Background: an optimization exercise with open tools, aiming at small area. Do not read the settings as production practice.
RTL that was checked went through simulation tests only; none was proved equivalent to the original.
Some runs may be left out. An edit can pass the tests and still lose a function that they never use.
For runs 2 and 6 to 12, only the layout was checked, not whether the RTL still works.
No activity file was given, so power comes from the tool's default toggle rates.

### Signal wires on met1, run 1

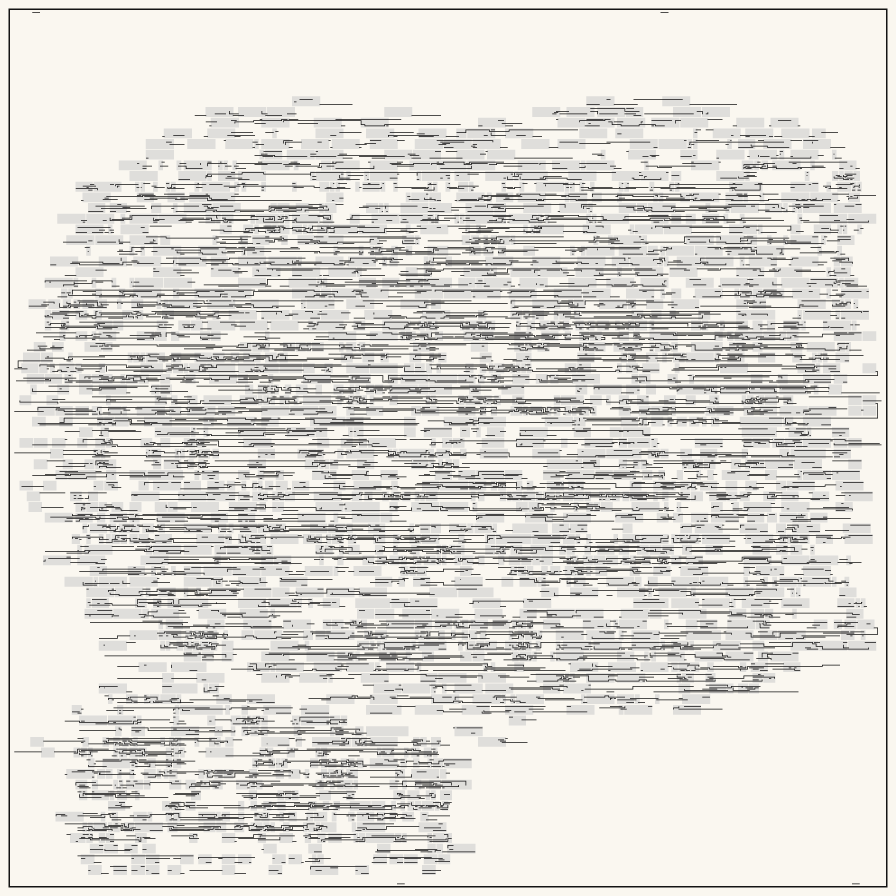
### Met2 routing, run 1

The bar under the picture is 50 um long.
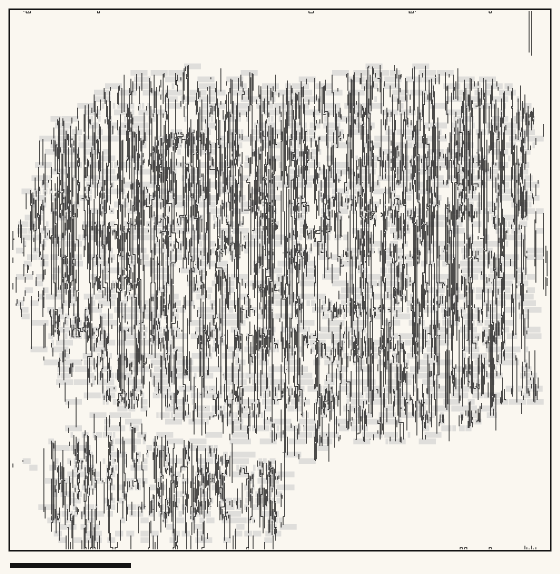
### Met3 routing, run 1

The bar under the picture is 50 um long.
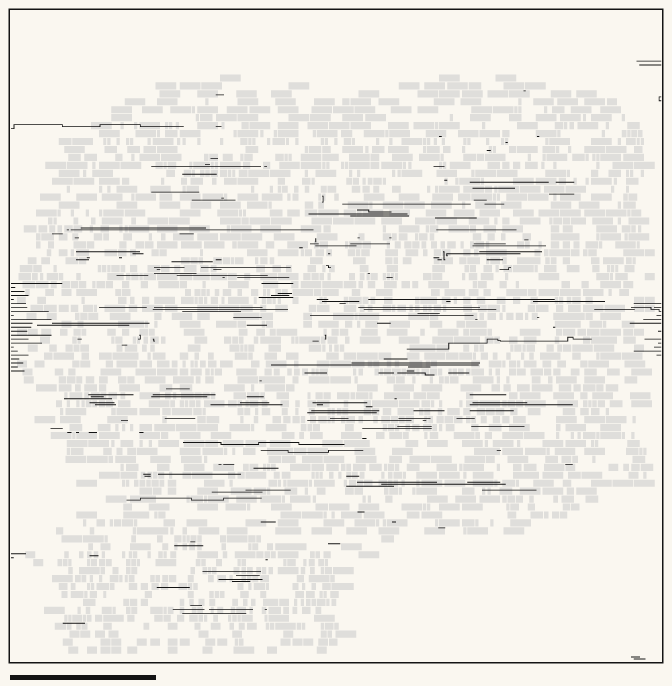
### M4 wires, run 1

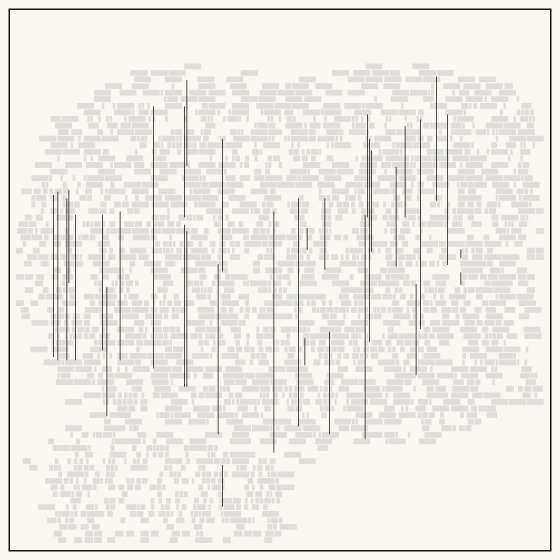
==> flow/design.v <==
module playrec(
	input			CLOCK_50, reset,
	output reg	[21:0]	ram_addr,
	output	[15:0]	ram_data_in,
	output			ram_read, ram_write,
	input	[15:0]	ram_data_out,
	input			ram_valid, ram_waitrq,
	output	[15:0]	audio_out,
	input	[15:0]	audio_in,
	input			audio_out_allowed, audio_in_available,
	output			write_audio_out, read_audio_in,
	input			play, record, pause,
	input	[1:0]	speed,
	input [2:0] sel
);
reg signed [15:0] x1, x2, x3, x4, x5, x6, x7, x8;
always @(posedge CLOCK_50) begin
  x1 <= audio_in; x2 <= x1; x3 <= x2; x4 <= x3;
  x5 <= x4; x6 <= x5; x7 <= x6; x8 <= x7;
end
wire signed [16:0] s1 = x1 + x8;
wire signed [16:0] s2 = x2 + x7;
wire signed [16:0] s3 = x3 + x6;
wire signed [16:0] s4 = x4 + x5;
wire signed [16:0] u2 = x2 + x8;
wire signed [16:0] u3 = x3 + x7;
wire signed [16:0] u4 = x4 + x6;
wire f1_s1 = ~(s1[6] ^ s3[2]);
wire f1_k2 = s1[6] | s3[2];
wire f1_s3 = ~(s1[7] ^ s3[3]);
wire f1_k4 = s1[7] | s3[3];
wire f1_s5 = ~(s1[8] ^ s3[4]);
wire f1_k6 = s1[8] | s3[4];
wire f1_s7 = ~(s1[9] ^ s3[5]);
wire f1_k8 = s1[9] | s3[5];
wire f1_s9 = ~(s1[10] ^ s3[6]);
wire f1_k10 = s1[10] | s3[6];
wire f1_s11 = ~(s1[11] ^ s3[7]);
wire f1_k12 = s1[11] | s3[7];
wire f1_s13 = ~(s1[12] ^ s3[8]);
wire f1_k14 = s1[12] | s3[8];
wire f1_s15 = ~(s1[13] ^ s3[9]);
wire f1_k16 = s1[13] | s3[9];
wire f1_s17 = ~(s1[14] ^ s3[10]);
wire f1_k18 = s1[14] | s3[10];
wire f1_s19 = ~(s1[15] ^ s3[11]);
wire f1_k20 = s1[15] | s3[11];
wire f1_s21 = ~(s1[2] ^ s3[2]);
wire f1_k22 = s1[2] | s3[2];
wire f1_s23 = ~(s1[3] ^ s3[3]);
wire f1_k24 = s1[3] | s3[3];
wire f1_s25, f1_k26;
fa_cell u_f1_s25 (.a(s1[4]), .b(s3[0]), .c(s3[4]), .s(f1_s25), .k(f1_k26));
wire f1_s27 = ~(s3[5] ^ s4[0]);
wire f1_k28 = s3[5] | s4[0];
wire f1_s29, f1_k30;
fa_cell u_f1_s29 (.a(s1[5]), .b(s3[1]), .c(s3[5]), .s(f1_s29), .k(f1_k30));
wire f1_s31, f1_k32;
fa_cell u_f1_s31 (.a(s3[6]), .b(s4[0]), .c(s4[1]), .s(f1_s31), .k(f1_k32));
wire f1_s33 = ~(s4[5] ^ s4[6]);
wire f1_k34 = s4[5] | s4[6];
wire f1_s35, f1_k36;
fa_cell u_f1_s35 (.a(f1_s1), .b(s3[6]), .c(s3[7]), .s(f1_s35), .k(f1_k36));
wire f1_s37, f1_k38;
fa_cell u_f1_s37 (.a(s4[1]), .b(s4[2]), .c(s4[6]), .s(f1_s37), .k(f1_k38));
wire nx39 = ~s4[7];
wire f1_s40 = ~(s2[4] ^ nx39);
wire f1_k41 = s2[4] | nx39;
wire f1_s42, f1_k43;
fa_cell u_f1_s42 (.a(f1_k2), .b(f1_s3), .c(s3[7]), .s(f1_s42), .k(f1_k43));
wire f1_s44, f1_k45;
fa_cell u_f1_s44 (.a(s3[8]), .b(s4[2]), .c(s4[3]), .s(f1_s44), .k(f1_k45));
wire nx46 = ~s2[5];
wire f1_s47, f1_k48;
fa_cell u_f1_s47 (.a(nx46), .b(s4[7]), .c(s4[8]), .s(f1_s47), .k(f1_k48));
wire f1_s49, f1_k50;
fa_cell u_f1_s49 (.a(f1_k4), .b(f1_s5), .c(s3[8]), .s(f1_s49), .k(f1_k50));
wire f1_s51, f1_k52;
fa_cell u_f1_s51 (.a(s3[9]), .b(s4[3]), .c(s4[4]), .s(f1_s51), .k(f1_k52));
wire nx53 = ~s2[6];
wire f1_s54, f1_k55;
fa_cell u_f1_s54 (.a(nx53), .b(s4[8]), .c(s4[9]), .s(f1_s54), .k(f1_k55));
wire f1_s56, f1_k57;
fa_cell u_f1_s56 (.a(f1_k6), .b(f1_s7), .c(s3[9]), .s(f1_s56), .k(f1_k57));
wire f1_s58, f1_k59;
fa_cell u_f1_s58 (.a(s3[10]), .b(s4[4]), .c(s4[5]), .s(f1_s58), .k(f1_k59));
wire nx60 = ~s2[7];
wire f1_s61, f1_k62;
fa_cell u_f1_s61 (.a(nx60), .b(s4[9]), .c(s4[10]), .s(f1_s61), .k(f1_k62));
wire f1_s63, f1_k64;
fa_cell u_f1_s63 (.a(f1_k8), .b(f1_s9), .c(s3[10]), .s(f1_s63), .k(f1_k64));
wire f1_s65, f1_k66;
fa_cell u_f1_s65 (.a(s3[11]), .b(s4[5]), .c(s4[6]), .s(f1_s65), .k(f1_k66));
wire nx67 = ~s2[8];
wire f1_s68, f1_k69;
fa_cell u_f1_s68 (.a(nx67), .b(s4[10]), .c(s4[11]), .s(f1_s68), .k(f1_k69));
wire f1_s70, f1_k71;
fa_cell u_f1_s70 (.a(f1_k10), .b(f1_s11), .c(s3[11]), .s(f1_s70), .k(f1_k71));
wire f1_s72, f1_k73;
fa_cell u_f1_s72 (.a(s3[12]), .b(s4[6]), .c(s4[7]), .s(f1_s72), .k(f1_k73));
wire nx74 = ~s2[9];
wire f1_s75, f1_k76;
fa_cell u_f1_s75 (.a(nx74), .b(s4[11]), .c(s4[12]), .s(f1_s75), .k(f1_k76));
wire f1_s77, f1_k78;
fa_cell u_f1_s77 (.a(f1_k12), .b(f1_s13), .c(s3[12]), .s(f1_s77), .k(f1_k78));
wire f1_s79, f1_k80;
fa_cell u_f1_s79 (.a(s3[13]), .b(s4[7]), .c(s4[8]), .s(f1_s79), .k(f1_k80));
wire nx81 = ~s2[10];
wire f1_s82, f1_k83;
fa_cell u_f1_s82 (.a(nx81), .b(s4[12]), .c(s4[13]), .s(f1_s82), .k(f1_k83));
wire f1_s84, f1_k85;
fa_cell u_f1_s84 (.a(f1_k14), .b(f1_s15), .c(s3[13]), .s(f1_s84), .k(f1_k85));
wire f1_s86, f1_k87;
fa_cell u_f1_s86 (.a(s3[14]), .b(s4[8]), .c(s4[9]), .s(f1_s86), .k(f1_k87));
wire nx88 = ~s2[11];
wire f1_s89, f1_k90;
fa_cell u_f1_s89 (.a(nx88), .b(s4[13]), .c(s4[14]), .s(f1_s89), .k(f1_k90));
wire f1_s91, f1_k92;
fa_cell u_f1_s91 (.a(f1_k16), .b(f1_s17), .c(s3[14]), .s(f1_s91), .k(f1_k92));
wire f1_s93, f1_k94;
fa_cell u_f1_s93 (.a(s3[15]), .b(s4[9]), .c(s4[10]), .s(f1_s93), .k(f1_k94));
wire nx95 = ~s2[12];
wire f1_s96, f1_k97;
fa_cell u_f1_s96 (.a(nx95), .b(s4[14]), .c(s4[15]), .s(f1_s96), .k(f1_k97));
wire f1_s98, f1_k99;
fa_cell u_f1_s98 (.a(f1_k18), .b(f1_s19), .c(s3[15]), .s(f1_s98), .k(f1_k99));
wire f1_s100, f1_k101;
fa_cell u_f1_s100 (.a(s4[10]), .b(s4[11]), .c(s4[15]), .s(f1_s100), .k(f1_k101));
wire f1_s102, f1_k103;
fa_cell u_f1_s102 (.a(s2[13]), .b(s3[16]), .c(s4[16]), .s(f1_s102), .k(f1_k103));
wire f1_s104, f1_k105;
fa_cell u_f1_s104 (.a(f1_k20), .b(s3[12]), .c(s4[11]), .s(f1_s104), .k(f1_k105));
wire f1_s106, f1_k107;
fa_cell u_f1_s106 (.a(s1[16]), .b(s2[14]), .c(s3[16]), .s(f1_s106), .k(f1_k107));
wire nx108 = ~s4[12];
wire f1_s109, f1_k110;
ha_cell u_f1_s109 (.a(nx108), .b(s4[16]), .s(f1_s109), .k(f1_k110));
wire f1_s111 = ~(s3[13] ^ s4[12]);
wire f1_k112 = s3[13] | s4[12];
wire f1_s113 = ~(s1[0] ^ s3[0]);
wire f1_k114 = s1[0] | s3[0];
wire f1_s115, f1_k116;
fa_cell u_f1_s115 (.a(s1[1]), .b(s3[1]), .c(s3[2]), .s(f1_s115), .k(f1_k116));
wire f1_s117, f1_k118;
fa_cell u_f1_s117 (.a(f1_s21), .b(s3[3]), .c(s4[2]), .s(f1_s117), .k(f1_k118));
wire f1_s119 = ~s4[3];
wire f1_k120 = s4[3];
wire f1_s121, f1_k122;
fa_cell u_f1_s121 (.a(f1_k22), .b(f1_s23), .c(s3[4]), .s(f1_s121), .k(f1_k122));
wire nx123 = ~s2[1];
wire f1_s124, f1_k125;
fa_cell u_f1_s124 (.a(nx123), .b(s4[3]), .c(s4[4]), .s(f1_s124), .k(f1_k125));
wire f1_s126, f1_k127;
fa_cell u_f1_s126 (.a(f1_k24), .b(f1_s25), .c(f1_s27), .s(f1_s126), .k(f1_k127));
wire nx128 = ~s2[2];
wire f1_s129, f1_k130;
fa_cell u_f1_s129 (.a(nx128), .b(s4[4]), .c(s4[5]), .s(f1_s129), .k(f1_k130));
wire f1_s131, f1_k132;
fa_cell u_f1_s131 (.a(f1_k26), .b(f1_k28), .c(f1_s29), .s(f1_s131), .k(f1_k132));
wire nx133 = ~s2[3];
wire f1_s134, f1_k135;
fa_cell u_f1_s134 (.a(f1_s31), .b(f1_s33), .c(nx133), .s(f1_s134), .k(f1_k135));
wire f1_s136, f1_k137;
fa_cell u_f1_s136 (.a(f1_k30), .b(f1_k32), .c(f1_k34), .s(f1_s136), .k(f1_k137));
wire nx138 = ~f1_s40;
wire f1_s139, f1_k140;
fa_cell u_f1_s139 (.a(f1_s35), .b(f1_s37), .c(nx138), .s(f1_s139), .k(f1_k140));
wire f1_s141, f1_k142;
fa_cell u_f1_s141 (.a(f1_k36), .b(f1_k38), .c(f1_s42), .s(f1_s141), .k(f1_k142));
wire nx143 = ~f1_k41;
wire f1_s144, f1_k145;
fa_cell u_f1_s144 (.a(nx143), .b(f1_s44), .c(f1_s47), .s(f1_s144), .k(f1_k145));
wire f1_s146, f1_k147;
fa_cell u_f1_s146 (.a(f1_k43), .b(f1_k45), .c(f1_k48), .s(f1_s146), .k(f1_k147));
wire f1_s148, f1_k149;
fa_cell u_f1_s148 (.a(f1_s49), .b(f1_s51), .c(f1_s54), .s(f1_s148), .k(f1_k149));
wire f1_s150, f1_k151;
fa_cell u_f1_s150 (.a(f1_k50), .b(f1_k52), .c(f1_k55), .s(f1_s150), .k(f1_k151));
wire f1_s152, f1_k153;
fa_cell u_f1_s152 (.a(f1_s56), .b(f1_s58), .c(f1_s61), .s(f1_s152), .k(f1_k153));
wire f1_s154, f1_k155;
fa_cell u_f1_s154 (.a(f1_k57), .b(f1_k59), .c(f1_k62), .s(f1_s154), .k(f1_k155));
wire f1_s156, f1_k157;
fa_cell u_f1_s156 (.a(f1_s63), .b(f1_s65), .c(f1_s68), .s(f1_s156), .k(f1_k157));
wire f1_s158, f1_k159;
fa_cell u_f1_s158 (.a(f1_k64), .b(f1_k66), .c(f1_k69), .s(f1_s158), .k(f1_k159));
wire f1_s160, f1_k161;
fa_cell u_f1_s160 (.a(f1_s70), .b(f1_s72), .c(f1_s75), .s(f1_s160), .k(f1_k161));
wire f1_s162, f1_k163;
fa_cell u_f1_s162 (.a(f1_k71), .b(f1_k73), .c(f1_k76), .s(f1_s162), .k(f1_k163));
wire f1_s164, f1_k165;
fa_cell u_f1_s164 (.a(f1_s77), .b(f1_s79), .c(f1_s82), .s(f1_s164), .k(f1_k165));
wire f1_s166, f1_k167;
fa_cell u_f1_s166 (.a(f1_k78), .b(f1_k80), .c(f1_k83), .s(f1_s166), .k(f1_k167));
wire f1_s168, f1_k169;
fa_cell u_f1_s168 (.a(f1_s84), .b(f1_s86), .c(f1_s89), .s(f1_s168), .k(f1_k169));
wire f1_s170, f1_k171;
fa_cell u_f1_s170 (.a(f1_k85), .b(f1_k87), .c(f1_k90), .s(f1_s170), .k(f1_k171));
wire f1_s172, f1_k173;
fa_cell u_f1_s172 (.a(f1_s91), .b(f1_s93), .c(f1_s96), .s(f1_s172), .k(f1_k173));
wire f1_s174, f1_k175;
fa_cell u_f1_s174 (.a(f1_k92), .b(f1_k94), .c(f1_k97), .s(f1_s174), .k(f1_k175));
wire nx176 = ~f1_s102;
wire f1_s177, f1_k178;
fa_cell u_f1_s177 (.a(f1_s98), .b(f1_s100), .c(nx176), .s(f1_s177), .k(f1_k178));
wire f1_s179, f1_k180;
fa_cell u_f1_s179 (.a(f1_k99), .b(f1_k101), .c(f1_s104), .s(f1_s179), .k(f1_k180));
wire f1_s181, f1_k182;
fa_cell u_f1_s181 (.a(f1_k103), .b(f1_s106), .c(f1_s109), .s(f1_s181), .k(f1_k182));
wire f1_s183, f1_k184;
fa_cell u_f1_s183 (.a(f1_k105), .b(f1_s111), .c(s4[13]), .s(f1_s183), .k(f1_k184));
wire f1_s185, f1_k186;
fa_cell u_f1_s185 (.a(f1_k107), .b(f1_k110), .c(s2[15]), .s(f1_s185), .k(f1_k186));
wire f1_s187, f1_k188;
fa_cell u_f1_s187 (.a(f1_k112), .b(s2[16]), .c(s3[14]), .s(f1_s187), .k(f1_k188));
wire f1_s189 = ~(s4[13] ^ s4[14]);
wire f1_k190 = s4[13] | s4[14];
wire f1_s191, f1_k192;
fa_cell u_f1_s191 (.a(s3[15]), .b(s4[14]), .c(s4[15]), .s(f1_s191), .k(f1_k192));
wire f1_s193 = ~s4[15];
wire f1_k194 = s4[15];
wire f1_s195 = ~(f1_s113 ^ s3[1]);
wire f1_k196 = f1_s113 | s3[1];
wire f1_s197, f1_k198;
fa_cell u_f1_s197 (.a(f1_k114), .b(f1_s115), .c(s4[1]), .s(f1_s197), .k(f1_k198));
wire f1_s199, f1_k200;
fa_cell u_f1_s199 (.a(f1_k116), .b(f1_s117), .c(f1_s119), .s(f1_s199), .k(f1_k200));
wire f1_s201, f1_k202;
fa_cell u_f1_s201 (.a(f1_k118), .b(f1_k120), .c(f1_s121), .s(f1_s201), .k(f1_k202));
wire f1_s203, f1_k204;
fa_cell u_f1_s203 (.a(f1_k122), .b(f1_k125), .c(f1_s126), .s(f1_s203), .k(f1_k204));
wire f1_s205, f1_k206;
fa_cell u_f1_s205 (.a(f1_k127), .b(f1_k130), .c(f1_s131), .s(f1_s205), .k(f1_k206));
wire f1_s207, f1_k208;
fa_cell u_f1_s207 (.a(f1_k132), .b(f1_k135), .c(f1_s136), .s(f1_s207), .k(f1_k208));
wire f1_s209, f1_k210;
fa_cell u_f1_s209 (.a(f1_k137), .b(f1_k140), .c(f1_s141), .s(f1_s209), .k(f1_k210));
wire f1_s211, f1_k212;
fa_cell u_f1_s211 (.a(f1_k142), .b(f1_k145), .c(f1_s146), .s(f1_s211), .k(f1_k212));
wire f1_s213, f1_k214;
fa_cell u_f1_s213 (.a(f1_k147), .b(f1_k149), .c(f1_s150), .s(f1_s213), .k(f1_k214));
wire f1_s215, f1_k216;
fa_cell u_f1_s215 (.a(f1_k151), .b(f1_k153), .c(f1_s154), .s(f1_s215), .k(f1_k216));
wire f1_s217, f1_k218;
fa_cell u_f1_s217 (.a(f1_k155), .b(f1_k157), .c(f1_s158), .s(f1_s217), .k(f1_k218));
wire f1_s219, f1_k220;
fa_cell u_f1_s219 (.a(f1_k159), .b(f1_k161), .c(f1_s162), .s(f1_s219), .k(f1_k220));
wire f1_s221, f1_k222;
fa_cell u_f1_s221 (.a(f1_k163), .b(f1_k165), .c(f1_s166), .s(f1_s221), .k(f1_k222));
wire f1_s223, f1_k224;
fa_cell u_f1_s223 (.a(f1_k167), .b(f1_k169), .c(f1_s170), .s(f1_s223), .k(f1_k224));
wire f1_s225, f1_k226;
fa_cell u_f1_s225 (.a(f1_k171), .b(f1_k173), .c(f1_s174), .s(f1_s225), .k(f1_k226));
wire f1_s227, f1_k228;
fa_cell u_f1_s227 (.a(f1_k175), .b(f1_k178), .c(f1_s179), .s(f1_s227), .k(f1_k228));
wire nx229 = ~f1_k182;
wire f1_s230, f1_k231;
fa_cell u_f1_s230 (.a(f1_k180), .b(nx229), .c(f1_s183), .s(f1_s230), .k(f1_k231));
wire f1_s232, f1_k233;
fa_cell u_f1_s232 (.a(f1_k184), .b(f1_s187), .c(f1_s189), .s(f1_s232), .k(f1_k233));
wire f1_s234, f1_k235;
fa_cell u_f1_s234 (.a(f1_k188), .b(f1_k190), .c(f1_s191), .s(f1_s234), .k(f1_k235));
wire nx236 = ~s3[16];
wire f1_s237, f1_k238;
fa_cell u_f1_s237 (.a(f1_k192), .b(f1_s193), .c(nx236), .s(f1_s237), .k(f1_k238));
wire f1_s239 = ~f1_k194;
wire f1_k240 = f1_k194;
wire f1_s241 = ~(f1_s195 ^ s4[0]);
wire f1_k242 = f1_s195 | s4[0];
wire f1_s243, f1_k244;
fa_cell u_f1_s243 (.a(f1_k196), .b(f1_s197), .c(s4[2]), .s(f1_s243), .k(f1_k244));
wire nx245 = ~s2[0];
wire f1_s246, f1_k247;
fa_cell u_f1_s246 (.a(f1_k198), .b(f1_s199), .c(nx245), .s(f1_s246), .k(f1_k247));
wire f1_s248, f1_k249;
fa_cell u_f1_s248 (.a(f1_k200), .b(f1_s201), .c(f1_s124), .s(f1_s248), .k(f1_k249));
wire f1_s250, f1_k251;
fa_cell u_f1_s250 (.a(f1_k202), .b(f1_s203), .c(f1_s129), .s(f1_s250), .k(f1_k251));
wire f1_s252, f1_k253;
fa_cell u_f1_s252 (.a(f1_k204), .b(f1_s205), .c(f1_s134), .s(f1_s252), .k(f1_k253));
wire f1_s254, f1_k255;
fa_cell u_f1_s254 (.a(f1_k206), .b(f1_s207), .c(f1_s139), .s(f1_s254), .k(f1_k255));
wire f1_s256, f1_k257;
fa_cell u_f1_s256 (.a(f1_k208), .b(f1_s209), .c(f1_s144), .s(f1_s256), .k(f1_k257));
wire f1_s258, f1_k259;
fa_cell u_f1_s258 (.a(f1_k210), .b(f1_s211), .c(f1_s148), .s(f1_s258), .k(f1_k259));
wire f1_s260, f1_k261;
fa_cell u_f1_s260 (.a(f1_k212), .b(f1_s213), .c(f1_s152), .s(f1_s260), .k(f1_k261));
wire f1_s262, f1_k263;
fa_cell u_f1_s262 (.a(f1_k214), .b(f1_s215), .c(f1_s156), .s(f1_s262), .k(f1_k263));
wire f1_s264, f1_k265;
fa_cell u_f1_s264 (.a(f1_k216), .b(f1_s217), .c(f1_s160), .s(f1_s264), .k(f1_k265));
wire f1_s266, f1_k267;
fa_cell u_f1_s266 (.a(f1_k218), .b(f1_s219), .c(f1_s164), .s(f1_s266), .k(f1_k267));
wire f1_s268, f1_k269;
fa_cell u_f1_s268 (.a(f1_k220), .b(f1_s221), .c(f1_s168), .s(f1_s268), .k(f1_k269));
wire f1_s270, f1_k271;
fa_cell u_f1_s270 (.a(f1_k222), .b(f1_s223), .c(f1_s172), .s(f1_s270), .k(f1_k271));
wire f1_s272, f1_k273;
fa_cell u_f1_s272 (.a(f1_k224), .b(f1_s225), .c(f1_s177), .s(f1_s272), .k(f1_k273));
wire nx274 = ~f1_s181;
wire f1_s275, f1_k276;
fa_cell u_f1_s275 (.a(f1_k226), .b(f1_s227), .c(nx274), .s(f1_s275), .k(f1_k276));
wire nx277 = ~f1_s185;
wire f1_s278, f1_k279;
fa_cell u_f1_s278 (.a(f1_k228), .b(f1_s230), .c(nx277), .s(f1_s278), .k(f1_k279));
wire nx280 = ~f1_k186;
wire f1_s281, f1_k282;
fa_cell u_f1_s281 (.a(f1_k231), .b(f1_s232), .c(nx280), .s(f1_s281), .k(f1_k282));
wire f1_s283, f1_k284;
ha_cell u_f1_s283 (.a(f1_k233), .b(f1_s234), .s(f1_s283), .k(f1_k284));
wire nx285 = ~s4[16];
wire f1_s286, f1_k287;
fa_cell u_f1_s286 (.a(f1_k235), .b(f1_s237), .c(nx285), .s(f1_s286), .k(f1_k287));
wire nx288 = ~s4[16];
wire f1_s289, f1_k290;
fa_cell u_f1_s289 (.a(f1_k238), .b(f1_s239), .c(nx288), .s(f1_s289), .k(f1_k290));
wire f1_lc291 = (~s3[0]&~s4[0])|(~s3[0]&1'b0)|(~s4[0]&1'b0);
wire f1_lc292 = (~f1_s241&~s4[1])|(~f1_s241&f1_lc291)|(~s4[1]&f1_lc291);
wire f1_lc293 = (~f1_k242&~f1_s243)|(~f1_k242&f1_lc292)|(~f1_s243&f1_lc292);
wire f1_lc294 = (~f1_k244&~f1_s246)|(~f1_k244&f1_lc293)|(~f1_s246&f1_lc293);
wire f1_lc295 = (~f1_k247&~f1_s248)|(~f1_k247&f1_lc294)|(~f1_s248&f1_lc294);
wire f1_lc296 = (~f1_k249&~f1_s250)|(~f1_k249&f1_lc295)|(~f1_s250&f1_lc295);
wire f1_lc297 = (~f1_k251&~f1_s252)|(~f1_k251&f1_lc296)|(~f1_s252&f1_lc296);
wire f1_lc298 = (~f1_k253&~f1_s254)|(~f1_k253&f1_lc297)|(~f1_s254&f1_lc297);
wire [15:0] f1_A = {~f1_k290, ~f1_k287, ~f1_k284, ~f1_k282, ~f1_k279, ~f1_k276, ~f1_k273, ~f1_k271, ~f1_k269, ~f1_k267, ~f1_k265, ~f1_k263, ~f1_k261, ~f1_k259, ~f1_k257, ~f1_k255};
wire [15:0] f1_B = {~f1_k240, ~f1_s289, ~f1_s286, ~f1_s283, ~f1_s281, ~f1_s278, ~f1_s275, ~f1_s272, ~f1_s270, ~f1_s268, ~f1_s266, ~f1_s264, ~f1_s262, ~f1_s260, ~f1_s258, ~f1_s256};
wire f1_ci = f1_lc298;
wire f3_s299 = ~(s1[6] ^ s3[6]);
wire f3_k300 = s1[6] | s3[6];
wire f3_s301, f3_k302;
fa_cell u_f3_s301 (.a(s2[5]), .b(s2[7]), .c(s3[2]), .s(f3_s301), .k(f3_k302));
wire f3_s303, f3_k304;
fa_cell u_f3_s303 (.a(s2[6]), .b(s2[8]), .c(s3[3]), .s(f3_s303), .k(f3_k304));
wire f3_s305, f3_k306;
fa_cell u_f3_s305 (.a(s2[7]), .b(s2[9]), .c(s3[4]), .s(f3_s305), .k(f3_k306));
wire f3_s307, f3_k308;
fa_cell u_f3_s307 (.a(s2[8]), .b(s2[10]), .c(s3[5]), .s(f3_s307), .k(f3_k308));
wire f3_s309, f3_k310;
fa_cell u_f3_s309 (.a(s2[9]), .b(s2[11]), .c(s3[6]), .s(f3_s309), .k(f3_k310));
wire f3_s311, f3_k312;
fa_cell u_f3_s311 (.a(s2[10]), .b(s2[12]), .c(s3[7]), .s(f3_s311), .k(f3_k312));
wire f3_s313, f3_k314;
fa_cell u_f3_s313 (.a(s2[11]), .b(s2[13]), .c(s3[8]), .s(f3_s313), .k(f3_k314));
wire f3_s315, f3_k316;
fa_cell u_f3_s315 (.a(s2[12]), .b(s2[14]), .c(s3[9]), .s(f3_s315), .k(f3_k316));
wire f3_s317, f3_k318;
fa_cell u_f3_s317 (.a(s2[13]), .b(s2[15]), .c(s3[10]), .s(f3_s317), .k(f3_k318));
wire f3_s319, f3_k320;
fa_cell u_f3_s319 (.a(s1[16]), .b(s2[14]), .c(s3[11]), .s(f3_s319), .k(f3_k320));
wire f3_s321 = ~s2[16];
wire f3_k322 = s2[16];
wire f3_s323 = ~s4[16];
wire f3_k324 = s4[16];
wire f3_s325 = ~(s1[3] ^ s3[3]);
wire f3_k326 = s1[3] | s3[3];
wire f3_s327, f3_k328;
fa_cell u_f3_s327 (.a(s2[2]), .b(s2[4]), .c(s3[1]), .s(f3_s327), .k(f3_k328));
wire f3_s329 = ~(s1[4] ^ s3[4]);
wire f3_k330 = s1[4] | s3[4];
wire f3_s331, f3_k332;
fa_cell u_f3_s331 (.a(s2[3]), .b(s2[5]), .c(s3[0]), .s(f3_s331), .k(f3_k332));
wire f3_s333, f3_k334;
fa_cell u_f3_s333 (.a(s3[2]), .b(s4[1]), .c(s4[3]), .s(f3_s333), .k(f3_k334));
wire f3_s335 = ~(s1[5] ^ s3[5]);
wire f3_k336 = s1[5] | s3[5];
wire f3_s337, f3_k338;
fa_cell u_f3_s337 (.a(s2[4]), .b(s2[6]), .c(s3[1]), .s(f3_s337), .k(f3_k338));
wire f3_s339, f3_k340;
fa_cell u_f3_s339 (.a(s3[3]), .b(s4[0]), .c(s4[2]), .s(f3_s339), .k(f3_k340));
wire nx341 = ~f3_s299;
wire f3_s342, f3_k343;
fa_cell u_f3_s342 (.a(nx341), .b(s4[4]), .c(s4[5]), .s(f3_s342), .k(f3_k343));
wire f3_s344, f3_k345;
fa_cell u_f3_s344 (.a(f3_k300), .b(s1[7]), .c(s3[7]), .s(f3_s344), .k(f3_k345));
wire f3_s346, f3_k347;
fa_cell u_f3_s346 (.a(f3_s301), .b(s3[4]), .c(s4[1]), .s(f3_s346), .k(f3_k347));
wire f3_s348, f3_k349;
fa_cell u_f3_s348 (.a(s4[3]), .b(s4[5]), .c(s4[6]), .s(f3_s348), .k(f3_k349));
wire f3_s350, f3_k351;
fa_cell u_f3_s350 (.a(f3_k302), .b(f3_s303), .c(s3[5]), .s(f3_s350), .k(f3_k351));
wire f3_s352, f3_k353;
fa_cell u_f3_s352 (.a(s4[2]), .b(s4[4]), .c(s4[6]), .s(f3_s352), .k(f3_k353));
wire nx354 = ~s4[7];
wire f3_s355, f3_k356;
fa_cell u_f3_s355 (.a(s1[8]), .b(s3[8]), .c(nx354), .s(f3_s355), .k(f3_k356));
wire f3_s357, f3_k358;
fa_cell u_f3_s357 (.a(f3_k304), .b(f3_s305), .c(s3[6]), .s(f3_s357), .k(f3_k358));
wire f3_s359, f3_k360;
fa_cell u_f3_s359 (.a(s4[3]), .b(s4[5]), .c(s4[7]), .s(f3_s359), .k(f3_k360));
wire nx361 = ~s4[8];
wire f3_s362, f3_k363;
fa_cell u_f3_s362 (.a(s1[9]), .b(s3[9]), .c(nx361), .s(f3_s362), .k(f3_k363));
wire f3_s364, f3_k365;
fa_cell u_f3_s364 (.a(f3_k306), .b(f3_s307), .c(s3[7]), .s(f3_s364), .k(f3_k365));
wire f3_s366, f3_k367;
fa_cell u_f3_s366 (.a(s4[4]), .b(s4[6]), .c(s4[8]), .s(f3_s366), .k(f3_k367));
wire nx368 = ~s4[9];
wire f3_s369, f3_k370;
fa_cell u_f3_s369 (.a(s1[10]), .b(s3[10]), .c(nx368), .s(f3_s369), .k(f3_k370));
wire f3_s371, f3_k372;
fa_cell u_f3_s371 (.a(f3_k308), .b(f3_s309), .c(s3[8]), .s(f3_s371), .k(f3_k372));
wire f3_s373, f3_k374;
fa_cell u_f3_s373 (.a(s4[5]), .b(s4[7]), .c(s4[9]), .s(f3_s373), .k(f3_k374));
wire nx375 = ~s4[10];
wire f3_s376, f3_k377;
fa_cell u_f3_s376 (.a(s1[11]), .b(s3[11]), .c(nx375), .s(f3_s376), .k(f3_k377));
wire f3_s378, f3_k379;
fa_cell u_f3_s378 (.a(f3_k310), .b(f3_s311), .c(s3[9]), .s(f3_s378), .k(f3_k379));
wire f3_s380, f3_k381;
fa_cell u_f3_s380 (.a(s4[6]), .b(s4[8]), .c(s4[10]), .s(f3_s380), .k(f3_k381));
wire nx382 = ~s4[11];
wire f3_s383, f3_k384;
fa_cell u_f3_s383 (.a(s1[12]), .b(s3[12]), .c(nx382), .s(f3_s383), .k(f3_k384));
wire f3_s385, f3_k386;
fa_cell u_f3_s385 (.a(f3_k312), .b(f3_s313), .c(s3[10]), .s(f3_s385), .k(f3_k386));
wire f3_s387, f3_k388;
fa_cell u_f3_s387 (.a(s4[7]), .b(s4[9]), .c(s4[11]), .s(f3_s387), .k(f3_k388));
wire nx389 = ~s4[12];
wire f3_s390, f3_k391;
fa_cell u_f3_s390 (.a(s1[13]), .b(s3[13]), .c(nx389), .s(f3_s390), .k(f3_k391));
wire f3_s392, f3_k393;
fa_cell u_f3_s392 (.a(f3_k314), .b(f3_s315), .c(s3[11]), .s(f3_s392), .k(f3_k393));
wire f3_s394, f3_k395;
fa_cell u_f3_s394 (.a(s4[8]), .b(s4[10]), .c(s4[12]), .s(f3_s394), .k(f3_k395));
wire nx396 = ~s4[13];
wire f3_s397, f3_k398;
fa_cell u_f3_s397 (.a(s1[14]), .b(s3[14]), .c(nx396), .s(f3_s397), .k(f3_k398));
wire f3_s399, f3_k400;
fa_cell u_f3_s399 (.a(f3_k316), .b(f3_s317), .c(s3[12]), .s(f3_s399), .k(f3_k400));
wire f3_s401, f3_k402;
fa_cell u_f3_s401 (.a(s4[9]), .b(s4[11]), .c(s4[13]), .s(f3_s401), .k(f3_k402));
wire nx403 = ~s4[14];
wire f3_s404, f3_k405;
fa_cell u_f3_s404 (.a(s1[15]), .b(s3[15]), .c(nx403), .s(f3_s404), .k(f3_k405));
wire f3_s406, f3_k407;
fa_cell u_f3_s406 (.a(f3_k318), .b(f3_s319), .c(s3[13]), .s(f3_s406), .k(f3_k407));
wire f3_s408, f3_k409;
fa_cell u_f3_s408 (.a(s3[16]), .b(s4[10]), .c(s4[12]), .s(f3_s408), .k(f3_k409));
wire nx410 = ~f3_s321;
wire f3_s411, f3_k412;
fa_cell u_f3_s411 (.a(nx410), .b(s4[14]), .c(s4[15]), .s(f3_s411), .k(f3_k412));
wire f3_s413, f3_k414;
fa_cell u_f3_s413 (.a(f3_k320), .b(s2[15]), .c(s3[12]), .s(f3_s413), .k(f3_k414));
wire f3_s415, f3_k416;
fa_cell u_f3_s415 (.a(s3[14]), .b(s4[11]), .c(s4[13]), .s(f3_s415), .k(f3_k416));
wire nx417 = ~s4[15];
wire f3_s418, f3_k419;
fa_cell u_f3_s418 (.a(f3_k322), .b(f3_s323), .c(nx417), .s(f3_s418), .k(f3_k419));
wire f3_s420, f3_k421;
fa_cell u_f3_s420 (.a(f3_k324), .b(s2[16]), .c(s4[16]), .s(f3_s420), .k(f3_k421));
wire f3_s422, f3_k423;
fa_cell u_f3_s422 (.a(s3[13]), .b(s3[15]), .c(s4[12]), .s(f3_s422), .k(f3_k423));
wire f3_s424 = ~s3[16];
wire f3_k425 = s3[16];
wire f3_s426 = ~(s1[1] ^ s3[1]);
wire f3_k427 = s1[1] | s3[1];
wire f3_s428, f3_k429;
fa_cell u_f3_s428 (.a(s2[0]), .b(s2[2]), .c(s4[0]), .s(f3_s428), .k(f3_k429));
wire f3_s430 = ~(s1[2] ^ s3[2]);
wire f3_k431 = s1[2] | s3[2];
wire f3_s432, f3_k433;
fa_cell u_f3_s432 (.a(s2[1]), .b(s2[3]), .c(s3[0]), .s(f3_s432), .k(f3_k433));
wire nx434 = ~f3_s325;
wire f3_s435, f3_k436;
fa_cell u_f3_s435 (.a(nx434), .b(s4[1]), .c(s4[2]), .s(f3_s435), .k(f3_k436));
wire f3_s437, f3_k438;
fa_cell u_f3_s437 (.a(f3_s327), .b(s4[0]), .c(s4[2]), .s(f3_s437), .k(f3_k438));
wire nx439 = ~s4[3];
wire f3_s440, f3_k441;
fa_cell u_f3_s440 (.a(f3_k326), .b(f3_s329), .c(nx439), .s(f3_s440), .k(f3_k441));
wire f3_s442, f3_k443;
fa_cell u_f3_s442 (.a(f3_k328), .b(f3_s331), .c(f3_s333), .s(f3_s442), .k(f3_k443));
wire nx444 = ~s4[4];
wire f3_s445, f3_k446;
fa_cell u_f3_s445 (.a(f3_k330), .b(f3_s335), .c(nx444), .s(f3_s445), .k(f3_k446));
wire f3_s447, f3_k448;
fa_cell u_f3_s447 (.a(f3_k332), .b(f3_k334), .c(f3_s337), .s(f3_s447), .k(f3_k448));
wire nx449 = ~f3_k336;
wire f3_s450, f3_k451;
fa_cell u_f3_s450 (.a(nx449), .b(f3_s339), .c(f3_s342), .s(f3_s450), .k(f3_k451));
wire f3_s452, f3_k453;
fa_cell u_f3_s452 (.a(f3_k338), .b(f3_k340), .c(f3_k343), .s(f3_s452), .k(f3_k453));
wire nx454 = ~f3_s344;
wire f3_s455, f3_k456;
fa_cell u_f3_s455 (.a(nx454), .b(f3_s346), .c(f3_s348), .s(f3_s455), .k(f3_k456));
wire f3_s457, f3_k458;
fa_cell u_f3_s457 (.a(f3_k347), .b(f3_k349), .c(f3_s350), .s(f3_s457), .k(f3_k458));
wire nx459 = ~f3_s352;
wire f3_s460, f3_k461;
fa_cell u_f3_s460 (.a(f3_k345), .b(nx459), .c(f3_s355), .s(f3_s460), .k(f3_k461));
wire f3_s462, f3_k463;
fa_cell u_f3_s462 (.a(f3_k351), .b(f3_k353), .c(f3_s357), .s(f3_s462), .k(f3_k463));
wire nx464 = ~f3_s359;
wire f3_s465, f3_k466;
fa_cell u_f3_s465 (.a(f3_k356), .b(nx464), .c(f3_s362), .s(f3_s465), .k(f3_k466));
wire f3_s467, f3_k468;
fa_cell u_f3_s467 (.a(f3_k358), .b(f3_k360), .c(f3_s364), .s(f3_s467), .k(f3_k468));
wire nx469 = ~f3_s366;
wire f3_s470, f3_k471;
fa_cell u_f3_s470 (.a(f3_k363), .b(nx469), .c(f3_s369), .s(f3_s470), .k(f3_k471));
wire f3_s472, f3_k473;
fa_cell u_f3_s472 (.a(f3_k365), .b(f3_k367), .c(f3_s371), .s(f3_s472), .k(f3_k473));
wire nx474 = ~f3_s373;
wire f3_s475, f3_k476;
fa_cell u_f3_s475 (.a(f3_k370), .b(nx474), .c(f3_s376), .s(f3_s475), .k(f3_k476));
wire f3_s477, f3_k478;
fa_cell u_f3_s477 (.a(f3_k372), .b(f3_k374), .c(f3_s378), .s(f3_s477), .k(f3_k478));
wire nx479 = ~f3_s380;
wire f3_s480, f3_k481;
fa_cell u_f3_s480 (.a(f3_k377), .b(nx479), .c(f3_s383), .s(f3_s480), .k(f3_k481));
wire f3_s482, f3_k483;
fa_cell u_f3_s482 (.a(f3_k379), .b(f3_k381), .c(f3_s385), .s(f3_s482), .k(f3_k483));
wire nx484 = ~f3_s387;
wire f3_s485, f3_k486;
fa_cell u_f3_s485 (.a(f3_k384), .b(nx484), .c(f3_s390), .s(f3_s485), .k(f3_k486));
wire f3_s487, f3_k488;
fa_cell u_f3_s487 (.a(f3_k386), .b(f3_k388), .c(f3_s392), .s(f3_s487), .k(f3_k488));
wire nx489 = ~f3_s394;
wire f3_s490, f3_k491;
fa_cell u_f3_s490 (.a(f3_k391), .b(nx489), .c(f3_s397), .s(f3_s490), .k(f3_k491));
wire f3_s492, f3_k493;
fa_cell u_f3_s492 (.a(f3_k393), .b(f3_k395), .c(f3_s399), .s(f3_s492), .k(f3_k493));
wire nx494 = ~f3_s401;
wire f3_s495, f3_k496;
fa_cell u_f3_s495 (.a(f3_k398), .b(nx494), .c(f3_s404), .s(f3_s495), .k(f3_k496));
wire f3_s497, f3_k498;
fa_cell u_f3_s497 (.a(f3_k400), .b(f3_k402), .c(f3_s406), .s(f3_s497), .k(f3_k498));
wire nx499 = ~f3_k405;
wire f3_s500, f3_k501;
fa_cell u_f3_s500 (.a(nx499), .b(f3_s408), .c(f3_s411), .s(f3_s500), .k(f3_k501));
wire f3_s502, f3_k503;
fa_cell u_f3_s502 (.a(f3_k407), .b(f3_k409), .c(f3_k412), .s(f3_s502), .k(f3_k503));
wire nx504 = ~f3_s418;
wire f3_s505, f3_k506;
fa_cell u_f3_s505 (.a(f3_s413), .b(f3_s415), .c(nx504), .s(f3_s505), .k(f3_k506));
wire f3_s507, f3_k508;
fa_cell u_f3_s507 (.a(f3_k414), .b(f3_k416), .c(f3_s422), .s(f3_s507), .k(f3_k508));
wire nx509 = ~s4[14];
wire f3_s510, f3_k511;
fa_cell u_f3_s510 (.a(f3_k419), .b(f3_s420), .c(nx509), .s(f3_s510), .k(f3_k511));
wire f3_s512, f3_k513;
fa_cell u_f3_s512 (.a(f3_k423), .b(s3[14]), .c(s4[13]), .s(f3_s512), .k(f3_k513));
wire nx514 = ~s4[15];
wire f3_s515, f3_k516;
fa_cell u_f3_s515 (.a(f3_k421), .b(f3_s424), .c(nx514), .s(f3_s515), .k(f3_k516));
wire f3_s517, f3_k518;
ha_cell u_f3_s517 (.a(f3_k425), .b(s4[16]), .s(f3_s517), .k(f3_k518));
wire f3_s519, f3_k520;
ha_cell u_f3_s519 (.a(s3[15]), .b(s4[14]), .s(f3_s519), .k(f3_k520));
wire f3_s521 = ~s3[16];
wire f3_k522 = s3[16];
wire f3_s523 = ~f3_s426;
wire f3_k524 = f3_s426;
wire nx525 = ~f3_s428;
wire f3_s526, f3_k527;
fa_cell u_f3_s526 (.a(f3_k427), .b(nx525), .c(f3_s430), .s(f3_s526), .k(f3_k527));
wire f3_s528, f3_k529;
fa_cell u_f3_s528 (.a(f3_k429), .b(f3_s432), .c(f3_s435), .s(f3_s528), .k(f3_k529));
wire f3_s530, f3_k531;
fa_cell u_f3_s530 (.a(f3_k433), .b(f3_k436), .c(f3_s437), .s(f3_s530), .k(f3_k531));
wire nx532 = ~f3_k441;
wire f3_s533, f3_k534;
fa_cell u_f3_s533 (.a(f3_k438), .b(nx532), .c(f3_s442), .s(f3_s533), .k(f3_k534));
wire f3_s535, f3_k536;
fa_cell u_f3_s535 (.a(f3_k443), .b(f3_s447), .c(f3_s450), .s(f3_s535), .k(f3_k536));
wire f3_s537, f3_k538;
fa_cell u_f3_s537 (.a(f3_k448), .b(f3_k451), .c(f3_s452), .s(f3_s537), .k(f3_k538));
wire f3_s539, f3_k540;
fa_cell u_f3_s539 (.a(f3_k453), .b(f3_k456), .c(f3_s457), .s(f3_s539), .k(f3_k540));
wire nx541 = ~f3_k461;
wire f3_s542, f3_k543;
fa_cell u_f3_s542 (.a(f3_k458), .b(nx541), .c(f3_s462), .s(f3_s542), .k(f3_k543));
wire nx544 = ~f3_k466;
wire f3_s545, f3_k546;
fa_cell u_f3_s545 (.a(f3_k463), .b(nx544), .c(f3_s467), .s(f3_s545), .k(f3_k546));
wire nx547 = ~f3_k471;
wire f3_s548, f3_k549;
fa_cell u_f3_s548 (.a(f3_k468), .b(nx547), .c(f3_s472), .s(f3_s548), .k(f3_k549));
wire nx550 = ~f3_k476;
wire f3_s551, f3_k552;
fa_cell u_f3_s551 (.a(f3_k473), .b(nx550), .c(f3_s477), .s(f3_s551), .k(f3_k552));
wire nx553 = ~f3_k481;
wire f3_s554, f3_k555;
fa_cell u_f3_s554 (.a(f3_k478), .b(nx553), .c(f3_s482), .s(f3_s554), .k(f3_k555));
wire nx556 = ~f3_k486;
wire f3_s557, f3_k558;
fa_cell u_f3_s557 (.a(f3_k483), .b(nx556), .c(f3_s487), .s(f3_s557), .k(f3_k558));
wire nx559 = ~f3_k491;
wire f3_s560, f3_k561;
fa_cell u_f3_s560 (.a(f3_k488), .b(nx559), .c(f3_s492), .s(f3_s560), .k(f3_k561));
wire f3_s562, f3_k563;
fa_cell u_f3_s562 (.a(f3_k493), .b(f3_s497), .c(f3_s500), .s(f3_s562), .k(f3_k563));
wire f3_s564, f3_k565;
fa_cell u_f3_s564 (.a(f3_k498), .b(f3_k501), .c(f3_s502), .s(f3_s564), .k(f3_k565));
wire f3_s566, f3_k567;
fa_cell u_f3_s566 (.a(f3_k503), .b(f3_k506), .c(f3_s507), .s(f3_s566), .k(f3_k567));
wire nx568 = ~f3_k511;
wire f3_s569, f3_k570;
fa_cell u_f3_s569 (.a(f3_k508), .b(nx568), .c(f3_s512), .s(f3_s569), .k(f3_k570));
wire nx571 = ~f3_k513;
wire f3_s572, f3_k573;
fa_cell u_f3_s572 (.a(nx571), .b(f3_k516), .c(f3_s517), .s(f3_s572), .k(f3_k573));
wire nx574 = ~f3_k520;
wire f3_s575, f3_k576;
fa_cell u_f3_s575 (.a(f3_k518), .b(nx574), .c(f3_s521), .s(f3_s575), .k(f3_k576));
wire f3_s577 = ~(f3_k522 ^ s4[16]);
wire f3_k578 = f3_k522 | s4[16];
wire f3_s579 = ~(s1[0] ^ s3[0]);
wire f3_k580 = s1[0] | s3[0];
wire nx581 = ~f3_s523;
wire f3_s582, f3_k583;
fa_cell u_f3_s582 (.a(nx581), .b(s2[1]), .c(s4[0]), .s(f3_s582), .k(f3_k583));
wire nx584 = ~s4[1];
wire f3_s585, f3_k586;
fa_cell u_f3_s585 (.a(f3_k524), .b(f3_s526), .c(nx584), .s(f3_s585), .k(f3_k586));
wire nx587 = ~f3_s528;
wire f3_s588, f3_k589;
fa_cell u_f3_s588 (.a(f3_k527), .b(nx587), .c(f3_k431), .s(f3_s588), .k(f3_k589));
wire nx590 = ~f3_s440;
wire f3_s591, f3_k592;
fa_cell u_f3_s591 (.a(f3_k529), .b(f3_s530), .c(nx590), .s(f3_s591), .k(f3_k592));
wire nx593 = ~f3_s445;
wire f3_s594, f3_k595;
fa_cell u_f3_s594 (.a(f3_k531), .b(f3_s533), .c(nx593), .s(f3_s594), .k(f3_k595));
wire nx596 = ~f3_k446;
wire f3_s597, f3_k598;
fa_cell u_f3_s597 (.a(f3_k534), .b(f3_s535), .c(nx596), .s(f3_s597), .k(f3_k598));
wire f3_s599, f3_k600;
fa_cell u_f3_s599 (.a(f3_k536), .b(f3_s537), .c(f3_s455), .s(f3_s599), .k(f3_k600));
wire nx601 = ~f3_s460;
wire f3_s602, f3_k603;
fa_cell u_f3_s602 (.a(f3_k538), .b(f3_s539), .c(nx601), .s(f3_s602), .k(f3_k603));
wire nx604 = ~f3_s465;
wire f3_s605, f3_k606;
fa_cell u_f3_s605 (.a(f3_k540), .b(f3_s542), .c(nx604), .s(f3_s605), .k(f3_k606));
wire nx607 = ~f3_s470;
wire f3_s608, f3_k609;
fa_cell u_f3_s608 (.a(f3_k543), .b(f3_s545), .c(nx607), .s(f3_s608), .k(f3_k609));
wire nx610 = ~f3_s475;
wire f3_s611, f3_k612;
fa_cell u_f3_s611 (.a(f3_k546), .b(f3_s548), .c(nx610), .s(f3_s611), .k(f3_k612));
wire nx613 = ~f3_s480;
wire f3_s614, f3_k615;
fa_cell u_f3_s614 (.a(f3_k549), .b(f3_s551), .c(nx613), .s(f3_s614), .k(f3_k615));
wire nx616 = ~f3_s485;
wire f3_s617, f3_k618;
fa_cell u_f3_s617 (.a(f3_k552), .b(f3_s554), .c(nx616), .s(f3_s617), .k(f3_k618));
wire nx619 = ~f3_s490;
wire f3_s620, f3_k621;
fa_cell u_f3_s620 (.a(f3_k555), .b(f3_s557), .c(nx619), .s(f3_s620), .k(f3_k621));
wire nx622 = ~f3_s495;
wire f3_s623, f3_k624;
fa_cell u_f3_s623 (.a(f3_k558), .b(f3_s560), .c(nx622), .s(f3_s623), .k(f3_k624));
wire nx625 = ~f3_k496;
wire f3_s626, f3_k627;
fa_cell u_f3_s626 (.a(f3_k561), .b(f3_s562), .c(nx625), .s(f3_s626), .k(f3_k627));
wire f3_s628, f3_k629;
fa_cell u_f3_s628 (.a(f3_k563), .b(f3_s564), .c(f3_s505), .s(f3_s628), .k(f3_k629));
wire nx630 = ~f3_s510;
wire f3_s631, f3_k632;
fa_cell u_f3_s631 (.a(f3_k565), .b(f3_s566), .c(nx630), .s(f3_s631), .k(f3_k632));
wire nx633 = ~f3_s515;
wire f3_s634, f3_k635;
fa_cell u_f3_s634 (.a(f3_k567), .b(f3_s569), .c(nx633), .s(f3_s634), .k(f3_k635));
wire nx636 = ~f3_s572;
wire f3_s637, f3_k638;
fa_cell u_f3_s637 (.a(f3_k570), .b(nx636), .c(f3_s519), .s(f3_s637), .k(f3_k638));
wire nx639 = ~s4[15];
wire f3_s640, f3_k641;
fa_cell u_f3_s640 (.a(f3_k573), .b(f3_s575), .c(nx639), .s(f3_s640), .k(f3_k641));
wire f3_s642, f3_k643;
ha_cell u_f3_s642 (.a(f3_k576), .b(f3_s577), .s(f3_s642), .k(f3_k643));
wire f3_lc644 = (~f3_s579&s2[0])|(~f3_s579&1'b0)|(s2[0]&1'b0);
wire f3_lc645 = (~f3_k580&f3_s582)|(~f3_k580&f3_lc644)|(f3_s582&f3_lc644);
wire f3_lc646 = (f3_k583&~f3_s585)|(f3_k583&f3_lc645)|(~f3_s585&f3_lc645);
wire f3_lc647 = (~f3_k586&~f3_s588)|(~f3_k586&f3_lc646)|(~f3_s588&f3_lc646);
wire f3_lc648 = (~f3_k589&f3_s591)|(~f3_k589&f3_lc647)|(f3_s591&f3_lc647);
wire f3_lc649 = (f3_k592&f3_s594)|(f3_k592&f3_lc648)|(f3_s594&f3_lc648);
wire f3_lc650 = (f3_k595&f3_s597)|(f3_k595&f3_lc649)|(f3_s597&f3_lc649);
wire f3_lc651 = (f3_k598&f3_s599)|(f3_k598&f3_lc650)|(f3_s599&f3_lc650);
wire [15:0] f3_A = {~f3_k643, ~f3_k641, f3_k638, f3_k635, f3_k632, f3_k629, f3_k627, f3_k624, f3_k621, f3_k618, f3_k615, f3_k612, f3_k609, f3_k606, f3_k603, f3_k600};
wire [15:0] f3_B = {~f3_k578, ~f3_s642, ~f3_s640, f3_s637, f3_s634, f3_s631, f3_s628, f3_s626, f3_s623, f3_s620, f3_s617, f3_s614, f3_s611, f3_s608, f3_s605, f3_s602};
wire f3_ci = f3_lc651;
wire f4_s652 = ~(u2[3] ^ u3[1]);
wire f4_k653 = u2[3] | u3[1];
wire f4_s654, f4_k655;
fa_cell u_f4_s654 (.a(u2[4]), .b(u3[2]), .c(u3[4]), .s(f4_s654), .k(f4_k655));
wire f4_s656 = ~(u3[5] ^ u4[1]);
wire f4_k657 = u3[5] | u4[1];
wire f4_s658, f4_k659;
fa_cell u_f4_s658 (.a(u2[5]), .b(u3[3]), .c(u3[5]), .s(f4_s658), .k(f4_k659));
wire f4_s660, f4_k661;
fa_cell u_f4_s660 (.a(u3[6]), .b(u4[2]), .c(u4[3]), .s(f4_s660), .k(f4_k661));
wire f4_s662 = ~(u4[6] ^ x5[1]);
wire f4_k663 = u4[6] | x5[1];
wire f4_s664, f4_k665;
fa_cell u_f4_s664 (.a(u2[6]), .b(u3[4]), .c(u3[6]), .s(f4_s664), .k(f4_k665));
wire f4_s666, f4_k667;
fa_cell u_f4_s666 (.a(u3[7]), .b(u4[3]), .c(u4[4]), .s(f4_s666), .k(f4_k667));
wire f4_s668 = ~(u4[7] ^ x5[2]);
wire f4_k669 = u4[7] | x5[2];
wire f4_s670, f4_k671;
fa_cell u_f4_s670 (.a(u2[7]), .b(u3[5]), .c(u3[7]), .s(f4_s670), .k(f4_k671));
wire f4_s672, f4_k673;
fa_cell u_f4_s672 (.a(u3[8]), .b(u4[4]), .c(u4[5]), .s(f4_s672), .k(f4_k673));
wire f4_s674 = ~(u4[8] ^ x5[3]);
wire f4_k675 = u4[8] | x5[3];
wire f4_s676, f4_k677;
fa_cell u_f4_s676 (.a(u2[8]), .b(u3[6]), .c(u3[8]), .s(f4_s676), .k(f4_k677));
wire f4_s678, f4_k679;
fa_cell u_f4_s678 (.a(u3[9]), .b(u4[5]), .c(u4[6]), .s(f4_s678), .k(f4_k679));
wire f4_s680 = ~(u4[9] ^ x5[4]);
wire f4_k681 = u4[9] | x5[4];
wire f4_s682, f4_k683;
fa_cell u_f4_s682 (.a(u2[9]), .b(u3[7]), .c(u3[9]), .s(f4_s682), .k(f4_k683));
wire f4_s684, f4_k685;
fa_cell u_f4_s684 (.a(u3[10]), .b(u4[6]), .c(u4[7]), .s(f4_s684), .k(f4_k685));
wire f4_s686 = ~(u4[10] ^ x5[5]);
wire f4_k687 = u4[10] | x5[5];
wire f4_s688, f4_k689;
fa_cell u_f4_s688 (.a(u2[10]), .b(u3[8]), .c(u3[10]), .s(f4_s688), .k(f4_k689));
wire f4_s690, f4_k691;
fa_cell u_f4_s690 (.a(u3[11]), .b(u4[7]), .c(u4[8]), .s(f4_s690), .k(f4_k691));
wire f4_s692 = ~(u4[11] ^ x5[6]);
wire f4_k693 = u4[11] | x5[6];
wire f4_s694, f4_k695;
fa_cell u_f4_s694 (.a(u2[11]), .b(u3[9]), .c(u3[11]), .s(f4_s694), .k(f4_k695));
wire f4_s696, f4_k697;
fa_cell u_f4_s696 (.a(u3[12]), .b(u4[8]), .c(u4[9]), .s(f4_s696), .k(f4_k697));
wire f4_s698 = ~(u4[12] ^ x5[7]);
wire f4_k699 = u4[12] | x5[7];
wire f4_s700, f4_k701;
fa_cell u_f4_s700 (.a(u2[12]), .b(u3[10]), .c(u3[12]), .s(f4_s700), .k(f4_k701));
wire f4_s702, f4_k703;
fa_cell u_f4_s702 (.a(u3[13]), .b(u4[9]), .c(u4[10]), .s(f4_s702), .k(f4_k703));
wire f4_s704 = ~(u4[13] ^ x5[8]);
wire f4_k705 = u4[13] | x5[8];
wire f4_s706, f4_k707;
fa_cell u_f4_s706 (.a(u2[13]), .b(u3[11]), .c(u3[13]), .s(f4_s706), .k(f4_k707));
wire f4_s708, f4_k709;
fa_cell u_f4_s708 (.a(u3[14]), .b(u4[10]), .c(u4[11]), .s(f4_s708), .k(f4_k709));
wire f4_s710 = ~(u4[14] ^ x5[9]);
wire f4_k711 = u4[14] | x5[9];
wire f4_s712, f4_k713;
fa_cell u_f4_s712 (.a(u2[14]), .b(u3[12]), .c(u3[14]), .s(f4_s712), .k(f4_k713));
wire f4_s714, f4_k715;
fa_cell u_f4_s714 (.a(u3[15]), .b(u4[11]), .c(u4[12]), .s(f4_s714), .k(f4_k715));
wire f4_s716 = ~(u4[15] ^ x5[10]);
wire f4_k717 = u4[15] | x5[10];
wire f4_s718, f4_k719;
fa_cell u_f4_s718 (.a(u2[15]), .b(u3[13]), .c(u3[15]), .s(f4_s718), .k(f4_k719));
wire f4_s720, f4_k721;
fa_cell u_f4_s720 (.a(u4[12]), .b(u4[13]), .c(x5[11]), .s(f4_s720), .k(f4_k721));
wire f4_s722, f4_k723;
ha_cell u_f4_s722 (.a(u3[16]), .b(u4[16]), .s(f4_s722), .k(f4_k723));
wire f4_s724, f4_k725;
fa_cell u_f4_s724 (.a(u3[14]), .b(u4[13]), .c(u4[14]), .s(f4_s724), .k(f4_k725));
wire f4_s726 = ~(u2[16] ^ u3[16]);
wire f4_k727 = u2[16] | u3[16];
wire f4_s728 = ~(u2[0] ^ u3[0]);
wire f4_k729 = u2[0] | u3[0];
wire f4_s730, f4_k731;
fa_cell u_f4_s730 (.a(u2[1]), .b(u3[1]), .c(u3[2]), .s(f4_s730), .k(f4_k731));
wire f4_s732, f4_k733;
fa_cell u_f4_s732 (.a(u2[2]), .b(u3[0]), .c(u3[2]), .s(f4_s732), .k(f4_k733));
wire f4_s734 = ~(u3[3] ^ u4[0]);
wire f4_k735 = u3[3] | u4[0];
wire f4_s736, f4_k737;
fa_cell u_f4_s736 (.a(f4_s652), .b(u3[3]), .c(u3[4]), .s(f4_s736), .k(f4_k737));
wire f4_s738, f4_k739;
fa_cell u_f4_s738 (.a(u4[0]), .b(u4[1]), .c(u4[4]), .s(f4_s738), .k(f4_k739));
wire f4_s740, f4_k741;
fa_cell u_f4_s740 (.a(f4_k653), .b(f4_s654), .c(f4_s656), .s(f4_s740), .k(f4_k741));
wire f4_s742, f4_k743;
fa_cell u_f4_s742 (.a(u4[2]), .b(u4[5]), .c(x5[0]), .s(f4_s742), .k(f4_k743));
wire f4_s744, f4_k745;
fa_cell u_f4_s744 (.a(f4_k655), .b(f4_k657), .c(f4_s658), .s(f4_s744), .k(f4_k745));
wire f4_s746, f4_k747;
ha_cell u_f4_s746 (.a(f4_s660), .b(f4_s662), .s(f4_s746), .k(f4_k747));
wire f4_s748, f4_k749;
fa_cell u_f4_s748 (.a(f4_k659), .b(f4_k661), .c(f4_k663), .s(f4_s748), .k(f4_k749));
wire f4_s750, f4_k751;
fa_cell u_f4_s750 (.a(f4_s664), .b(f4_s666), .c(f4_s668), .s(f4_s750), .k(f4_k751));
wire f4_s752, f4_k753;
fa_cell u_f4_s752 (.a(f4_k665), .b(f4_k667), .c(f4_k669), .s(f4_s752), .k(f4_k753));
wire f4_s754, f4_k755;
fa_cell u_f4_s754 (.a(f4_s670), .b(f4_s672), .c(f4_s674), .s(f4_s754), .k(f4_k755));
wire f4_s756, f4_k757;
fa_cell u_f4_s756 (.a(f4_k671), .b(f4_k673), .c(f4_k675), .s(f4_s756), .k(f4_k757));
wire f4_s758, f4_k759;
fa_cell u_f4_s758 (.a(f4_s676), .b(f4_s678), .c(f4_s680), .s(f4_s758), .k(f4_k759));
wire f4_s760, f4_k761;
fa_cell u_f4_s760 (.a(f4_k677), .b(f4_k679), .c(f4_k681), .s(f4_s760), .k(f4_k761));
wire f4_s762, f4_k763;
fa_cell u_f4_s762 (.a(f4_s682), .b(f4_s684), .c(f4_s686), .s(f4_s762), .k(f4_k763));
wire f4_s764, f4_k765;
fa_cell u_f4_s764 (.a(f4_k683), .b(f4_k685), .c(f4_k687), .s(f4_s764), .k(f4_k765));
wire f4_s766, f4_k767;
fa_cell u_f4_s766 (.a(f4_s688), .b(f4_s690), .c(f4_s692), .s(f4_s766), .k(f4_k767));
wire f4_s768, f4_k769;
fa_cell u_f4_s768 (.a(f4_k689), .b(f4_k691), .c(f4_k693), .s(f4_s768), .k(f4_k769));
wire f4_s770, f4_k771;
fa_cell u_f4_s770 (.a(f4_s694), .b(f4_s696), .c(f4_s698), .s(f4_s770), .k(f4_k771));
wire f4_s772, f4_k773;
fa_cell u_f4_s772 (.a(f4_k695), .b(f4_k697), .c(f4_k699), .s(f4_s772), .k(f4_k773));
wire f4_s774, f4_k775;
fa_cell u_f4_s774 (.a(f4_s700), .b(f4_s702), .c(f4_s704), .s(f4_s774), .k(f4_k775));
wire f4_s776, f4_k777;
fa_cell u_f4_s776 (.a(f4_k701), .b(f4_k703), .c(f4_k705), .s(f4_s776), .k(f4_k777));
wire f4_s778, f4_k779;
fa_cell u_f4_s778 (.a(f4_s706), .b(f4_s708), .c(f4_s710), .s(f4_s778), .k(f4_k779));
wire f4_s780, f4_k781;
fa_cell u_f4_s780 (.a(f4_k707), .b(f4_k709), .c(f4_k711), .s(f4_s780), .k(f4_k781));
wire f4_s782, f4_k783;
fa_cell u_f4_s782 (.a(f4_s712), .b(f4_s714), .c(f4_s716), .s(f4_s782), .k(f4_k783));
wire f4_s784, f4_k785;
fa_cell u_f4_s784 (.a(f4_k713), .b(f4_k715), .c(f4_k717), .s(f4_s784), .k(f4_k785));
wire nx786 = ~f4_s722;
wire f4_s787, f4_k788;
fa_cell u_f4_s787 (.a(f4_s718), .b(f4_s720), .c(nx786), .s(f4_s787), .k(f4_k788));
wire f4_s789, f4_k790;
fa_cell u_f4_s789 (.a(f4_k719), .b(f4_k721), .c(f4_s724), .s(f4_s789), .k(f4_k790));
wire nx791 = ~x5[12];
wire f4_s792, f4_k793;
fa_cell u_f4_s792 (.a(f4_k723), .b(f4_s726), .c(nx791), .s(f4_s792), .k(f4_k793));
wire f4_s794, f4_k795;
fa_cell u_f4_s794 (.a(f4_k725), .b(u3[15]), .c(u4[14]), .s(f4_s794), .k(f4_k795));
wire nx796 = ~f4_k727;
wire f4_s797, f4_k798;
fa_cell u_f4_s797 (.a(nx796), .b(u4[15]), .c(x5[13]), .s(f4_s797), .k(f4_k798));
wire f4_s799, f4_k800;
ha_cell u_f4_s799 (.a(u4[15]), .b(x5[14]), .s(f4_s799), .k(f4_k800));
wire f4_s801, f4_k802;
ha_cell u_f4_s801 (.a(u3[16]), .b(u4[16]), .s(f4_s801), .k(f4_k802));
wire f4_s803 = ~(f4_s728 ^ u3[1]);
wire f4_k804 = f4_s728 | u3[1];
wire f4_s805, f4_k806;
fa_cell u_f4_s805 (.a(f4_k729), .b(f4_s730), .c(u4[2]), .s(f4_s805), .k(f4_k806));
wire f4_s807, f4_k808;
fa_cell u_f4_s807 (.a(f4_k731), .b(f4_s732), .c(f4_s734), .s(f4_s807), .k(f4_k808));
wire f4_s809, f4_k810;
fa_cell u_f4_s809 (.a(f4_k733), .b(f4_k735), .c(f4_s736), .s(f4_s809), .k(f4_k810));
wire f4_s811, f4_k812;
fa_cell u_f4_s811 (.a(f4_k737), .b(f4_k739), .c(f4_s740), .s(f4_s811), .k(f4_k812));
wire f4_s813, f4_k814;
fa_cell u_f4_s813 (.a(f4_k741), .b(f4_k743), .c(f4_s744), .s(f4_s813), .k(f4_k814));
wire f4_s815, f4_k816;
fa_cell u_f4_s815 (.a(f4_k745), .b(f4_k747), .c(f4_s748), .s(f4_s815), .k(f4_k816));
wire f4_s817, f4_k818;
fa_cell u_f4_s817 (.a(f4_k749), .b(f4_k751), .c(f4_s752), .s(f4_s817), .k(f4_k818));
wire f4_s819, f4_k820;
fa_cell u_f4_s819 (.a(f4_k753), .b(f4_k755), .c(f4_s756), .s(f4_s819), .k(f4_k820));
wire f4_s821, f4_k822;
fa_cell u_f4_s821 (.a(f4_k757), .b(f4_k759), .c(f4_s760), .s(f4_s821), .k(f4_k822));
wire f4_s823, f4_k824;
fa_cell u_f4_s823 (.a(f4_k761), .b(f4_k763), .c(f4_s764), .s(f4_s823), .k(f4_k824));
wire f4_s825, f4_k826;
fa_cell u_f4_s825 (.a(f4_k765), .b(f4_k767), .c(f4_s768), .s(f4_s825), .k(f4_k826));
wire f4_s827, f4_k828;
fa_cell u_f4_s827 (.a(f4_k769), .b(f4_k771), .c(f4_s772), .s(f4_s827), .k(f4_k828));
wire f4_s829, f4_k830;
fa_cell u_f4_s829 (.a(f4_k773), .b(f4_k775), .c(f4_s776), .s(f4_s829), .k(f4_k830));
wire f4_s831, f4_k832;
fa_cell u_f4_s831 (.a(f4_k777), .b(f4_k779), .c(f4_s780), .s(f4_s831), .k(f4_k832));
wire f4_s833, f4_k834;
fa_cell u_f4_s833 (.a(f4_k781), .b(f4_k783), .c(f4_s784), .s(f4_s833), .k(f4_k834));
wire f4_s835, f4_k836;
fa_cell u_f4_s835 (.a(f4_k785), .b(f4_k788), .c(f4_s789), .s(f4_s835), .k(f4_k836));
wire f4_s837, f4_k838;
fa_cell u_f4_s837 (.a(f4_k790), .b(f4_s794), .c(f4_s797), .s(f4_s837), .k(f4_k838));
wire f4_s839, f4_k840;
fa_cell u_f4_s839 (.a(f4_k795), .b(f4_k798), .c(f4_s799), .s(f4_s839), .k(f4_k840));
wire f4_s841, f4_k842;
fa_cell u_f4_s841 (.a(f4_k802), .b(u4[16]), .c(x5[15]), .s(f4_s841), .k(f4_k842));
wire f4_s843 = ~(f4_s803 ^ u4[1]);
wire f4_k844 = f4_s803 | u4[1];
wire f4_s845, f4_k846;
ha_cell u_f4_s845 (.a(f4_k804), .b(f4_s805), .s(f4_s845), .k(f4_k846));
wire f4_s847, f4_k848;
fa_cell u_f4_s847 (.a(f4_k806), .b(f4_s807), .c(u4[3]), .s(f4_s847), .k(f4_k848));
wire f4_s849, f4_k850;
fa_cell u_f4_s849 (.a(f4_k808), .b(f4_s809), .c(f4_s738), .s(f4_s849), .k(f4_k850));
wire f4_s851, f4_k852;
fa_cell u_f4_s851 (.a(f4_k810), .b(f4_s811), .c(f4_s742), .s(f4_s851), .k(f4_k852));
wire f4_s853, f4_k854;
fa_cell u_f4_s853 (.a(f4_k812), .b(f4_s813), .c(f4_s746), .s(f4_s853), .k(f4_k854));
wire f4_s855, f4_k856;
fa_cell u_f4_s855 (.a(f4_k814), .b(f4_s815), .c(f4_s750), .s(f4_s855), .k(f4_k856));
wire f4_s857, f4_k858;
fa_cell u_f4_s857 (.a(f4_k816), .b(f4_s817), .c(f4_s754), .s(f4_s857), .k(f4_k858));
wire f4_s859, f4_k860;
fa_cell u_f4_s859 (.a(f4_k818), .b(f4_s819), .c(f4_s758), .s(f4_s859), .k(f4_k860));
wire f4_s861, f4_k862;
fa_cell u_f4_s861 (.a(f4_k820), .b(f4_s821), .c(f4_s762), .s(f4_s861), .k(f4_k862));
wire f4_s863, f4_k864;
fa_cell u_f4_s863 (.a(f4_k822), .b(f4_s823), .c(f4_s766), .s(f4_s863), .k(f4_k864));
wire f4_s865, f4_k866;
fa_cell u_f4_s865 (.a(f4_k824), .b(f4_s825), .c(f4_s770), .s(f4_s865), .k(f4_k866));
wire f4_s867, f4_k868;
fa_cell u_f4_s867 (.a(f4_k826), .b(f4_s827), .c(f4_s774), .s(f4_s867), .k(f4_k868));
wire f4_s869, f4_k870;
fa_cell u_f4_s869 (.a(f4_k828), .b(f4_s829), .c(f4_s778), .s(f4_s869), .k(f4_k870));
wire f4_s871, f4_k872;
fa_cell u_f4_s871 (.a(f4_k830), .b(f4_s831), .c(f4_s782), .s(f4_s871), .k(f4_k872));
wire f4_s873, f4_k874;
fa_cell u_f4_s873 (.a(f4_k832), .b(f4_s833), .c(f4_s787), .s(f4_s873), .k(f4_k874));
wire nx875 = ~f4_s792;
wire f4_s876, f4_k877;
fa_cell u_f4_s876 (.a(f4_k834), .b(f4_s835), .c(nx875), .s(f4_s876), .k(f4_k877));
wire nx878 = ~f4_k793;
wire f4_s879, f4_k880;
fa_cell u_f4_s879 (.a(f4_k836), .b(f4_s837), .c(nx878), .s(f4_s879), .k(f4_k880));
wire nx881 = ~f4_s801;
wire f4_s882, f4_k883;
fa_cell u_f4_s882 (.a(f4_k838), .b(f4_s839), .c(nx881), .s(f4_s882), .k(f4_k883));
wire nx884 = ~f4_s841;
wire f4_s885, f4_k886;
fa_cell u_f4_s885 (.a(f4_k840), .b(nx884), .c(f4_k800), .s(f4_s885), .k(f4_k886));
wire f4_lc887 = (1'b0&1'b0)|(1'b0&1'b0)|(1'b0&1'b0);
wire f4_lc888 = (~u3[0]&~u4[0])|(~u3[0]&f4_lc887)|(~u4[0]&f4_lc887);
wire f4_lc889 = (~f4_s843&1'b1)|(~f4_s843&f4_lc888)|(1'b1&f4_lc888);
wire f4_lc890 = (~f4_k844&~f4_s845)|(~f4_k844&f4_lc889)|(~f4_s845&f4_lc889);
wire f4_lc891 = (~f4_k846&~f4_s847)|(~f4_k846&f4_lc890)|(~f4_s847&f4_lc890);
wire f4_lc892 = (~f4_k848&~f4_s849)|(~f4_k848&f4_lc891)|(~f4_s849&f4_lc891);
wire f4_lc893 = (~f4_k850&~f4_s851)|(~f4_k850&f4_lc892)|(~f4_s851&f4_lc892);
wire f4_lc894 = (~f4_k852&~f4_s853)|(~f4_k852&f4_lc893)|(~f4_s853&f4_lc893);
wire [15:0] f4_A = {1'b1, ~f4_k886, ~f4_k883, ~f4_k880, ~f4_k877, ~f4_k874, ~f4_k872, ~f4_k870, ~f4_k868, ~f4_k866, ~f4_k864, ~f4_k862, ~f4_k860, ~f4_k858, ~f4_k856, ~f4_k854};
wire [15:0] f4_B = {1'b0, f4_k842, ~f4_s885, ~f4_s882, ~f4_s879, ~f4_s876, ~f4_s873, ~f4_s871, ~f4_s869, ~f4_s867, ~f4_s865, ~f4_s863, ~f4_s861, ~f4_s859, ~f4_s857, ~f4_s855};
wire f4_ci = f4_lc894;
reg [15:0] mA, mB; reg mC;
always @(*) begin
  case (sel)
  3'd1: begin mA = f1_A; mB = f1_B; mC = f1_ci; end
  3'd2: begin mA = x1; mB = {x8[15], x8[15:1]}; mC = 1'b0; end
  3'd3: begin mA = f3_A; mB = f3_B; mC = f3_ci; end
  3'd4: begin mA = f4_A; mB = f4_B; mC = f4_ci; end
  default: begin mA = audio_in; mB = 16'd0; mC = 1'b0; end
  endcase
end
assign ram_data_in = mA + mB + mC;
reg [2:0] st, streg;
localparam	st_start = 0,
			st_rc_audio_wait = 1,
			st_rc_ram_nextaddr = 2,
			st_rc_ram_wait = 3,
			st_pl_ram_rd = 4,
			st_pl_audio_wait = 5,
			st_pl_ram_nextaddr = 6,
			st_input_check = 7;
always @(*) begin
	st = streg;
	case(streg)
		st_start: st = st_input_check;
		st_input_check:
			if(!pause)
				if(play) st = st_pl_audio_wait;
				else if(record) st = st_rc_audio_wait;
				else st = st_start;
		st_rc_audio_wait: if(audio_in_available) st = st_rc_ram_nextaddr;
		st_rc_ram_nextaddr: st = st_rc_ram_wait;
		st_rc_ram_wait: if(!ram_waitrq) st = st_input_check;
		st_pl_audio_wait: if(audio_out_allowed) st = st_pl_ram_rd;
		st_pl_ram_rd: if(!ram_waitrq && ram_valid) st = st_pl_ram_nextaddr;  
		st_pl_ram_nextaddr: st = st_input_check;
	endcase
end
always @(posedge CLOCK_50)
	if(reset) streg <= st_input_check;
	else streg <= st;
always @(posedge CLOCK_50)
	if(reset) ram_addr <= 0;
	else
		case(streg)
			st_start: ram_addr <= 0;
			st_rc_ram_nextaddr: ram_addr <= ram_addr + 1;
			st_pl_ram_nextaddr: ram_addr <= ram_addr + 1 + speed;
		endcase
assign read_audio_in = (streg == st_rc_ram_nextaddr) || (streg == st_start && audio_in_available);
assign write_audio_out = (st == st_pl_ram_nextaddr);
assign audio_out = ram_data_out;
assign ram_write = (streg == st_rc_ram_wait);
assign ram_read = (streg == st_pl_ram_rd);
endmodule
module fa_cell(input a, input b, input c, output s, output k);
  assign {k, s} = a + b + c;
endmodule
module ha_cell(input a, input b, output s, output k);
  assign {k, s} = a + b;
endmodule
==> flow/run.sh <==
#!/bin/bash
# synth_recipe.tcl (not shown) runs the flow's synth.tcl, then flattens the netlist and writes it again
# the make line also repeats each setting of config.mk as NAME=value (left out here)
make -C /OpenROAD-flow-scripts/flow DESIGN_CONFIG=/design/flow/config.mk WORK_HOME=/design/flow/orfs CLKGATE_MAP_FILE= SYNTH_SCRIPT=/design/flow/synth_recipe.tcl finish
==> flow/config.mk <==
export PLATFORM = sky130hd
export DESIGN_NAME = playrec
export DESIGN_NICKNAME = playrec
export VERILOG_FILES = /design/flow/design.v
export SDC_FILE = /design/flow/constraint.sdc
export NUM_CORES = 4
export LEC_CHECK = 0
export CAP_MARGIN = 20
export CORE_MARGIN = 2
export CORE_UTILIZATION = 40
export SLEW_MARGIN = 20
export SYNTH_HIERARCHICAL = 1
export SYNTH_MINIMUM_KEEP_SIZE = 0
==> flow/constraint.sdc <==
create_clock -name core_clock -period 10.0 [get_ports {CLOCK_50}]
set_input_delay 2.0000 -clock core_clock [delete_from_list [all_inputs] [get_ports {CLOCK_50}]]
set_output_delay 2.0000 -clock core_clock [all_outputs]
set_load 0.01 [all_outputs]
==> summary.txt, run 1 <==
Layout
  – Final nets: between 2000 and 3000
  – Most flops, register: ram_addr
  – Number of fillers in the final layout: 4534
  – Non-clk buf share: 0.0531
  – Inverters: 246
  – Multi-input logic area: between 15000 and 20000 um^2
  – Max FFs per register: 22
  – Commonest non-fill, non-tap cell in the layout: fa_1
  – FF+latch area: 3060 um^2
  – Synth-to-layout area growth: 12.7%
  – Post-Layout Cell Count: around 2600
  – Nonclk buf count: approximately 130
  – Fraction of area in multi-input gates: 0.699
  – Layout Utilization: 0.456
  – Layout cells sized above 1: 0.0758

Die
  – Core area: roughly 48000 um^2
  – Tapcells: ~620
  – Die ar.: about 50000 um^2
  – Chip height: 223 um
  – DIE WIDTH: ~220 um
  – Initial Util: 0.404

Critical path
  – Crit-path slowest cell: fa_1
  – Critical path class: reg -> out
  – Bufs and invs on worst path: 2
  – Register-to-register setup slack: 6840 ps
  – Critical path's most frequent cell: fa_1
  – Crit path DAT: between 7000 and 8000 ps
  – Max stage delay on crit path: about 530 ps
  – Crit path max-delay family: adder cells
  – Reg2Reg Depth: 9
  – Startpoint class of the critical path: flop
  – Reg-to-reg endpoint: ram_addr[19]
  – R2R Path Start: ram_addr[0]

CTS
  – Reg clk slew, reported paths: around 60 ps
  – Hold Buf Count CTS: 0
  – Sink Count: 153
  – H-tree depth: 4
  – Total CTS buffers: 17
  – Post CTS Setup Buffer Count: 0
  – Clock Latency Late Sink: between 400 and 500 ps
  – Max clock buf depth: 2

Worst hold path
  – Hold EP: x6[12]
  – Hold depth: 0
  – Hold WC Path Type: reg -> reg
  – Worst Hold Launch: x5[12]

Synthesis
  – Dominant cells by area after synthesis: fa_1 35%, dfxtp_1 16%, ha_1 12%
  – Synth Area in Compound Gates: 0.147
  – Sequential fraction of the synthesis area: 0.159
  – Synth Area in Simple Gates: 0.100
  – Post-Syn Instances: ~1900
  – Post-synthesis xor/xnor area fraction: 0.0561
  – Post-Syn Area: between 15000 and 20000 um^2
  – Most frequent cell after synthesis: fa_1
  – Largest family of logic cells by synthesized area: adder cells
  – Commonest register cell after synthesis: dfxtp_1
  – Ys Warns: 7
  – Number of synthesized register bits: roughly 150
  – Mux contribution to synthesized area: 0.00221
  – Cell taking the most area after synthesis: fa_1

Power
  – Comb pwr: about 0.0070 W
  – Pwr dens: roughly 380 nW/um^2
  – Combinational power share: 0.836
  – Pleak: just over 9 nW
  – Top contributor to total power: combinational logic
  – Clk power: approximately 0.00068 W
  – Clock share of power: 0.082
  – Internal power: ~0.0043 W
  – P_seq: 0.000682 W
  – Design Power: 0.00833 W
  – Peak supply drop: about 600 uV

GRT
  – Total gr overflow: 0
  – First-pass GRT wire length: about 87000 um
  – GRT Total Usage: 0.230
  – Initial antenna violation count: 1

STA
  – Worst-margin pin slew: between 900 and 1000 ps
  – Final-report max-slew violation count: 0
  – Rel. slew slack: 0.348
  – Post-Route Skew: 10.5 ps
  – Final hold vios: 0
  – Max Clock Freq: about 100 MHz
  – Final min period: between 9000 and 10000 ps
  – Final TNS setup: 0 ps
  – Tcrit/Tclk final: 0.972

Placed design
  – Number of I/O port buffers: a little over 70
  – DP HPWL: between 40000 and 50000 um
  – Placed cell area: 20800 um^2
  – Final Wtd Congestion: slightly above 0.9

Routing
  – Drt drc: 0
  – Via Count: about 14000
  – Drt pass-1 iters: 7
  – Vias per cell: 5.45
  – DR WL/cell: 20.8 um
  – Routed Antenna Nets: 0
  – Drt first-iter violations: between 800 and 900

Job
  – Max Cap Viol: 0

Run status
  – Status: finished clean
About 'Signal wires on met1':
longest straight run	77.7 um
nets with wire on the layer	2392
wire length on this layer	23.7 mm

About 'Met2 routing':
nets with wire on the layer	2237
wire length on this layer	26.5 mm

About 'Met3 routing':
share of all routed wire	5.0%
wire length on this layer	2710 um

About 'M4 wires':
main direction	vertical
longest straight run	108 um
nets with wire on the layer	29
share of all routed wire	3.3%
wire length on this layer	1800 um

run 1: routing by layer:
layer,GRT usage,vias up,share of wire
li1,-,6696,-
met1,0.303,7203,0.43
met2,0.386,390,0.48
met3,0.0328,72,0.049
met4,0.0816,2,0.033
met5,0,-,0.00024
run 1: stage by stage:
| step | setup slack [ps] | hold WS, ps |
|---|---|---|
| 6_report | 285 | 379 |
| 5_1_grt | -13.7 | 383 |
| 4_1_cts | 25.7 | 378 |
| 3_5_place_dp | -27.4 | 368 |
| 3_3_place_gp | 62.9 | 364 |
| 2_1_floorplan | 1070 | 355 |
run 1: modules after synthesis (local to each module, per instance):
module,area [um^2],cells
playrec,12500,1571
fa_cell,20.0,1
ha_cell,12.5,1
run 1: how the worst max path moves through the flow:
stage                      from         endpoint  slack (ps)  depth (start not counted)
after floorplan           x3[0]  ram_data_in[15]        1070                         25
after global placement    x1[0]  ram_data_in[12]          60                         29
after detailed placement  x3[0]  ram_data_in[12]         -30                         28
after CTS                 x3[0]   ram_data_in[9]          30                         26
after global routing      x3[0]  ram_data_in[13]         -10                         26
final                     x2[0]  ram_data_in[13]         280                         26
### Worst path highlighted, run 1

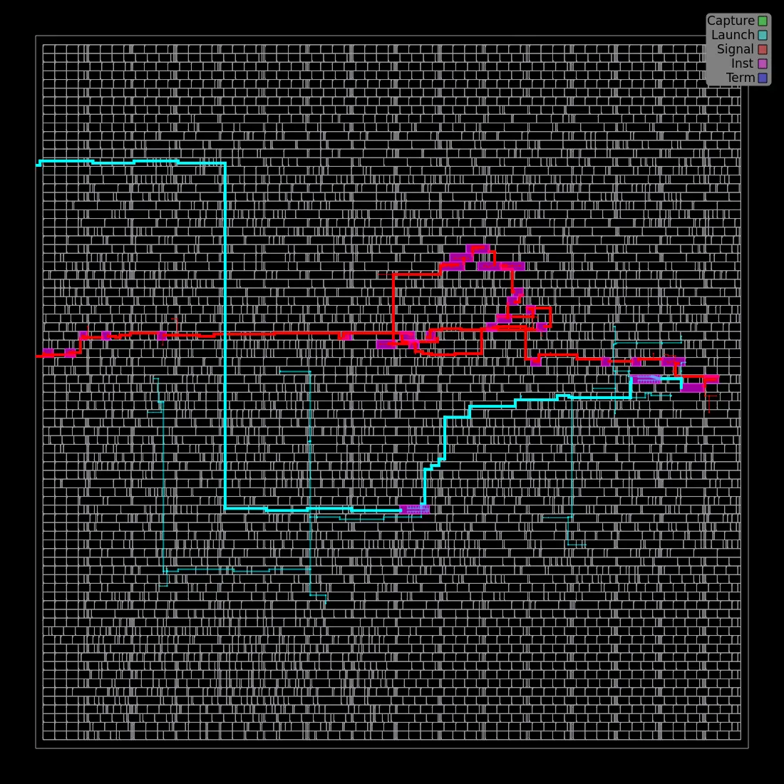

## Run 2: files that changed since run 1, shown whole
==> flow/design.v <==
module playrec(
	input			CLOCK_50, reset,
	output reg	[21:0]	ram_addr,
	output	[15:0]	ram_data_in,
	output			ram_read, ram_write,
	input	[15:0]	ram_data_out,
	input			ram_valid, ram_waitrq,
	output	[15:0]	audio_out,
	input	[15:0]	audio_in,
	input			audio_out_allowed, audio_in_available,
	output			write_audio_out, read_audio_in,
	input			play, record, pause,
	input	[1:0]	speed,
	input [2:0] sel
);
reg signed [15:0] x1, x2, x3, x4, x5, x6, x7, x8;
always @(posedge CLOCK_50) begin
  x1 <= audio_in; x2 <= x1; x3 <= x2; x4 <= x3;
  x5 <= x4; x6 <= x5; x7 <= x6; x8 <= x7;
end
wire [16:0] s1_a = {x1[15], x1};
wire [16:0] s1_b = {x8[15], x8};
wire signed [16:0] s1;
wire [16:0] s1_p = s1_a ^ s1_b, s1_g = s1_a & s1_b;
wire [17:0] s1_c;
assign s1_c[0] = 1'b0;
assign s1_c[1] = s1_g[0] | (s1_p[0] & s1_c[0]);
assign s1_c[2] = s1_g[1] | (s1_p[1] & s1_g[0]) | (s1_p[1] & s1_p[0] & s1_c[0]);
assign s1_c[3] = s1_g[2] | (s1_p[2] & s1_c[2]);
assign s1_c[4] = s1_g[3] | (s1_p[3] & s1_g[2]) | (s1_p[3] & s1_p[2] & s1_c[2]);
assign s1_c[5] = s1_g[4] | (s1_p[4] & s1_c[4]);
assign s1_c[6] = s1_g[5] | (s1_p[5] & s1_g[4]) | (s1_p[5] & s1_p[4] & s1_c[4]);
assign s1_c[7] = s1_g[6] | (s1_p[6] & s1_c[6]);
assign s1_c[8] = s1_g[7] | (s1_p[7] & s1_g[6]) | (s1_p[7] & s1_p[6] & s1_c[6]);
assign s1_c[9] = s1_g[8] | (s1_p[8] & s1_c[8]);
assign s1_c[10] = s1_g[9] | (s1_p[9] & s1_g[8]) | (s1_p[9] & s1_p[8] & s1_c[8]);
assign s1_c[11] = s1_g[10] | (s1_p[10] & s1_c[10]);
assign s1_c[12] = s1_g[11] | (s1_p[11] & s1_g[10]) | (s1_p[11] & s1_p[10] & s1_c[10]);
assign s1_c[13] = s1_g[12] | (s1_p[12] & s1_c[12]);
assign s1_c[14] = s1_g[13] | (s1_p[13] & s1_g[12]) | (s1_p[13] & s1_p[12] & s1_c[12]);
assign s1_c[15] = s1_g[14] | (s1_p[14] & s1_c[14]);
assign s1_c[16] = s1_g[15] | (s1_p[15] & s1_g[14]) | (s1_p[15] & s1_p[14] & s1_c[14]);
assign s1_c[17] = s1_g[16] | (s1_p[16] & s1_c[16]);
assign s1 = s1_p ^ s1_c[16:0];
wire [16:0] s2_a = {x2[15], x2};
wire [16:0] s2_b = {x7[15], x7};
wire signed [16:0] s2;
wire [16:0] s2_p = s2_a ^ s2_b, s2_g = s2_a & s2_b;
wire [17:0] s2_c;
assign s2_c[0] = 1'b0;
assign s2_c[1] = s2_g[0] | (s2_p[0] & s2_c[0]);
assign s2_c[2] = s2_g[1] | (s2_p[1] & s2_g[0]) | (s2_p[1] & s2_p[0] & s2_c[0]);
assign s2_c[3] = s2_g[2] | (s2_p[2] & s2_c[2]);
assign s2_c[4] = s2_g[3] | (s2_p[3] & s2_g[2]) | (s2_p[3] & s2_p[2] & s2_c[2]);
assign s2_c[5] = s2_g[4] | (s2_p[4] & s2_c[4]);
assign s2_c[6] = s2_g[5] | (s2_p[5] & s2_g[4]) | (s2_p[5] & s2_p[4] & s2_c[4]);
assign s2_c[7] = s2_g[6] | (s2_p[6] & s2_c[6]);
assign s2_c[8] = s2_g[7] | (s2_p[7] & s2_g[6]) | (s2_p[7] & s2_p[6] & s2_c[6]);
assign s2_c[9] = s2_g[8] | (s2_p[8] & s2_c[8]);
assign s2_c[10] = s2_g[9] | (s2_p[9] & s2_g[8]) | (s2_p[9] & s2_p[8] & s2_c[8]);
assign s2_c[11] = s2_g[10] | (s2_p[10] & s2_c[10]);
assign s2_c[12] = s2_g[11] | (s2_p[11] & s2_g[10]) | (s2_p[11] & s2_p[10] & s2_c[10]);
assign s2_c[13] = s2_g[12] | (s2_p[12] & s2_c[12]);
assign s2_c[14] = s2_g[13] | (s2_p[13] & s2_g[12]) | (s2_p[13] & s2_p[12] & s2_c[12]);
assign s2_c[15] = s2_g[14] | (s2_p[14] & s2_c[14]);
assign s2_c[16] = s2_g[15] | (s2_p[15] & s2_g[14]) | (s2_p[15] & s2_p[14] & s2_c[14]);
assign s2_c[17] = s2_g[16] | (s2_p[16] & s2_c[16]);
assign s2 = s2_p ^ s2_c[16:0];
wire [16:0] s3_a = {x3[15], x3};
wire [16:0] s3_b = {x6[15], x6};
wire signed [16:0] s3;
wire [16:0] s3_p = s3_a ^ s3_b, s3_g = s3_a & s3_b;
wire [17:0] s3_c;
assign s3_c[0] = 1'b0;
assign s3_c[1] = s3_g[0] | (s3_p[0] & s3_c[0]);
assign s3_c[2] = s3_g[1] | (s3_p[1] & s3_g[0]) | (s3_p[1] & s3_p[0] & s3_c[0]);
assign s3_c[3] = s3_g[2] | (s3_p[2] & s3_c[2]);
assign s3_c[4] = s3_g[3] | (s3_p[3] & s3_g[2]) | (s3_p[3] & s3_p[2] & s3_c[2]);
assign s3_c[5] = s3_g[4] | (s3_p[4] & s3_c[4]);
assign s3_c[6] = s3_g[5] | (s3_p[5] & s3_g[4]) | (s3_p[5] & s3_p[4] & s3_c[4]);
assign s3_c[7] = s3_g[6] | (s3_p[6] & s3_c[6]);
assign s3_c[8] = s3_g[7] | (s3_p[7] & s3_g[6]) | (s3_p[7] & s3_p[6] & s3_c[6]);
assign s3_c[9] = s3_g[8] | (s3_p[8] & s3_c[8]);
assign s3_c[10] = s3_g[9] | (s3_p[9] & s3_g[8]) | (s3_p[9] & s3_p[8] & s3_c[8]);
assign s3_c[11] = s3_g[10] | (s3_p[10] & s3_c[10]);
assign s3_c[12] = s3_g[11] | (s3_p[11] & s3_g[10]) | (s3_p[11] & s3_p[10] & s3_c[10]);
assign s3_c[13] = s3_g[12] | (s3_p[12] & s3_c[12]);
assign s3_c[14] = s3_g[13] | (s3_p[13] & s3_g[12]) | (s3_p[13] & s3_p[12] & s3_c[12]);
assign s3_c[15] = s3_g[14] | (s3_p[14] & s3_c[14]);
assign s3_c[16] = s3_g[15] | (s3_p[15] & s3_g[14]) | (s3_p[15] & s3_p[14] & s3_c[14]);
assign s3_c[17] = s3_g[16] | (s3_p[16] & s3_c[16]);
assign s3 = s3_p ^ s3_c[16:0];
wire [16:0] s4_a = {x4[15], x4};
wire [16:0] s4_b = {x5[15], x5};
wire signed [16:0] s4;
wire [16:0] s4_p = s4_a ^ s4_b, s4_g = s4_a & s4_b;
wire [17:0] s4_c;
assign s4_c[0] = 1'b0;
assign s4_c[1] = s4_g[0] | (s4_p[0] & s4_c[0]);
assign s4_c[2] = s4_g[1] | (s4_p[1] & s4_g[0]) | (s4_p[1] & s4_p[0] & s4_c[0]);
assign s4_c[3] = s4_g[2] | (s4_p[2] & s4_c[2]);
assign s4_c[4] = s4_g[3] | (s4_p[3] & s4_g[2]) | (s4_p[3] & s4_p[2] & s4_c[2]);
assign s4_c[5] = s4_g[4] | (s4_p[4] & s4_c[4]);
assign s4_c[6] = s4_g[5] | (s4_p[5] & s4_g[4]) | (s4_p[5] & s4_p[4] & s4_c[4]);
assign s4_c[7] = s4_g[6] | (s4_p[6] & s4_c[6]);
assign s4_c[8] = s4_g[7] | (s4_p[7] & s4_g[6]) | (s4_p[7] & s4_p[6] & s4_c[6]);
assign s4_c[9] = s4_g[8] | (s4_p[8] & s4_c[8]);
assign s4_c[10] = s4_g[9] | (s4_p[9] & s4_g[8]) | (s4_p[9] & s4_p[8] & s4_c[8]);
assign s4_c[11] = s4_g[10] | (s4_p[10] & s4_c[10]);
assign s4_c[12] = s4_g[11] | (s4_p[11] & s4_g[10]) | (s4_p[11] & s4_p[10] & s4_c[10]);
assign s4_c[13] = s4_g[12] | (s4_p[12] & s4_c[12]);
assign s4_c[14] = s4_g[13] | (s4_p[13] & s4_g[12]) | (s4_p[13] & s4_p[12] & s4_c[12]);
assign s4_c[15] = s4_g[14] | (s4_p[14] & s4_c[14]);
assign s4_c[16] = s4_g[15] | (s4_p[15] & s4_g[14]) | (s4_p[15] & s4_p[14] & s4_c[14]);
assign s4_c[17] = s4_g[16] | (s4_p[16] & s4_c[16]);
assign s4 = s4_p ^ s4_c[16:0];
wire f1_0, fe_0, f3_0, f4_0, fr_0;
sel_dec u_dec0 (.sel(sel), .f1(f1_0), .fe(fe_0), .f3(f3_0), .f4(f4_0), .fr(fr_0));
wire f1_1, fe_1, f3_1, f4_1, fr_1;
sel_dec u_dec1 (.sel(sel), .f1(f1_1), .fe(fe_1), .f3(f3_1), .f4(f4_1), .fr(fr_1));
wire f1_2, fe_2, f3_2, f4_2, fr_2;
sel_dec u_dec2 (.sel(sel), .f1(f1_2), .fe(fe_2), .f3(f3_2), .f4(f4_2), .fr(fr_2));
wire f1_3, fe_3, f3_3, f4_3, fr_3;
sel_dec u_dec3 (.sel(sel), .f1(f1_3), .fe(fe_3), .f3(f3_3), .f4(f4_3), .fr(fr_3));
wire r0_6 = (f1_0 & ~s4[0]) | (f3_0 & s4[0]) | (f4_0 & ~s4[0]);
wire r0_7 = (f1_0 & ~s4[1]) | (f3_0 & s4[1]) | (f4_0 & ~s4[1]);
wire r0_8 = (f1_0 & ~s4[2]) | (f3_0 & s4[2]) | (f4_0 & ~s4[2]) | (fe_0 & x1[0]);
wire r0_9 = (f1_0 & ~s4[3]) | (f3_0 & s4[3]) | (f4_0 & ~s4[3]) | (fe_0 & x1[1]);
wire r0_10 = (f1_0 & ~s4[4]) | (f3_0 & s4[4]) | (f4_0 & ~s4[4]) | (fe_0 & x1[2]);
wire r0_11 = (f1_0 & ~s4[5]) | (f3_0 & s4[5]) | (f4_0 & ~s4[5]) | (fe_0 & x1[3]);
wire r0_12 = (f1_0 & ~s4[6]) | (f3_0 & s4[6]) | (f4_0 & ~s4[6]) | (fe_0 & x1[4]);
wire r0_13 = (f1_0 & ~s4[7]) | (f3_0 & s4[7]) | (f4_0 & ~s4[7]) | (fe_0 & x1[5]);
wire r0_14 = (f1_0 & ~s4[8]) | (f3_0 & s4[8]) | (f4_0 & ~s4[8]) | (fe_0 & x1[6]);
wire r0_15 = (f1_0 & ~s4[9]) | (f3_0 & s4[9]) | (f4_0 & ~s4[9]) | (fe_0 & x1[7]);
wire r0_16 = (f1_0 & ~s4[10]) | (f3_0 & s4[10]) | (f4_0 & ~s4[10]) | (fe_0 & x1[8]);
wire r0_17 = (f1_0 & ~s4[11]) | (f3_0 & s4[11]) | (f4_0 & ~s4[11]) | (fe_0 & x1[9]);
wire r0_18 = (f1_0 & ~s4[12]) | (f3_0 & s4[12]) | (f4_0 & ~s4[12]) | (fe_0 & x1[10]);
wire r0_19 = (f1_0 & ~s4[13]) | (f3_0 & s4[13]) | (f4_0 & ~s4[13]) | (fe_0 & x1[11]);
wire r0_20 = (f1_0 & ~s4[14]) | (f3_0 & s4[14]) | (f4_0 & ~s4[14]) | (fe_0 & x1[12]);
wire r0_21 = (f1_0 & ~s4[15]) | (f3_0 & s4[15]) | (f4_0 & ~s4[15]) | (fe_0 & x1[13]);
wire r0_22 = (f1_0 & s4[16]) | (f3_0 & ~s4[16]) | (f4_0 & s4[16]) | (fe_0 & x1[14]);
wire r0_23 = (fe_0 & ~x1[15]);
wire r1_1 = (f1_0 & ~s4[0]) | (f3_0 & ~s4[0]) | (f4_0 & ~x4[0]);
wire r1_2 = (f1_0 & ~s4[1]) | (f3_0 & ~s4[1]) | (f4_0 & ~x4[1]);
wire r1_3 = (f1_0 & ~s4[2]) | (f3_0 & ~s4[2]) | (f4_0 & ~x4[2]);
wire r1_4 = (f1_0 & ~s4[3]) | (f3_0 & ~s4[3]) | (f4_0 & ~x4[3]);
wire r1_5 = (f1_0 & ~s4[4]) | (f3_0 & ~s4[4]) | (f4_0 & ~x4[4]);
wire r1_6 = (f1_0 & ~s4[5]) | (f3_0 & ~s4[5]) | (f4_0 & ~x4[5]);
wire r1_7 = (f1_0 & ~s4[6]) | (f3_0 & ~s4[6]) | (f4_0 & ~x4[6]);
wire r1_8 = (f1_0 & ~s4[7]) | (f3_0 & ~s4[7]) | (f4_0 & ~x4[7]);
wire r1_9 = (f1_0 & ~s4[8]) | (f3_0 & ~s4[8]) | (f4_0 & ~x4[8]);
wire r1_10 = (f1_0 & ~s4[9]) | (f3_0 & ~s4[9]) | (f4_0 & ~x4[9]);
wire r1_11 = (f1_0 & ~s4[10]) | (f3_0 & ~s4[10]) | (f4_0 & ~x4[10]);
wire r1_12 = (f1_0 & ~s4[11]) | (f3_0 & ~s4[11]) | (f4_0 & ~x4[11]);
wire r1_13 = (f1_0 & ~s4[12]) | (f3_0 & ~s4[12]) | (f4_0 & ~x4[12]);
wire r1_14 = (f1_0 & ~s4[13]) | (f3_0 & ~s4[13]) | (f4_0 & ~x4[13]);
wire r1_15 = (f1_0 & ~s4[14]) | (f3_0 & ~s4[14]) | (f4_0 & ~x4[14]);
wire r1_16 = (f1_0 & ~s4[15]) | (f3_0 & ~s4[15]) | (f4_0 & x4[15]);
wire r1_17 = (f1_0 & s4[16]) | (f3_0 & s4[16]);
wire r2_2 = (f4_0 & ~x3[0]);
wire r2_3 = (f4_0 & ~x3[1]);
wire r2_4 = (f4_0 & ~x3[2]);
wire r2_5 = (f1_0 & ~s3[0]) | (f3_0 & s3[0]) | (f4_0 & ~x3[3]);
wire r2_6 = (f1_0 & ~s3[1]) | (f3_0 & s3[1]) | (f4_0 & ~x3[4]);
wire r2_7 = (f1_0 & ~s3[2]) | (f3_0 & s3[2]) | (f4_0 & ~x3[5]);
wire r2_8 = (f1_0 & ~s3[3]) | (f3_0 & s3[3]) | (f4_0 & ~x3[6]);
wire r2_9 = (f1_0 & ~s3[4]) | (f3_0 & s3[4]) | (f4_0 & ~x3[7]);
wire r2_10 = (f1_0 & ~s3[5]) | (f3_0 & s3[5]) | (f4_0 & ~x3[8]);
wire r2_11 = (f1_0 & ~s3[6]) | (f3_0 & s3[6]) | (f4_0 & ~x3[9]);
wire r2_12 = (f1_0 & ~s3[7]) | (f3_0 & s3[7]) | (f4_0 & ~x3[10]);
wire r2_13 = (f1_0 & ~s3[8]) | (f3_0 & s3[8]) | (f4_0 & ~x3[11]);
wire r2_14 = (f1_0 & ~s3[9]) | (f3_0 & s3[9]) | (f4_0 & ~x3[12]);
wire r2_15 = (f1_0 & ~s3[10]) | (f3_0 & s3[10]) | (f4_0 & ~x3[13]);
wire r2_16 = (f1_0 & ~s3[11]) | (f3_0 & s3[11]) | (f4_0 & ~x3[14]);
wire r2_17 = (f1_0 & ~s3[12]) | (f3_0 & s3[12]) | (f4_0 & x3[15]);
wire r2_18 = (f1_0 & ~s3[13]) | (f3_0 & s3[13]);
wire r2_19 = (f1_0 & ~s3[14]) | (f3_0 & s3[14]);
wire r2_20 = (f1_0 & ~s3[15]) | (f3_0 & s3[15]);
wire r2_21 = (f1_0 & s3[16]) | (f3_0 & ~s3[16]);
wire r3_1 = (f1_1 & ~s1[0]);
wire r3_2 = (f3_1 & s2[0]) | (f4_1 & ~s2[0]) | (f1_1 & ~s1[1]);
wire r3_3 = (f3_1 & s2[1]) | (f4_1 & ~s2[1]) | (f1_1 & ~s1[2]);
wire r3_4 = (f3_1 & s2[2]) | (f4_1 & ~s2[2]) | (f1_1 & ~s1[3]);
wire r3_5 = (f3_1 & s2[3]) | (f4_1 & ~s2[3]) | (f1_1 & ~s1[4]);
wire r3_6 = (f3_1 & s2[4]) | (f4_1 & ~s2[4]) | (f1_1 & ~s1[5]);
wire r3_7 = (f3_1 & s2[5]) | (f4_1 & ~s2[5]) | (f1_1 & ~s1[6]);
wire r3_8 = (f3_1 & s2[6]) | (f4_1 & ~s2[6]) | (f1_1 & ~s1[7]);
wire r3_9 = (f3_1 & s2[7]) | (f4_1 & ~s2[7]) | (f1_1 & ~s1[8]);
wire r3_10 = (f3_1 & s2[8]) | (f4_1 & ~s2[8]) | (f1_1 & ~s1[9]);
wire r3_11 = (f3_1 & s2[9]) | (f4_1 & ~s2[9]) | (f1_1 & ~s1[10]);
wire r3_12 = (f3_1 & s2[10]) | (f4_1 & ~s2[10]) | (f1_1 & ~s1[11]);
wire r3_13 = (f3_1 & s2[11]) | (f4_1 & ~s2[11]) | (f1_1 & ~s1[12]);
wire r3_14 = (f3_1 & s2[12]) | (f4_1 & ~s2[12]) | (f1_1 & ~s1[13]);
wire r3_15 = (f3_1 & s2[13]) | (f4_1 & ~s2[13]) | (f1_1 & ~s1[14]);
wire r3_16 = (f3_1 & s2[14]) | (f4_1 & ~s2[14]) | (f1_1 & ~s1[15]);
wire r3_17 = (f3_1 & s2[15]) | (f4_1 & ~s2[15]) | (f1_1 & s1[16]);
wire r3_18 = (f3_1 & ~s2[16]) | (f4_1 & s2[16]);
wire r4_0 = (f1_1 & ~s3[0]) | (f3_1 & ~s3[0]);
wire r4_1 = (f1_1 & ~s3[1]) | (f3_1 & ~s3[1]);
wire r4_2 = (f1_1 & ~s3[2]) | (f3_1 & ~s3[2]);
wire r4_3 = (f1_1 & ~s3[3]) | (f3_1 & ~s3[3]);
wire r4_4 = (f1_1 & ~s3[4]) | (f3_1 & ~s3[4]) | (f4_1 & ~s3[0]);
wire r4_5 = (f1_1 & ~s3[5]) | (f3_1 & ~s3[5]) | (f4_1 & ~s3[1]);
wire r4_6 = (f1_1 & ~s3[6]) | (f3_1 & ~s3[6]) | (f4_1 & ~s3[2]);
wire r4_7 = (f1_1 & ~s3[7]) | (f3_1 & ~s3[7]) | (f4_1 & ~s3[3]);
wire r4_8 = (f1_1 & ~s3[8]) | (f3_1 & ~s3[8]) | (f4_1 & ~s3[4]);
wire r4_9 = (f1_1 & ~s3[9]) | (f3_1 & ~s3[9]) | (f4_1 & ~s3[5]);
wire r4_10 = (f1_1 & ~s3[10]) | (f3_1 & ~s3[10]) | (f4_1 & ~s3[6]);
wire r4_11 = (f1_1 & ~s3[11]) | (f3_1 & ~s3[11]) | (f4_1 & ~s3[7]);
wire r4_12 = (f1_1 & ~s3[12]) | (f3_1 & ~s3[12]) | (f4_1 & ~s3[8]);
wire r4_13 = (f1_1 & ~s3[13]) | (f3_1 & ~s3[13]) | (f4_1 & ~s3[9]);
wire r4_14 = (f1_1 & ~s3[14]) | (f3_1 & ~s3[14]) | (f4_1 & ~s3[10]);
wire r4_15 = (f1_1 & ~s3[15]) | (f3_1 & ~s3[15]) | (f4_1 & ~s3[11]);
wire r4_16 = (f1_1 & s3[16]) | (f3_1 & s3[16]) | (f4_1 & ~s3[12]);
wire r4_17 = (f4_1 & ~s3[13]);
wire r4_18 = (f4_1 & ~s3[14]);
wire r4_19 = (f4_1 & ~s3[15]);
wire r4_20 = (f4_1 & s3[16]);
wire r5_0 = (f3_1 & ~s1[0]);
wire r5_1 = (f1_1 & ~s3[0]) | (f4_1 & ~s3[0]) | (f3_1 & ~s1[1]);
wire r5_2 = (f1_1 & ~s3[1]) | (f4_1 & ~s3[1]) | (f3_1 & ~s1[2]);
wire r5_3 = (f1_1 & ~s3[2]) | (f4_1 & ~s3[2]) | (f3_1 & ~s1[3]);
wire r5_4 = (f1_1 & ~s3[3]) | (f4_1 & ~s3[3]) | (f3_1 & ~s1[4]);
wire r5_5 = (f1_1 & ~s3[4]) | (f4_1 & ~s3[4]) | (f3_1 & ~s1[5]);
wire r5_6 = (f1_1 & ~s3[5]) | (f4_1 & ~s3[5]) | (f3_1 & ~s1[6]);
wire r5_7 = (f1_1 & ~s3[6]) | (f4_1 & ~s3[6]) | (f3_1 & ~s1[7]);
wire r5_8 = (f1_1 & ~s3[7]) | (f4_1 & ~s3[7]) | (f3_1 & ~s1[8]);
wire r5_9 = (f1_1 & ~s3[8]) | (f4_1 & ~s3[8]) | (f3_1 & ~s1[9]);
wire r5_10 = (f1_1 & ~s3[9]) | (f4_1 & ~s3[9]) | (f3_1 & ~s1[10]);
wire r5_11 = (f1_1 & ~s3[10]) | (f4_1 & ~s3[10]) | (f3_1 & ~s1[11]);
wire r5_12 = (f1_1 & ~s3[11]) | (f4_1 & ~s3[11]) | (f3_1 & ~s1[12]);
wire r5_13 = (f1_1 & ~s3[12]) | (f4_1 & ~s3[12]) | (f3_1 & ~s1[13]);
wire r5_14 = (f1_1 & ~s3[13]) | (f4_1 & ~s3[13]) | (f3_1 & ~s1[14]);
wire r5_15 = (f1_1 & ~s3[14]) | (f4_1 & ~s3[14]) | (f3_1 & ~s1[15]);
wire r5_16 = (f1_1 & ~s3[15]) | (f4_1 & ~s3[15]) | (f3_1 & s1[16]);
wire r5_17 = (f1_1 & s3[16]) | (f4_1 & s3[16]);
wire r6_3 = (f3_2 & s3[0]);
wire r6_4 = (f3_2 & s3[1]) | (f4_2 & x4[0]);
wire r6_5 = (f3_2 & s3[2]) | (f4_2 & x4[1]);
wire r6_6 = (f3_2 & s3[3]) | (f4_2 & x4[2]);
wire r6_7 = (f3_2 & s3[4]) | (f4_2 & x4[3]);
wire r6_8 = (f3_2 & s3[5]) | (f4_2 & x4[4]);
wire r6_9 = (f3_2 & s3[6]) | (f4_2 & x4[5]);
wire r6_10 = (f3_2 & s3[7]) | (f4_2 & x4[6]);
wire r6_11 = (f3_2 & s3[8]) | (f4_2 & x4[7]);
wire r6_12 = (f3_2 & s3[9]) | (f4_2 & x4[8]);
wire r6_13 = (f3_2 & s3[10]) | (f4_2 & x4[9]);
wire r6_14 = (f3_2 & s3[11]) | (f4_2 & x4[10]);
wire r6_15 = (f3_2 & s3[12]) | (f4_2 & x4[11]);
wire r6_16 = (f3_2 & s3[13]) | (f4_2 & x4[12]);
wire r6_17 = (f3_2 & s3[14]) | (f4_2 & x4[13]);
wire r6_18 = (f3_2 & s3[15]) | (f4_2 & x4[14]);
wire r6_19 = (f3_2 & ~s3[16]) | (f4_2 & ~x4[15]);
wire r7_3 = (f1_2 & s2[0]);
wire r7_4 = (f1_2 & s2[1]) | (f4_2 & ~x7[0]);
wire r7_5 = (f1_2 & s2[2]) | (f4_2 & ~x7[1]);
wire r7_6 = (f1_2 & s2[3]) | (f4_2 & ~x7[2]);
wire r7_7 = (f1_2 & s2[4]) | (f4_2 & ~x7[3]);
wire r7_8 = (f1_2 & s2[5]) | (f4_2 & ~x7[4]);
wire r7_9 = (f1_2 & s2[6]) | (f4_2 & ~x7[5]);
wire r7_10 = (f1_2 & s2[7]) | (f4_2 & ~x7[6]);
wire r7_11 = (f1_2 & s2[8]) | (f4_2 & ~x7[7]);
wire r7_12 = (f1_2 & s2[9]) | (f4_2 & ~x7[8]);
wire r7_13 = (f1_2 & s2[10]) | (f4_2 & ~x7[9]);
wire r7_14 = (f1_2 & s2[11]) | (f4_2 & ~x7[10]);
wire r7_15 = (f1_2 & s2[12]) | (f4_2 & ~x7[11]);
wire r7_16 = (f1_2 & s2[13]) | (f4_2 & ~x7[12]);
wire r7_17 = (f1_2 & s2[14]) | (f4_2 & ~x7[13]);
wire r7_18 = (f1_2 & s2[15]) | (f4_2 & ~x7[14]);
wire r7_19 = (f1_2 & ~s2[16]) | (f4_2 & x7[15]);
wire r8_1 = (f4_2 & ~x7[0]);
wire r8_2 = (f4_2 & ~x7[1]);
wire r8_3 = (f4_2 & ~x7[2]) | (f3_2 & ~s4[0]);
wire r8_4 = (f4_2 & ~x7[3]) | (f3_2 & ~s4[1]);
wire r8_5 = (f4_2 & ~x7[4]) | (f3_2 & ~s4[2]);
wire r8_6 = (f4_2 & ~x7[5]) | (f3_2 & ~s4[3]);
wire r8_7 = (f4_2 & ~x7[6]) | (f3_2 & ~s4[4]);
wire r8_8 = (f4_2 & ~x7[7]) | (f3_2 & ~s4[5]);
wire r8_9 = (f4_2 & ~x7[8]) | (f3_2 & ~s4[6]);
wire r8_10 = (f4_2 & ~x7[9]) | (f3_2 & ~s4[7]);
wire r8_11 = (f4_2 & ~x7[10]) | (f3_2 & ~s4[8]);
wire r8_12 = (f4_2 & ~x7[11]) | (f3_2 & ~s4[9]);
wire r8_13 = (f4_2 & ~x7[12]) | (f3_2 & ~s4[10]);
wire r8_14 = (f4_2 & ~x7[13]) | (f3_2 & ~s4[11]);
wire r8_15 = (f4_2 & ~x7[14]) | (f3_2 & ~s4[12]);
wire r8_16 = (f4_2 & x7[15]) | (f3_2 & ~s4[13]);
wire r8_17 = (f3_2 & ~s4[14]);
wire r8_18 = (f3_2 & ~s4[15]);
wire r8_19 = (f3_2 & s4[16]);
wire r9_0 = (f3_3 & s2[0]) | (f1_3 & ~s4[0]);
wire r9_1 = (f3_3 & s2[1]) | (f1_3 & ~s4[1]);
wire r9_2 = (f3_3 & s2[2]) | (f1_3 & ~s4[2]);
wire r9_3 = (f3_3 & s2[3]) | (f1_3 & ~s4[3]);
wire r9_4 = (f3_3 & s2[4]) | (f1_3 & ~s4[4]);
wire r9_5 = (f3_3 & s2[5]) | (f4_3 & ~x6[0]) | (f1_3 & ~s4[5]);
wire r9_6 = (f3_3 & s2[6]) | (f4_3 & ~x6[1]) | (f1_3 & ~s4[6]);
wire r9_7 = (f3_3 & s2[7]) | (f4_3 & ~x6[2]) | (f1_3 & ~s4[7]);
wire r9_8 = (f3_3 & s2[8]) | (f4_3 & ~x6[3]) | (f1_3 & ~s4[8]);
wire r9_9 = (f3_3 & s2[9]) | (f4_3 & ~x6[4]) | (f1_3 & ~s4[9]);
wire r9_10 = (f3_3 & s2[10]) | (f4_3 & ~x6[5]) | (f1_3 & ~s4[10]);
wire r9_11 = (f3_3 & s2[11]) | (f4_3 & ~x6[6]) | (f1_3 & ~s4[11]);
wire r9_12 = (f3_3 & s2[12]) | (f4_3 & ~x6[7]) | (f1_3 & ~s4[12]);
wire r9_13 = (f3_3 & s2[13]) | (f4_3 & ~x6[8]) | (f1_3 & ~s4[13]);
wire r9_14 = (f3_3 & s2[14]) | (f4_3 & ~x6[9]) | (f1_3 & ~s4[14]);
wire r9_15 = (f3_3 & s2[15]) | (f4_3 & ~x6[10]) | (f1_3 & ~s4[15]);
wire r9_16 = (f3_3 & ~s2[16]) | (f4_3 & ~x6[11]) | (f1_3 & s4[16]);
wire r9_17 = (f4_3 & ~x6[12]);
wire r9_18 = (f4_3 & ~x6[13]);
wire r9_19 = (f4_3 & ~x6[14]);
wire r9_20 = (f4_3 & x6[15]);
wire r10_2 = (f4_3 & ~x8[0]);
wire r10_3 = (f4_3 & ~x8[1]);
wire r10_4 = (f4_3 & ~x8[2]);
wire r10_5 = (f1_3 & ~s4[0]) | (f3_3 & s4[0]) | (f4_3 & ~x8[3]);
wire r10_6 = (f1_3 & ~s4[1]) | (f3_3 & s4[1]) | (f4_3 & ~x8[4]);
wire r10_7 = (f1_3 & ~s4[2]) | (f3_3 & s4[2]) | (fe_3 & x8[0]) | (f4_3 & ~x8[5]);
wire r10_8 = (f1_3 & ~s4[3]) | (f3_3 & s4[3]) | (fe_3 & x8[1]) | (fr_3 & audio_in[0]) | (f4_3 & ~x8[6]);
wire r10_9 = (f1_3 & ~s4[4]) | (f3_3 & s4[4]) | (fe_3 & x8[2]) | (fr_3 & audio_in[1]) | (f4_3 & ~x8[7]);
wire r10_10 = (f1_3 & ~s4[5]) | (f3_3 & s4[5]) | (fe_3 & x8[3]) | (fr_3 & audio_in[2]) | (f4_3 & ~x8[8]);
wire r10_11 = (f1_3 & ~s4[6]) | (f3_3 & s4[6]) | (fe_3 & x8[4]) | (fr_3 & audio_in[3]) | (f4_3 & ~x8[9]);
wire r10_12 = (f1_3 & ~s4[7]) | (f3_3 & s4[7]) | (fe_3 & x8[5]) | (fr_3 & audio_in[4]) | (f4_3 & ~x8[10]);
wire r10_13 = (f1_3 & ~s4[8]) | (f3_3 & s4[8]) | (fe_3 & x8[6]) | (fr_3 & audio_in[5]) | (f4_3 & ~x8[11]);
wire r10_14 = (f1_3 & ~s4[9]) | (f3_3 & s4[9]) | (fe_3 & x8[7]) | (fr_3 & audio_in[6]) | (f4_3 & ~x8[12]);
wire r10_15 = (f1_3 & ~s4[10]) | (f3_3 & s4[10]) | (fe_3 & x8[8]) | (fr_3 & audio_in[7]) | (f4_3 & ~x8[13]);
wire r10_16 = (f1_3 & ~s4[11]) | (f3_3 & s4[11]) | (fe_3 & x8[9]) | (fr_3 & audio_in[8]) | (f4_3 & ~x8[14]);
wire r10_17 = (f1_3 & ~s4[12]) | (f3_3 & s4[12]) | (fe_3 & x8[10]) | (fr_3 & audio_in[9]) | (f4_3 & x8[15]);
wire r10_18 = (f1_3 & ~s4[13]) | (f3_3 & s4[13]) | (fe_3 & x8[11]) | (fr_3 & audio_in[10]);
wire r10_19 = (f1_3 & ~s4[14]) | (f3_3 & s4[14]) | (fe_3 & x8[12]) | (fr_3 & audio_in[11]);
wire r10_20 = (f1_3 & ~s4[15]) | (f3_3 & s4[15]) | (fe_3 & x8[13]) | (fr_3 & audio_in[12]);
wire r10_21 = (f1_3 & s4[16]) | (f3_3 & ~s4[16]) | (fe_3 & x8[14]) | (fr_3 & audio_in[13]);
wire r10_22 = (fe_3 & ~x8[15]) | (fr_3 & audio_in[14]);
wire r10_23 = (fr_3 & ~audio_in[15]);
wire k_1 = f4_0;
wire k_2 = f3_0;
wire k_3 = f1_0 | f3_0;
wire k_4 = f4_0;
wire k_7 = f1_0 | f4_0;
wire k_16 = f3_0;
wire k_17 = f3_0;
wire k_18 = f3_0 | f4_0;
wire k_20 = f1_0;
wire k_21 = f1_0 | f3_0;
wire k_22 = f1_0 | f3_0 | fe_0;
wire k_23 = f4_0 | fr_0;
wire t_s1, t_c2;
fa_cell u_t_s1 (.a(r1_3), .b(r2_3), .c(r3_3), .s(t_s1), .k(t_c2));
wire t_s3, t_c4;
fa_cell u_t_s3 (.a(r1_4), .b(r2_4), .c(r3_4), .s(t_s3), .k(t_c4));
wire t_s5, t_c6;
ha_cell u_t_s5 (.a(r4_4), .b(r5_4), .s(t_s5), .k(t_c6));
wire t_s7, t_c8;
fa_cell u_t_s7 (.a(r1_5), .b(r2_5), .c(r3_5), .s(t_s7), .k(t_c8));
wire t_s9, t_c10;
ha_cell u_t_s9 (.a(r4_5), .b(r5_5), .s(t_s9), .k(t_c10));
wire t_s11, t_c12;
fa_cell u_t_s11 (.a(r0_6), .b(r1_6), .c(r2_6), .s(t_s11), .k(t_c12));
wire t_s13, t_c14;
fa_cell u_t_s13 (.a(r3_6), .b(r4_6), .c(r5_6), .s(t_s13), .k(t_c14));
wire t_s15, t_c16;
fa_cell u_t_s15 (.a(r0_7), .b(r1_7), .c(r2_7), .s(t_s15), .k(t_c16));
wire t_s17, t_c18;
fa_cell u_t_s17 (.a(r3_7), .b(r4_7), .c(r5_7), .s(t_s17), .k(t_c18));
wire t_s19, t_c20;
ha_cell u_t_s19 (.a(r6_7), .b(r7_7), .s(t_s19), .k(t_c20));
wire t_s21, t_c22;
fa_cell u_t_s21 (.a(r0_8), .b(r1_8), .c(r2_8), .s(t_s21), .k(t_c22));
wire t_s23, t_c24;
fa_cell u_t_s23 (.a(r3_8), .b(r4_8), .c(r5_8), .s(t_s23), .k(t_c24));
wire t_s25, t_c26;
ha_cell u_t_s25 (.a(r6_8), .b(r7_8), .s(t_s25), .k(t_c26));
wire t_s27, t_c28;
fa_cell u_t_s27 (.a(r0_9), .b(r1_9), .c(r2_9), .s(t_s27), .k(t_c28));
wire t_s29, t_c30;
fa_cell u_t_s29 (.a(r3_9), .b(r4_9), .c(r5_9), .s(t_s29), .k(t_c30));
wire t_s31, t_c32;
ha_cell u_t_s31 (.a(r6_9), .b(r7_9), .s(t_s31), .k(t_c32));
wire t_s33, t_c34;
fa_cell u_t_s33 (.a(r0_10), .b(r1_10), .c(r2_10), .s(t_s33), .k(t_c34));
wire t_s35, t_c36;
fa_cell u_t_s35 (.a(r3_10), .b(r4_10), .c(r5_10), .s(t_s35), .k(t_c36));
wire t_s37, t_c38;
ha_cell u_t_s37 (.a(r6_10), .b(r7_10), .s(t_s37), .k(t_c38));
wire t_s39, t_c40;
fa_cell u_t_s39 (.a(r0_11), .b(r1_11), .c(r2_11), .s(t_s39), .k(t_c40));
wire t_s41, t_c42;
fa_cell u_t_s41 (.a(r3_11), .b(r4_11), .c(r5_11), .s(t_s41), .k(t_c42));
wire t_s43, t_c44;
ha_cell u_t_s43 (.a(r6_11), .b(r7_11), .s(t_s43), .k(t_c44));
wire t_s45, t_c46;
fa_cell u_t_s45 (.a(r0_12), .b(r1_12), .c(r2_12), .s(t_s45), .k(t_c46));
wire t_s47, t_c48;
fa_cell u_t_s47 (.a(r3_12), .b(r4_12), .c(r5_12), .s(t_s47), .k(t_c48));
wire t_s49, t_c50;
ha_cell u_t_s49 (.a(r6_12), .b(r7_12), .s(t_s49), .k(t_c50));
wire t_s51, t_c52;
fa_cell u_t_s51 (.a(r0_13), .b(r1_13), .c(r2_13), .s(t_s51), .k(t_c52));
wire t_s53, t_c54;
fa_cell u_t_s53 (.a(r3_13), .b(r4_13), .c(r5_13), .s(t_s53), .k(t_c54));
wire t_s55, t_c56;
ha_cell u_t_s55 (.a(r6_13), .b(r7_13), .s(t_s55), .k(t_c56));
wire t_s57, t_c58;
fa_cell u_t_s57 (.a(r0_14), .b(r1_14), .c(r2_14), .s(t_s57), .k(t_c58));
wire t_s59, t_c60;
fa_cell u_t_s59 (.a(r3_14), .b(r4_14), .c(r5_14), .s(t_s59), .k(t_c60));
wire t_s61, t_c62;
ha_cell u_t_s61 (.a(r6_14), .b(r7_14), .s(t_s61), .k(t_c62));
wire t_s63, t_c64;
fa_cell u_t_s63 (.a(r0_15), .b(r1_15), .c(r2_15), .s(t_s63), .k(t_c64));
wire t_s65, t_c66;
fa_cell u_t_s65 (.a(r3_15), .b(r4_15), .c(r5_15), .s(t_s65), .k(t_c66));
wire t_s67, t_c68;
ha_cell u_t_s67 (.a(r6_15), .b(r7_15), .s(t_s67), .k(t_c68));
wire t_s69, t_c70;
fa_cell u_t_s69 (.a(r0_16), .b(r1_16), .c(r2_16), .s(t_s69), .k(t_c70));
wire t_s71, t_c72;
fa_cell u_t_s71 (.a(r3_16), .b(r4_16), .c(r5_16), .s(t_s71), .k(t_c72));
wire t_s73, t_c74;
fa_cell u_t_s73 (.a(r6_16), .b(r7_16), .c(r8_16), .s(t_s73), .k(t_c74));
wire t_s75, t_c76;
fa_cell u_t_s75 (.a(r0_17), .b(r1_17), .c(r2_17), .s(t_s75), .k(t_c76));
wire t_s77, t_c78;
fa_cell u_t_s77 (.a(r3_17), .b(r4_17), .c(r5_17), .s(t_s77), .k(t_c78));
wire t_s79, t_c80;
fa_cell u_t_s79 (.a(r6_17), .b(r7_17), .c(r8_17), .s(t_s79), .k(t_c80));
wire t_s81, t_c82;
fa_cell u_t_s81 (.a(r0_18), .b(r2_18), .c(r3_18), .s(t_s81), .k(t_c82));
wire t_s83, t_c84;
fa_cell u_t_s83 (.a(r4_18), .b(r6_18), .c(r7_18), .s(t_s83), .k(t_c84));
wire t_s85, t_c86;
ha_cell u_t_s85 (.a(r0_19), .b(r2_19), .s(t_s85), .k(t_c86));
wire t_s87, t_c88;
ha_cell u_t_s87 (.a(r1_1), .b(r3_1), .s(t_s87), .k(t_c88));
wire t_s89, t_c90;
fa_cell u_t_s89 (.a(r1_2), .b(r2_2), .c(r3_2), .s(t_s89), .k(t_c90));
wire t_s91, t_c92;
fa_cell u_t_s91 (.a(r4_2), .b(r5_2), .c(r8_2), .s(t_s91), .k(t_c92));
wire t_s93, t_c94;
fa_cell u_t_s93 (.a(t_s1), .b(r4_3), .c(r5_3), .s(t_s93), .k(t_c94));
wire t_s95, t_c96;
fa_cell u_t_s95 (.a(r6_3), .b(r7_3), .c(r8_3), .s(t_s95), .k(t_c96));
wire t_s97, t_c98;
ha_cell u_t_s97 (.a(r9_3), .b(r10_3), .s(t_s97), .k(t_c98));
wire t_s99, t_c100;
fa_cell u_t_s99 (.a(t_c2), .b(t_s3), .c(t_s5), .s(t_s99), .k(t_c100));
wire t_s101, t_c102;
fa_cell u_t_s101 (.a(r6_4), .b(r7_4), .c(r8_4), .s(t_s101), .k(t_c102));
wire t_s103, t_c104;
fa_cell u_t_s103 (.a(r9_4), .b(r10_4), .c(k_4), .s(t_s103), .k(t_c104));
wire t_s105, t_c106;
fa_cell u_t_s105 (.a(t_c4), .b(t_c6), .c(t_s7), .s(t_s105), .k(t_c106));
wire t_s107, t_c108;
fa_cell u_t_s107 (.a(t_s9), .b(r6_5), .c(r7_5), .s(t_s107), .k(t_c108));
wire t_s109, t_c110;
fa_cell u_t_s109 (.a(r8_5), .b(r9_5), .c(r10_5), .s(t_s109), .k(t_c110));
wire t_s111, t_c112;
fa_cell u_t_s111 (.a(t_c8), .b(t_c10), .c(t_s11), .s(t_s111), .k(t_c112));
wire t_s113, t_c114;
fa_cell u_t_s113 (.a(t_s13), .b(r6_6), .c(r7_6), .s(t_s113), .k(t_c114));
wire t_s115, t_c116;
fa_cell u_t_s115 (.a(r8_6), .b(r9_6), .c(r10_6), .s(t_s115), .k(t_c116));
wire t_s117, t_c118;
fa_cell u_t_s117 (.a(t_c12), .b(t_c14), .c(t_s15), .s(t_s117), .k(t_c118));
wire t_s119, t_c120;
fa_cell u_t_s119 (.a(t_s17), .b(t_s19), .c(r8_7), .s(t_s119), .k(t_c120));
wire t_s121, t_c122;
fa_cell u_t_s121 (.a(r9_7), .b(r10_7), .c(k_7), .s(t_s121), .k(t_c122));
wire t_s123, t_c124;
fa_cell u_t_s123 (.a(t_c16), .b(t_c18), .c(t_c20), .s(t_s123), .k(t_c124));
wire t_s125, t_c126;
fa_cell u_t_s125 (.a(t_s21), .b(t_s23), .c(t_s25), .s(t_s125), .k(t_c126));
wire t_s127, t_c128;
fa_cell u_t_s127 (.a(r8_8), .b(r9_8), .c(r10_8), .s(t_s127), .k(t_c128));
wire t_s129, t_c130;
fa_cell u_t_s129 (.a(t_c22), .b(t_c24), .c(t_c26), .s(t_s129), .k(t_c130));
wire t_s131, t_c132;
fa_cell u_t_s131 (.a(t_s27), .b(t_s29), .c(t_s31), .s(t_s131), .k(t_c132));
wire t_s133, t_c134;
fa_cell u_t_s133 (.a(r8_9), .b(r9_9), .c(r10_9), .s(t_s133), .k(t_c134));
wire t_s135, t_c136;
fa_cell u_t_s135 (.a(t_c28), .b(t_c30), .c(t_c32), .s(t_s135), .k(t_c136));
wire t_s137, t_c138;
fa_cell u_t_s137 (.a(t_s33), .b(t_s35), .c(t_s37), .s(t_s137), .k(t_c138));
wire t_s139, t_c140;
fa_cell u_t_s139 (.a(r8_10), .b(r9_10), .c(r10_10), .s(t_s139), .k(t_c140));
wire t_s141, t_c142;
fa_cell u_t_s141 (.a(t_c34), .b(t_c36), .c(t_c38), .s(t_s141), .k(t_c142));
wire t_s143, t_c144;
fa_cell u_t_s143 (.a(t_s39), .b(t_s41), .c(t_s43), .s(t_s143), .k(t_c144));
wire t_s145, t_c146;
fa_cell u_t_s145 (.a(r8_11), .b(r9_11), .c(r10_11), .s(t_s145), .k(t_c146));
wire t_s147, t_c148;
fa_cell u_t_s147 (.a(t_c40), .b(t_c42), .c(t_c44), .s(t_s147), .k(t_c148));
wire t_s149, t_c150;
fa_cell u_t_s149 (.a(t_s45), .b(t_s47), .c(t_s49), .s(t_s149), .k(t_c150));
wire t_s151, t_c152;
fa_cell u_t_s151 (.a(r8_12), .b(r9_12), .c(r10_12), .s(t_s151), .k(t_c152));
wire t_s153, t_c154;
fa_cell u_t_s153 (.a(t_c46), .b(t_c48), .c(t_c50), .s(t_s153), .k(t_c154));
wire t_s155, t_c156;
fa_cell u_t_s155 (.a(t_s51), .b(t_s53), .c(t_s55), .s(t_s155), .k(t_c156));
wire t_s157, t_c158;
fa_cell u_t_s157 (.a(r8_13), .b(r9_13), .c(r10_13), .s(t_s157), .k(t_c158));
wire t_s159, t_c160;
fa_cell u_t_s159 (.a(t_c52), .b(t_c54), .c(t_c56), .s(t_s159), .k(t_c160));
wire t_s161, t_c162;
fa_cell u_t_s161 (.a(t_s57), .b(t_s59), .c(t_s61), .s(t_s161), .k(t_c162));
wire t_s163, t_c164;
fa_cell u_t_s163 (.a(r8_14), .b(r9_14), .c(r10_14), .s(t_s163), .k(t_c164));
wire t_s165, t_c166;
fa_cell u_t_s165 (.a(t_c58), .b(t_c60), .c(t_c62), .s(t_s165), .k(t_c166));
wire t_s167, t_c168;
fa_cell u_t_s167 (.a(t_s63), .b(t_s65), .c(t_s67), .s(t_s167), .k(t_c168));
wire t_s169, t_c170;
fa_cell u_t_s169 (.a(r8_15), .b(r9_15), .c(r10_15), .s(t_s169), .k(t_c170));
wire t_s171, t_c172;
fa_cell u_t_s171 (.a(t_c64), .b(t_c66), .c(t_c68), .s(t_s171), .k(t_c172));
wire t_s173, t_c174;
fa_cell u_t_s173 (.a(t_s69), .b(t_s71), .c(t_s73), .s(t_s173), .k(t_c174));
wire t_s175, t_c176;
fa_cell u_t_s175 (.a(r9_16), .b(r10_16), .c(k_16), .s(t_s175), .k(t_c176));
wire t_s177, t_c178;
fa_cell u_t_s177 (.a(t_c70), .b(t_c72), .c(t_c74), .s(t_s177), .k(t_c178));
wire t_s179, t_c180;
fa_cell u_t_s179 (.a(t_s75), .b(t_s77), .c(t_s79), .s(t_s179), .k(t_c180));
wire t_s181, t_c182;
fa_cell u_t_s181 (.a(r9_17), .b(r10_17), .c(k_17), .s(t_s181), .k(t_c182));
wire t_s183, t_c184;
fa_cell u_t_s183 (.a(t_c76), .b(t_c78), .c(t_c80), .s(t_s183), .k(t_c184));
wire t_s185, t_c186;
fa_cell u_t_s185 (.a(t_s81), .b(t_s83), .c(r8_18), .s(t_s185), .k(t_c186));
wire t_s187, t_c188;
fa_cell u_t_s187 (.a(r9_18), .b(r10_18), .c(k_18), .s(t_s187), .k(t_c188));
wire t_s189, t_c190;
fa_cell u_t_s189 (.a(t_c82), .b(t_c84), .c(t_s85), .s(t_s189), .k(t_c190));
wire t_s191, t_c192;
fa_cell u_t_s191 (.a(r4_19), .b(r6_19), .c(r7_19), .s(t_s191), .k(t_c192));
wire t_s193, t_c194;
fa_cell u_t_s193 (.a(r8_19), .b(r9_19), .c(r10_19), .s(t_s193), .k(t_c194));
wire t_s195, t_c196;
fa_cell u_t_s195 (.a(t_c86), .b(r0_20), .c(r2_20), .s(t_s195), .k(t_c196));
wire t_s197, t_c198;
fa_cell u_t_s197 (.a(r4_20), .b(r9_20), .c(r10_20), .s(t_s197), .k(t_c198));
wire t_s199, t_c200;
fa_cell u_t_s199 (.a(t_s87), .b(r4_1), .c(r5_1), .s(t_s199), .k(t_c200));
wire t_s201, t_c202;
fa_cell u_t_s201 (.a(t_c88), .b(t_s89), .c(t_s91), .s(t_s201), .k(t_c202));
wire t_s203, t_c204;
ha_cell u_t_s203 (.a(r9_2), .b(r10_2), .s(t_s203), .k(t_c204));
wire t_s205, t_c206;
fa_cell u_t_s205 (.a(t_c90), .b(t_c92), .c(t_s93), .s(t_s205), .k(t_c206));
wire t_s207, t_c208;
fa_cell u_t_s207 (.a(t_s95), .b(t_s97), .c(k_3), .s(t_s207), .k(t_c208));
wire t_s209, t_c210;
fa_cell u_t_s209 (.a(t_c94), .b(t_c96), .c(t_c98), .s(t_s209), .k(t_c210));
wire t_s211, t_c212;
fa_cell u_t_s211 (.a(t_s99), .b(t_s101), .c(t_s103), .s(t_s211), .k(t_c212));
wire t_s213, t_c214;
fa_cell u_t_s213 (.a(t_c100), .b(t_c102), .c(t_c104), .s(t_s213), .k(t_c214));
wire t_s215, t_c216;
fa_cell u_t_s215 (.a(t_s105), .b(t_s107), .c(t_s109), .s(t_s215), .k(t_c216));
wire t_s217, t_c218;
fa_cell u_t_s217 (.a(t_c106), .b(t_c108), .c(t_c110), .s(t_s217), .k(t_c218));
wire t_s219, t_c220;
fa_cell u_t_s219 (.a(t_s111), .b(t_s113), .c(t_s115), .s(t_s219), .k(t_c220));
wire t_s221, t_c222;
fa_cell u_t_s221 (.a(t_c112), .b(t_c114), .c(t_c116), .s(t_s221), .k(t_c222));
wire t_s223, t_c224;
fa_cell u_t_s223 (.a(t_s117), .b(t_s119), .c(t_s121), .s(t_s223), .k(t_c224));
wire t_s225, t_c226;
fa_cell u_t_s225 (.a(t_c118), .b(t_c120), .c(t_c122), .s(t_s225), .k(t_c226));
wire t_s227, t_c228;
fa_cell u_t_s227 (.a(t_s123), .b(t_s125), .c(t_s127), .s(t_s227), .k(t_c228));
wire t_s229, t_c230;
fa_cell u_t_s229 (.a(t_c124), .b(t_c126), .c(t_c128), .s(t_s229), .k(t_c230));
wire t_s231, t_c232;
fa_cell u_t_s231 (.a(t_s129), .b(t_s131), .c(t_s133), .s(t_s231), .k(t_c232));
wire t_s233, t_c234;
fa_cell u_t_s233 (.a(t_c130), .b(t_c132), .c(t_c134), .s(t_s233), .k(t_c234));
wire t_s235, t_c236;
fa_cell u_t_s235 (.a(t_s135), .b(t_s137), .c(t_s139), .s(t_s235), .k(t_c236));
wire t_s237, t_c238;
fa_cell u_t_s237 (.a(t_c136), .b(t_c138), .c(t_c140), .s(t_s237), .k(t_c238));
wire t_s239, t_c240;
fa_cell u_t_s239 (.a(t_s141), .b(t_s143), .c(t_s145), .s(t_s239), .k(t_c240));
wire t_s241, t_c242;
fa_cell u_t_s241 (.a(t_c142), .b(t_c144), .c(t_c146), .s(t_s241), .k(t_c242));
wire t_s243, t_c244;
fa_cell u_t_s243 (.a(t_s147), .b(t_s149), .c(t_s151), .s(t_s243), .k(t_c244));
wire t_s245, t_c246;
fa_cell u_t_s245 (.a(t_c148), .b(t_c150), .c(t_c152), .s(t_s245), .k(t_c246));
wire t_s247, t_c248;
fa_cell u_t_s247 (.a(t_s153), .b(t_s155), .c(t_s157), .s(t_s247), .k(t_c248));
wire t_s249, t_c250;
fa_cell u_t_s249 (.a(t_c154), .b(t_c156), .c(t_c158), .s(t_s249), .k(t_c250));
wire t_s251, t_c252;
fa_cell u_t_s251 (.a(t_s159), .b(t_s161), .c(t_s163), .s(t_s251), .k(t_c252));
wire t_s253, t_c254;
fa_cell u_t_s253 (.a(t_c160), .b(t_c162), .c(t_c164), .s(t_s253), .k(t_c254));
wire t_s255, t_c256;
fa_cell u_t_s255 (.a(t_s165), .b(t_s167), .c(t_s169), .s(t_s255), .k(t_c256));
wire t_s257, t_c258;
fa_cell u_t_s257 (.a(t_c166), .b(t_c168), .c(t_c170), .s(t_s257), .k(t_c258));
wire t_s259, t_c260;
fa_cell u_t_s259 (.a(t_s171), .b(t_s173), .c(t_s175), .s(t_s259), .k(t_c260));
wire t_s261, t_c262;
fa_cell u_t_s261 (.a(t_c172), .b(t_c174), .c(t_c176), .s(t_s261), .k(t_c262));
wire t_s263, t_c264;
fa_cell u_t_s263 (.a(t_s177), .b(t_s179), .c(t_s181), .s(t_s263), .k(t_c264));
wire t_s265, t_c266;
fa_cell u_t_s265 (.a(t_c178), .b(t_c180), .c(t_c182), .s(t_s265), .k(t_c266));
wire t_s267, t_c268;
fa_cell u_t_s267 (.a(t_s183), .b(t_s185), .c(t_s187), .s(t_s267), .k(t_c268));
wire t_s269, t_c270;
fa_cell u_t_s269 (.a(t_c184), .b(t_c186), .c(t_c188), .s(t_s269), .k(t_c270));
wire t_s271, t_c272;
fa_cell u_t_s271 (.a(t_s189), .b(t_s191), .c(t_s193), .s(t_s271), .k(t_c272));
wire t_s273, t_c274;
fa_cell u_t_s273 (.a(t_c190), .b(t_c192), .c(t_c194), .s(t_s273), .k(t_c274));
wire t_s275, t_c276;
fa_cell u_t_s275 (.a(t_s195), .b(t_s197), .c(k_20), .s(t_s275), .k(t_c276));
wire t_s277, t_c278;
fa_cell u_t_s277 (.a(t_c196), .b(t_c198), .c(r0_21), .s(t_s277), .k(t_c278));
wire t_s279, t_c280;
fa_cell u_t_s279 (.a(r2_21), .b(r10_21), .c(k_21), .s(t_s279), .k(t_c280));
wire t_s281, t_c282;
ha_cell u_t_s281 (.a(r0_22), .b(r10_22), .s(t_s281), .k(t_c282));
wire t_s283, t_c284;
ha_cell u_t_s283 (.a(t_s199), .b(r8_1), .s(t_s283), .k(t_c284));
wire t_s285, t_c286;
fa_cell u_t_s285 (.a(t_c200), .b(t_s201), .c(t_s203), .s(t_s285), .k(t_c286));
wire t_s287, t_c288;
fa_cell u_t_s287 (.a(t_c202), .b(t_c204), .c(t_s205), .s(t_s287), .k(t_c288));
wire t_s289, t_c290;
fa_cell u_t_s289 (.a(t_c206), .b(t_c208), .c(t_s209), .s(t_s289), .k(t_c290));
wire t_s291, t_c292;
fa_cell u_t_s291 (.a(t_c210), .b(t_c212), .c(t_s213), .s(t_s291), .k(t_c292));
wire t_s293, t_c294;
fa_cell u_t_s293 (.a(t_c214), .b(t_c216), .c(t_s217), .s(t_s293), .k(t_c294));
wire t_s295, t_c296;
fa_cell u_t_s295 (.a(t_c218), .b(t_c220), .c(t_s221), .s(t_s295), .k(t_c296));
wire t_s297, t_c298;
fa_cell u_t_s297 (.a(t_c222), .b(t_c224), .c(t_s225), .s(t_s297), .k(t_c298));
wire t_s299, t_c300;
fa_cell u_t_s299 (.a(t_c226), .b(t_c228), .c(t_s229), .s(t_s299), .k(t_c300));
wire t_s301, t_c302;
fa_cell u_t_s301 (.a(t_c230), .b(t_c232), .c(t_s233), .s(t_s301), .k(t_c302));
wire t_s303, t_c304;
fa_cell u_t_s303 (.a(t_c234), .b(t_c236), .c(t_s237), .s(t_s303), .k(t_c304));
wire t_s305, t_c306;
fa_cell u_t_s305 (.a(t_c238), .b(t_c240), .c(t_s241), .s(t_s305), .k(t_c306));
wire t_s307, t_c308;
fa_cell u_t_s307 (.a(t_c242), .b(t_c244), .c(t_s245), .s(t_s307), .k(t_c308));
wire t_s309, t_c310;
fa_cell u_t_s309 (.a(t_c246), .b(t_c248), .c(t_s249), .s(t_s309), .k(t_c310));
wire t_s311, t_c312;
fa_cell u_t_s311 (.a(t_c250), .b(t_c252), .c(t_s253), .s(t_s311), .k(t_c312));
wire t_s313, t_c314;
fa_cell u_t_s313 (.a(t_c254), .b(t_c256), .c(t_s257), .s(t_s313), .k(t_c314));
wire t_s315, t_c316;
fa_cell u_t_s315 (.a(t_c258), .b(t_c260), .c(t_s261), .s(t_s315), .k(t_c316));
wire t_s317, t_c318;
fa_cell u_t_s317 (.a(t_c262), .b(t_c264), .c(t_s265), .s(t_s317), .k(t_c318));
wire t_s319, t_c320;
fa_cell u_t_s319 (.a(t_c266), .b(t_c268), .c(t_s269), .s(t_s319), .k(t_c320));
wire t_s321, t_c322;
fa_cell u_t_s321 (.a(t_c270), .b(t_c272), .c(t_s273), .s(t_s321), .k(t_c322));
wire t_s323, t_c324;
fa_cell u_t_s323 (.a(t_c274), .b(t_c276), .c(t_s277), .s(t_s323), .k(t_c324));
wire t_s325, t_c326;
fa_cell u_t_s325 (.a(t_c278), .b(t_c280), .c(t_s281), .s(t_s325), .k(t_c326));
wire t_x327 = t_c282 ^ r0_23 ^ r10_23;
wire t_s328, t_c329;
ha_cell u_t_s328 (.a(r4_0), .b(r5_0), .s(t_s328), .k(t_c329));
wire t_s330, t_c331;
fa_cell u_t_s330 (.a(t_s283), .b(r9_1), .c(k_1), .s(t_s330), .k(t_c331));
wire t_s332, t_c333;
fa_cell u_t_s332 (.a(t_c284), .b(t_s285), .c(k_2), .s(t_s332), .k(t_c333));
wire t_s334, t_c335;
fa_cell u_t_s334 (.a(t_c286), .b(t_s287), .c(t_s207), .s(t_s334), .k(t_c335));
wire t_s336, t_c337;
fa_cell u_t_s336 (.a(t_c288), .b(t_s289), .c(t_s211), .s(t_s336), .k(t_c337));
wire t_s338, t_c339;
fa_cell u_t_s338 (.a(t_c290), .b(t_s291), .c(t_s215), .s(t_s338), .k(t_c339));
wire t_s340, t_c341;
fa_cell u_t_s340 (.a(t_c292), .b(t_s293), .c(t_s219), .s(t_s340), .k(t_c341));
wire t_s342, t_c343;
fa_cell u_t_s342 (.a(t_c294), .b(t_s295), .c(t_s223), .s(t_s342), .k(t_c343));
wire t_s344, t_c345;
fa_cell u_t_s344 (.a(t_c296), .b(t_s297), .c(t_s227), .s(t_s344), .k(t_c345));
wire t_s346, t_c347;
fa_cell u_t_s346 (.a(t_c298), .b(t_s299), .c(t_s231), .s(t_s346), .k(t_c347));
wire t_s348, t_c349;
fa_cell u_t_s348 (.a(t_c300), .b(t_s301), .c(t_s235), .s(t_s348), .k(t_c349));
wire t_s350, t_c351;
fa_cell u_t_s350 (.a(t_c302), .b(t_s303), .c(t_s239), .s(t_s350), .k(t_c351));
wire t_s352, t_c353;
fa_cell u_t_s352 (.a(t_c304), .b(t_s305), .c(t_s243), .s(t_s352), .k(t_c353));
wire t_s354, t_c355;
fa_cell u_t_s354 (.a(t_c306), .b(t_s307), .c(t_s247), .s(t_s354), .k(t_c355));
wire t_s356, t_c357;
fa_cell u_t_s356 (.a(t_c308), .b(t_s309), .c(t_s251), .s(t_s356), .k(t_c357));
wire t_s358, t_c359;
fa_cell u_t_s358 (.a(t_c310), .b(t_s311), .c(t_s255), .s(t_s358), .k(t_c359));
wire t_s360, t_c361;
fa_cell u_t_s360 (.a(t_c312), .b(t_s313), .c(t_s259), .s(t_s360), .k(t_c361));
wire t_s362, t_c363;
fa_cell u_t_s362 (.a(t_c314), .b(t_s315), .c(t_s263), .s(t_s362), .k(t_c363));
wire t_s364, t_c365;
fa_cell u_t_s364 (.a(t_c316), .b(t_s317), .c(t_s267), .s(t_s364), .k(t_c365));
wire t_s366, t_c367;
fa_cell u_t_s366 (.a(t_c318), .b(t_s319), .c(t_s271), .s(t_s366), .k(t_c367));
wire t_s368, t_c369;
fa_cell u_t_s368 (.a(t_c320), .b(t_s321), .c(t_s275), .s(t_s368), .k(t_c369));
wire t_s370, t_c371;
fa_cell u_t_s370 (.a(t_c322), .b(t_s323), .c(t_s279), .s(t_s370), .k(t_c371));
wire t_s372, t_c373;
fa_cell u_t_s372 (.a(t_c324), .b(t_s325), .c(k_22), .s(t_s372), .k(t_c373));
wire t_x374 = t_c326 ^ t_x327 ^ k_23;
wire [23:0] ta = {t_c373, t_c371, t_c369, t_c367, t_c365, t_c363, t_c361, t_c359, t_c357, t_c355, t_c353, t_c351, t_c349, t_c347, t_c345, t_c343, t_c341, t_c339, t_c337, t_c335, t_c333, t_c331, t_c329, t_s328};
wire [23:0] tb = {t_x374, t_s372, t_s370, t_s368, t_s366, t_s364, t_s362, t_s360, t_s358, t_s356, t_s354, t_s352, t_s350, t_s348, t_s346, t_s344, t_s342, t_s340, t_s338, t_s336, t_s334, t_s332, t_s330, r9_0};
wire [23:0] tsum = ta + tb;
assign ram_data_in = tsum[23:8];
reg [2:0] st, streg;
localparam	st_start = 0,
			st_rc_audio_wait = 1,
			st_rc_ram_nextaddr = 2,
			st_rc_ram_wait = 3,
			st_pl_ram_rd = 4,
			st_pl_audio_wait = 5,
			st_pl_ram_nextaddr = 6,
			st_input_check = 7;
always @(*) begin
	st = streg;
	case(streg)
		st_start: st = st_input_check;
		st_input_check:
			if(!pause)
				if(play) st = st_pl_audio_wait;
				else if(record) st = st_rc_audio_wait;
				else st = st_start;
		st_rc_audio_wait: if(audio_in_available) st = st_rc_ram_nextaddr;
		st_rc_ram_nextaddr: st = st_rc_ram_wait;
		st_rc_ram_wait: if(!ram_waitrq) st = st_input_check;
		st_pl_audio_wait: if(audio_out_allowed) st = st_pl_ram_rd;
		st_pl_ram_rd: if(!ram_waitrq && ram_valid) st = st_pl_ram_nextaddr;
		st_pl_ram_nextaddr: st = st_input_check;
	endcase
end
always @(posedge CLOCK_50)
	if(reset) streg <= st_input_check;
	else streg <= st;
wire is_start = (streg == st_start);
wire is_rcn = (streg == st_rc_ram_nextaddr);
wire is_pln = (streg == st_pl_ram_nextaddr);
wire [2:0] addr_inc = is_pln ? ({1'b0, speed} + 3'd1) : {2'b00, is_rcn};
wire [3:0] addr_lo = {1'b0, ram_addr[2:0]} + {1'b0, addr_inc};
wire [19:0] addr_cy;
wire [21:0] addr_sum;
assign addr_cy[0] = addr_lo[3];
assign addr_sum[2:0] = addr_lo[2:0];
genvar ai;
generate for (ai = 3; ai < 22; ai = ai + 1) begin : g_inc
	ha_cell u_inc (.a(ram_addr[ai]), .b(addr_cy[ai-3]), .s(addr_sum[ai]), .k(addr_cy[ai-2]));
end endgenerate
always @(posedge CLOCK_50)
	if(reset || is_start) ram_addr <= 0;
	else ram_addr <= addr_sum;
assign read_audio_in = (streg == st_rc_ram_nextaddr) || (streg == st_start && audio_in_available);
assign write_audio_out = (st == st_pl_ram_nextaddr);
assign audio_out = ram_data_out;
assign ram_write = (streg == st_rc_ram_wait);
assign ram_read = (streg == st_pl_ram_rd);
endmodule
module fa_cell(input a, input b, input c, output s, output k);
  assign {k, s} = a + b + c;
endmodule
module sel_dec(input [2:0] sel, output f1, output fe, output f3, output f4, output fr);
  assign f1 = (sel == 3'd1);
  assign fe = (sel == 3'd2);
  assign f3 = (sel == 3'd3);
  assign f4 = (sel == 3'd4);
  assign fr = ~(f1 | fe | f3 | f4);
endmodule
module ha_cell(input a, input b, output s, output k);
  assign {k, s} = a + b;
endmodule
==> flow/config.mk <==
export PLATFORM = sky130hd
export DESIGN_NAME = playrec
export DESIGN_NICKNAME = playrec
export VERILOG_FILES = /design/flow/design.v
export SDC_FILE = /design/flow/constraint.sdc
export NUM_CORES = 4
export LEC_CHECK = 0
export CAP_MARGIN = 20
export CORE_MARGIN = 2
export CORE_UTILIZATION = 40
export SETUP_SLACK_MARGIN = 0.3
export SLEW_MARGIN = 20
export SYNTH_HIERARCHICAL = 1
export SYNTH_MINIMUM_KEEP_SIZE = 0
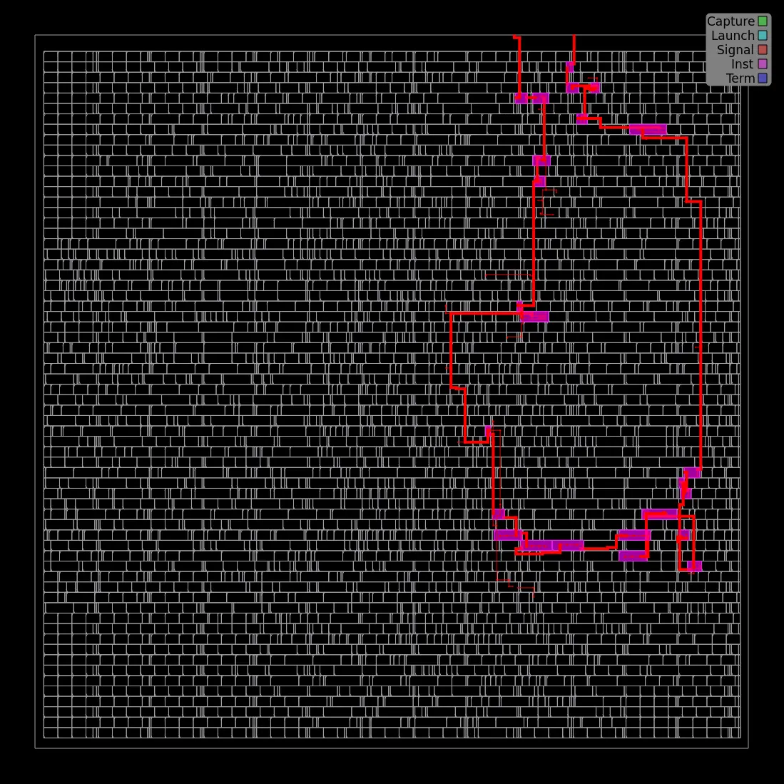
*Worst path highlighted, run 2*
Final min period: 9790 ps
Post-Layout Cell Count: 1971
post-layout worst setup margin: 212 ps
Final TNS setup: 0 ps
Layout Utilization: 0.521

==> summary.txt, run 2 <==
Layout
  – Final nets: 1886 (was 2570)
  – Multi-input logic area: 10200 um^2 (was 15200 um^2)
  – Sequential share of cell area: 0.180 (was 0.141)
  – Non-clk buf share: 0.139 (was 0.0531)
  – FF+latch area: 3070 um^2 (was 3060 um^2)
  – Commonest non-fill, non-tap cell in the layout: buf_4 (was fa_1)
  – Most flops, register: ram_addr (unchanged)
  – Commonest cells after routing, fill and taps aside: 198 x buf_4, 152 x fa_1, 150 x dfxtp_1, 124 x nand2_1, 117 x ha_1 (was 336 x fa_1, 246 x inv_1, 181 x ha_1, 153 x dfxtp_1, 108 x nor2_1)
  – Clock buf/inv share: 0.0349 (was 0.0279)
  – Final sequential cell count: 153 (unchanged)
  – Max FFs per register: 22 (unchanged)
  – Nonclk buf count: 284 (was 128)
  – Comb_multi_in: 999 (was 1460)
  – CLK BUF: 23 (was 18)
  – Inverters: 61 (was 246)
  – Synth-to-layout area growth: 27.8% (was 12.7%)
  – # diodes: 0 (unchanged)
  – Layout cells sized above 1: 0.260 (was 0.0758)
  – Fraction of area in multi-input gates: 0.600 (was 0.699)
  – Number of fillers in the final layout: 2954 (was 4534)
  – Final Instance Area: 17000 um^2 (was 21700 um^2)
  – Top class by area: multi-input combinational cells (unchanged)

Routing
  – Routed Antenna Nets: 0 (unchanged)
  – Top Layer Used: met4 (was met5)
  – Met3 wire len: 4690 um (was 2710 um)
  – Routed wl met2: 18800 um (was 26500 um)
  – DR WL/cell: 23.0 um (was 20.8 um)
  – Drt drc: 0 (unchanged)
  – Detailed Route WL: 45300 um (was 54700 um)
  – Drt first-iter violations: 740 (was 877)
  – Via Count: 10900 (was 14400)
  – Drt pass-1 iters: 6 (was 7)
  – Met1 WL: 20500 um (was 23700 um)
  – Vias per cell: 5.51 (was 5.45)

Power
  – Design Power: 0.00551 W (was 0.00833 W)
  – Seq pwr share: 0.124 (was 0.082)
  – P_seq: 0.000681 W (was 0.000682 W)
  – Combinational power share: 0.761 (was 0.836)
  – Pleak: 7.89 nW (was 9.34 nW)
  – Clock share of power: 0.115 (was 0.082)
  – Switching pwr: 0.00226 W (was 0.00408 W)
  – Top contributor to total power: combinational logic (unchanged)
  – Comb pwr: 0.00419 W (was 0.00697 W)
  – Pwr dens: 324 nW/um^2 (was 384 nW/um^2)
  – Peak supply drop: 564 uV (was 590 uV)
  – Clk power: 0.000636 W (was 0.000680 W)
  – Switch share: 0.410 (was 0.489)
  – Internal power: 0.00325 W (was 0.00425 W)

Critical path
  – Endpoint class of the critical path: output pin (unchanged)
  – Register-to-register setup slack: 4790 ps (was 6840 ps)
  – Reg-to-reg endpoint: ram_addr[21] (was ram_addr[19])
  – Max stage delay on crit path: 570 ps (was 530 ps)
  – R2R Path Start: streg[1] (was ram_addr[0])
  – Worst path cell trace: dlygate4sd2_1, buf_6, nor3b_2, buf_4, clkinv_1, buf_12, nand2_1, a22o_1, fa_1, fa_2, fa_2, fa_2, fa_1, ha_4, nor3_2, o21a_1, nor2_1, and2_2, a221o_2, a311oi_4, buf_4, nor2_2, a211o_1, buf_2
  – Bufs and invs on worst path: 7 (was 2)
  – Worst-path fanout max: 9 (was 3)
  – Crit path DAT: 7790 ps (was 7720 ps)
  – Crit-path slowest cell: fa_2 (was fa_1)
  – Req. time, crit path: 8000 ps (about the same)
  – Critical path's most frequent cell: fa_2 (was fa_1)
  – Crit path max-delay family: adder cells (unchanged)
  – Reg2Reg Depth: 26 (was 9)
  – Critical path class: in -> out (was reg -> out)
  – Startpoint class of the critical path: input pin (was flop)

Synthesis
  – Syn_area_per_cell: 10.5 um^2 (was 10.1 um^2)
  – Post-Syn Instances: 1273 (was 1908)
  – Ys Warns: 7 (unchanged)
  – Post-Syn Area: 13300 um^2 (was 19200 um^2)

GRT
  – First-pass GRT wire length: 68200 um (was 86800 um)
  – GRT Total Usage: 0.263 (was 0.230)
  – Total gr overflow: 0 (unchanged)
  – Largest net degree at the start of global routing: 28 (was 30)
  – Initial antenna violation count: 0 (was 1)
  – Vias in the first global route: 11400 (was 15200)

Job
  – Max Cap Viol: 0 (unchanged)

Die
  – Chip height: 187 um (was 223 um)
  – Rows: 66 (was 80)
  – Die ar.: 34800 um^2 (was 49800 um^2)
  – Ports: 104 (unchanged)
  – Tapcells: 442 (was 615)
  – DIE WIDTH: 187 um (was 223 um)
  – Core area: 32700 um^2 (was 47500 um^2)
  – Initial Util: 0.408 (was 0.404)

STA
  – Final-report max-slew violation count: 0 (unchanged)
  – Final hold vios: 0 (unchanged)
  – Minimum hold slack: 352 ps (was 379 ps)
  – Max Clock Freq: 102 MHz (was 103 MHz)
  – Tcrit/Tclk final: 0.979 (was 0.972)
  – Final Setup Violations: 0 (unchanged)
  – Post-Route Skew: 5.93 ps (was 10.5 ps)
  – Worst-margin pin slew: 933 ps (was 973 ps)
  – Unrepaired setup endpoints after global routing: yes
  – Rel. slew slack: 0.376 (was 0.348)

CTS
  – Max clock buf depth: 2 (unchanged)
  – CTS tree: built (unchanged)
  – H-tree depth: 4 (unchanged)
  – Root Driver: clkbuf_16 (unchanged)
  – Clock Latency Late Sink: 420 ps (was 440 ps)
  – Hold Buf Count CTS: 0 (unchanged)
  – Reg clk slew, reported paths: 60 ps (about the same)
  – Total CTS buffers: 17 (unchanged)
  – Sink Count: 153 (unchanged)

Placed design
  – Placed cell count: 1923 (was 2599)
  – Placed cell area: 15900 um^2 (was 20800 um^2)
  – Setup WS pre-CTS: -608 ps (was -27.4 ps)
  – Final Wtd Congestion: 0.992 (was 0.920)
  – DP HPWL: 38300 um (was 46800 um)
  – Number of I/O port buffers: 71 (unchanged)

Worst hold path
  – Hold WC Path Type: reg -> reg (unchanged)
  – Hold depth: 0 (unchanged)
  – Hold EP: x3[1] (was x6[12])
  – Worst Hold Launch: x2[1] (was x5[12])

Run status
  – Status: finished clean (unchanged)
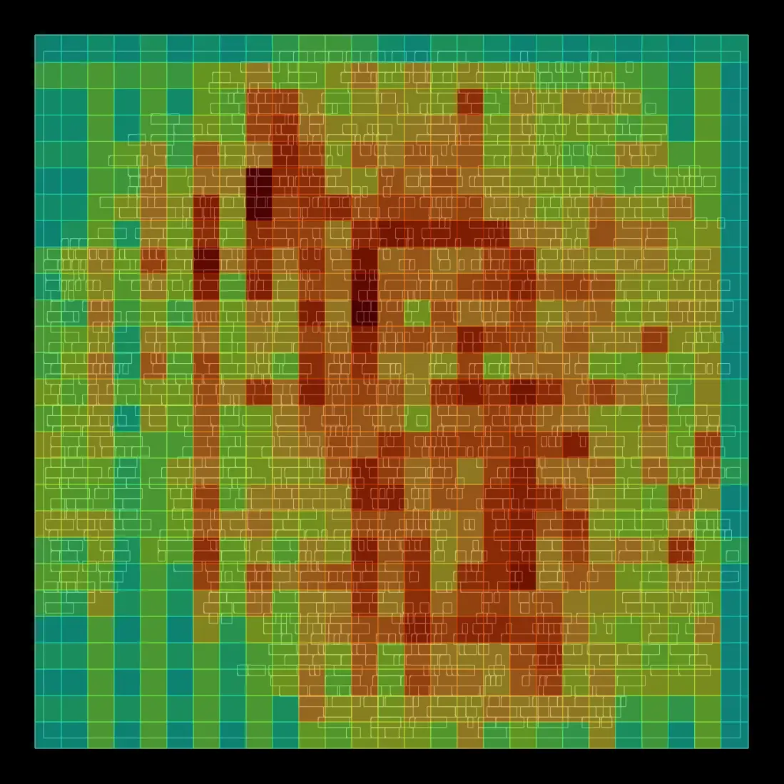
*Track usage over the die, run 2*
GRT met3 Usage: 0.0912
met1 GRT Util: 0.364

-- run 2: cell count changes in the layout (fill, tap and decap cells not counted), moves of 49 or more --
| cell | change |
|---|---|
| inv_1 | -188 |
| fa_1 | -184 |
| buf_4 | +142 |
| a21oi_1 | -75 |
| ha_1 | -64 |
| xnor2_1 | -49 |
-- run 2: what timing repair did --
action | 4_1_cts | 5_1_grt
gates cloned | 0 | 1
pin swaps | 53 | 35
buffers inserted | 8 | 7
gates resized for setup | 120 | 57
endpoints found under the setup margin | 16 | 15
-- run 2: how the worst max path moves through the flow --
stage            from  slack (ps)  depth (start not counted)         endpoint
2_1_floorplan  sel[0]         500                         20  ram_data_in[12]
3_3_place_gp   sel[2]        -550                         22  ram_data_in[12]
3_5_place_dp   sel[2]        -610                         22  ram_data_in[12]
4_1_cts         x4[0]          90                         26  ram_data_in[14]
5_1_grt         x4[0]         -70                         27  ram_data_in[15]
6_report       sel[1]         210                         24  ram_data_in[15]
-- run 2: routing by layer --
metal  vias up  GRT usage
met1      5430      0.364
met4         0     0.0757
met2       465      0.389
li1       4895          -
met3        69     0.0912
met5         -          0
### Signal wires on met1, run 2

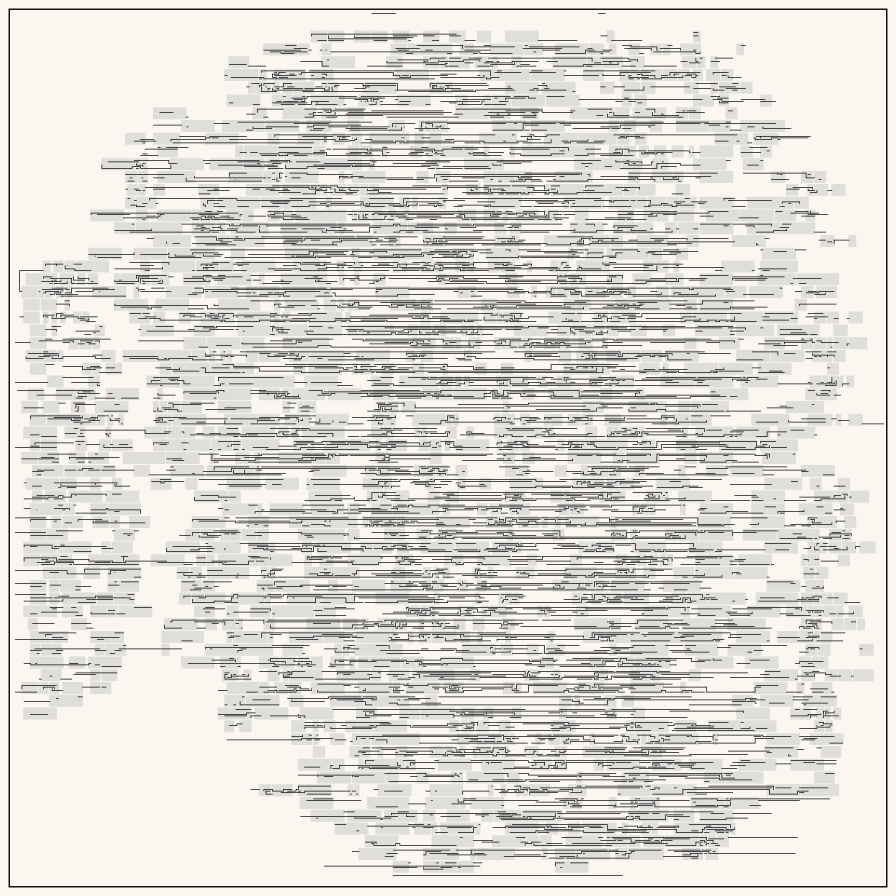

==> run 3: changes to the inputs <==
--- a/flow/design.v
+++ b/flow/design.v
@@ -742,29 +742,21 @@
 		st_rc_ram_nextaddr: st = st_rc_ram_wait;
 		st_rc_ram_wait: if(!ram_waitrq) st = st_input_check;
 		st_pl_audio_wait: if(audio_out_allowed) st = st_pl_ram_rd;
-		st_pl_ram_rd: if(!ram_waitrq && ram_valid) st = st_pl_ram_nextaddr;
+		st_pl_ram_rd: if(!ram_waitrq && ram_valid) st = st_pl_ram_nextaddr;  
 		st_pl_ram_nextaddr: st = st_input_check;
 	endcase
 end
 always @(posedge CLOCK_50)
 	if(reset) streg <= st_input_check;
 	else streg <= st;
-wire is_start = (streg == st_start);
-wire is_rcn = (streg == st_rc_ram_nextaddr);
-wire is_pln = (streg == st_pl_ram_nextaddr);
-wire [2:0] addr_inc = is_pln ? ({1'b0, speed} + 3'd1) : {2'b00, is_rcn};
-wire [3:0] addr_lo = {1'b0, ram_addr[2:0]} + {1'b0, addr_inc};
-wire [19:0] addr_cy;
-wire [21:0] addr_sum;
-assign addr_cy[0] = addr_lo[3];
-assign addr_sum[2:0] = addr_lo[2:0];
-genvar ai;
-generate for (ai = 3; ai < 22; ai = ai + 1) begin : g_inc
-	ha_cell u_inc (.a(ram_addr[ai]), .b(addr_cy[ai-3]), .s(addr_sum[ai]), .k(addr_cy[ai-2]));
-end endgenerate
 always @(posedge CLOCK_50)
-	if(reset || is_start) ram_addr <= 0;
-	else ram_addr <= addr_sum;
+	if(reset) ram_addr <= 0;
+	else
+		case(streg)
+			st_start: ram_addr <= 0;
+			st_rc_ram_nextaddr: ram_addr <= ram_addr + 1;
+			st_pl_ram_nextaddr: ram_addr <= ram_addr + 1 + speed;
+		endcase
 assign read_audio_in = (streg == st_rc_ram_nextaddr) || (streg == st_start && audio_in_available);
 assign write_audio_out = (st == st_pl_ram_nextaddr);
 assign audio_out = ram_data_out;
--- a/flow/config.mk
+++ b/flow/config.mk
@@ -8,7 +8,6 @@
 export CAP_MARGIN = 20
 export CORE_MARGIN = 2
 export CORE_UTILIZATION = 40
-export SETUP_SLACK_MARGIN = 0.3
 export SLEW_MARGIN = 20
 export SYNTH_HIERARCHICAL = 1
 export SYNTH_MINIMUM_KEEP_SIZE = 0
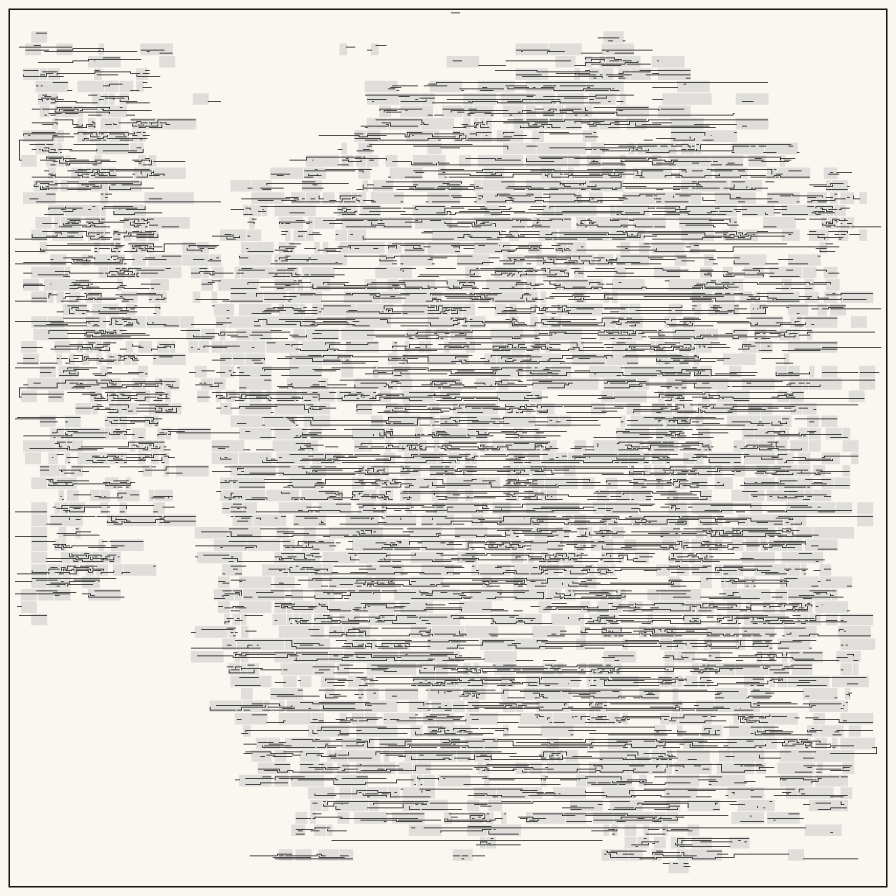
*Signal wires on met1, run 3*
main direction	horizontal
wire length on this layer	21.3 mm
nets with wire on the layer	1906
longest straight run	83.7 um

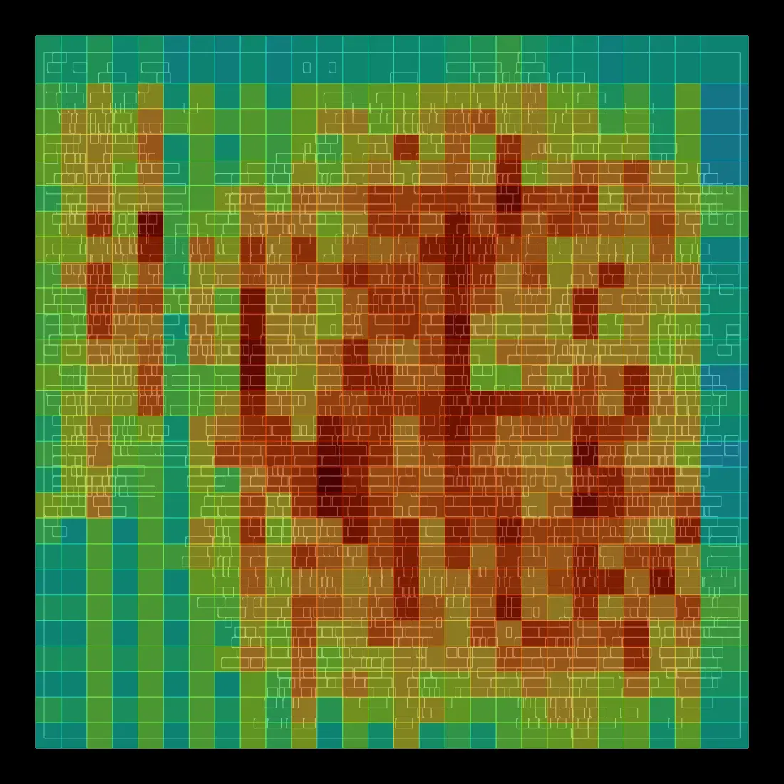
*Track usage over the die, run 3*
gr busiest metal: met2
grt met2 use: 0.438

==> summary.txt, run 3 <==
Layout
  – Max FFs per register: 22 (unchanged)
  – Number of fillers in the final layout: 3128 (was 2954)
  – FF+latch area: 3070 um^2 (about the same)
  – Commonest non-fill, non-tap cell in the layout: buf_4 (unchanged)
  – Synth-to-layout area growth: 28.6% (was 27.8%)
  – Final Instance Area: 18200 um^2 (was 17000 um^2)
  – Most flops, register: ram_addr (unchanged)
  – Layout Utilization: 0.525 (was 0.521)
  – Final nets: 2051 (was 1886)
  – Multi-input logic area: 11000 um^2 (was 10200 um^2)
  – Layout cells sized above 1: 0.250 (was 0.260)
  – Commonest cells after routing, fill and taps aside: 226 x buf_4, 172 x fa_1, 157 x nand2_1, 149 x dfxtp_1, 97 x ha_1 (was 198 x buf_4, 152 x fa_1, 150 x dfxtp_1, 124 x nand2_1, 117 x ha_1)

Die
  – DIE WIDTH: 192 um (was 187 um)
  – Core area: 34700 um^2 (was 32700 um^2)
  – Ports: 104 (unchanged)
  – Die ar.: 37000 um^2 (was 34800 um^2)
  – Chip height: 192 um (was 187 um)
  – Rows: 68 (was 66)
  – Initial Util: 0.408 (about the same)

Power
  – Peak supply drop: 368 uV (was 564 uV)
  – Pleak: 8.20 nW (was 7.89 nW)
  – Pwr dens: 330 nW/um^2 (was 324 nW/um^2)
  – Design Power: 0.00602 W (was 0.00551 W)

STA
  – Rel. slew slack: 0.354 (was 0.376)
  – Post-layout worst setup margin: -17.0 ps (was 212 ps)
  – Post-Route Skew: 8.75 ps (was 5.93 ps)
  – Tcrit/Tclk final: 1.00 (was 0.979)
  – Max Clock Freq: 99.8 MHz (was 102 MHz)
  – Minimum hold slack: 354 ps (was 352 ps)
  – Unrepaired setup endpoints after global routing: yes (unchanged)
  – Worst-margin pin slew: 963 ps (was 933 ps)
  – Final min period: 10020 ps (was 9790 ps)
  – Final Setup Violations: 1 (was 0)
  – Final hold vios: 0 (unchanged)
  – Final-report max-slew violation count: 0 (unchanged)

CTS
  – H-tree depth: 4 (unchanged)
  – Clock Latency Late Sink: 460 ps (was 420 ps)
  – Sink Count: 153 (unchanged)
  – Root Driver: clkbuf_16 (unchanged)
  – Post CTS Setup Buffer Count: 15 (was 8)
  – Max clock buf depth: 2 (unchanged)
  – Total CTS buffers: 17 (unchanged)
  – Cts repair resizes: 122 (was 120)
  – Reg clk slew, reported paths: 60 ps (about the same)
  – CTS tree: built (unchanged)
  – Hold Buf Count CTS: 0 (unchanged)

GRT
  – Initial antenna violation count: 0 (unchanged)
  – GRT met3 Usage: 0.0875 (was 0.0912)
  – Total gr overflow: 0 (unchanged)
  – Vias in the first global route: 12800 (was 11400)
  – Largest net degree at the start of global routing: 27 (was 28)
  – GRT Total Usage: 0.284 (was 0.263)
  – First-pass GRT wire length: 76900 um (was 68200 um)
  – Met1 GRT Util: 0.381 (was 0.364)

Placed design
  – Setup WS pre-CTS: -1090 ps (was -608 ps)
  – Number of I/O port buffers: 71 (unchanged)
  – Placed cell area: 16900 um^2 (was 15900 um^2)
  – Final Wtd Congestion: 0.956 (was 0.992)
  – DP HPWL: 40300 um (was 38300 um)

Job
  – Max Cap Viol: 0 (unchanged)

Critical path
  – Critical path class: reg -> out (was in -> out)
  – Crit path max-delay family: adder cells (unchanged)
  – Req. time, crit path: 8000 ps (about the same)
  – Worst-path fanout max: 3 (was 9)
  – Crit-path slowest cell: fa_2 (unchanged)
  – Crit path DAT: 8020 ps (was 7790 ps)
  – Max stage delay on crit path: 610 ps (was 570 ps)
  – Startpoint class of the critical path: flop (was input pin)
  – Bufs and invs on worst path: 3 (was 7)
  – Endpoint class of the critical path: output pin (unchanged)
  – Critical path's most frequent cell: fa_2 (unchanged)

Routing
  – Routed wl met2: 22600 um (was 18800 um)
  – Drt drc: 0 (unchanged)
  – DR WL/cell: 23.4 um (was 23.0 um)
  – Met1 WL: 21300 um (was 20500 um)
  – Drt first-iter violations: 1246 (was 740)
  – Met3 wire len: 5130 um (was 4690 um)
  – Vias per cell: 5.73 (was 5.51)
  – Detailed Route WL: 50700 um (was 45300 um)
  – Via Count: 12400 (was 10900)
  – Top Layer Used: met4 (unchanged)
  – Routed Antenna Nets: 0 (unchanged)
  – Drt pass-1 iters: 8 (was 6)

Run status
  – Layout violations: negative setup slack
  – Status: finished with violations (was finished clean)

Synthesis
  – Post-Syn Instances: 1439 (was 1273)
  – Syn_area_per_cell: 9.85 um^2 (was 10.5 um^2)
  – Ys Warns: 7 (unchanged)
  – Post-Syn Area: 14200 um^2 (was 13300 um^2)

Worst hold path
  – Hold WC Path Type: reg -> reg (unchanged)
## run 3: cell type report
cell class,instances,area share
multi-input combinational,1144,0.602
tap,455,0.0312
timing repair buffer,316,0.147
clock buffer,19,0.0249
clock inverter,13,0.0118
sequential,153,0.168
antenna,1,0.000137
inverter,69,0.0146
## run 3: metrics by stage
stage                     std cells  TNS, ps
after CTS                      2158     -298
final                          2170    -17.0
after global routing           2169    -1030
after global placement         2111   -10550
after detailed placement       2111   -11410
after floorplan                1439        0
## run 3: final timing paths
kind / start / endpoint / slack (ps) / cells after the start
min: x5[13] / x6[13] / 350 / 0
min reg2reg: x5[13] / x6[13] / 350 / 0
max: x3[0] / ram_data_in[15] / -20 / 29
max reg2reg: ram_addr[0] / ram_addr[21] / 7290 / 8
## run 3: power breakdown
| group | leakage (nW) | switching [W] | internal (W) | total (W) |
|---|---|---|---|---|
| Combinational | 6.59 | 0.00230 | 0.00228 | 0.00459 |
| Clock | 0.324 | 0.000294 | 0.000459 | 0.000753 |
| Sequential | 1.28 | 0.0000404 | 0.000640 | 0.000680 |
| Total | 8.20 | 0.00264 | 0.00338 | 0.00602 |
### Worst path highlighted, run 3

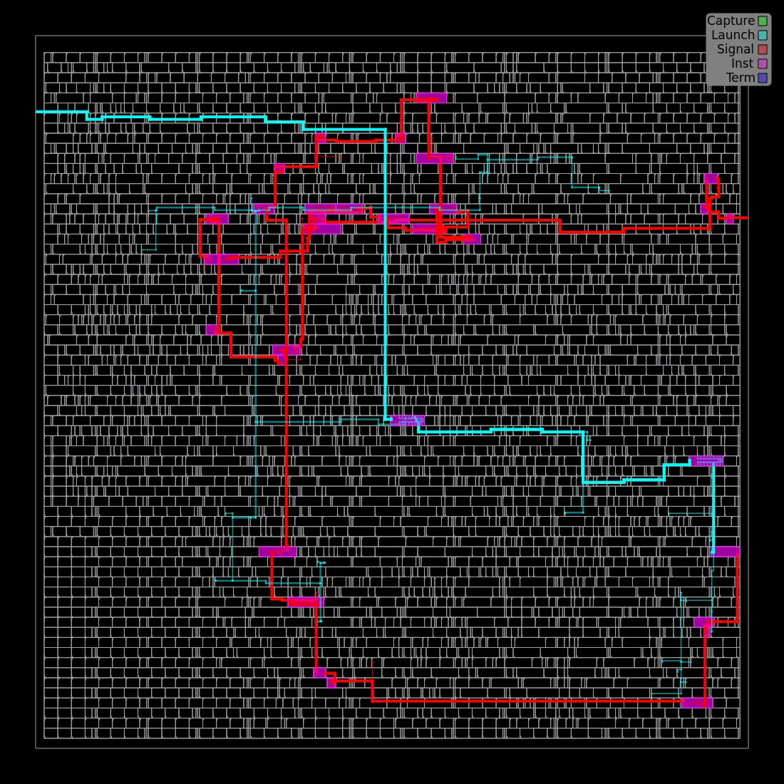

## Run 4: large edit since run 3, in outline
flow/design.v: 778 -> 739 lines; modules unchanged: 3
  playrec: edited, 765 -> 726 lines
--- a/flow/config.mk
+++ b/flow/config.mk
@@ -9,4 +9,5 @@
 export CORE_MARGIN = 2
 export CORE_UTILIZATION = 40
+export SETUP_SLACK_MARGIN = 0.2
 export SLEW_MARGIN = 20
 export SYNTH_HIERARCHICAL = 1
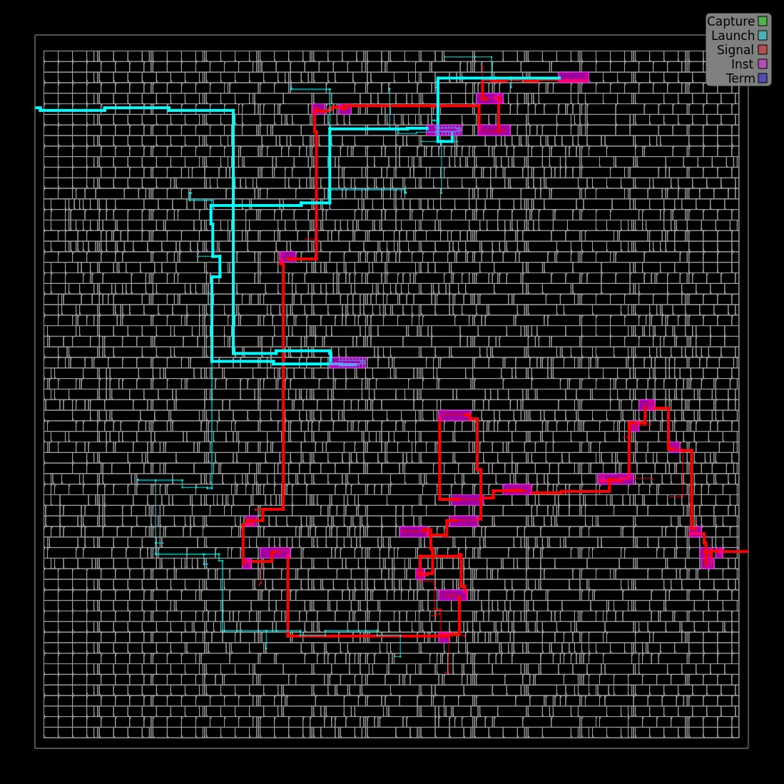
*Worst path highlighted, run 4*
Layout Utilization: 0.528
Post-Layout Cell Count: 1901
post-layout worst setup margin: 210 ps

==> summary.txt, run 4 <==
Run status
  – Status: finished clean (was finished with violations)

CTS
  – Root Driver: clkbuf_16 (unchanged)
  – Max clock buf depth: 2 (unchanged)
  – Total CTS buffers: 17 (unchanged)
  – Clock Latency Late Sink: 430 ps (was 460 ps)
  – CTS tree: built (unchanged)
  – Reg clk slew, reported paths: 70 ps (was 60 ps)

Layout
  – Layout cells sized above 1: 0.271 (was 0.250)
  – Final Instance Area: 16700 um^2 (was 18200 um^2)
  – Commonest cells after routing, fill and taps aside: 190 x buf_4, 149 x dfxtp_1, 142 x fa_1, 112 x ha_1, 98 x nand2_1 (was 226 x buf_4, 172 x fa_1, 157 x nand2_1, 149 x dfxtp_1, 97 x ha_1)
  – Commonest non-fill, non-tap cell in the layout: buf_4 (unchanged)
  – Most flops, register: ram_addr (unchanged)
  – Synth-to-layout area growth: 29.5% (was 28.6%)

STA
  – Final Setup Violations: 0 (was 1)
  – Final TNS setup: 0 ps (was -17.0 ps)
  – Max Clock Freq: 102 MHz (was 99.8 MHz)
  – Tcrit/Tclk final: 0.979 (was 1.00)
  – Final hold vios: 0 (unchanged)
  – Final-report max-slew violation count: 0 (unchanged)
  – Post-Route Skew: 7.32 ps (was 8.75 ps)
  – Unrepaired setup endpoints after global routing: yes (unchanged)
  – Minimum hold slack: 348 ps (was 354 ps)

GRT
  – First-pass GRT wire length: 66900 um (was 76900 um)
  – Gr busiest metal: met2 (unchanged)
  – Vias in the first global route: 11500 (was 12800)
  – Largest net degree at the start of global routing: 22 (was 27)
  – GRT Total Usage: 0.267 (was 0.284)

Routing
  – Drt pass-1 iters: 6 (was 8)
  – Detailed Route WL: 44300 um (was 50700 um)
  – DR WL/cell: 23.3 um (was 23.4 um)
  – Met1 WL: 18800 um (was 21300 um)
  – Routed wl met2: 19200 um (was 22600 um)
  – Met3 wire len: 4730 um (was 5130 um)
  – Routed Antenna Nets: 0 (unchanged)
  – Via Count: 11000 (was 12400)
  – Drt first-iter violations: 1184 (was 1246)
  – Drt drc: 0 (unchanged)

Placed design
  – Placed cell area: 15400 um^2 (was 16900 um^2)
  – Final Wtd Congestion: 1.01 (was 0.956)
  – Placed cell count: 1850 (was 2111)
  – Number of I/O port buffers: 71 (unchanged)
  – Setup WS pre-CTS: -708 ps (was -1090 ps)

Critical path
  – Bufs and invs on worst path: 3 (unchanged)
  – Reg2Reg Depth: 26 (was 8)
  – Critical path's most frequent cell: fa_1 (was fa_2)
  – R2R Path Start: streg[1] (was ram_addr[0])
  – Register-to-register setup slack: 4720 ps (was 7290 ps)
  – Crit-path slowest cell: fa_1 (was fa_2)
  – Endpoint class of the critical path: output pin (unchanged)
  – Worst-path fanout max: 5 (was 3)
  – Max stage delay on crit path: 610 ps (about the same)

Power
  – Switching pwr: 0.00263 W (was 0.00264 W)
  – Seq pwr share: 0.108 (was 0.113)
  – Internal power: 0.00366 W (was 0.00338 W)
  – Pleak: 7.54 nW (was 8.20 nW)
  – Clock share of power: 0.103 (was 0.125)
  – Switch share: 0.418 (was 0.438)
  – Peak supply drop: 705 uV (was 368 uV)
  – Design Power: 0.00630 W (was 0.00602 W)
  – Pwr dens: 377 nW/um^2 (was 330 nW/um^2)

Synthesis
  – Post-Syn Area: 12900 um^2 (was 14200 um^2)
  – Ys Warns: 7 (unchanged)

Die
  – Ports: 104 (unchanged)
  – Initial Util: 0.408 (about the same)
  – Die ar.: 33700 um^2 (was 37000 um^2)

Worst hold path
  – Hold WC Path Type: reg -> reg (unchanged)

Job
  – Max Cap Viol: 0 (unchanged)
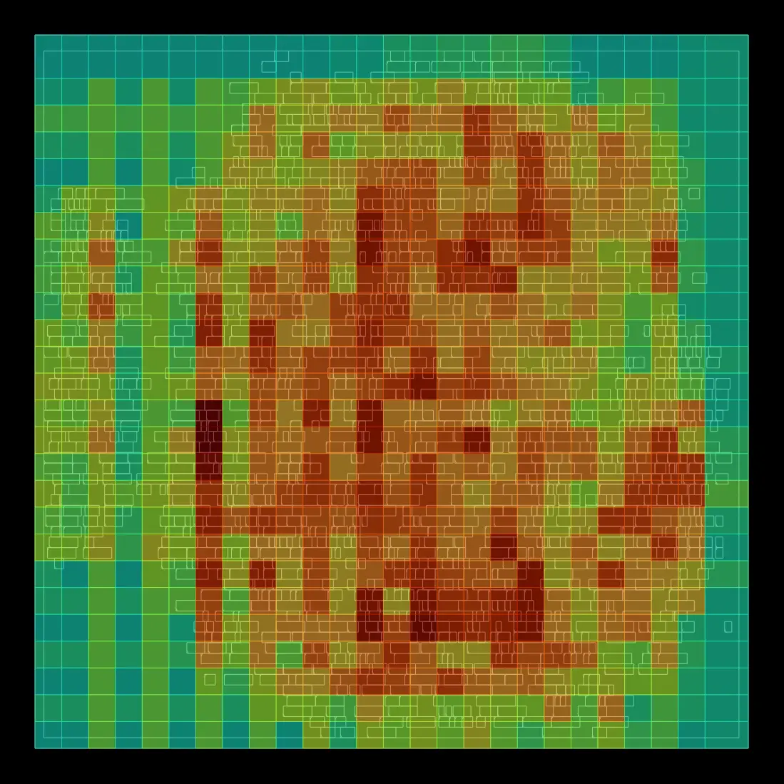
*Track usage over the die, run 4*
GRT met3 Usage: 0.0664
grt met2 use: 0.408
met1 GRT Util: 0.367

-- run 4: cell type report --
type                       count  area [um^2]  share of cell area
clock inverter                11          135             0.00808
tap                          402          503              0.0301
clock buffer                  21          460              0.0275
inverter                      69          259              0.0155
timing repair buffer         281         2370               0.142
sequential                   153         3070               0.184
multi-input combinational    964         9920               0.593
-- run 4: power groups by stage --
stage          clock network, W  logic [W]  registers, W
2_1_floorplan                 0    0.00227      0.000673
3_3_place_gp                  0    0.00436      0.000688
3_5_place_dp                  0    0.00441      0.000688
4_1_cts                0.000664    0.00456      0.000675
5_1_grt                0.000694    0.00538      0.000681
6_report               0.000651    0.00497      0.000677
-- run 4: how the worst max path moves through the flow --
| stage | slack [ps] | start | depth (start not counted) | end |
|---|---|---|---|---|
| CTS | 90 | x2[0] | 27 | ram_data_in[14] |
| global placement | -720 | sel[2] | 24 | ram_data_in[14] |
| finish | 210 | x6[0] | 25 | ram_data_in[14] |
| floorplan | 800 | sel[1] | 19 | ram_data_in[11] |
| detailed placement | -710 | sel[2] | 24 | ram_data_in[14] |
| global route | -60 | x6[0] | 29 | ram_data_in[14] |
### Signal wires on met1, run 4

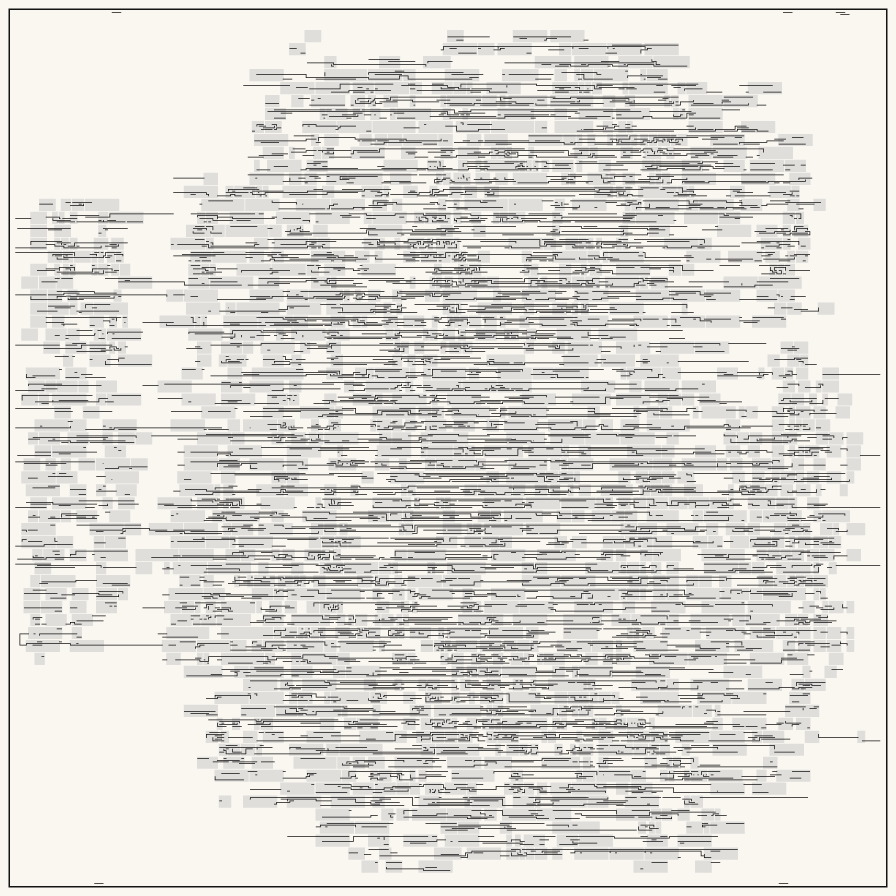

==> run 5: changes to the inputs <==
--- a/flow/config.mk
+++ b/flow/config.mk
@@ -8,6 +8,7 @@
 export CAP_MARGIN = 20
 export CORE_MARGIN = 2
 export CORE_UTILIZATION = 40
+export GPL_TIMING_DRIVEN = 0
 export SETUP_SLACK_MARGIN = 0.2
 export SLEW_MARGIN = 20
 export SYNTH_HIERARCHICAL = 1
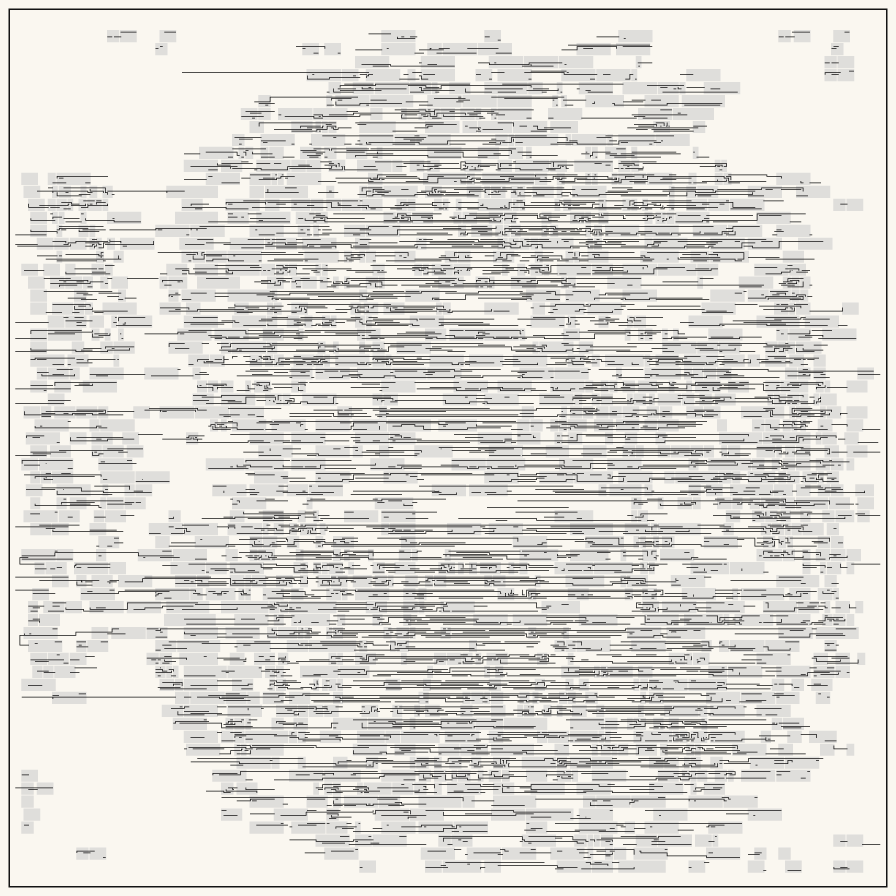
*Signal wires on met1, run 5*
nets with wire on the layer	1628
share of all routed wire	40%

==> summary.txt, run 5 <==
Run status
  – Status: finished clean (unchanged)

STA
  – Final Setup Violations: 0 (unchanged)
  – Worst-margin pin slew: 974 ps (was 931 ps)
  – Unrepaired setup endpoints after global routing: yes (unchanged)
  – Max Clock Freq: 102 MHz (about the same)
  – Post-Route Skew: 13.3 ps (was 7.32 ps)
  – Tcrit/Tclk final: 0.983 (was 0.979)
  – Rel. slew slack: 0.350 (was 0.377)
  – Final-report max-slew violation count: 0 (unchanged)
  – Final hold vios: 0 (unchanged)

Layout
  – Nonclk buf count: 183 (was 281)
  – Multi-input logic area: 10100 um^2 (was 9920 um^2)
  – Most flops, register: ram_addr (unchanged)
  – CLK BUF: 20 (was 21)
  – Clock buf/inv share: 0.0379 (was 0.0356)
  – # diodes: 0 (unchanged)
  – Max FFs per register: 22 (unchanged)
  – Non-clk buf share: 0.0977 (was 0.142)
  – Commonest cells after routing, fill and taps aside: 150 x fa_1, 148 x dfxtp_1, 108 x ha_1, 96 x nand2_1, 77 x o21ai_0 (was 190 x buf_4, 149 x dfxtp_1, 142 x fa_1, 112 x ha_1, 98 x nand2_1)
  – Synth-to-layout area growth: 24.9% (was 29.5%)
  – Layout cells sized above 1: 0.213 (was 0.271)
  – Final nets: 1743 (was 1841)
  – Top class by area: multi-input combinational cells (unchanged)
  – Commonest non-fill, non-tap cell in the layout: fa_1 (was buf_4)
  – Final sequential cell count: 153 (unchanged)
  – Post-Layout Cell Count: 1803 (was 1901)
  – Inverters: 69 (unchanged)
  – Number of fillers in the final layout: 2869 (was 2804)
  – FF+latch area: 3070 um^2 (about the same)
  – Sequential share of cell area: 0.191 (was 0.184)
  – Comb_multi_in: 964 (unchanged)
  – Fraction of area in multi-input gates: 0.625 (was 0.593)

CTS
  – Max clock buf depth: 2 (unchanged)
  – CTS tree: built (unchanged)
  – Root Driver: clkbuf_16 (unchanged)
  – Sink Count: 153 (unchanged)
  – H-tree depth: 4 (unchanged)
  – Cts repair resizes: 207 (was 134)
  – Clock Latency Late Sink: 450 ps (was 430 ps)
  – Post CTS Setup Buffer Count: 25 (was 8)
  – Reg clk slew, reported paths: 70 ps (about the same)
  – Total CTS buffers: 17 (unchanged)
  – Hold Buf Count CTS: 0 (unchanged)

GRT
  – GRT met3 Usage: 0.0721 (was 0.0664)
  – Grt met2 use: 0.449 (was 0.408)
  – Met1 GRT Util: 0.401 (was 0.367)
  – Total gr overflow: 0 (unchanged)
  – Largest net degree at the start of global routing: 17 (was 22)
  – GRT Total Usage: 0.298 (was 0.267)
  – Gr busiest metal: met2 (unchanged)
  – Vias in the first global route: 11300 (was 11500)
  – First-pass GRT wire length: 72300 um (was 66900 um)
  – Initial antenna violation count: 0 (was 1)

Routing
  – DR WL/cell: 27.6 um (was 23.3 um)
  – Drt first-iter violations: 1329 (was 1184)
  – Drt pass-1 iters: 7 (was 6)
  – Vias per cell: 6.09 (was 5.80)
  – Detailed Route WL: 49700 um (was 44300 um)
  – Via Count: 11000 (about the same)
  – Routed Antenna Nets: 0 (unchanged)
  – Drt drc: 0 (unchanged)

Synthesis
  – Ys Warns: 7 (unchanged)
  – Post-Syn Area: 12900 um^2 (unchanged)
  – Post-Syn Instances: 1248 (unchanged)
  – Syn_area_per_cell: 10.3 um^2 (unchanged)

Power
  – Combinational power share: 0.775 (was 0.789)
  – Peak supply drop: 759 uV (was 705 uV)
  – Top contributor to total power: combinational logic (unchanged)
  – Switching pwr: 0.00266 W (was 0.00263 W)
  – Clock share of power: 0.113 (was 0.103)
  – P_seq: 0.000676 W (was 0.000677 W)
  – Seq pwr share: 0.112 (was 0.108)
  – Internal power: 0.00339 W (was 0.00366 W)
  – Switch share: 0.440 (was 0.418)
  – Pleak: 7.09 nW (was 7.54 nW)
  – Clk power: 0.000681 W (was 0.000651 W)
  – Pwr dens: 375 nW/um^2 (was 377 nW/um^2)
  – Comb pwr: 0.00468 W (was 0.00497 W)

Die
  – Ports: 104 (unchanged)
  – Initial Util: 0.408 (unchanged)
  – Die ar.: 33700 um^2 (unchanged)
  – DIE WIDTH: 184 um (unchanged)
  – Core area: 31600 um^2 (unchanged)
  – Rows: 65 (unchanged)
  – Tapcells: 402 (unchanged)
  – Chip height: 184 um (unchanged)

Critical path
  – Max stage delay on crit path: 550 ps (was 610 ps)
  – Reg2Reg Depth: 27 (was 26)
  – Crit-path slowest cell: fa_2 (was fa_1)
  – Worst-path fanout max: 4 (was 5)
  – Critical path's most frequent cell: fa_2 (was fa_1)
  – Endpoint class of the critical path: output pin (unchanged)
  – Startpoint class of the critical path: flop (unchanged)
  – Bufs and invs on worst path: 1 (was 3)
  – CP Depth: 28 (was 25)
  – Crit path max-delay family: adder cells (unchanged)
  – Crit path DAT: 7830 ps (was 7790 ps)
  – Register-to-register setup slack: 4660 ps (was 4720 ps)
  – R2R Path Start: streg[1] (unchanged)
  – Req. time, crit path: 8000 ps (about the same)
  – Reg-to-reg endpoint: ram_addr[21] (unchanged)
  – Worst Setup SP: x7[0] (was x6[0])
  – Critical path class: reg -> out (unchanged)
  – Setup crit end: ram_data_in[15] (was ram_data_in[14])

Job
  – Max Cap Viol: 0 (unchanged)

Placed design
  – Final Wtd Congestion: 0.965 (was 1.01)
  – Number of I/O port buffers: 87 (was 71)
  – Placed cell count: 1738 (was 1850)
  – DP HPWL: 37200 um (was 35400 um)

Worst hold path
  – Hold WC Path Type: reg -> reg (unchanged)
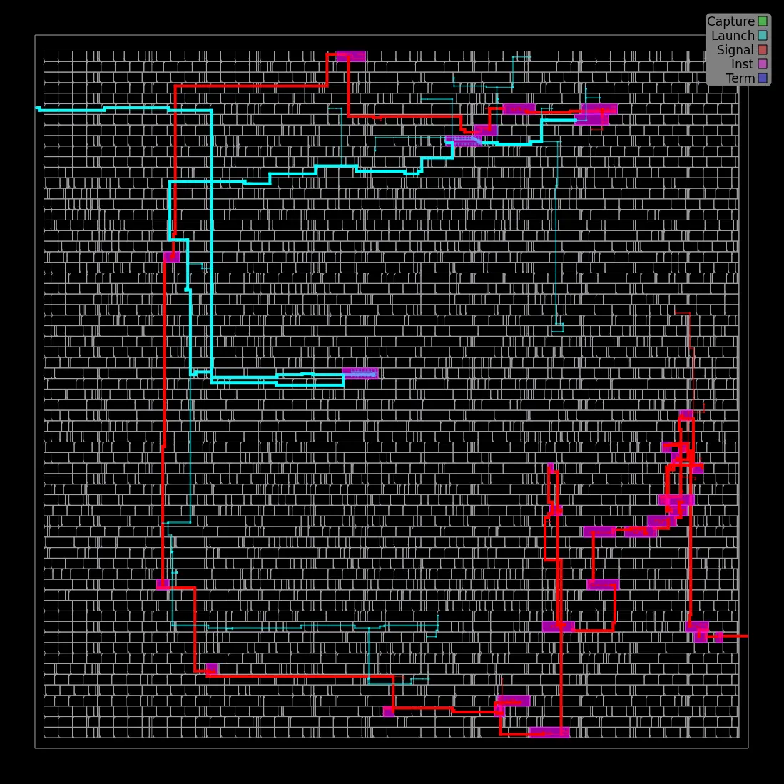
*Worst path highlighted, run 5*
Layout Utilization: 0.510
Final min period: 9830 ps

[run 5: per-layer routing]
metal / wire, um / up-vias / part of all wire
li1: - / 4690 / -
met1: 20000 / 5393 / 0.40
met3: 5520 / 155 / 0.11
met2: 21600 / 746 / 0.43
met4: 2640 / 0 / 0.053
met5: 0 / - / 0
[run 5: metrics by stage]
stage	hold WS [ps]	power (W)	TNS [ps]	setup WS, ps	cell area, um^2
2_1_floorplan	331	0.00295	0	801	12900
3_3_place_gp	338	0.00436	-27490	-2430	14300
3_5_place_dp	342	0.00440	-25360	-2070	14300
4_1_cts	354	0.00560	0	55.4	15600
5_1_grt	359	0.00645	-89.3	-89.3	16100
6_report	356	0.00604	0	169	16100
[run 5: how the worst min path moves through the flow]
| stage | cells after the start | endpoint | slack, ps | start |
|---|---|---|---|---|
| finish | 0 | x3[11] | 360 | x2[11] |
| global route | 0 | x6[15] | 360 | x5[15] |
| CTS | 0 | x6[11] | 350 | x5[11] |
| detailed placement | 0 | x6[1] | 340 | x5[1] |
| global placement | 0 | x6[1] | 340 | x5[1] |
| floorplan | 0 | x6[1] | 330 | x5[1] |
### M4 wires, run 5

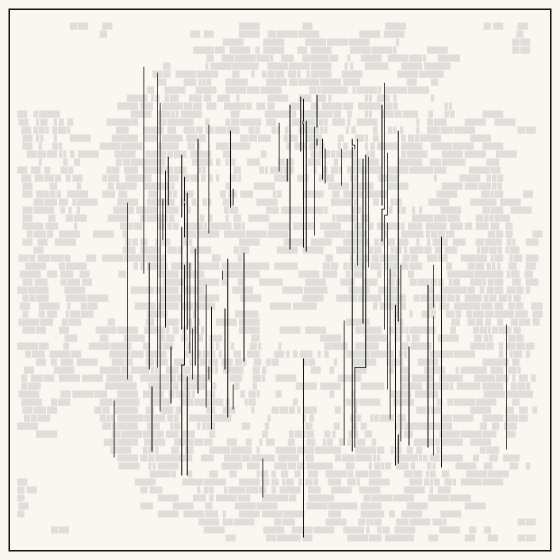

--- run 6: outline of the changes from run 5 ---
flow/design.v: 739 -> 867 lines; modules unchanged: 3
  playrec: edited, 726 -> 854 lines
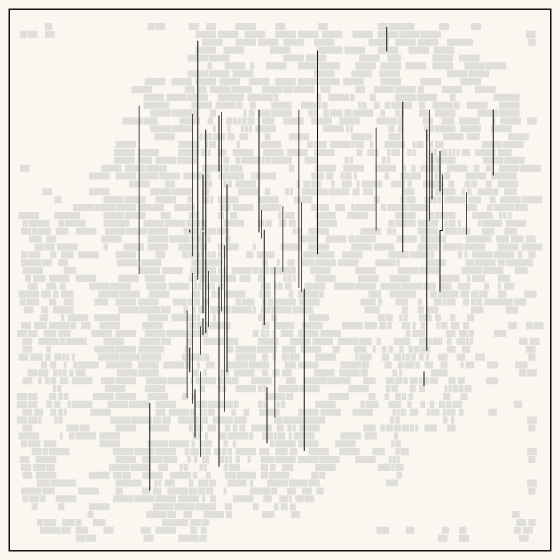
*M4 wires, run 6*
main direction	vertical
nets with wire on the layer	33
share of all routed wire	3.8%
longest straight run	82.3 um
wire length on this layer	1490 um

==> summary.txt, run 6 <==
Routing
  – Via Count: 9746 (was 11000)
  – Drt first-iter violations: 1039 (was 1329)
  – Routed Antenna Nets: 0 (unchanged)
  – Detailed Route WL: 39600 um (was 49700 um)
  – DR WL/cell: 23.0 um (was 27.6 um)
  – Vias per cell: 5.65 (was 6.09)
  – Drt drc: 0 (unchanged)

Layout
  – Clock buf/inv share: 0.0516 (was 0.0379)
  – Final sequential cell count: 221 (was 153)
  – Fraction of area in multi-input gates: 0.545 (was 0.625)
  – Comb_multi_in: 834 (was 964)
  – Max FFs per register: 22 (unchanged)
  – Layout cells sized above 1: 0.138 (was 0.213)
  – Top class by area: multi-input combinational cells (unchanged)
  – Sequential share of cell area: 0.276 (was 0.191)
  – Final nets: 1593 (was 1743)
  – Commonest non-fill, non-tap cell in the layout: dfxtp_1 (was fa_1)
  – Synth-to-layout area growth: 20.3% (was 24.9%)
  – Nonclk buf count: 167 (was 183)
  – Commonest cells after routing, fill and taps aside: 221 x dfxtp_1, 213 x fa_1, 116 x nand2_1, 71 x o22ai_1, 71 x clkdlybuf4s50_1 (was 150 x fa_1, 148 x dfxtp_1, 108 x ha_1, 96 x nand2_1, 77 x o21ai_0)
  – Layout Utilization: 0.491 (was 0.510)
  – Final Instance Area: 16000 um^2 (was 16100 um^2)
  – Most flops, register: ram_addr (unchanged)
  – Number of fillers in the final layout: 2992 (was 2869)
  – Non-clk buf share: 0.0891 (was 0.0977)
  – # diodes: 0 (unchanged)

Critical path
  – Max stage delay on crit path: 600 ps (was 550 ps)
  – Worst path cell trace: buf_4, and3b_2, buf_6, clkbuf_8, a222oi_1, o21ai_2, fa_1, fa_2, fa_2, fa_1, fa_1, ha_1, clkbuf_4, a21o_1, a211oi_2, a31oi_1, a311o_1, a21oi_2, xnor2_1, clkdlybuf4s15_2
  – Worst-path fanout max: 14 (was 4)
  – Bufs and invs on worst path: 5 (was 1)
  – Crit-path slowest cell: fa_1 (was fa_2)
  – Endpoint class of the critical path: output pin (unchanged)
  – Crit path DAT: 7700 ps (was 7830 ps)

Die
  – Core area: 32700 um^2 (was 31600 um^2)
  – Tapcells: 442 (was 402)
  – Initial Util: 0.408 (about the same)
  – Die ar.: 34800 um^2 (was 33700 um^2)
  – Chip height: 187 um (was 184 um)
  – Ports: 104 (unchanged)
  – Rows: 66 (was 65)

CTS
  – Clock Latency Late Sink: 540 ps (was 450 ps)
  – H-tree depth: 1 (was 4)
  – Root Driver: clkbuf_16 (unchanged)
  – Reg clk slew, reported paths: 60 ps (was 70 ps)

Power
  – Peak supply drop: 493 uV (was 759 uV)
  – Switching pwr: 0.00287 W (was 0.00266 W)
  – Clock share of power: 0.143 (was 0.113)
  – Combinational power share: 0.684 (was 0.775)
  – Pwr dens: 394 nW/um^2 (was 375 nW/um^2)
  – Pleak: 6.84 nW (was 7.09 nW)
  – Internal power: 0.00345 W (was 0.00339 W)
  – Seq pwr share: 0.173 (was 0.112)
  – Design Power: 0.00632 W (was 0.00604 W)
  – Switch share: 0.454 (was 0.440)

STA
  – Final TNS setup: 0 ps (unchanged)
  – Max Clock Freq: 103 MHz (was 102 MHz)
  – Unrepaired setup endpoints after global routing: no (was yes)
  – Final Setup Violations: 0 (unchanged)
  – Rel. slew slack: 0.520 (was 0.350)
  – Final-report max-slew violation count: 0 (unchanged)
  – Post-Route Skew: 15.0 ps (was 13.3 ps)
  – Worst-margin pin slew: 712 ps (was 974 ps)
  – Minimum hold slack: 361 ps (was 356 ps)

Worst hold path
  – Worst Hold Launch: x5[0] (was x2[11])

Placed design
  – Placed cell area: 14800 um^2 (was 14300 um^2)
  – DP HPWL: 31900 um (was 37200 um)
  – Placed cell count: 1671 (was 1738)
  – Final Wtd Congestion: 0.954 (was 0.965)
  – Setup WS pre-CTS: -1780 ps (was -2070 ps)

GRT
  – First-pass GRT wire length: 60500 um (was 72300 um)
  – Largest net degree at the start of global routing: 17 (unchanged)
  – GRT Total Usage: 0.225 (was 0.298)
  – Total gr overflow: 0 (unchanged)
  – Vias in the first global route: 10200 (was 11300)

Run status
  – Status: finished clean (unchanged)

Job
  – Max Cap Viol: 0 (unchanged)
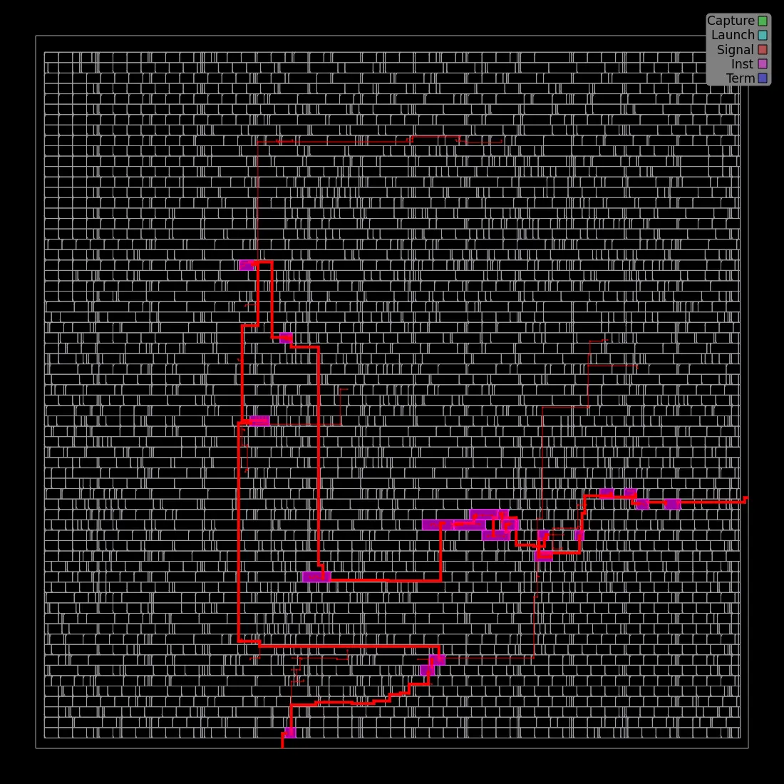
*Worst path highlighted, run 6*
Final min period: 9700 ps
Post-Layout Cell Count: 1725

run 6: metal layers:
| layer | wire [um] | vias to the layer above | global-route usage | share of wire |
|---|---|---|---|---|
| met5 | 0 | - | 0.00137 | 0 |
| met4 | 1490 | 0 | 0.0824 | 0.038 |
| li1 | - | 4282 | - | - |
| met2 | 18100 | 455 | 0.356 | 0.46 |
| met1 | 17200 | 4912 | 0.315 | 0.43 |
| met3 | 2820 | 97 | 0.0359 | 0.071 |
run 6: power groups by stage:
stage	clock [W]	sequential (W)	combinational, W
2_1_floorplan	0	0.00106	0.00261
3_3_place_gp	0	0.00110	0.00412
3_5_place_dp	0	0.00110	0.00416
4_1_cts	0.000919	0.00109	0.00425
5_1_grt	0.000954	0.00110	0.00475
6_report	0.000905	0.00109	0.00433
run 6: final timing paths:
path,endpoint,slack [ps],cells past startpoint
setup / recovery,ram_data_in[13],300,20
hold / removal,x6[0],360,0
setup reg to reg,s3[16],2890,18
hold reg to reg,x6[0],360,0
run 6: what timing repair did:
item	4_1_cts	5_1_grt
pin swaps	8	7
setup buffers	10	2
endpoints found under the setup margin	16	15
hold buffers	0	0
gates resized for setup	117	52
### Track usage over the die, run 6

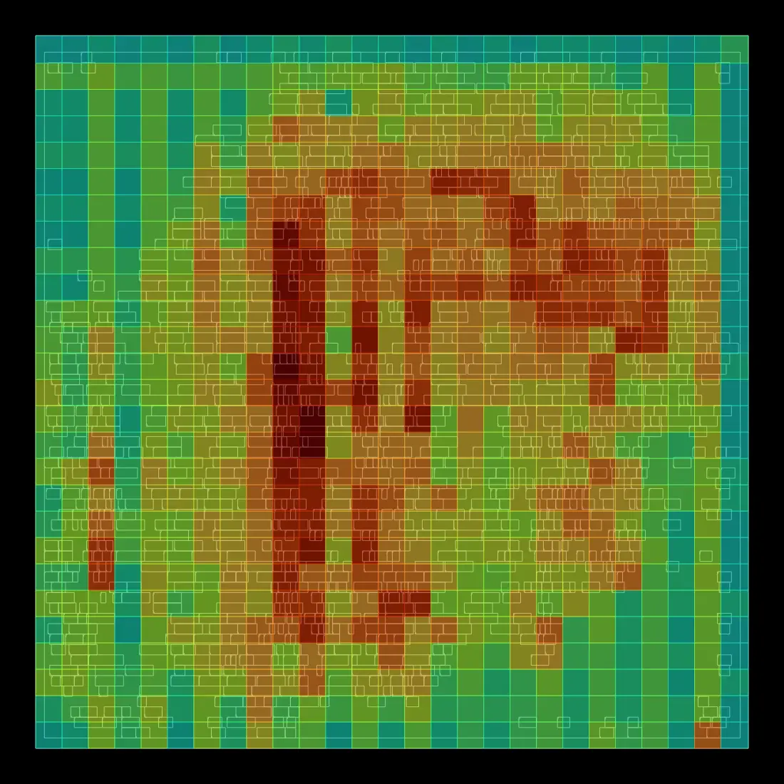

==> run 7: changes to the inputs <==
--- a/flow/config.mk
+++ b/flow/config.mk
@@ -8,6 +8,7 @@
 export CAP_MARGIN = 20
 export CORE_MARGIN = 2
 export CORE_UTILIZATION = 40
+export CTS_BUF_LIST = sky130_fd_sc_hd__clkbuf_8
 export GPL_TIMING_DRIVEN = 0
 export SETUP_SLACK_MARGIN = 0.2
 export SLEW_MARGIN = 20
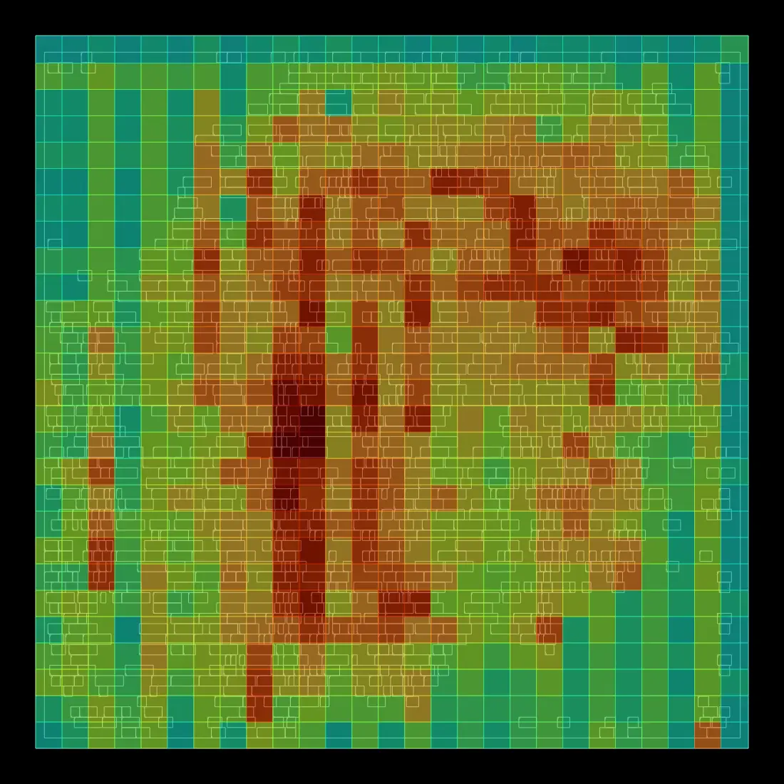
*Track usage over the die, run 7*
GRT Total Usage: 0.230
met1 GRT Util: 0.315

==> summary.txt, run 7 <==
Synthesis
  – Ys Warns: 7 (unchanged)
  – Post-Syn Instances: 1142 (unchanged)
  – Syn_area_per_cell: 11.7 um^2 (unchanged)
  – Post-Syn Area: 13300 um^2 (unchanged)

STA
  – Rel. slew slack: 0.525 (was 0.520)
  – Worst-margin pin slew: 705 ps (was 712 ps)
  – Final hold vios: 0 (unchanged)
  – Final min period: 9680 ps (was 9700 ps)
  – Final Setup Violations: 0 (unchanged)
  – Post-layout worst setup margin: 325 ps (was 295 ps)
  – Max Clock Freq: 103 MHz (about the same)
  – Final-report max-slew violation count: 0 (unchanged)
  – Post-Route Skew: 34.0 ps (was 15.0 ps)
  – Tcrit/Tclk final: 0.968 (was 0.970)
  – Unrepaired setup endpoints after global routing: no (unchanged)
  – Final TNS setup: 0 ps (unchanged)

Die
  – Ports: 104 (unchanged)
  – Initial Util: 0.408 (unchanged)
  – DIE WIDTH: 187 um (unchanged)
  – Rows: 66 (unchanged)
  – Chip height: 187 um (unchanged)
  – Core area: 32700 um^2 (unchanged)
  – Die ar.: 34800 um^2 (unchanged)

Routing
  – Vias per cell: 5.60 (was 5.65)
  – Detailed Route WL: 40000 um (was 39600 um)
  – DR WL/cell: 22.8 um (was 23.0 um)
  – Drt pass-1 iters: 7 (was 8)
  – Via Count: 9793 (was 9746)
  – Drt first-iter violations: 948 (was 1039)
  – Routed Antenna Nets: 0 (unchanged)
  – Drt drc: 0 (unchanged)

Layout
  – Number of fillers in the final layout: 3004 (was 2992)
  – Layout Utilization: 0.489 (was 0.491)
  – Commonest non-fill, non-tap cell in the layout: dfxtp_1 (unchanged)
  – Commonest cells after routing, fill and taps aside: 221 x dfxtp_1, 213 x fa_1, 116 x nand2_1, 71 x o22ai_1, 71 x clkdlybuf4s50_1 (unchanged)
  – FF+latch area: 4420 um^2 (unchanged)
  – Most flops, register: ram_addr (unchanged)
  – Final Instance Area: 16000 um^2 (about the same)
  – Max FFs per register: 22 (unchanged)
  – Final nets: 1607 (was 1593)
  – Layout cells sized above 1: 0.146 (was 0.138)
  – Multi-input logic area: 8720 um^2 (was 8740 um^2)
  – # diodes: 0 (unchanged)
  – Synth-to-layout area growth: 20.0% (was 20.3%)

Placed design
  – Setup WS pre-CTS: -1780 ps (unchanged)
  – Placed cell area: 14800 um^2 (unchanged)
  – Final Wtd Congestion: 0.954 (unchanged)
  – DP HPWL: 31900 um (unchanged)
  – Number of I/O port buffers: 87 (unchanged)

Critical path
  – Bufs and invs on worst path: 5 (unchanged)
  – Worst path cell trace: buf_4, and3b_2, buf_6, clkbuf_8, a222oi_1, o21ai_2, fa_1, fa_2, fa_2, fa_1, fa_1, ha_1, clkbuf_4, a21o_1, a211oi_2, a31oi_1, a311o_1, a21oi_2, xnor2_1, buf_2 (was buf_4, and3b_2, buf_6, clkbuf_8, a222oi_1, o21ai_2, fa_1, fa_2, fa_2, fa_1, fa_1, ha_1, clkbuf_4, a21o_1, a211oi_2, a31oi_1, a311o_1, a21oi_2, xnor2_1, clkdlybuf4s15_2)
  – Worst-path fanout max: 14 (unchanged)
  – Setup crit end: ram_data_in[13] (unchanged)
  – Reg2Reg Depth: 18 (unchanged)
  – Register-to-register setup slack: 2890 ps (about the same)
  – Startpoint class of the critical path: input pin (unchanged)
  – Crit-path slowest cell: fa_1 (unchanged)
  – Crit path max-delay family: adder cells (unchanged)
  – CP Depth: 20 (unchanged)
  – Critical path's most frequent cell: fa_1 (unchanged)
  – Reg-to-reg endpoint: s3[16] (unchanged)
  – Worst Setup SP: sel[1] (unchanged)
  – Endpoint class of the critical path: output pin (unchanged)
  – R2R Path Start: x2[0] (unchanged)
  – Req. time, crit path: 8000 ps (about the same)
  – Max stage delay on crit path: 600 ps (about the same)
  – Critical path class: in -> out (unchanged)
  – Crit path DAT: 7680 ps (was 7700 ps)

CTS
  – Clock Latency Late Sink: 570 ps (was 540 ps)
  – Root Driver: clkbuf_8 (was clkbuf_16)
  – CTS tree: built (unchanged)
  – H-tree depth: 2 (was 1)
  – Post CTS Setup Buffer Count: 11 (was 10)
  – Total CTS buffers: 39 (was 24)
  – Sink Count: 221 (unchanged)
  – Max clock buf depth: 3 (unchanged)
  – Hold Buf Count CTS: 0 (unchanged)
  – Reg clk slew, reported paths: 60 ps (about the same)
  – Cts repair resizes: 123 (was 117)

GRT
  – First-pass GRT wire length: 61300 um (was 60500 um)
  – Largest net degree at the start of global routing: 17 (unchanged)
  – Initial antenna violation count: 0 (unchanged)
  – Total gr overflow: 0 (unchanged)
  – Vias in the first global route: 10400 (was 10200)

Run status
  – Status: finished clean (unchanged)

Power
  – Peak supply drop: 486 uV (was 493 uV)
  – Pwr dens: 389 nW/um^2 (was 394 nW/um^2)
  – Comb pwr: 0.00426 W (was 0.00433 W)
  – Clk power: 0.000878 W (was 0.000905 W)
  – Switching pwr: 0.00287 W (about the same)
  – Internal power: 0.00336 W (was 0.00345 W)
  – P_seq: 0.00109 W (about the same)
  – Design Power: 0.00623 W (was 0.00632 W)
  – Clock share of power: 0.141 (was 0.143)
  – Pleak: 6.89 nW (was 6.84 nW)
  – Seq pwr share: 0.175 (was 0.173)
  – Combinational power share: 0.684 (about the same)
  – Switch share: 0.461 (was 0.454)
  – Top contributor to total power: combinational logic (unchanged)

Job
  – Max Cap Viol: 0 (unchanged)

Worst hold path
  – Hold WC Path Type: reg -> reg (unchanged)
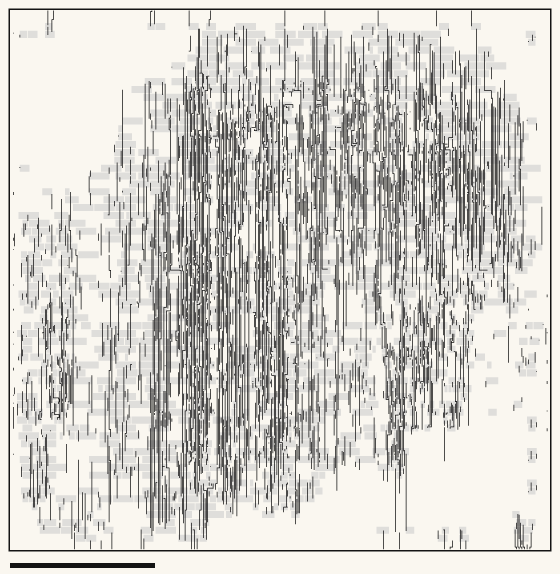
*Met2 routing, run 7*
The bar under the picture is 50 um long.
main direction	vertical
nets with wire on the layer	1392

run 7: layer usage:
layer,share of wire,routed length (um),global-route usage,vias up
met5,0,0,0.00137,-
met2,0.46,18500,0.363,505
met3,0.076,3040,0.0393,91
met1,0.42,17000,0.315,4884
li1,-,-,-,4313
met4,0.036,1420,0.0919,0
run 7: final cells by class:
cell class                      count  area share
Tap cell                          442      0.0346
Inverter                           18     0.00438
Buffer                             68      0.0287
Timing Repair Buffer               98      0.0595
Clock buffer                       47      0.0404
Sequential cell                   221       0.276
Multi-Input combinational cell    834       0.545
Clock inverter                     22      0.0109
run 7: through the flow:
stage | hold slack (ps) | std cells
after floorplan | 334 | 1142
final | 361 | 1750
after detailed placement | 351 | 1671
after CTS | 358 | 1750
after global placement | 348 | 1671
after global routing | 364 | 1750
run 7: worst min path at each step:
stage | from | endpoint | slack [ps] | depth (start not counted)
finish | x5[0] | x6[0] | 360 | 0
global route | x5[0] | x6[0] | 360 | 0
CTS | x5[8] | x6[8] | 360 | 0
detailed placement | x2[0] | x3[0] | 350 | 0
global placement | x2[0] | x3[0] | 350 | 0
floorplan | x5[0] | x6[0] | 330 | 0
### Worst path highlighted, run 7

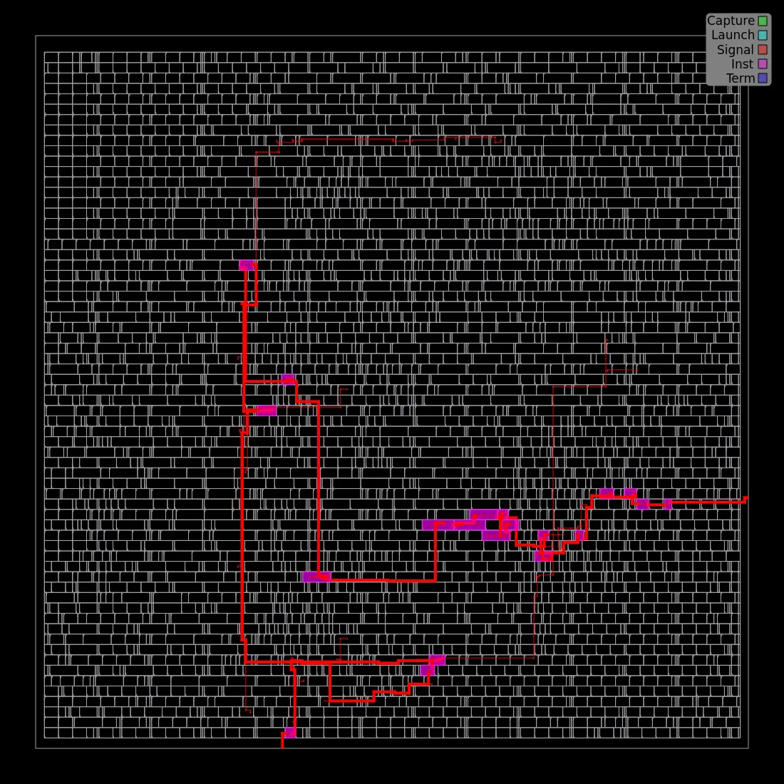

==> run 8: changes to the inputs <==
==> flow/flow/run.sh (new file) <==
#!/bin/bash
# Standard ORFS layout (standard.sh, unchanged synthesis) with two
# layout-only choices passed to the ORFS scripts:
#  - port buffers use the smallest buffer cell (every port is still buffered)
#  - clock tree synthesis without dummy loads
set -euo pipefail
export BUFFER_PORTS_ARGS="-buffer_cell sky130_fd_sc_hd__buf_1"
export CTS_ARGS="-sink_clustering_enable -repair_clock_nets -dont_use_dummy_load"
bash standard.sh > standard_flow.log 2>&1
==> flow/standard.sh (new file) <==
#!/bin/bash
# synth_recipe.tcl (not shown) runs the flow's synth.tcl, then flattens the netlist and writes it again
# the make line also repeats each setting of config.mk as NAME=value (left out here)
make -C /OpenROAD-flow-scripts/flow DESIGN_CONFIG=/design/flow/config.mk WORK_HOME=/design/flow/orfs CLKGATE_MAP_FILE= SYNTH_SCRIPT=/design/flow/synth_recipe.tcl "${@:-finish}"
--- a/flow/config.mk
+++ b/flow/config.mk
@@ -8,7 +8,6 @@
 export CAP_MARGIN = 20
 export CORE_MARGIN = 2
 export CORE_UTILIZATION = 40
-export CTS_BUF_LIST = sky130_fd_sc_hd__clkbuf_8
 export GPL_TIMING_DRIVEN = 0
 export SETUP_SLACK_MARGIN = 0.2
 export SLEW_MARGIN = 20
removed: flow/run.sh
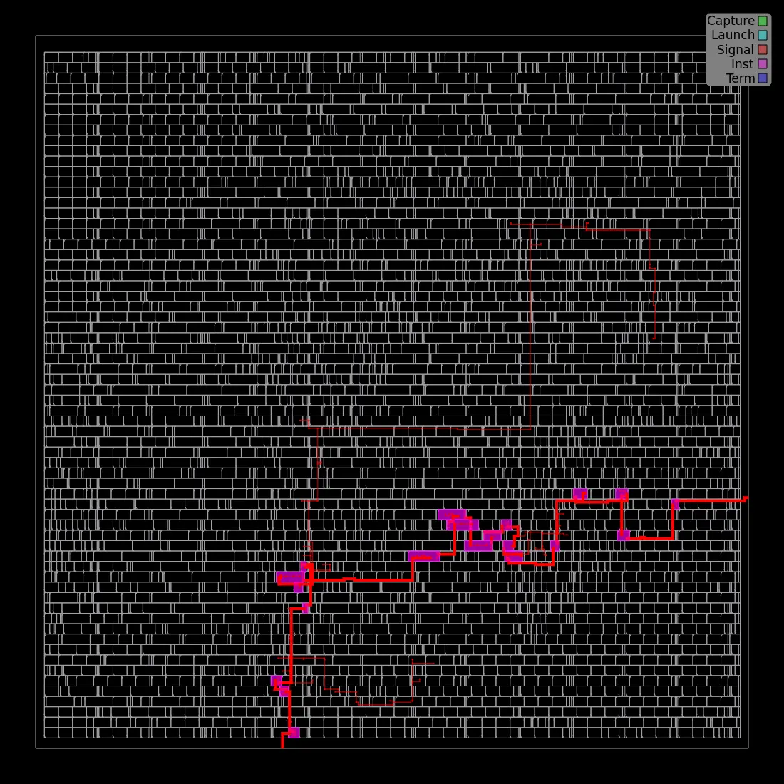
*Worst path highlighted, run 8*
Final min period: 9660 ps
Post-Layout Cell Count: 1704
post-layout worst setup margin: 339 ps
Layout Utilization: 0.464

==> summary.txt, run 8 <==
STA
  – Final hold vios: 0 (unchanged)
  – Final-report max-slew violation count: 0 (unchanged)
  – Post-Route Skew: 40.1 ps (was 34.0 ps)
  – Final Setup Violations: 0 (unchanged)
  – Worst-margin pin slew: 821 ps (was 705 ps)
  – Tcrit/Tclk final: 0.966 (was 0.968)
  – Unrepaired setup endpoints after global routing: no (unchanged)
  – Rel. slew slack: 0.453 (was 0.525)
  – Minimum hold slack: 361 ps (about the same)
  – Max Clock Freq: 104 MHz (was 103 MHz)

Power
  – Switch share: 0.488 (was 0.461)
  – Clock share of power: 0.130 (was 0.141)
  – Peak supply drop: 390 uV (was 486 uV)
  – Internal power: 0.00290 W (was 0.00336 W)
  – Switching pwr: 0.00277 W (was 0.00287 W)
  – Seq pwr share: 0.192 (was 0.175)
  – Combinational power share: 0.678 (was 0.684)
  – Pwr dens: 374 nW/um^2 (was 389 nW/um^2)
  – Clk power: 0.000737 W (was 0.000878 W)
  – P_seq: 0.00109 W (about the same)
  – Top contributor to total power: combinational logic (unchanged)
  – Comb pwr: 0.00384 W (was 0.00426 W)
  – Pleak: 6.42 nW (was 6.89 nW)

Routing
  – Drt drc: 0 (unchanged)
  – Vias per cell: 5.66 (was 5.60)
  – DR WL/cell: 22.4 um (was 22.8 um)
  – Routed Antenna Nets: 0 (unchanged)
  – Detailed Route WL: 38200 um (was 40000 um)
  – Via Count: 9651 (was 9793)
  – Drt first-iter violations: 1062 (was 948)
  – Drt pass-1 iters: 6 (was 7)

Critical path
  – Crit-path slowest cell: fa_1 (unchanged)
  – Startpoint class of the critical path: input pin (unchanged)
  – Worst path cell trace: buf_4, nor2_2, and2_2, inv_1, clkbuf_1, o22ai_1, fa_1, fa_2, fa_2, fa_1, fa_1, ha_1, buf_4, a21o_1, a211oi_2, a31oi_1, a311o_1, a21oi_2, xnor2_1, buf_2 (was buf_4, and3b_2, buf_6, clkbuf_8, a222oi_1, o21ai_2, fa_1, fa_2, fa_2, fa_1, fa_1, ha_1, clkbuf_4, a21o_1, a211oi_2, a31oi_1, a311o_1, a21oi_2, xnor2_1, buf_2)
  – Crit path DAT: 7660 ps (was 7680 ps)
  – Critical path's most frequent cell: fa_1 (unchanged)
  – Endpoint class of the critical path: output pin (unchanged)
  – Register-to-register setup slack: 2930 ps (was 2890 ps)
  – Critical path class: in -> out (unchanged)
  – Worst Setup SP: sel[1] (unchanged)
  – Bufs and invs on worst path: 5 (unchanged)
  – Worst-path fanout max: 14 (unchanged)
  – Max stage delay on crit path: 640 ps (was 600 ps)
  – Crit path max-delay family: adder cells (unchanged)
  – R2R Path Start: x6[0] (was x2[0])
  – Req. time, crit path: 8000 ps (about the same)

Layout
  – Max FFs per register: 22 (unchanged)
  – Commonest cells after routing, fill and taps aside: 221 x dfxtp_1, 213 x fa_1, 117 x nand2_1, 83 x buf_1, 73 x o22ai_1 (was 221 x dfxtp_1, 213 x fa_1, 116 x nand2_1, 71 x o22ai_1, 71 x clkdlybuf4s50_1)
  – Layout cells sized above 1: 0.111 (was 0.146)
  – Final nets: 1591 (was 1607)
  – Synth-to-layout area growth: 13.8% (was 20.0%)
  – Most flops, register: ram_addr (unchanged)
  – Commonest non-fill, non-tap cell in the layout: dfxtp_1 (unchanged)
  – # diodes: 0 (unchanged)

Synthesis
  – Syn_area_per_cell: 11.7 um^2 (unchanged)
  – Post-Syn Instances: 1142 (unchanged)
  – Ys Warns: 7 (unchanged)
  – Post-Syn Area: 13300 um^2 (unchanged)

Die
  – Chip height: 187 um (unchanged)
  – Core area: 32700 um^2 (unchanged)
  – Ports: 104 (unchanged)
  – Initial Util: 0.408 (unchanged)
  – Rows: 66 (unchanged)
  – DIE WIDTH: 187 um (unchanged)
  – Die ar.: 34800 um^2 (unchanged)

Placed design
  – DP HPWL: 31000 um (was 31900 um)
  – Number of I/O port buffers: 87 (unchanged)
  – Final Wtd Congestion: 0.927 (was 0.954)
  – Placed cell count: 1671 (unchanged)

CTS
  – Hold Buf Count CTS: 0 (unchanged)
  – Reg clk slew, reported paths: 60 ps (about the same)
  – Total CTS buffers: 24 (was 39)
  – Sink Count: 221 (unchanged)
  – Root Driver: clkbuf_16 (was clkbuf_8)
  – H-tree depth: 1 (was 2)
  – Max clock buf depth: 3 (unchanged)
  – CTS tree: built (unchanged)
  – Clock Latency Late Sink: 520 ps (was 570 ps)

GRT
  – Largest net degree at the start of global routing: 17 (unchanged)
  – GRT Total Usage: 0.220 (was 0.230)
  – Vias in the first global route: 10100 (was 10400)
  – Total gr overflow: 0 (unchanged)
  – First-pass GRT wire length: 58900 um (was 61300 um)
  – Initial antenna violation count: 0 (unchanged)

Job
  – Max Cap Viol: 0 (unchanged)

Worst hold path
  – Hold WC Path Type: reg -> reg (unchanged)
  – Worst Hold Launch: x5[0] (unchanged)

Run status
  – Status: finished clean (unchanged)
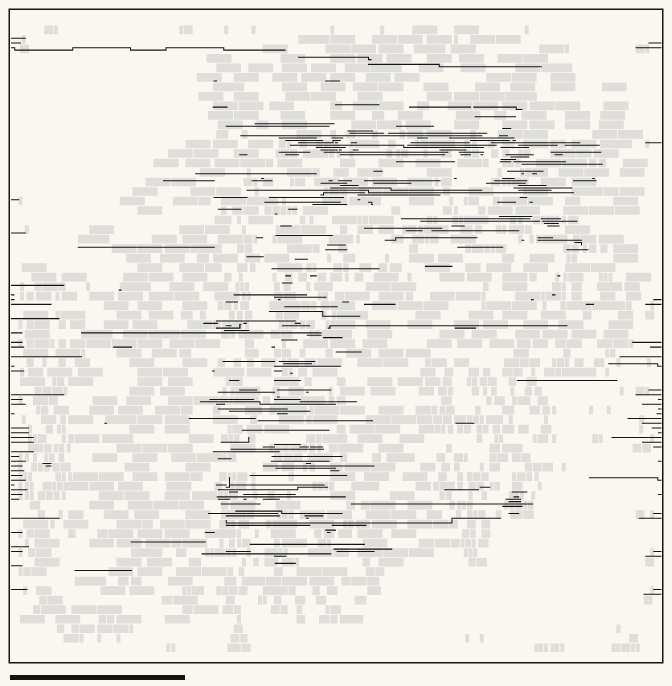
*Met3 routing, run 8*
The bar under the picture is 50 um long.
nets with wire on the layer	230
wire length on this layer	3380 um
main direction	horizontal
share of all routed wire	8.8%

run 8: path summary, 6_finish.rpt:
kind,end,depth (start not counted)
max,ram_data_in[13],20
max reg2reg,s2[16],18
min reg2reg,x6[0],0
min,x6[0],0
run 8: area by class of cell:
type / count / area [um^2]
clock buffers: 24 / 601
fillers: 3050 / 17500
flip-flops and latches: 221 / 4420
repair buffers: 97 / 419
plain buffers: 68 / 438
well taps: 442 / 553
multi-input cells: 834 / 8670
inverters: 18 / 70.1
run 8: metrics by stage:
step                      worst slack [ps]  setup TNS (ps)  power (W)  area [um^2]
after floorplan                        798               0    0.00367        13300
after global placement               -1030          -13400    0.00473        14200
after detailed placement             -1080          -13900    0.00477        14200
after CTS                              216               0    0.00560        15000
after global routing                   200               0    0.00618        15200
final                                  339               0    0.00567        15200
run 8: repair_timing:
action / CTS / global route
buffers inserted: 5 / 5
endpoints found under the setup margin: 16 / 14
pin swaps: 4 / 11
hold endpoints to repair: 0 / 0
resized for setup: 66 / 70
run 8: routing by layer:
layer,share of wire,up-vias,track usage
met4,0.037,0,0.0852
li1,-,4254,-
met5,0,-,0
met1,0.42,4801,0.303
met3,0.088,79,0.0431
met2,0.45,517,0.344
### Track usage over the die, run 8

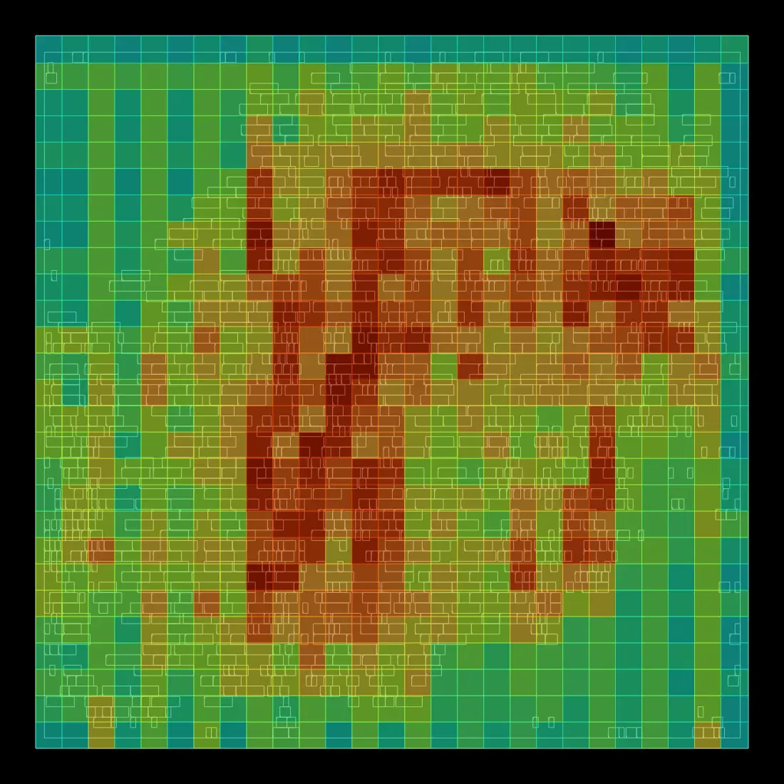

==> run 9: changes to the inputs <==
--- a/flow/flow/run.sh
+++ b/flow/flow/run.sh
@@ -5,5 +5,5 @@
 #  - clock tree synthesis without dummy loads
 set -euo pipefail
 export BUFFER_PORTS_ARGS="-buffer_cell sky130_fd_sc_hd__buf_1"
-export CTS_ARGS="-sink_clustering_enable -repair_clock_nets -dont_use_dummy_load"
+export CTS_ARGS="-sink_clustering_enable -repair_clock_nets -dont_use_dummy_load -buf_list sky130_fd_sc_hd__clkbuf_4"
 bash standard.sh > standard_flow.log 2>&1
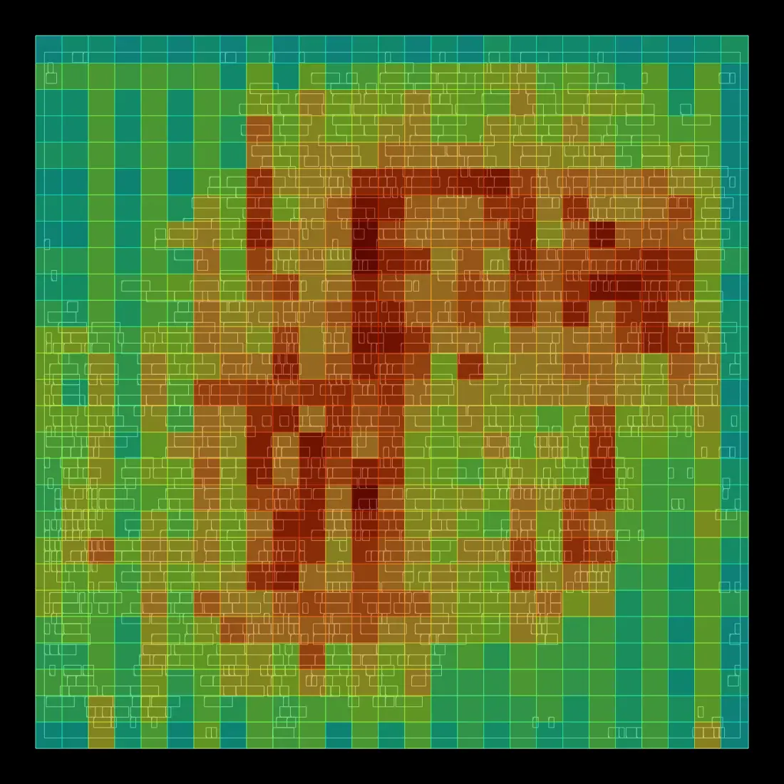
*Track usage over the die, run 9*
DR WL/cell: 22.1 um
grt met2 use: 0.345

==> summary.txt, run 9 <==
Run status
  – Status: finished clean (unchanged)

Die
  – Chip height: 187 um (unchanged)
  – DIE WIDTH: 187 um (unchanged)
  – Core area: 32700 um^2 (unchanged)
  – Tapcells: 442 (unchanged)
  – Ports: 104 (unchanged)
  – Die ar.: 34800 um^2 (unchanged)

Routing
  – Vias per cell: 5.66 (about the same)
  – Top Layer Used: met4 (unchanged)
  – Drt pass-1 iters: 6 (unchanged)
  – Met1 WL: 16500 um (was 16200 um)
  – Routed Antenna Nets: 0 (unchanged)
  – Via Count: 9836 (was 9651)
  – Met3 wire len: 3100 um (was 3380 um)
  – Drt first-iter violations: 1021 (was 1062)
  – Detailed Route WL: 38500 um (was 38200 um)

STA
  – Post-layout worst setup margin: 331 ps (was 339 ps)
  – Max Clock Freq: 103 MHz (was 104 MHz)
  – Worst-margin pin slew: 791 ps (was 821 ps)
  – Rel. slew slack: 0.472 (was 0.453)
  – Post-Route Skew: 67.2 ps (was 40.1 ps)
  – Final hold vios: 0 (unchanged)
  – Minimum hold slack: 312 ps (was 361 ps)
  – Unrepaired setup endpoints after global routing: no (unchanged)
  – Tcrit/Tclk final: 0.967 (was 0.966)
  – Final-report max-slew violation count: 0 (unchanged)
  – Final Setup Violations: 0 (unchanged)

GRT
  – Met1 GRT Util: 0.304 (was 0.303)
  – Vias in the first global route: 10300 (was 10100)
  – First-pass GRT wire length: 59300 um (was 58900 um)
  – Initial antenna violation count: 1 (was 0)
  – Largest net degree at the start of global routing: 17 (unchanged)
  – GRT Total Usage: 0.222 (was 0.220)
  – Gr busiest metal: met2 (unchanged)

Power
  – Combinational power share: 0.700 (was 0.678)
  – Pwr dens: 366 nW/um^2 (was 374 nW/um^2)
  – Seq pwr share: 0.199 (was 0.192)
  – P_seq: 0.00109 W (about the same)
  – Pleak: 6.38 nW (was 6.42 nW)
  – Internal power: 0.00274 W (was 0.00290 W)
  – Design Power: 0.00549 W (was 0.00567 W)
  – Comb pwr: 0.00384 W (about the same)
  – Clk power: 0.000556 W (was 0.000737 W)
  – Top contributor to total power: combinational logic (unchanged)
  – Clock share of power: 0.101 (was 0.130)
  – Switching pwr: 0.00275 W (was 0.00277 W)
  – Peak supply drop: 389 uV (was 390 uV)

Layout
  – Comb_multi_in: 834 (unchanged)
  – Commonest cells after routing, fill and taps aside: 221 x dfxtp_1, 213 x fa_1, 117 x nand2_1, 83 x buf_1, 73 x o22ai_1 (unchanged)
  – Fraction of area in multi-input gates: 0.578 (was 0.571)
  – Final nets: 1624 (was 1591)
  – Most flops, register: ram_addr (unchanged)
  – Synth-to-layout area growth: 12.5% (was 13.8%)
  – Max FFs per register: 22 (unchanged)
  – Top class by area: multi-input combinational cells (unchanged)
  – Post-Layout Cell Count: 1738 (was 1704)
  – Multi-input logic area: 8670 um^2 (unchanged)
  – Inverters: 18 (unchanged)
  – FF+latch area: 4420 um^2 (unchanged)
  – Layout Utilization: 0.459 (was 0.464)
  – Commonest non-fill, non-tap cell in the layout: dfxtp_1 (unchanged)
  – Sequential share of cell area: 0.295 (was 0.292)
  – Final Instance Area: 15000 um^2 (was 15200 um^2)
  – Number of fillers in the final layout: 3082 (was 3050)
  – Clock buf/inv share: 0.0280 (was 0.0396)
  – Layout cells sized above 1: 0.133 (was 0.111)
  – Non-clk buf share: 0.0573 (was 0.0565)

CTS
  – H-tree depth: 2 (was 1)
  – Reg clk slew, reported paths: 60 ps (about the same)
  – Max clock buf depth: 3 (unchanged)
  – Root Driver: clkbuf_4 (was clkbuf_16)
  – CTS tree: built (unchanged)
  – Sink Count: 221 (unchanged)
  – Clock Latency Late Sink: 660 ps (was 520 ps)

Critical path
  – Endpoint class of the critical path: output pin (unchanged)
  – R2R Path Start: x1[0] (was x6[0])
  – Req. time, crit path: 8000 ps (about the same)
  – Crit path DAT: 7670 ps (was 7660 ps)
  – Critical path class: in -> out (unchanged)
  – Worst-path fanout max: 14 (unchanged)
  – Register-to-register setup slack: 2920 ps (was 2930 ps)
  – Reg-to-reg endpoint: s2[16] (unchanged)
  – Reg2Reg Depth: 18 (unchanged)
  – Startpoint class of the critical path: input pin (unchanged)

Worst hold path
  – Hold depth: 0 (unchanged)
  – Hold EP: x3[4] (was x6[0])
  – Worst Hold Launch: x2[4] (was x5[0])
  – Hold WC Path Type: reg -> reg (unchanged)

Synthesis
  – Ys Warns: 7 (unchanged)
  – Syn_area_per_cell: 11.7 um^2 (unchanged)
  – Post-Syn Area: 13300 um^2 (unchanged)
  – Post-Syn Instances: 1142 (unchanged)

Placed design
  – Placed cell area: 14200 um^2 (unchanged)
  – DP HPWL: 31000 um (unchanged)
  – Final Wtd Congestion: 0.927 (unchanged)

Job
  – Max Cap Viol: 0 (unchanged)
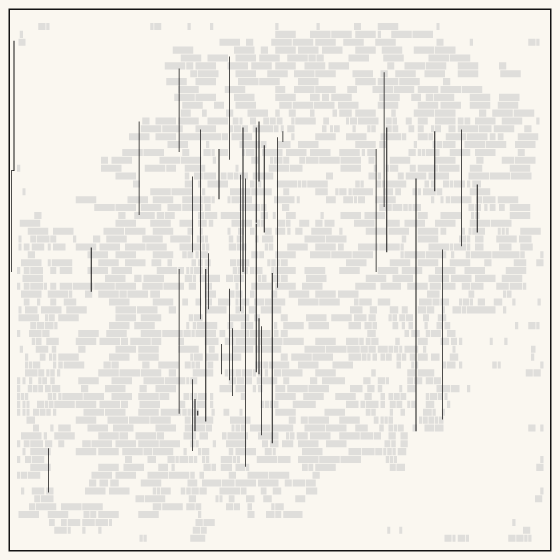
*M4 wires, run 9*
nets with wire on the layer	35
wire length on this layer	1390 um
share of all routed wire	3.6%
longest straight run	99.3 um

==> run 9: what timing repair did <==
action                                  4_1_cts  5_1_grt
buffers inserted                              5        6
hold endpoints to repair                      0        0
endpoints found under the setup margin       16       14
gates resized for setup                      66       66
pin swaps                                     4        9
hold buffers                                  0        0
==> run 9: worst max-delay path by stage <==
stage / depth (start not counted) / slack, ps / to / start
floorplan: 17 / 800 / ram_data_in[15] / sel[1]
global placement: 19 / -1030 / ram_data_in[7] / sel[2]
detailed placement: 19 / -1080 / ram_data_in[7] / sel[2]
CTS: 18 / 220 / ram_data_in[4] / sel[1]
global route: 19 / 190 / ram_data_in[7] / sel[0]
finish: 20 / 330 / ram_data_in[13] / sel[0]
==> run 9: worst max-delay path, stage by stage <==
cell	delay, ps
buf_4	180
nor2_2	50
and2_2	220
inv_1	100
clkbuf_1	540
o22ai_1	330
fa_1	480
fa_1	440
fa_1	570
fa_1	440
fa_1	460
ha_1	280
clkbuf_4	180
a21o_1	200
a211oi_2	240
a31oi_1	140
a311o_1	360
a21oi_2	130
xnor2_1	140
buf_2	170
### Worst path highlighted, run 9

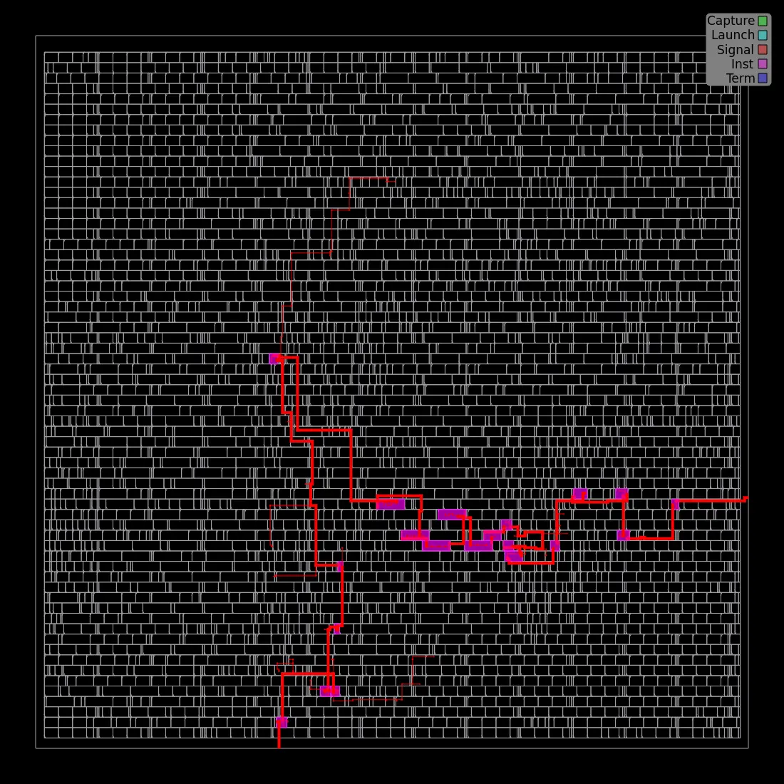

==> run 10: changes to the inputs <==
--- a/flow/config.mk
+++ b/flow/config.mk
@@ -8,7 +8,6 @@
 export CAP_MARGIN = 20
 export CORE_MARGIN = 2
 export CORE_UTILIZATION = 40
-export GPL_TIMING_DRIVEN = 0
 export SETUP_SLACK_MARGIN = 0.2
 export SLEW_MARGIN = 20
 export SYNTH_HIERARCHICAL = 1
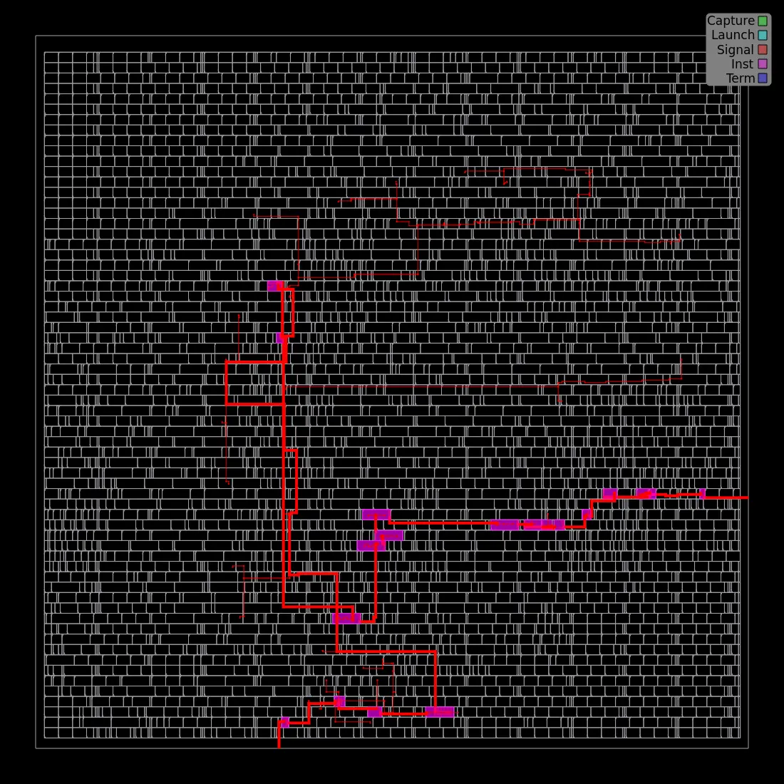
*Worst path highlighted, run 10*
Post-Layout Cell Count: 1680
Final min period: 9560 ps

==> summary.txt, run 10 <==
Critical path
  – Max stage delay on crit path: 590 ps (was 570 ps)
  – Crit path DAT: 7560 ps (was 7670 ps)
  – Bufs and invs on worst path: 4 (was 5)
  – Critical path class: in -> out (unchanged)
  – Critical path's most frequent cell: fa_1 (unchanged)
  – Worst path cell trace: clkbuf_2, buf_4, and3b_2, buf_12, a222oi_1, o21ai_1, fa_1, fa_1, fa_1, fa_1, fa_1, ha_1, a21o_1, a211oi_1, a31oi_1, a311o_1, a21oi_1, xnor2_1, buf_1 (was buf_4, nor2_2, and2_2, inv_1, clkbuf_1, o22ai_1, fa_1, fa_1, fa_1, fa_1, fa_1, ha_1, clkbuf_4, a21o_1, a211oi_2, a31oi_1, a311o_1, a21oi_2, xnor2_1, buf_2)
  – Crit path max-delay family: adder cells (unchanged)
  – Startpoint class of the critical path: input pin (unchanged)
  – Worst-path fanout max: 34 (was 14)

Layout
  – Synth-to-layout area growth: 9.86% (was 12.5%)
  – Layout Utilization: 0.448 (was 0.459)
  – Number of fillers in the final layout: 3135 (was 3082)
  – Final Instance Area: 14600 um^2 (was 15000 um^2)
  – Layout cells sized above 1: 0.103 (was 0.133)
  – Most flops, register: ram_addr (unchanged)
  – Commonest non-fill, non-tap cell in the layout: dfxtp_1 (unchanged)
  – Commonest cells after routing, fill and taps aside: 221 x dfxtp_1, 215 x fa_1, 117 x nand2_1, 78 x o22ai_1, 68 x buf_1 (was 221 x dfxtp_1, 213 x fa_1, 117 x nand2_1, 83 x buf_1, 73 x o22ai_1)

Synthesis
  – Syn_area_per_cell: 11.7 um^2 (unchanged)
  – Ys Warns: 7 (unchanged)
  – Post-Syn Area: 13300 um^2 (unchanged)

Placed design
  – Setup WS pre-CTS: 272 ps (was -1080 ps)
  – Placed cell area: 14200 um^2 (about the same)
  – Placed cell count: 1621 (was 1671)
  – Number of I/O port buffers: 71 (was 87)

Power
  – Design Power: 0.00540 W (was 0.00549 W)
  – Clk power: 0.000573 W (was 0.000556 W)
  – Combinational power share: 0.691 (was 0.700)
  – Pwr dens: 368 nW/um^2 (was 366 nW/um^2)
  – Switching pwr: 0.00266 W (was 0.00275 W)
  – Peak supply drop: 439 uV (was 389 uV)
  – Seq pwr share: 0.203 (was 0.199)
  – Comb pwr: 0.00373 W (was 0.00384 W)
  – Switch share: 0.492 (was 0.501)
  – Clock share of power: 0.106 (was 0.101)
  – Top contributor to total power: combinational logic (unchanged)

Routing
  – Drt drc: 0 (unchanged)
  – Met3 wire len: 3390 um (was 3100 um)
  – Routed Antenna Nets: 0 (unchanged)
  – DR WL/cell: 22.5 um (was 22.1 um)
  – Vias per cell: 5.73 (was 5.66)
  – Drt first-iter violations: 933 (was 1021)
  – Drt pass-1 iters: 6 (unchanged)
  – Via Count: 9626 (was 9836)

GRT
  – Initial antenna violation count: 1 (unchanged)
  – First-pass GRT wire length: 59700 um (was 59300 um)
  – Largest net degree at the start of global routing: 47 (was 17)
  – GRT met3 Usage: 0.0515 (was 0.0457)
  – Total gr overflow: 0 (unchanged)
  – Met1 GRT Util: 0.304 (about the same)
  – Gr busiest metal: met2 (unchanged)

STA
  – Rel. slew slack: 0.571 (was 0.472)
  – Final-report max-slew violation count: 0 (unchanged)
  – Unrepaired setup endpoints after global routing: yes (was no)
  – Worst-margin pin slew: 637 ps (was 791 ps)
  – Post-Route Skew: 92.1 ps (was 67.2 ps)
  – Tcrit/Tclk final: 0.956 (was 0.967)
  – Post-layout worst setup margin: 438 ps (was 331 ps)
  – Final hold vios: 0 (unchanged)
  – Final TNS setup: 0 ps (unchanged)

CTS
  – Total CTS buffers: 58 (was 56)
  – Post CTS Setup Buffer Count: 0 (was 5)
  – Root Driver: clkbuf_4 (unchanged)
  – Hold Buf Count CTS: 0 (unchanged)
  – Cts repair resizes: 0 (was 66)
  – CTS tree: built (unchanged)

Die
  – Core area: 32700 um^2 (unchanged)
  – DIE WIDTH: 187 um (unchanged)
  – Die ar.: 34800 um^2 (unchanged)
  – Initial Util: 0.408 (unchanged)
  – Ports: 104 (unchanged)

Run status
  – Status: finished clean (unchanged)

Job
  – Max Cap Viol: 0 (unchanged)
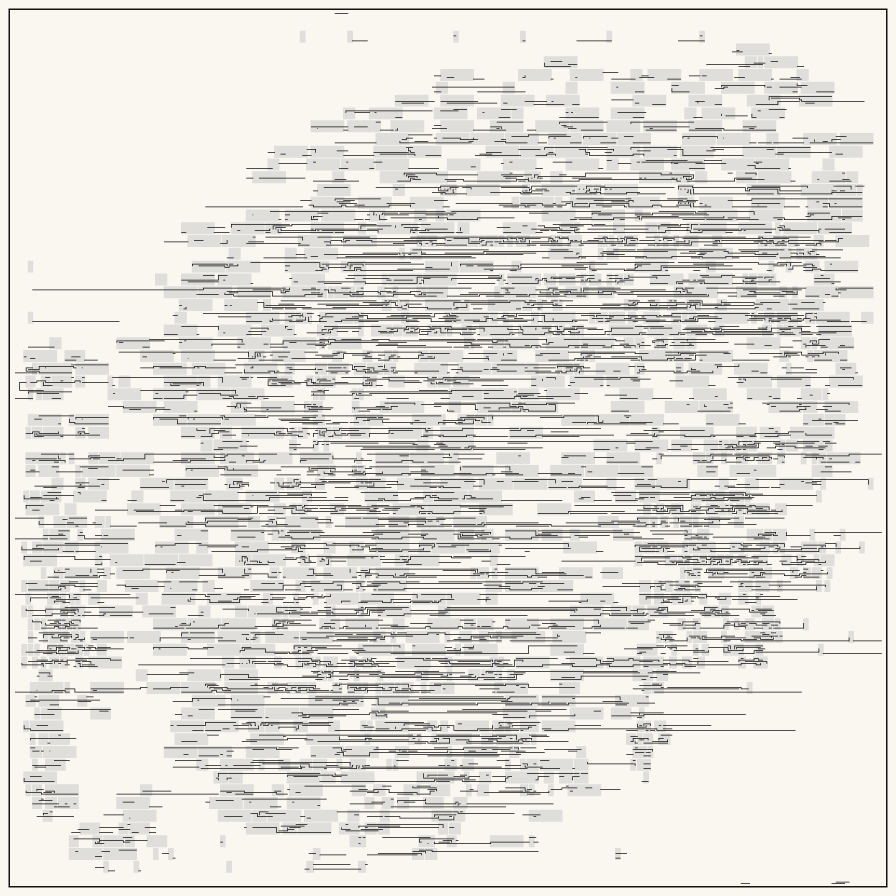
*Signal wires on met1, run 10*
share of all routed wire	43%
wire length on this layer	16200 um
longest straight run	71.3 um
nets with wire on the layer	1415
main direction	horizontal

==> run 10: worst reg2reg max path, cell delays in order, from the launching register on <==
cell and delay [ps]:
dfxtp_1 370, ha_1 220, fa_1 380, fa_1 400
fa_1 410, fa_1 400, fa_1 390, fa_1 420
fa_1 420, fa_1 400, fa_1 400, fa_1 410
fa_1 430, fa_1 420, fa_1 410, fa_1 440
fa_1 400, xnor2_1 150, xnor2_1 120
==> run 10: final cells by class <==
class | instances | area [um^2] | share of cell area
antenna | 1 | 2.50 | 0.000171
clock buffer | 58 | 435 | 0.0297
inverter | 18 | 67.6 | 0.00461
multi-input combinational | 834 | 8560 | 0.584
sequential | 221 | 4420 | 0.302
tap | 442 | 553 | 0.0378
timing repair buffer | 106 | 608 | 0.0415
==> run 10: final timing paths <==
kind,endpoint,from,cells after the start,slack (ps)
setup / recovery,ram_data_in[13],sel[0],19,440
hold / removal,x3[4],x2[4],0,330
setup reg to reg,s2[16],x6[0],18,2950
hold reg to reg,x3[4],x2[4],0,330
### M4 wires, run 10

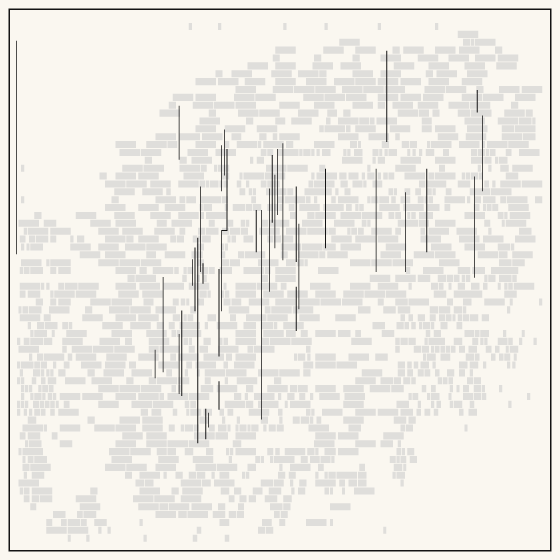

==> run 11: changes to the inputs <==
--- a/flow/flow/run.sh
+++ b/flow/flow/run.sh
@@ -6,4 +6,5 @@
 set -euo pipefail
 export BUFFER_PORTS_ARGS="-buffer_cell sky130_fd_sc_hd__buf_1"
 export CTS_ARGS="-sink_clustering_enable -repair_clock_nets -dont_use_dummy_load -buf_list sky130_fd_sc_hd__clkbuf_4"
+export REMOVE_ABC_BUFFERS=1
 bash standard.sh > standard_flow.log 2>&1
--- a/flow/config.mk
+++ b/flow/config.mk
@@ -8,6 +8,7 @@
 export CAP_MARGIN = 20
 export CORE_MARGIN = 2
 export CORE_UTILIZATION = 40
+export GPL_TIMING_DRIVEN = 0
 export SETUP_SLACK_MARGIN = 0.2
 export SLEW_MARGIN = 20
 export SYNTH_HIERARCHICAL = 1
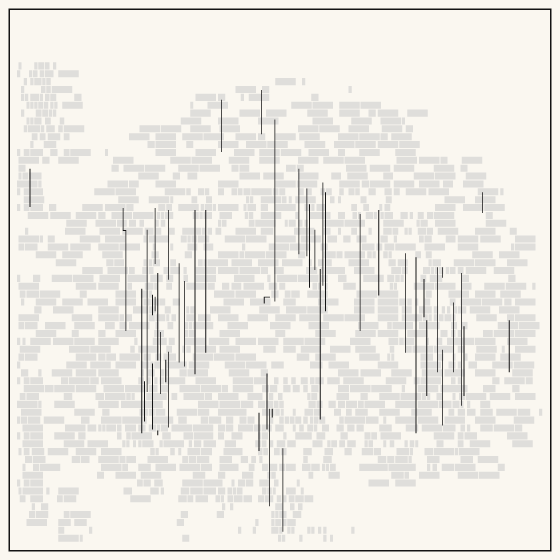
*M4 wires, run 11*
longest straight run	62.6 um
wire length on this layer	1310 um
share of all routed wire	3.4%
main direction	vertical

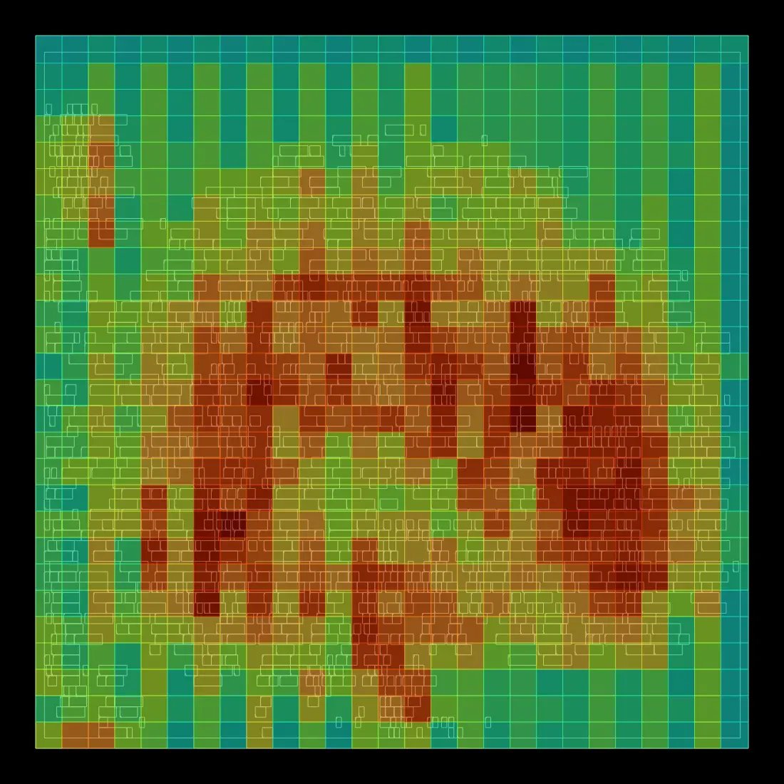
*Track usage over the die, run 11*
GRT Total Usage: 0.220
GRT met3 Usage: 0.0536
Layout Utilization: 0.455
DR WL/cell: 23.0 um

==> summary.txt, run 11 <==
STA
  – Final-report max-slew violation count: 0 (unchanged)
  – Worst-margin pin slew: 1070 ps (was 637 ps)
  – Post-layout worst setup margin: 327 ps (was 438 ps)
  – Post-Route Skew: 62.2 ps (was 92.1 ps)
  – Rel. slew slack: 0.284 (was 0.571)
  – Tcrit/Tclk final: 0.967 (was 0.956)
  – Final Setup Violations: 0 (unchanged)
  – Final hold vios: 0 (unchanged)
  – Unrepaired setup endpoints after global routing: yes (unchanged)
  – Final TNS setup: 0 ps (unchanged)

Placed design
  – Number of I/O port buffers: 71 (unchanged)
  – Placed cell area: 14000 um^2 (was 14200 um^2)
  – Setup WS pre-CTS: -964 ps (was 272 ps)

Routing
  – Vias per cell: 5.79 (was 5.73)
  – Top Layer Used: met4 (unchanged)
  – Via Count: 9783 (was 9626)
  – Drt first-iter violations: 1243 (was 933)
  – Met3 wire len: 3270 um (was 3390 um)
  – Drt pass-1 iters: 6 (unchanged)
  – Drt drc: 0 (unchanged)
  – Detailed Route WL: 38900 um (was 37900 um)
  – Met1 WL: 15600 um (was 16200 um)

Power
  – Seq pwr share: 0.204 (was 0.203)
  – Switch share: 0.497 (was 0.492)
  – Peak supply drop: 439 uV (about the same)

Critical path
  – Setup crit end: ram_data_in[10] (was ram_data_in[13])
  – Crit path DAT: 7670 ps (was 7560 ps)
  – Bufs and invs on worst path: 4 (unchanged)
  – Endpoint class of the critical path: output pin (unchanged)
  – Register-to-register setup slack: 2950 ps (about the same)
  – Worst-path fanout max: 17 (was 34)
  – R2R Path Start: x7[0] (was x6[0])
  – Critical path's most frequent cell: fa_1 (unchanged)
  – Reg2Reg Depth: 18 (unchanged)
  – Max stage delay on crit path: 540 ps (was 590 ps)
  – Crit-path slowest cell: fa_1 (unchanged)
  – Req. time, crit path: 8000 ps (about the same)
  – Critical path class: in -> out (unchanged)

Die
  – Core area: 32700 um^2 (unchanged)
  – Initial Util: 0.408 (unchanged)
  – Ports: 104 (unchanged)
  – Die ar.: 34800 um^2 (unchanged)
  – Chip height: 187 um (unchanged)

CTS
  – H-tree depth: 2 (unchanged)
  – CTS tree: built (unchanged)
  – Clock Latency Late Sink: 690 ps (was 680 ps)
  – Hold Buf Count CTS: 0 (unchanged)
  – Total CTS buffers: 56 (was 58)
  – Sink Count: 221 (unchanged)

Worst hold path
  – Hold WC Path Type: reg -> reg (unchanged)
  – Hold EP: x3[12] (was x3[4])

Layout
  – Final Instance Area: 14900 um^2 (was 14600 um^2)
  – Synth-to-layout area growth: 11.6% (was 9.86%)
  – Layout cells sized above 1: 0.123 (was 0.103)

GRT
  – Met1 GRT Util: 0.286 (was 0.304)
  – Largest net degree at the start of global routing: 36 (was 47)
  – First-pass GRT wire length: 58900 um (was 59700 um)
  – Initial antenna violation count: 1 (unchanged)

Synthesis
  – Ys Warns: 7 (unchanged)
  – Post-Syn Instances: 1142 (unchanged)
  – Syn_area_per_cell: 11.7 um^2 (unchanged)

Run status
  – Status: finished clean (unchanged)

Job
  – Max Cap Viol: 0 (unchanged)
[run 11: cell type report]
cell class / count / area (um^2) / area share
Antenna cell: 1 / 2.50 / 0.000168
Inverter: 18 / 91.3 / 0.00614
Clock buffer: 56 / 420 / 0.0282
Multi-Input combinational cell: 837 / 8690 / 0.584
Timing Repair inverter: 1 / 7.51 / 0.000504
Tap cell: 442 / 553 / 0.0372
Timing Repair Buffer: 115 / 692 / 0.0465
Sequential cell: 221 / 4420 / 0.297
[run 11: timing repair]
item | 4_1_cts | 5_1_grt
endpoints found under the setup margin | 16 | 14
gates cloned | 2 | 2
resized for setup | 23 | 20
setup buffers | 18 | 12
pin swaps | 1 | 2
[run 11: stage by stage]
step / instances / power [W]
final: 1691 / 0.00533
after detailed placement: 1600 / 0.00470
after global routing: 1691 / 0.00575
after global placement: 1586 / 0.00465
after CTS: 1676 / 0.00530
after floorplan: 1073 / 0.00365
[run 11: power groups by stage]
stage	Clock [W]	Combinational, W	Sequential (W)
final	0.000559	0.00369	0.00108
after global routing	0.000630	0.00402	0.00110
after CTS	0.000588	0.00363	0.00108
after detailed placement	0	0.00360	0.00110
after global placement	0	0.00356	0.00110
after floorplan	0	0.00260	0.00106
### Signal wires on met1, run 11

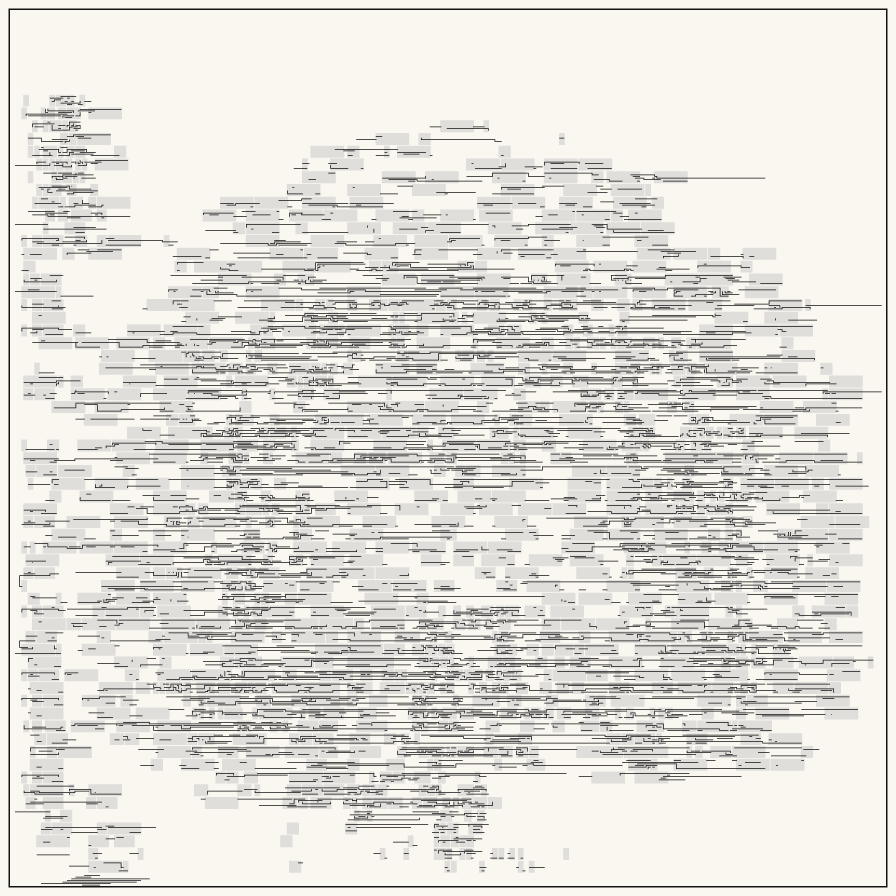

==> run 12: changes to the inputs <==
==> flow/flow/run.sh (replaced) <==
#!/bin/bash
# Standard ORFS layout (standard.sh, unchanged synthesis) with two
# layout-only choices passed to the ORFS scripts:
#  - port buffers use the smallest buffer cell (every port is still buffered)
#  - clock tree synthesis without dummy loads
set -euo pipefail
export BUFFER_PORTS_ARGS="-buffer_cell sky130_fd_sc_hd__buf_1"
export CTS_ARGS="-sink_clustering_enable -repair_clock_nets -dont_use_dummy_load -buf_list {sky130_fd_sc_hd__clkbuf_4 sky130_fd_sc_hd__clkbuf_8}"
bash standard.sh > standard_flow.log 2>&1
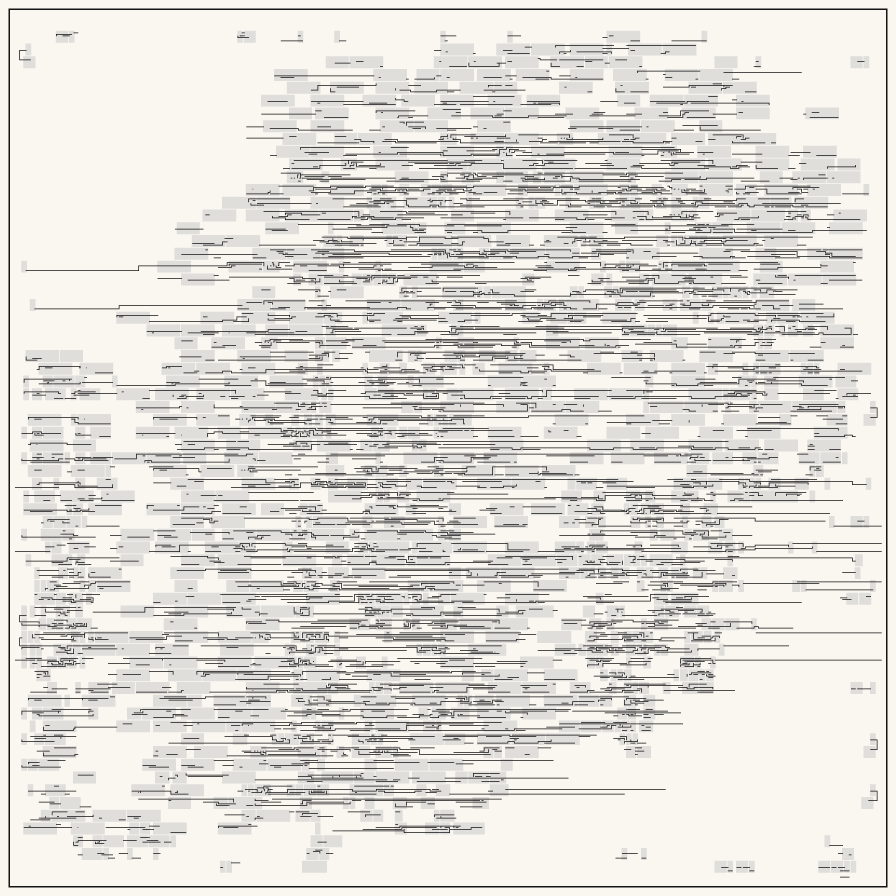
*Signal wires on met1, run 12*
longest straight run	92.0 um
share of all routed wire	42%
main direction	horizontal

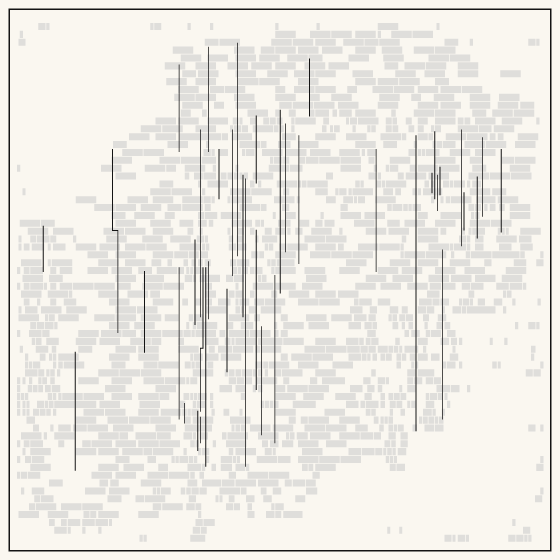
*M4 wires, run 12*
wire length on this layer	1580 um
longest straight run	102 um
nets with wire on the layer	35
share of all routed wire	4.1%
main direction	vertical

==> summary.txt, run 12 <==
Critical path
  – Critical path class: in -> out (unchanged)
  – Req. time, crit path: 8000 ps (about the same)
  – Critical path's most frequent cell: fa_1 (unchanged)
  – Crit-path slowest cell: fa_1 (unchanged)
  – Reg2Reg Depth: 18 (unchanged)
  – Register-to-register setup slack: 2980 ps (was 2950 ps)
  – Bufs and invs on worst path: 5 (was 4)
  – Worst-path fanout max: 14 (was 17)
  – Crit path DAT: 7690 ps (was 7670 ps)
  – Crit path max-delay family: adder cells (unchanged)
  – Endpoint class of the critical path: output pin (unchanged)
  – Setup crit end: ram_data_in[13] (was ram_data_in[10])
  – Startpoint class of the critical path: input pin (unchanged)
  – Reg-to-reg endpoint: s2[16] (was s1[16])

STA
  – Final min period: 9690 ps (was 9670 ps)
  – Final-report max-slew violation count: 0 (unchanged)
  – Worst-margin pin slew: 803 ps (was 1070 ps)
  – Minimum hold slack: 356 ps (was 353 ps)
  – Rel. slew slack: 0.464 (was 0.284)
  – Post-layout worst setup margin: 311 ps (was 327 ps)
  – Final Setup Violations: 0 (unchanged)
  – Final hold vios: 0 (unchanged)
  – Final TNS setup: 0 ps (unchanged)

Routing
  – Routed Antenna Nets: 0 (unchanged)
  – Detailed Route WL: 38500 um (was 38900 um)
  – Drt first-iter violations: 1014 (was 1243)
  – DR WL/cell: 22.4 um (was 23.0 um)
  – Drt drc: 0 (unchanged)

Layout
  – Multi-input logic area: 8670 um^2 (was 8690 um^2)
  – Synth-to-layout area growth: 13.2% (was 11.6%)
  – Post-Layout Cell Count: 1718 (was 1691)
  – Final Instance Area: 15100 um^2 (was 14900 um^2)
  – Most flops, register: ram_addr (unchanged)
  – Layout cells sized above 1: 0.120 (was 0.123)
  – Commonest cells after routing, fill and taps aside: 221 x dfxtp_1, 213 x fa_1, 117 x nand2_1, 83 x buf_1, 73 x o22ai_1 (was 221 x dfxtp_1, 215 x fa_1, 117 x nand2_1, 77 x o22ai_1, 68 x buf_1)
  – FF+latch area: 4420 um^2 (unchanged)

GRT
  – Largest net degree at the start of global routing: 17 (was 36)
  – First-pass GRT wire length: 59200 um (was 58900 um)
  – Initial antenna violation count: 0 (was 1)
  – GRT Total Usage: 0.222 (was 0.220)

Placed design
  – Placed cell count: 1671 (was 1600)
  – Setup WS pre-CTS: -1080 ps (was -964 ps)
  – Number of I/O port buffers: 87 (was 71)
  – DP HPWL: 31000 um (was 28200 um)

Power
  – Pwr dens: 369 nW/um^2 (was 358 nW/um^2)
  – Pleak: 6.39 nW (was 6.29 nW)
  – Design Power: 0.00557 W (was 0.00533 W)
  – Peak supply drop: 388 uV (was 439 uV)

Die
  – Core area: 32700 um^2 (unchanged)
  – Chip height: 187 um (unchanged)
  – Initial Util: 0.408 (unchanged)

CTS
  – Reg clk slew, reported paths: 60 ps (about the same)
  – Total CTS buffers: 38 (was 56)
  – Root Driver: clkbuf_8 (was clkbuf_4)

Worst hold path
  – Hold WC Path Type: reg -> reg (unchanged)

Job
  – Max Cap Viol: 0 (unchanged)

Synthesis
  – Syn_area_per_cell: 11.7 um^2 (unchanged)
  – Post-Syn Instances: 1142 (unchanged)

Run status
  – Status: finished clean (unchanged)
## run 12: routing by layer
layer,track usage,vias up,wire [um]
li1,-,4281,-
met1,0.305,4845,16400
met2,0.344,521,17400
met3,0.0450,92,3220
met4,0.0946,0,1580
met5,0,-,0
## run 12: worst min path at each step
stage / to / slack, ps / depth (start not counted)
floorplan: x6[0] / 330 / 0
global placement: x6[0] / 340 / 0
detailed placement: x6[0] / 350 / 0
CTS: x3[4] / 360 / 0
global route: x3[4] / 360 / 0
finish: x6[5] / 360 / 0
## run 12: timing repair
action / 4_1_cts / 5_1_grt
resized for setup: 66 / 66
setup endpoints to repair: 16 / 14
hold buffers: 0 / 0
pin swaps: 4 / 9
setup buffers: 5 / 5
## run 12: where the power goes
| group | switching (W) | total [W] | leakage, nW | internal (W) |
|---|---|---|---|---|
| combinational | 0.00232 | 0.00383 | 4.27 | 0.00152 |
| clock | 0.000314 | 0.000649 | 0.273 | 0.000335 |
| sequential | 0.000123 | 0.00109 | 1.86 | 0.000970 |
## run 12: layout make-up
cell class	instances	area share
timing repair buffer	97	0.0283
buffer	68	0.0284
multi-input combinational	834	0.574
sequential	221	0.293
clock buffer	38	0.0346
inverter	18	0.00464
tap	442	0.0366

-- afterwards: timing with drivers on the ports --
How much do the figures lean on ideal ports? The routed layouts below were timed once more, with nothing changed but the port constraints.
Step 1: set_driving_cell puts a clkbuf_16 on CLOCK_50 and a buf_2 on each other input, an assumption about the parent block.
Step 2, shift: input delay + t, output delay - t, t = (earliest + latest rising clock arrival at the registers) / 2. This alone moves slack from input paths to output paths.
Three values: no drivers, after step 1, after step 2; two values: the first two.
run | shift t [ns] | slack for setup (ns) | clock arrival spread, ns
run 1 | 0.497 | 0.285 / 0.222 / 0.720 | 0.011 / 0.011
run 2 | 0.467 | 0.212 / 0.175 / 0.187 | 0.009 / 0.010
run 3 | 0.504 | -0.017 / -0.069 / 0.056 | 0.011 / 0.011
run 4 | 0.476 | 0.210 / 0.165 / 0.392 | 0.018 / 0.018
run 5 | 0.488 | 0.169 / 0.119 / 0.202 | 0.021 / 0.022
run 6 | 0.585 | 0.295 / 0.274 / 0.274 | 0.016 / 0.016
run 7 | 0.602 | 0.325 / 0.303 / 0.303 | 0.035 / 0.034
run 8 | 0.551 | 0.339 / 0.315 / 0.315 | 0.042 / 0.042
run 9 | 0.672 | 0.331 / 0.305 / 0.305 | 0.072 / 0.071
run 10 | 0.681 | 0.438 / 0.415 / 0.415 | 0.093 / 0.093
run 11 | 0.695 | 0.327 / 0.304 / 0.304 | 0.076 / 0.075
run 12 | 0.559 | 0.311 / 0.285 / 0.285 | 0.048 / 0.048
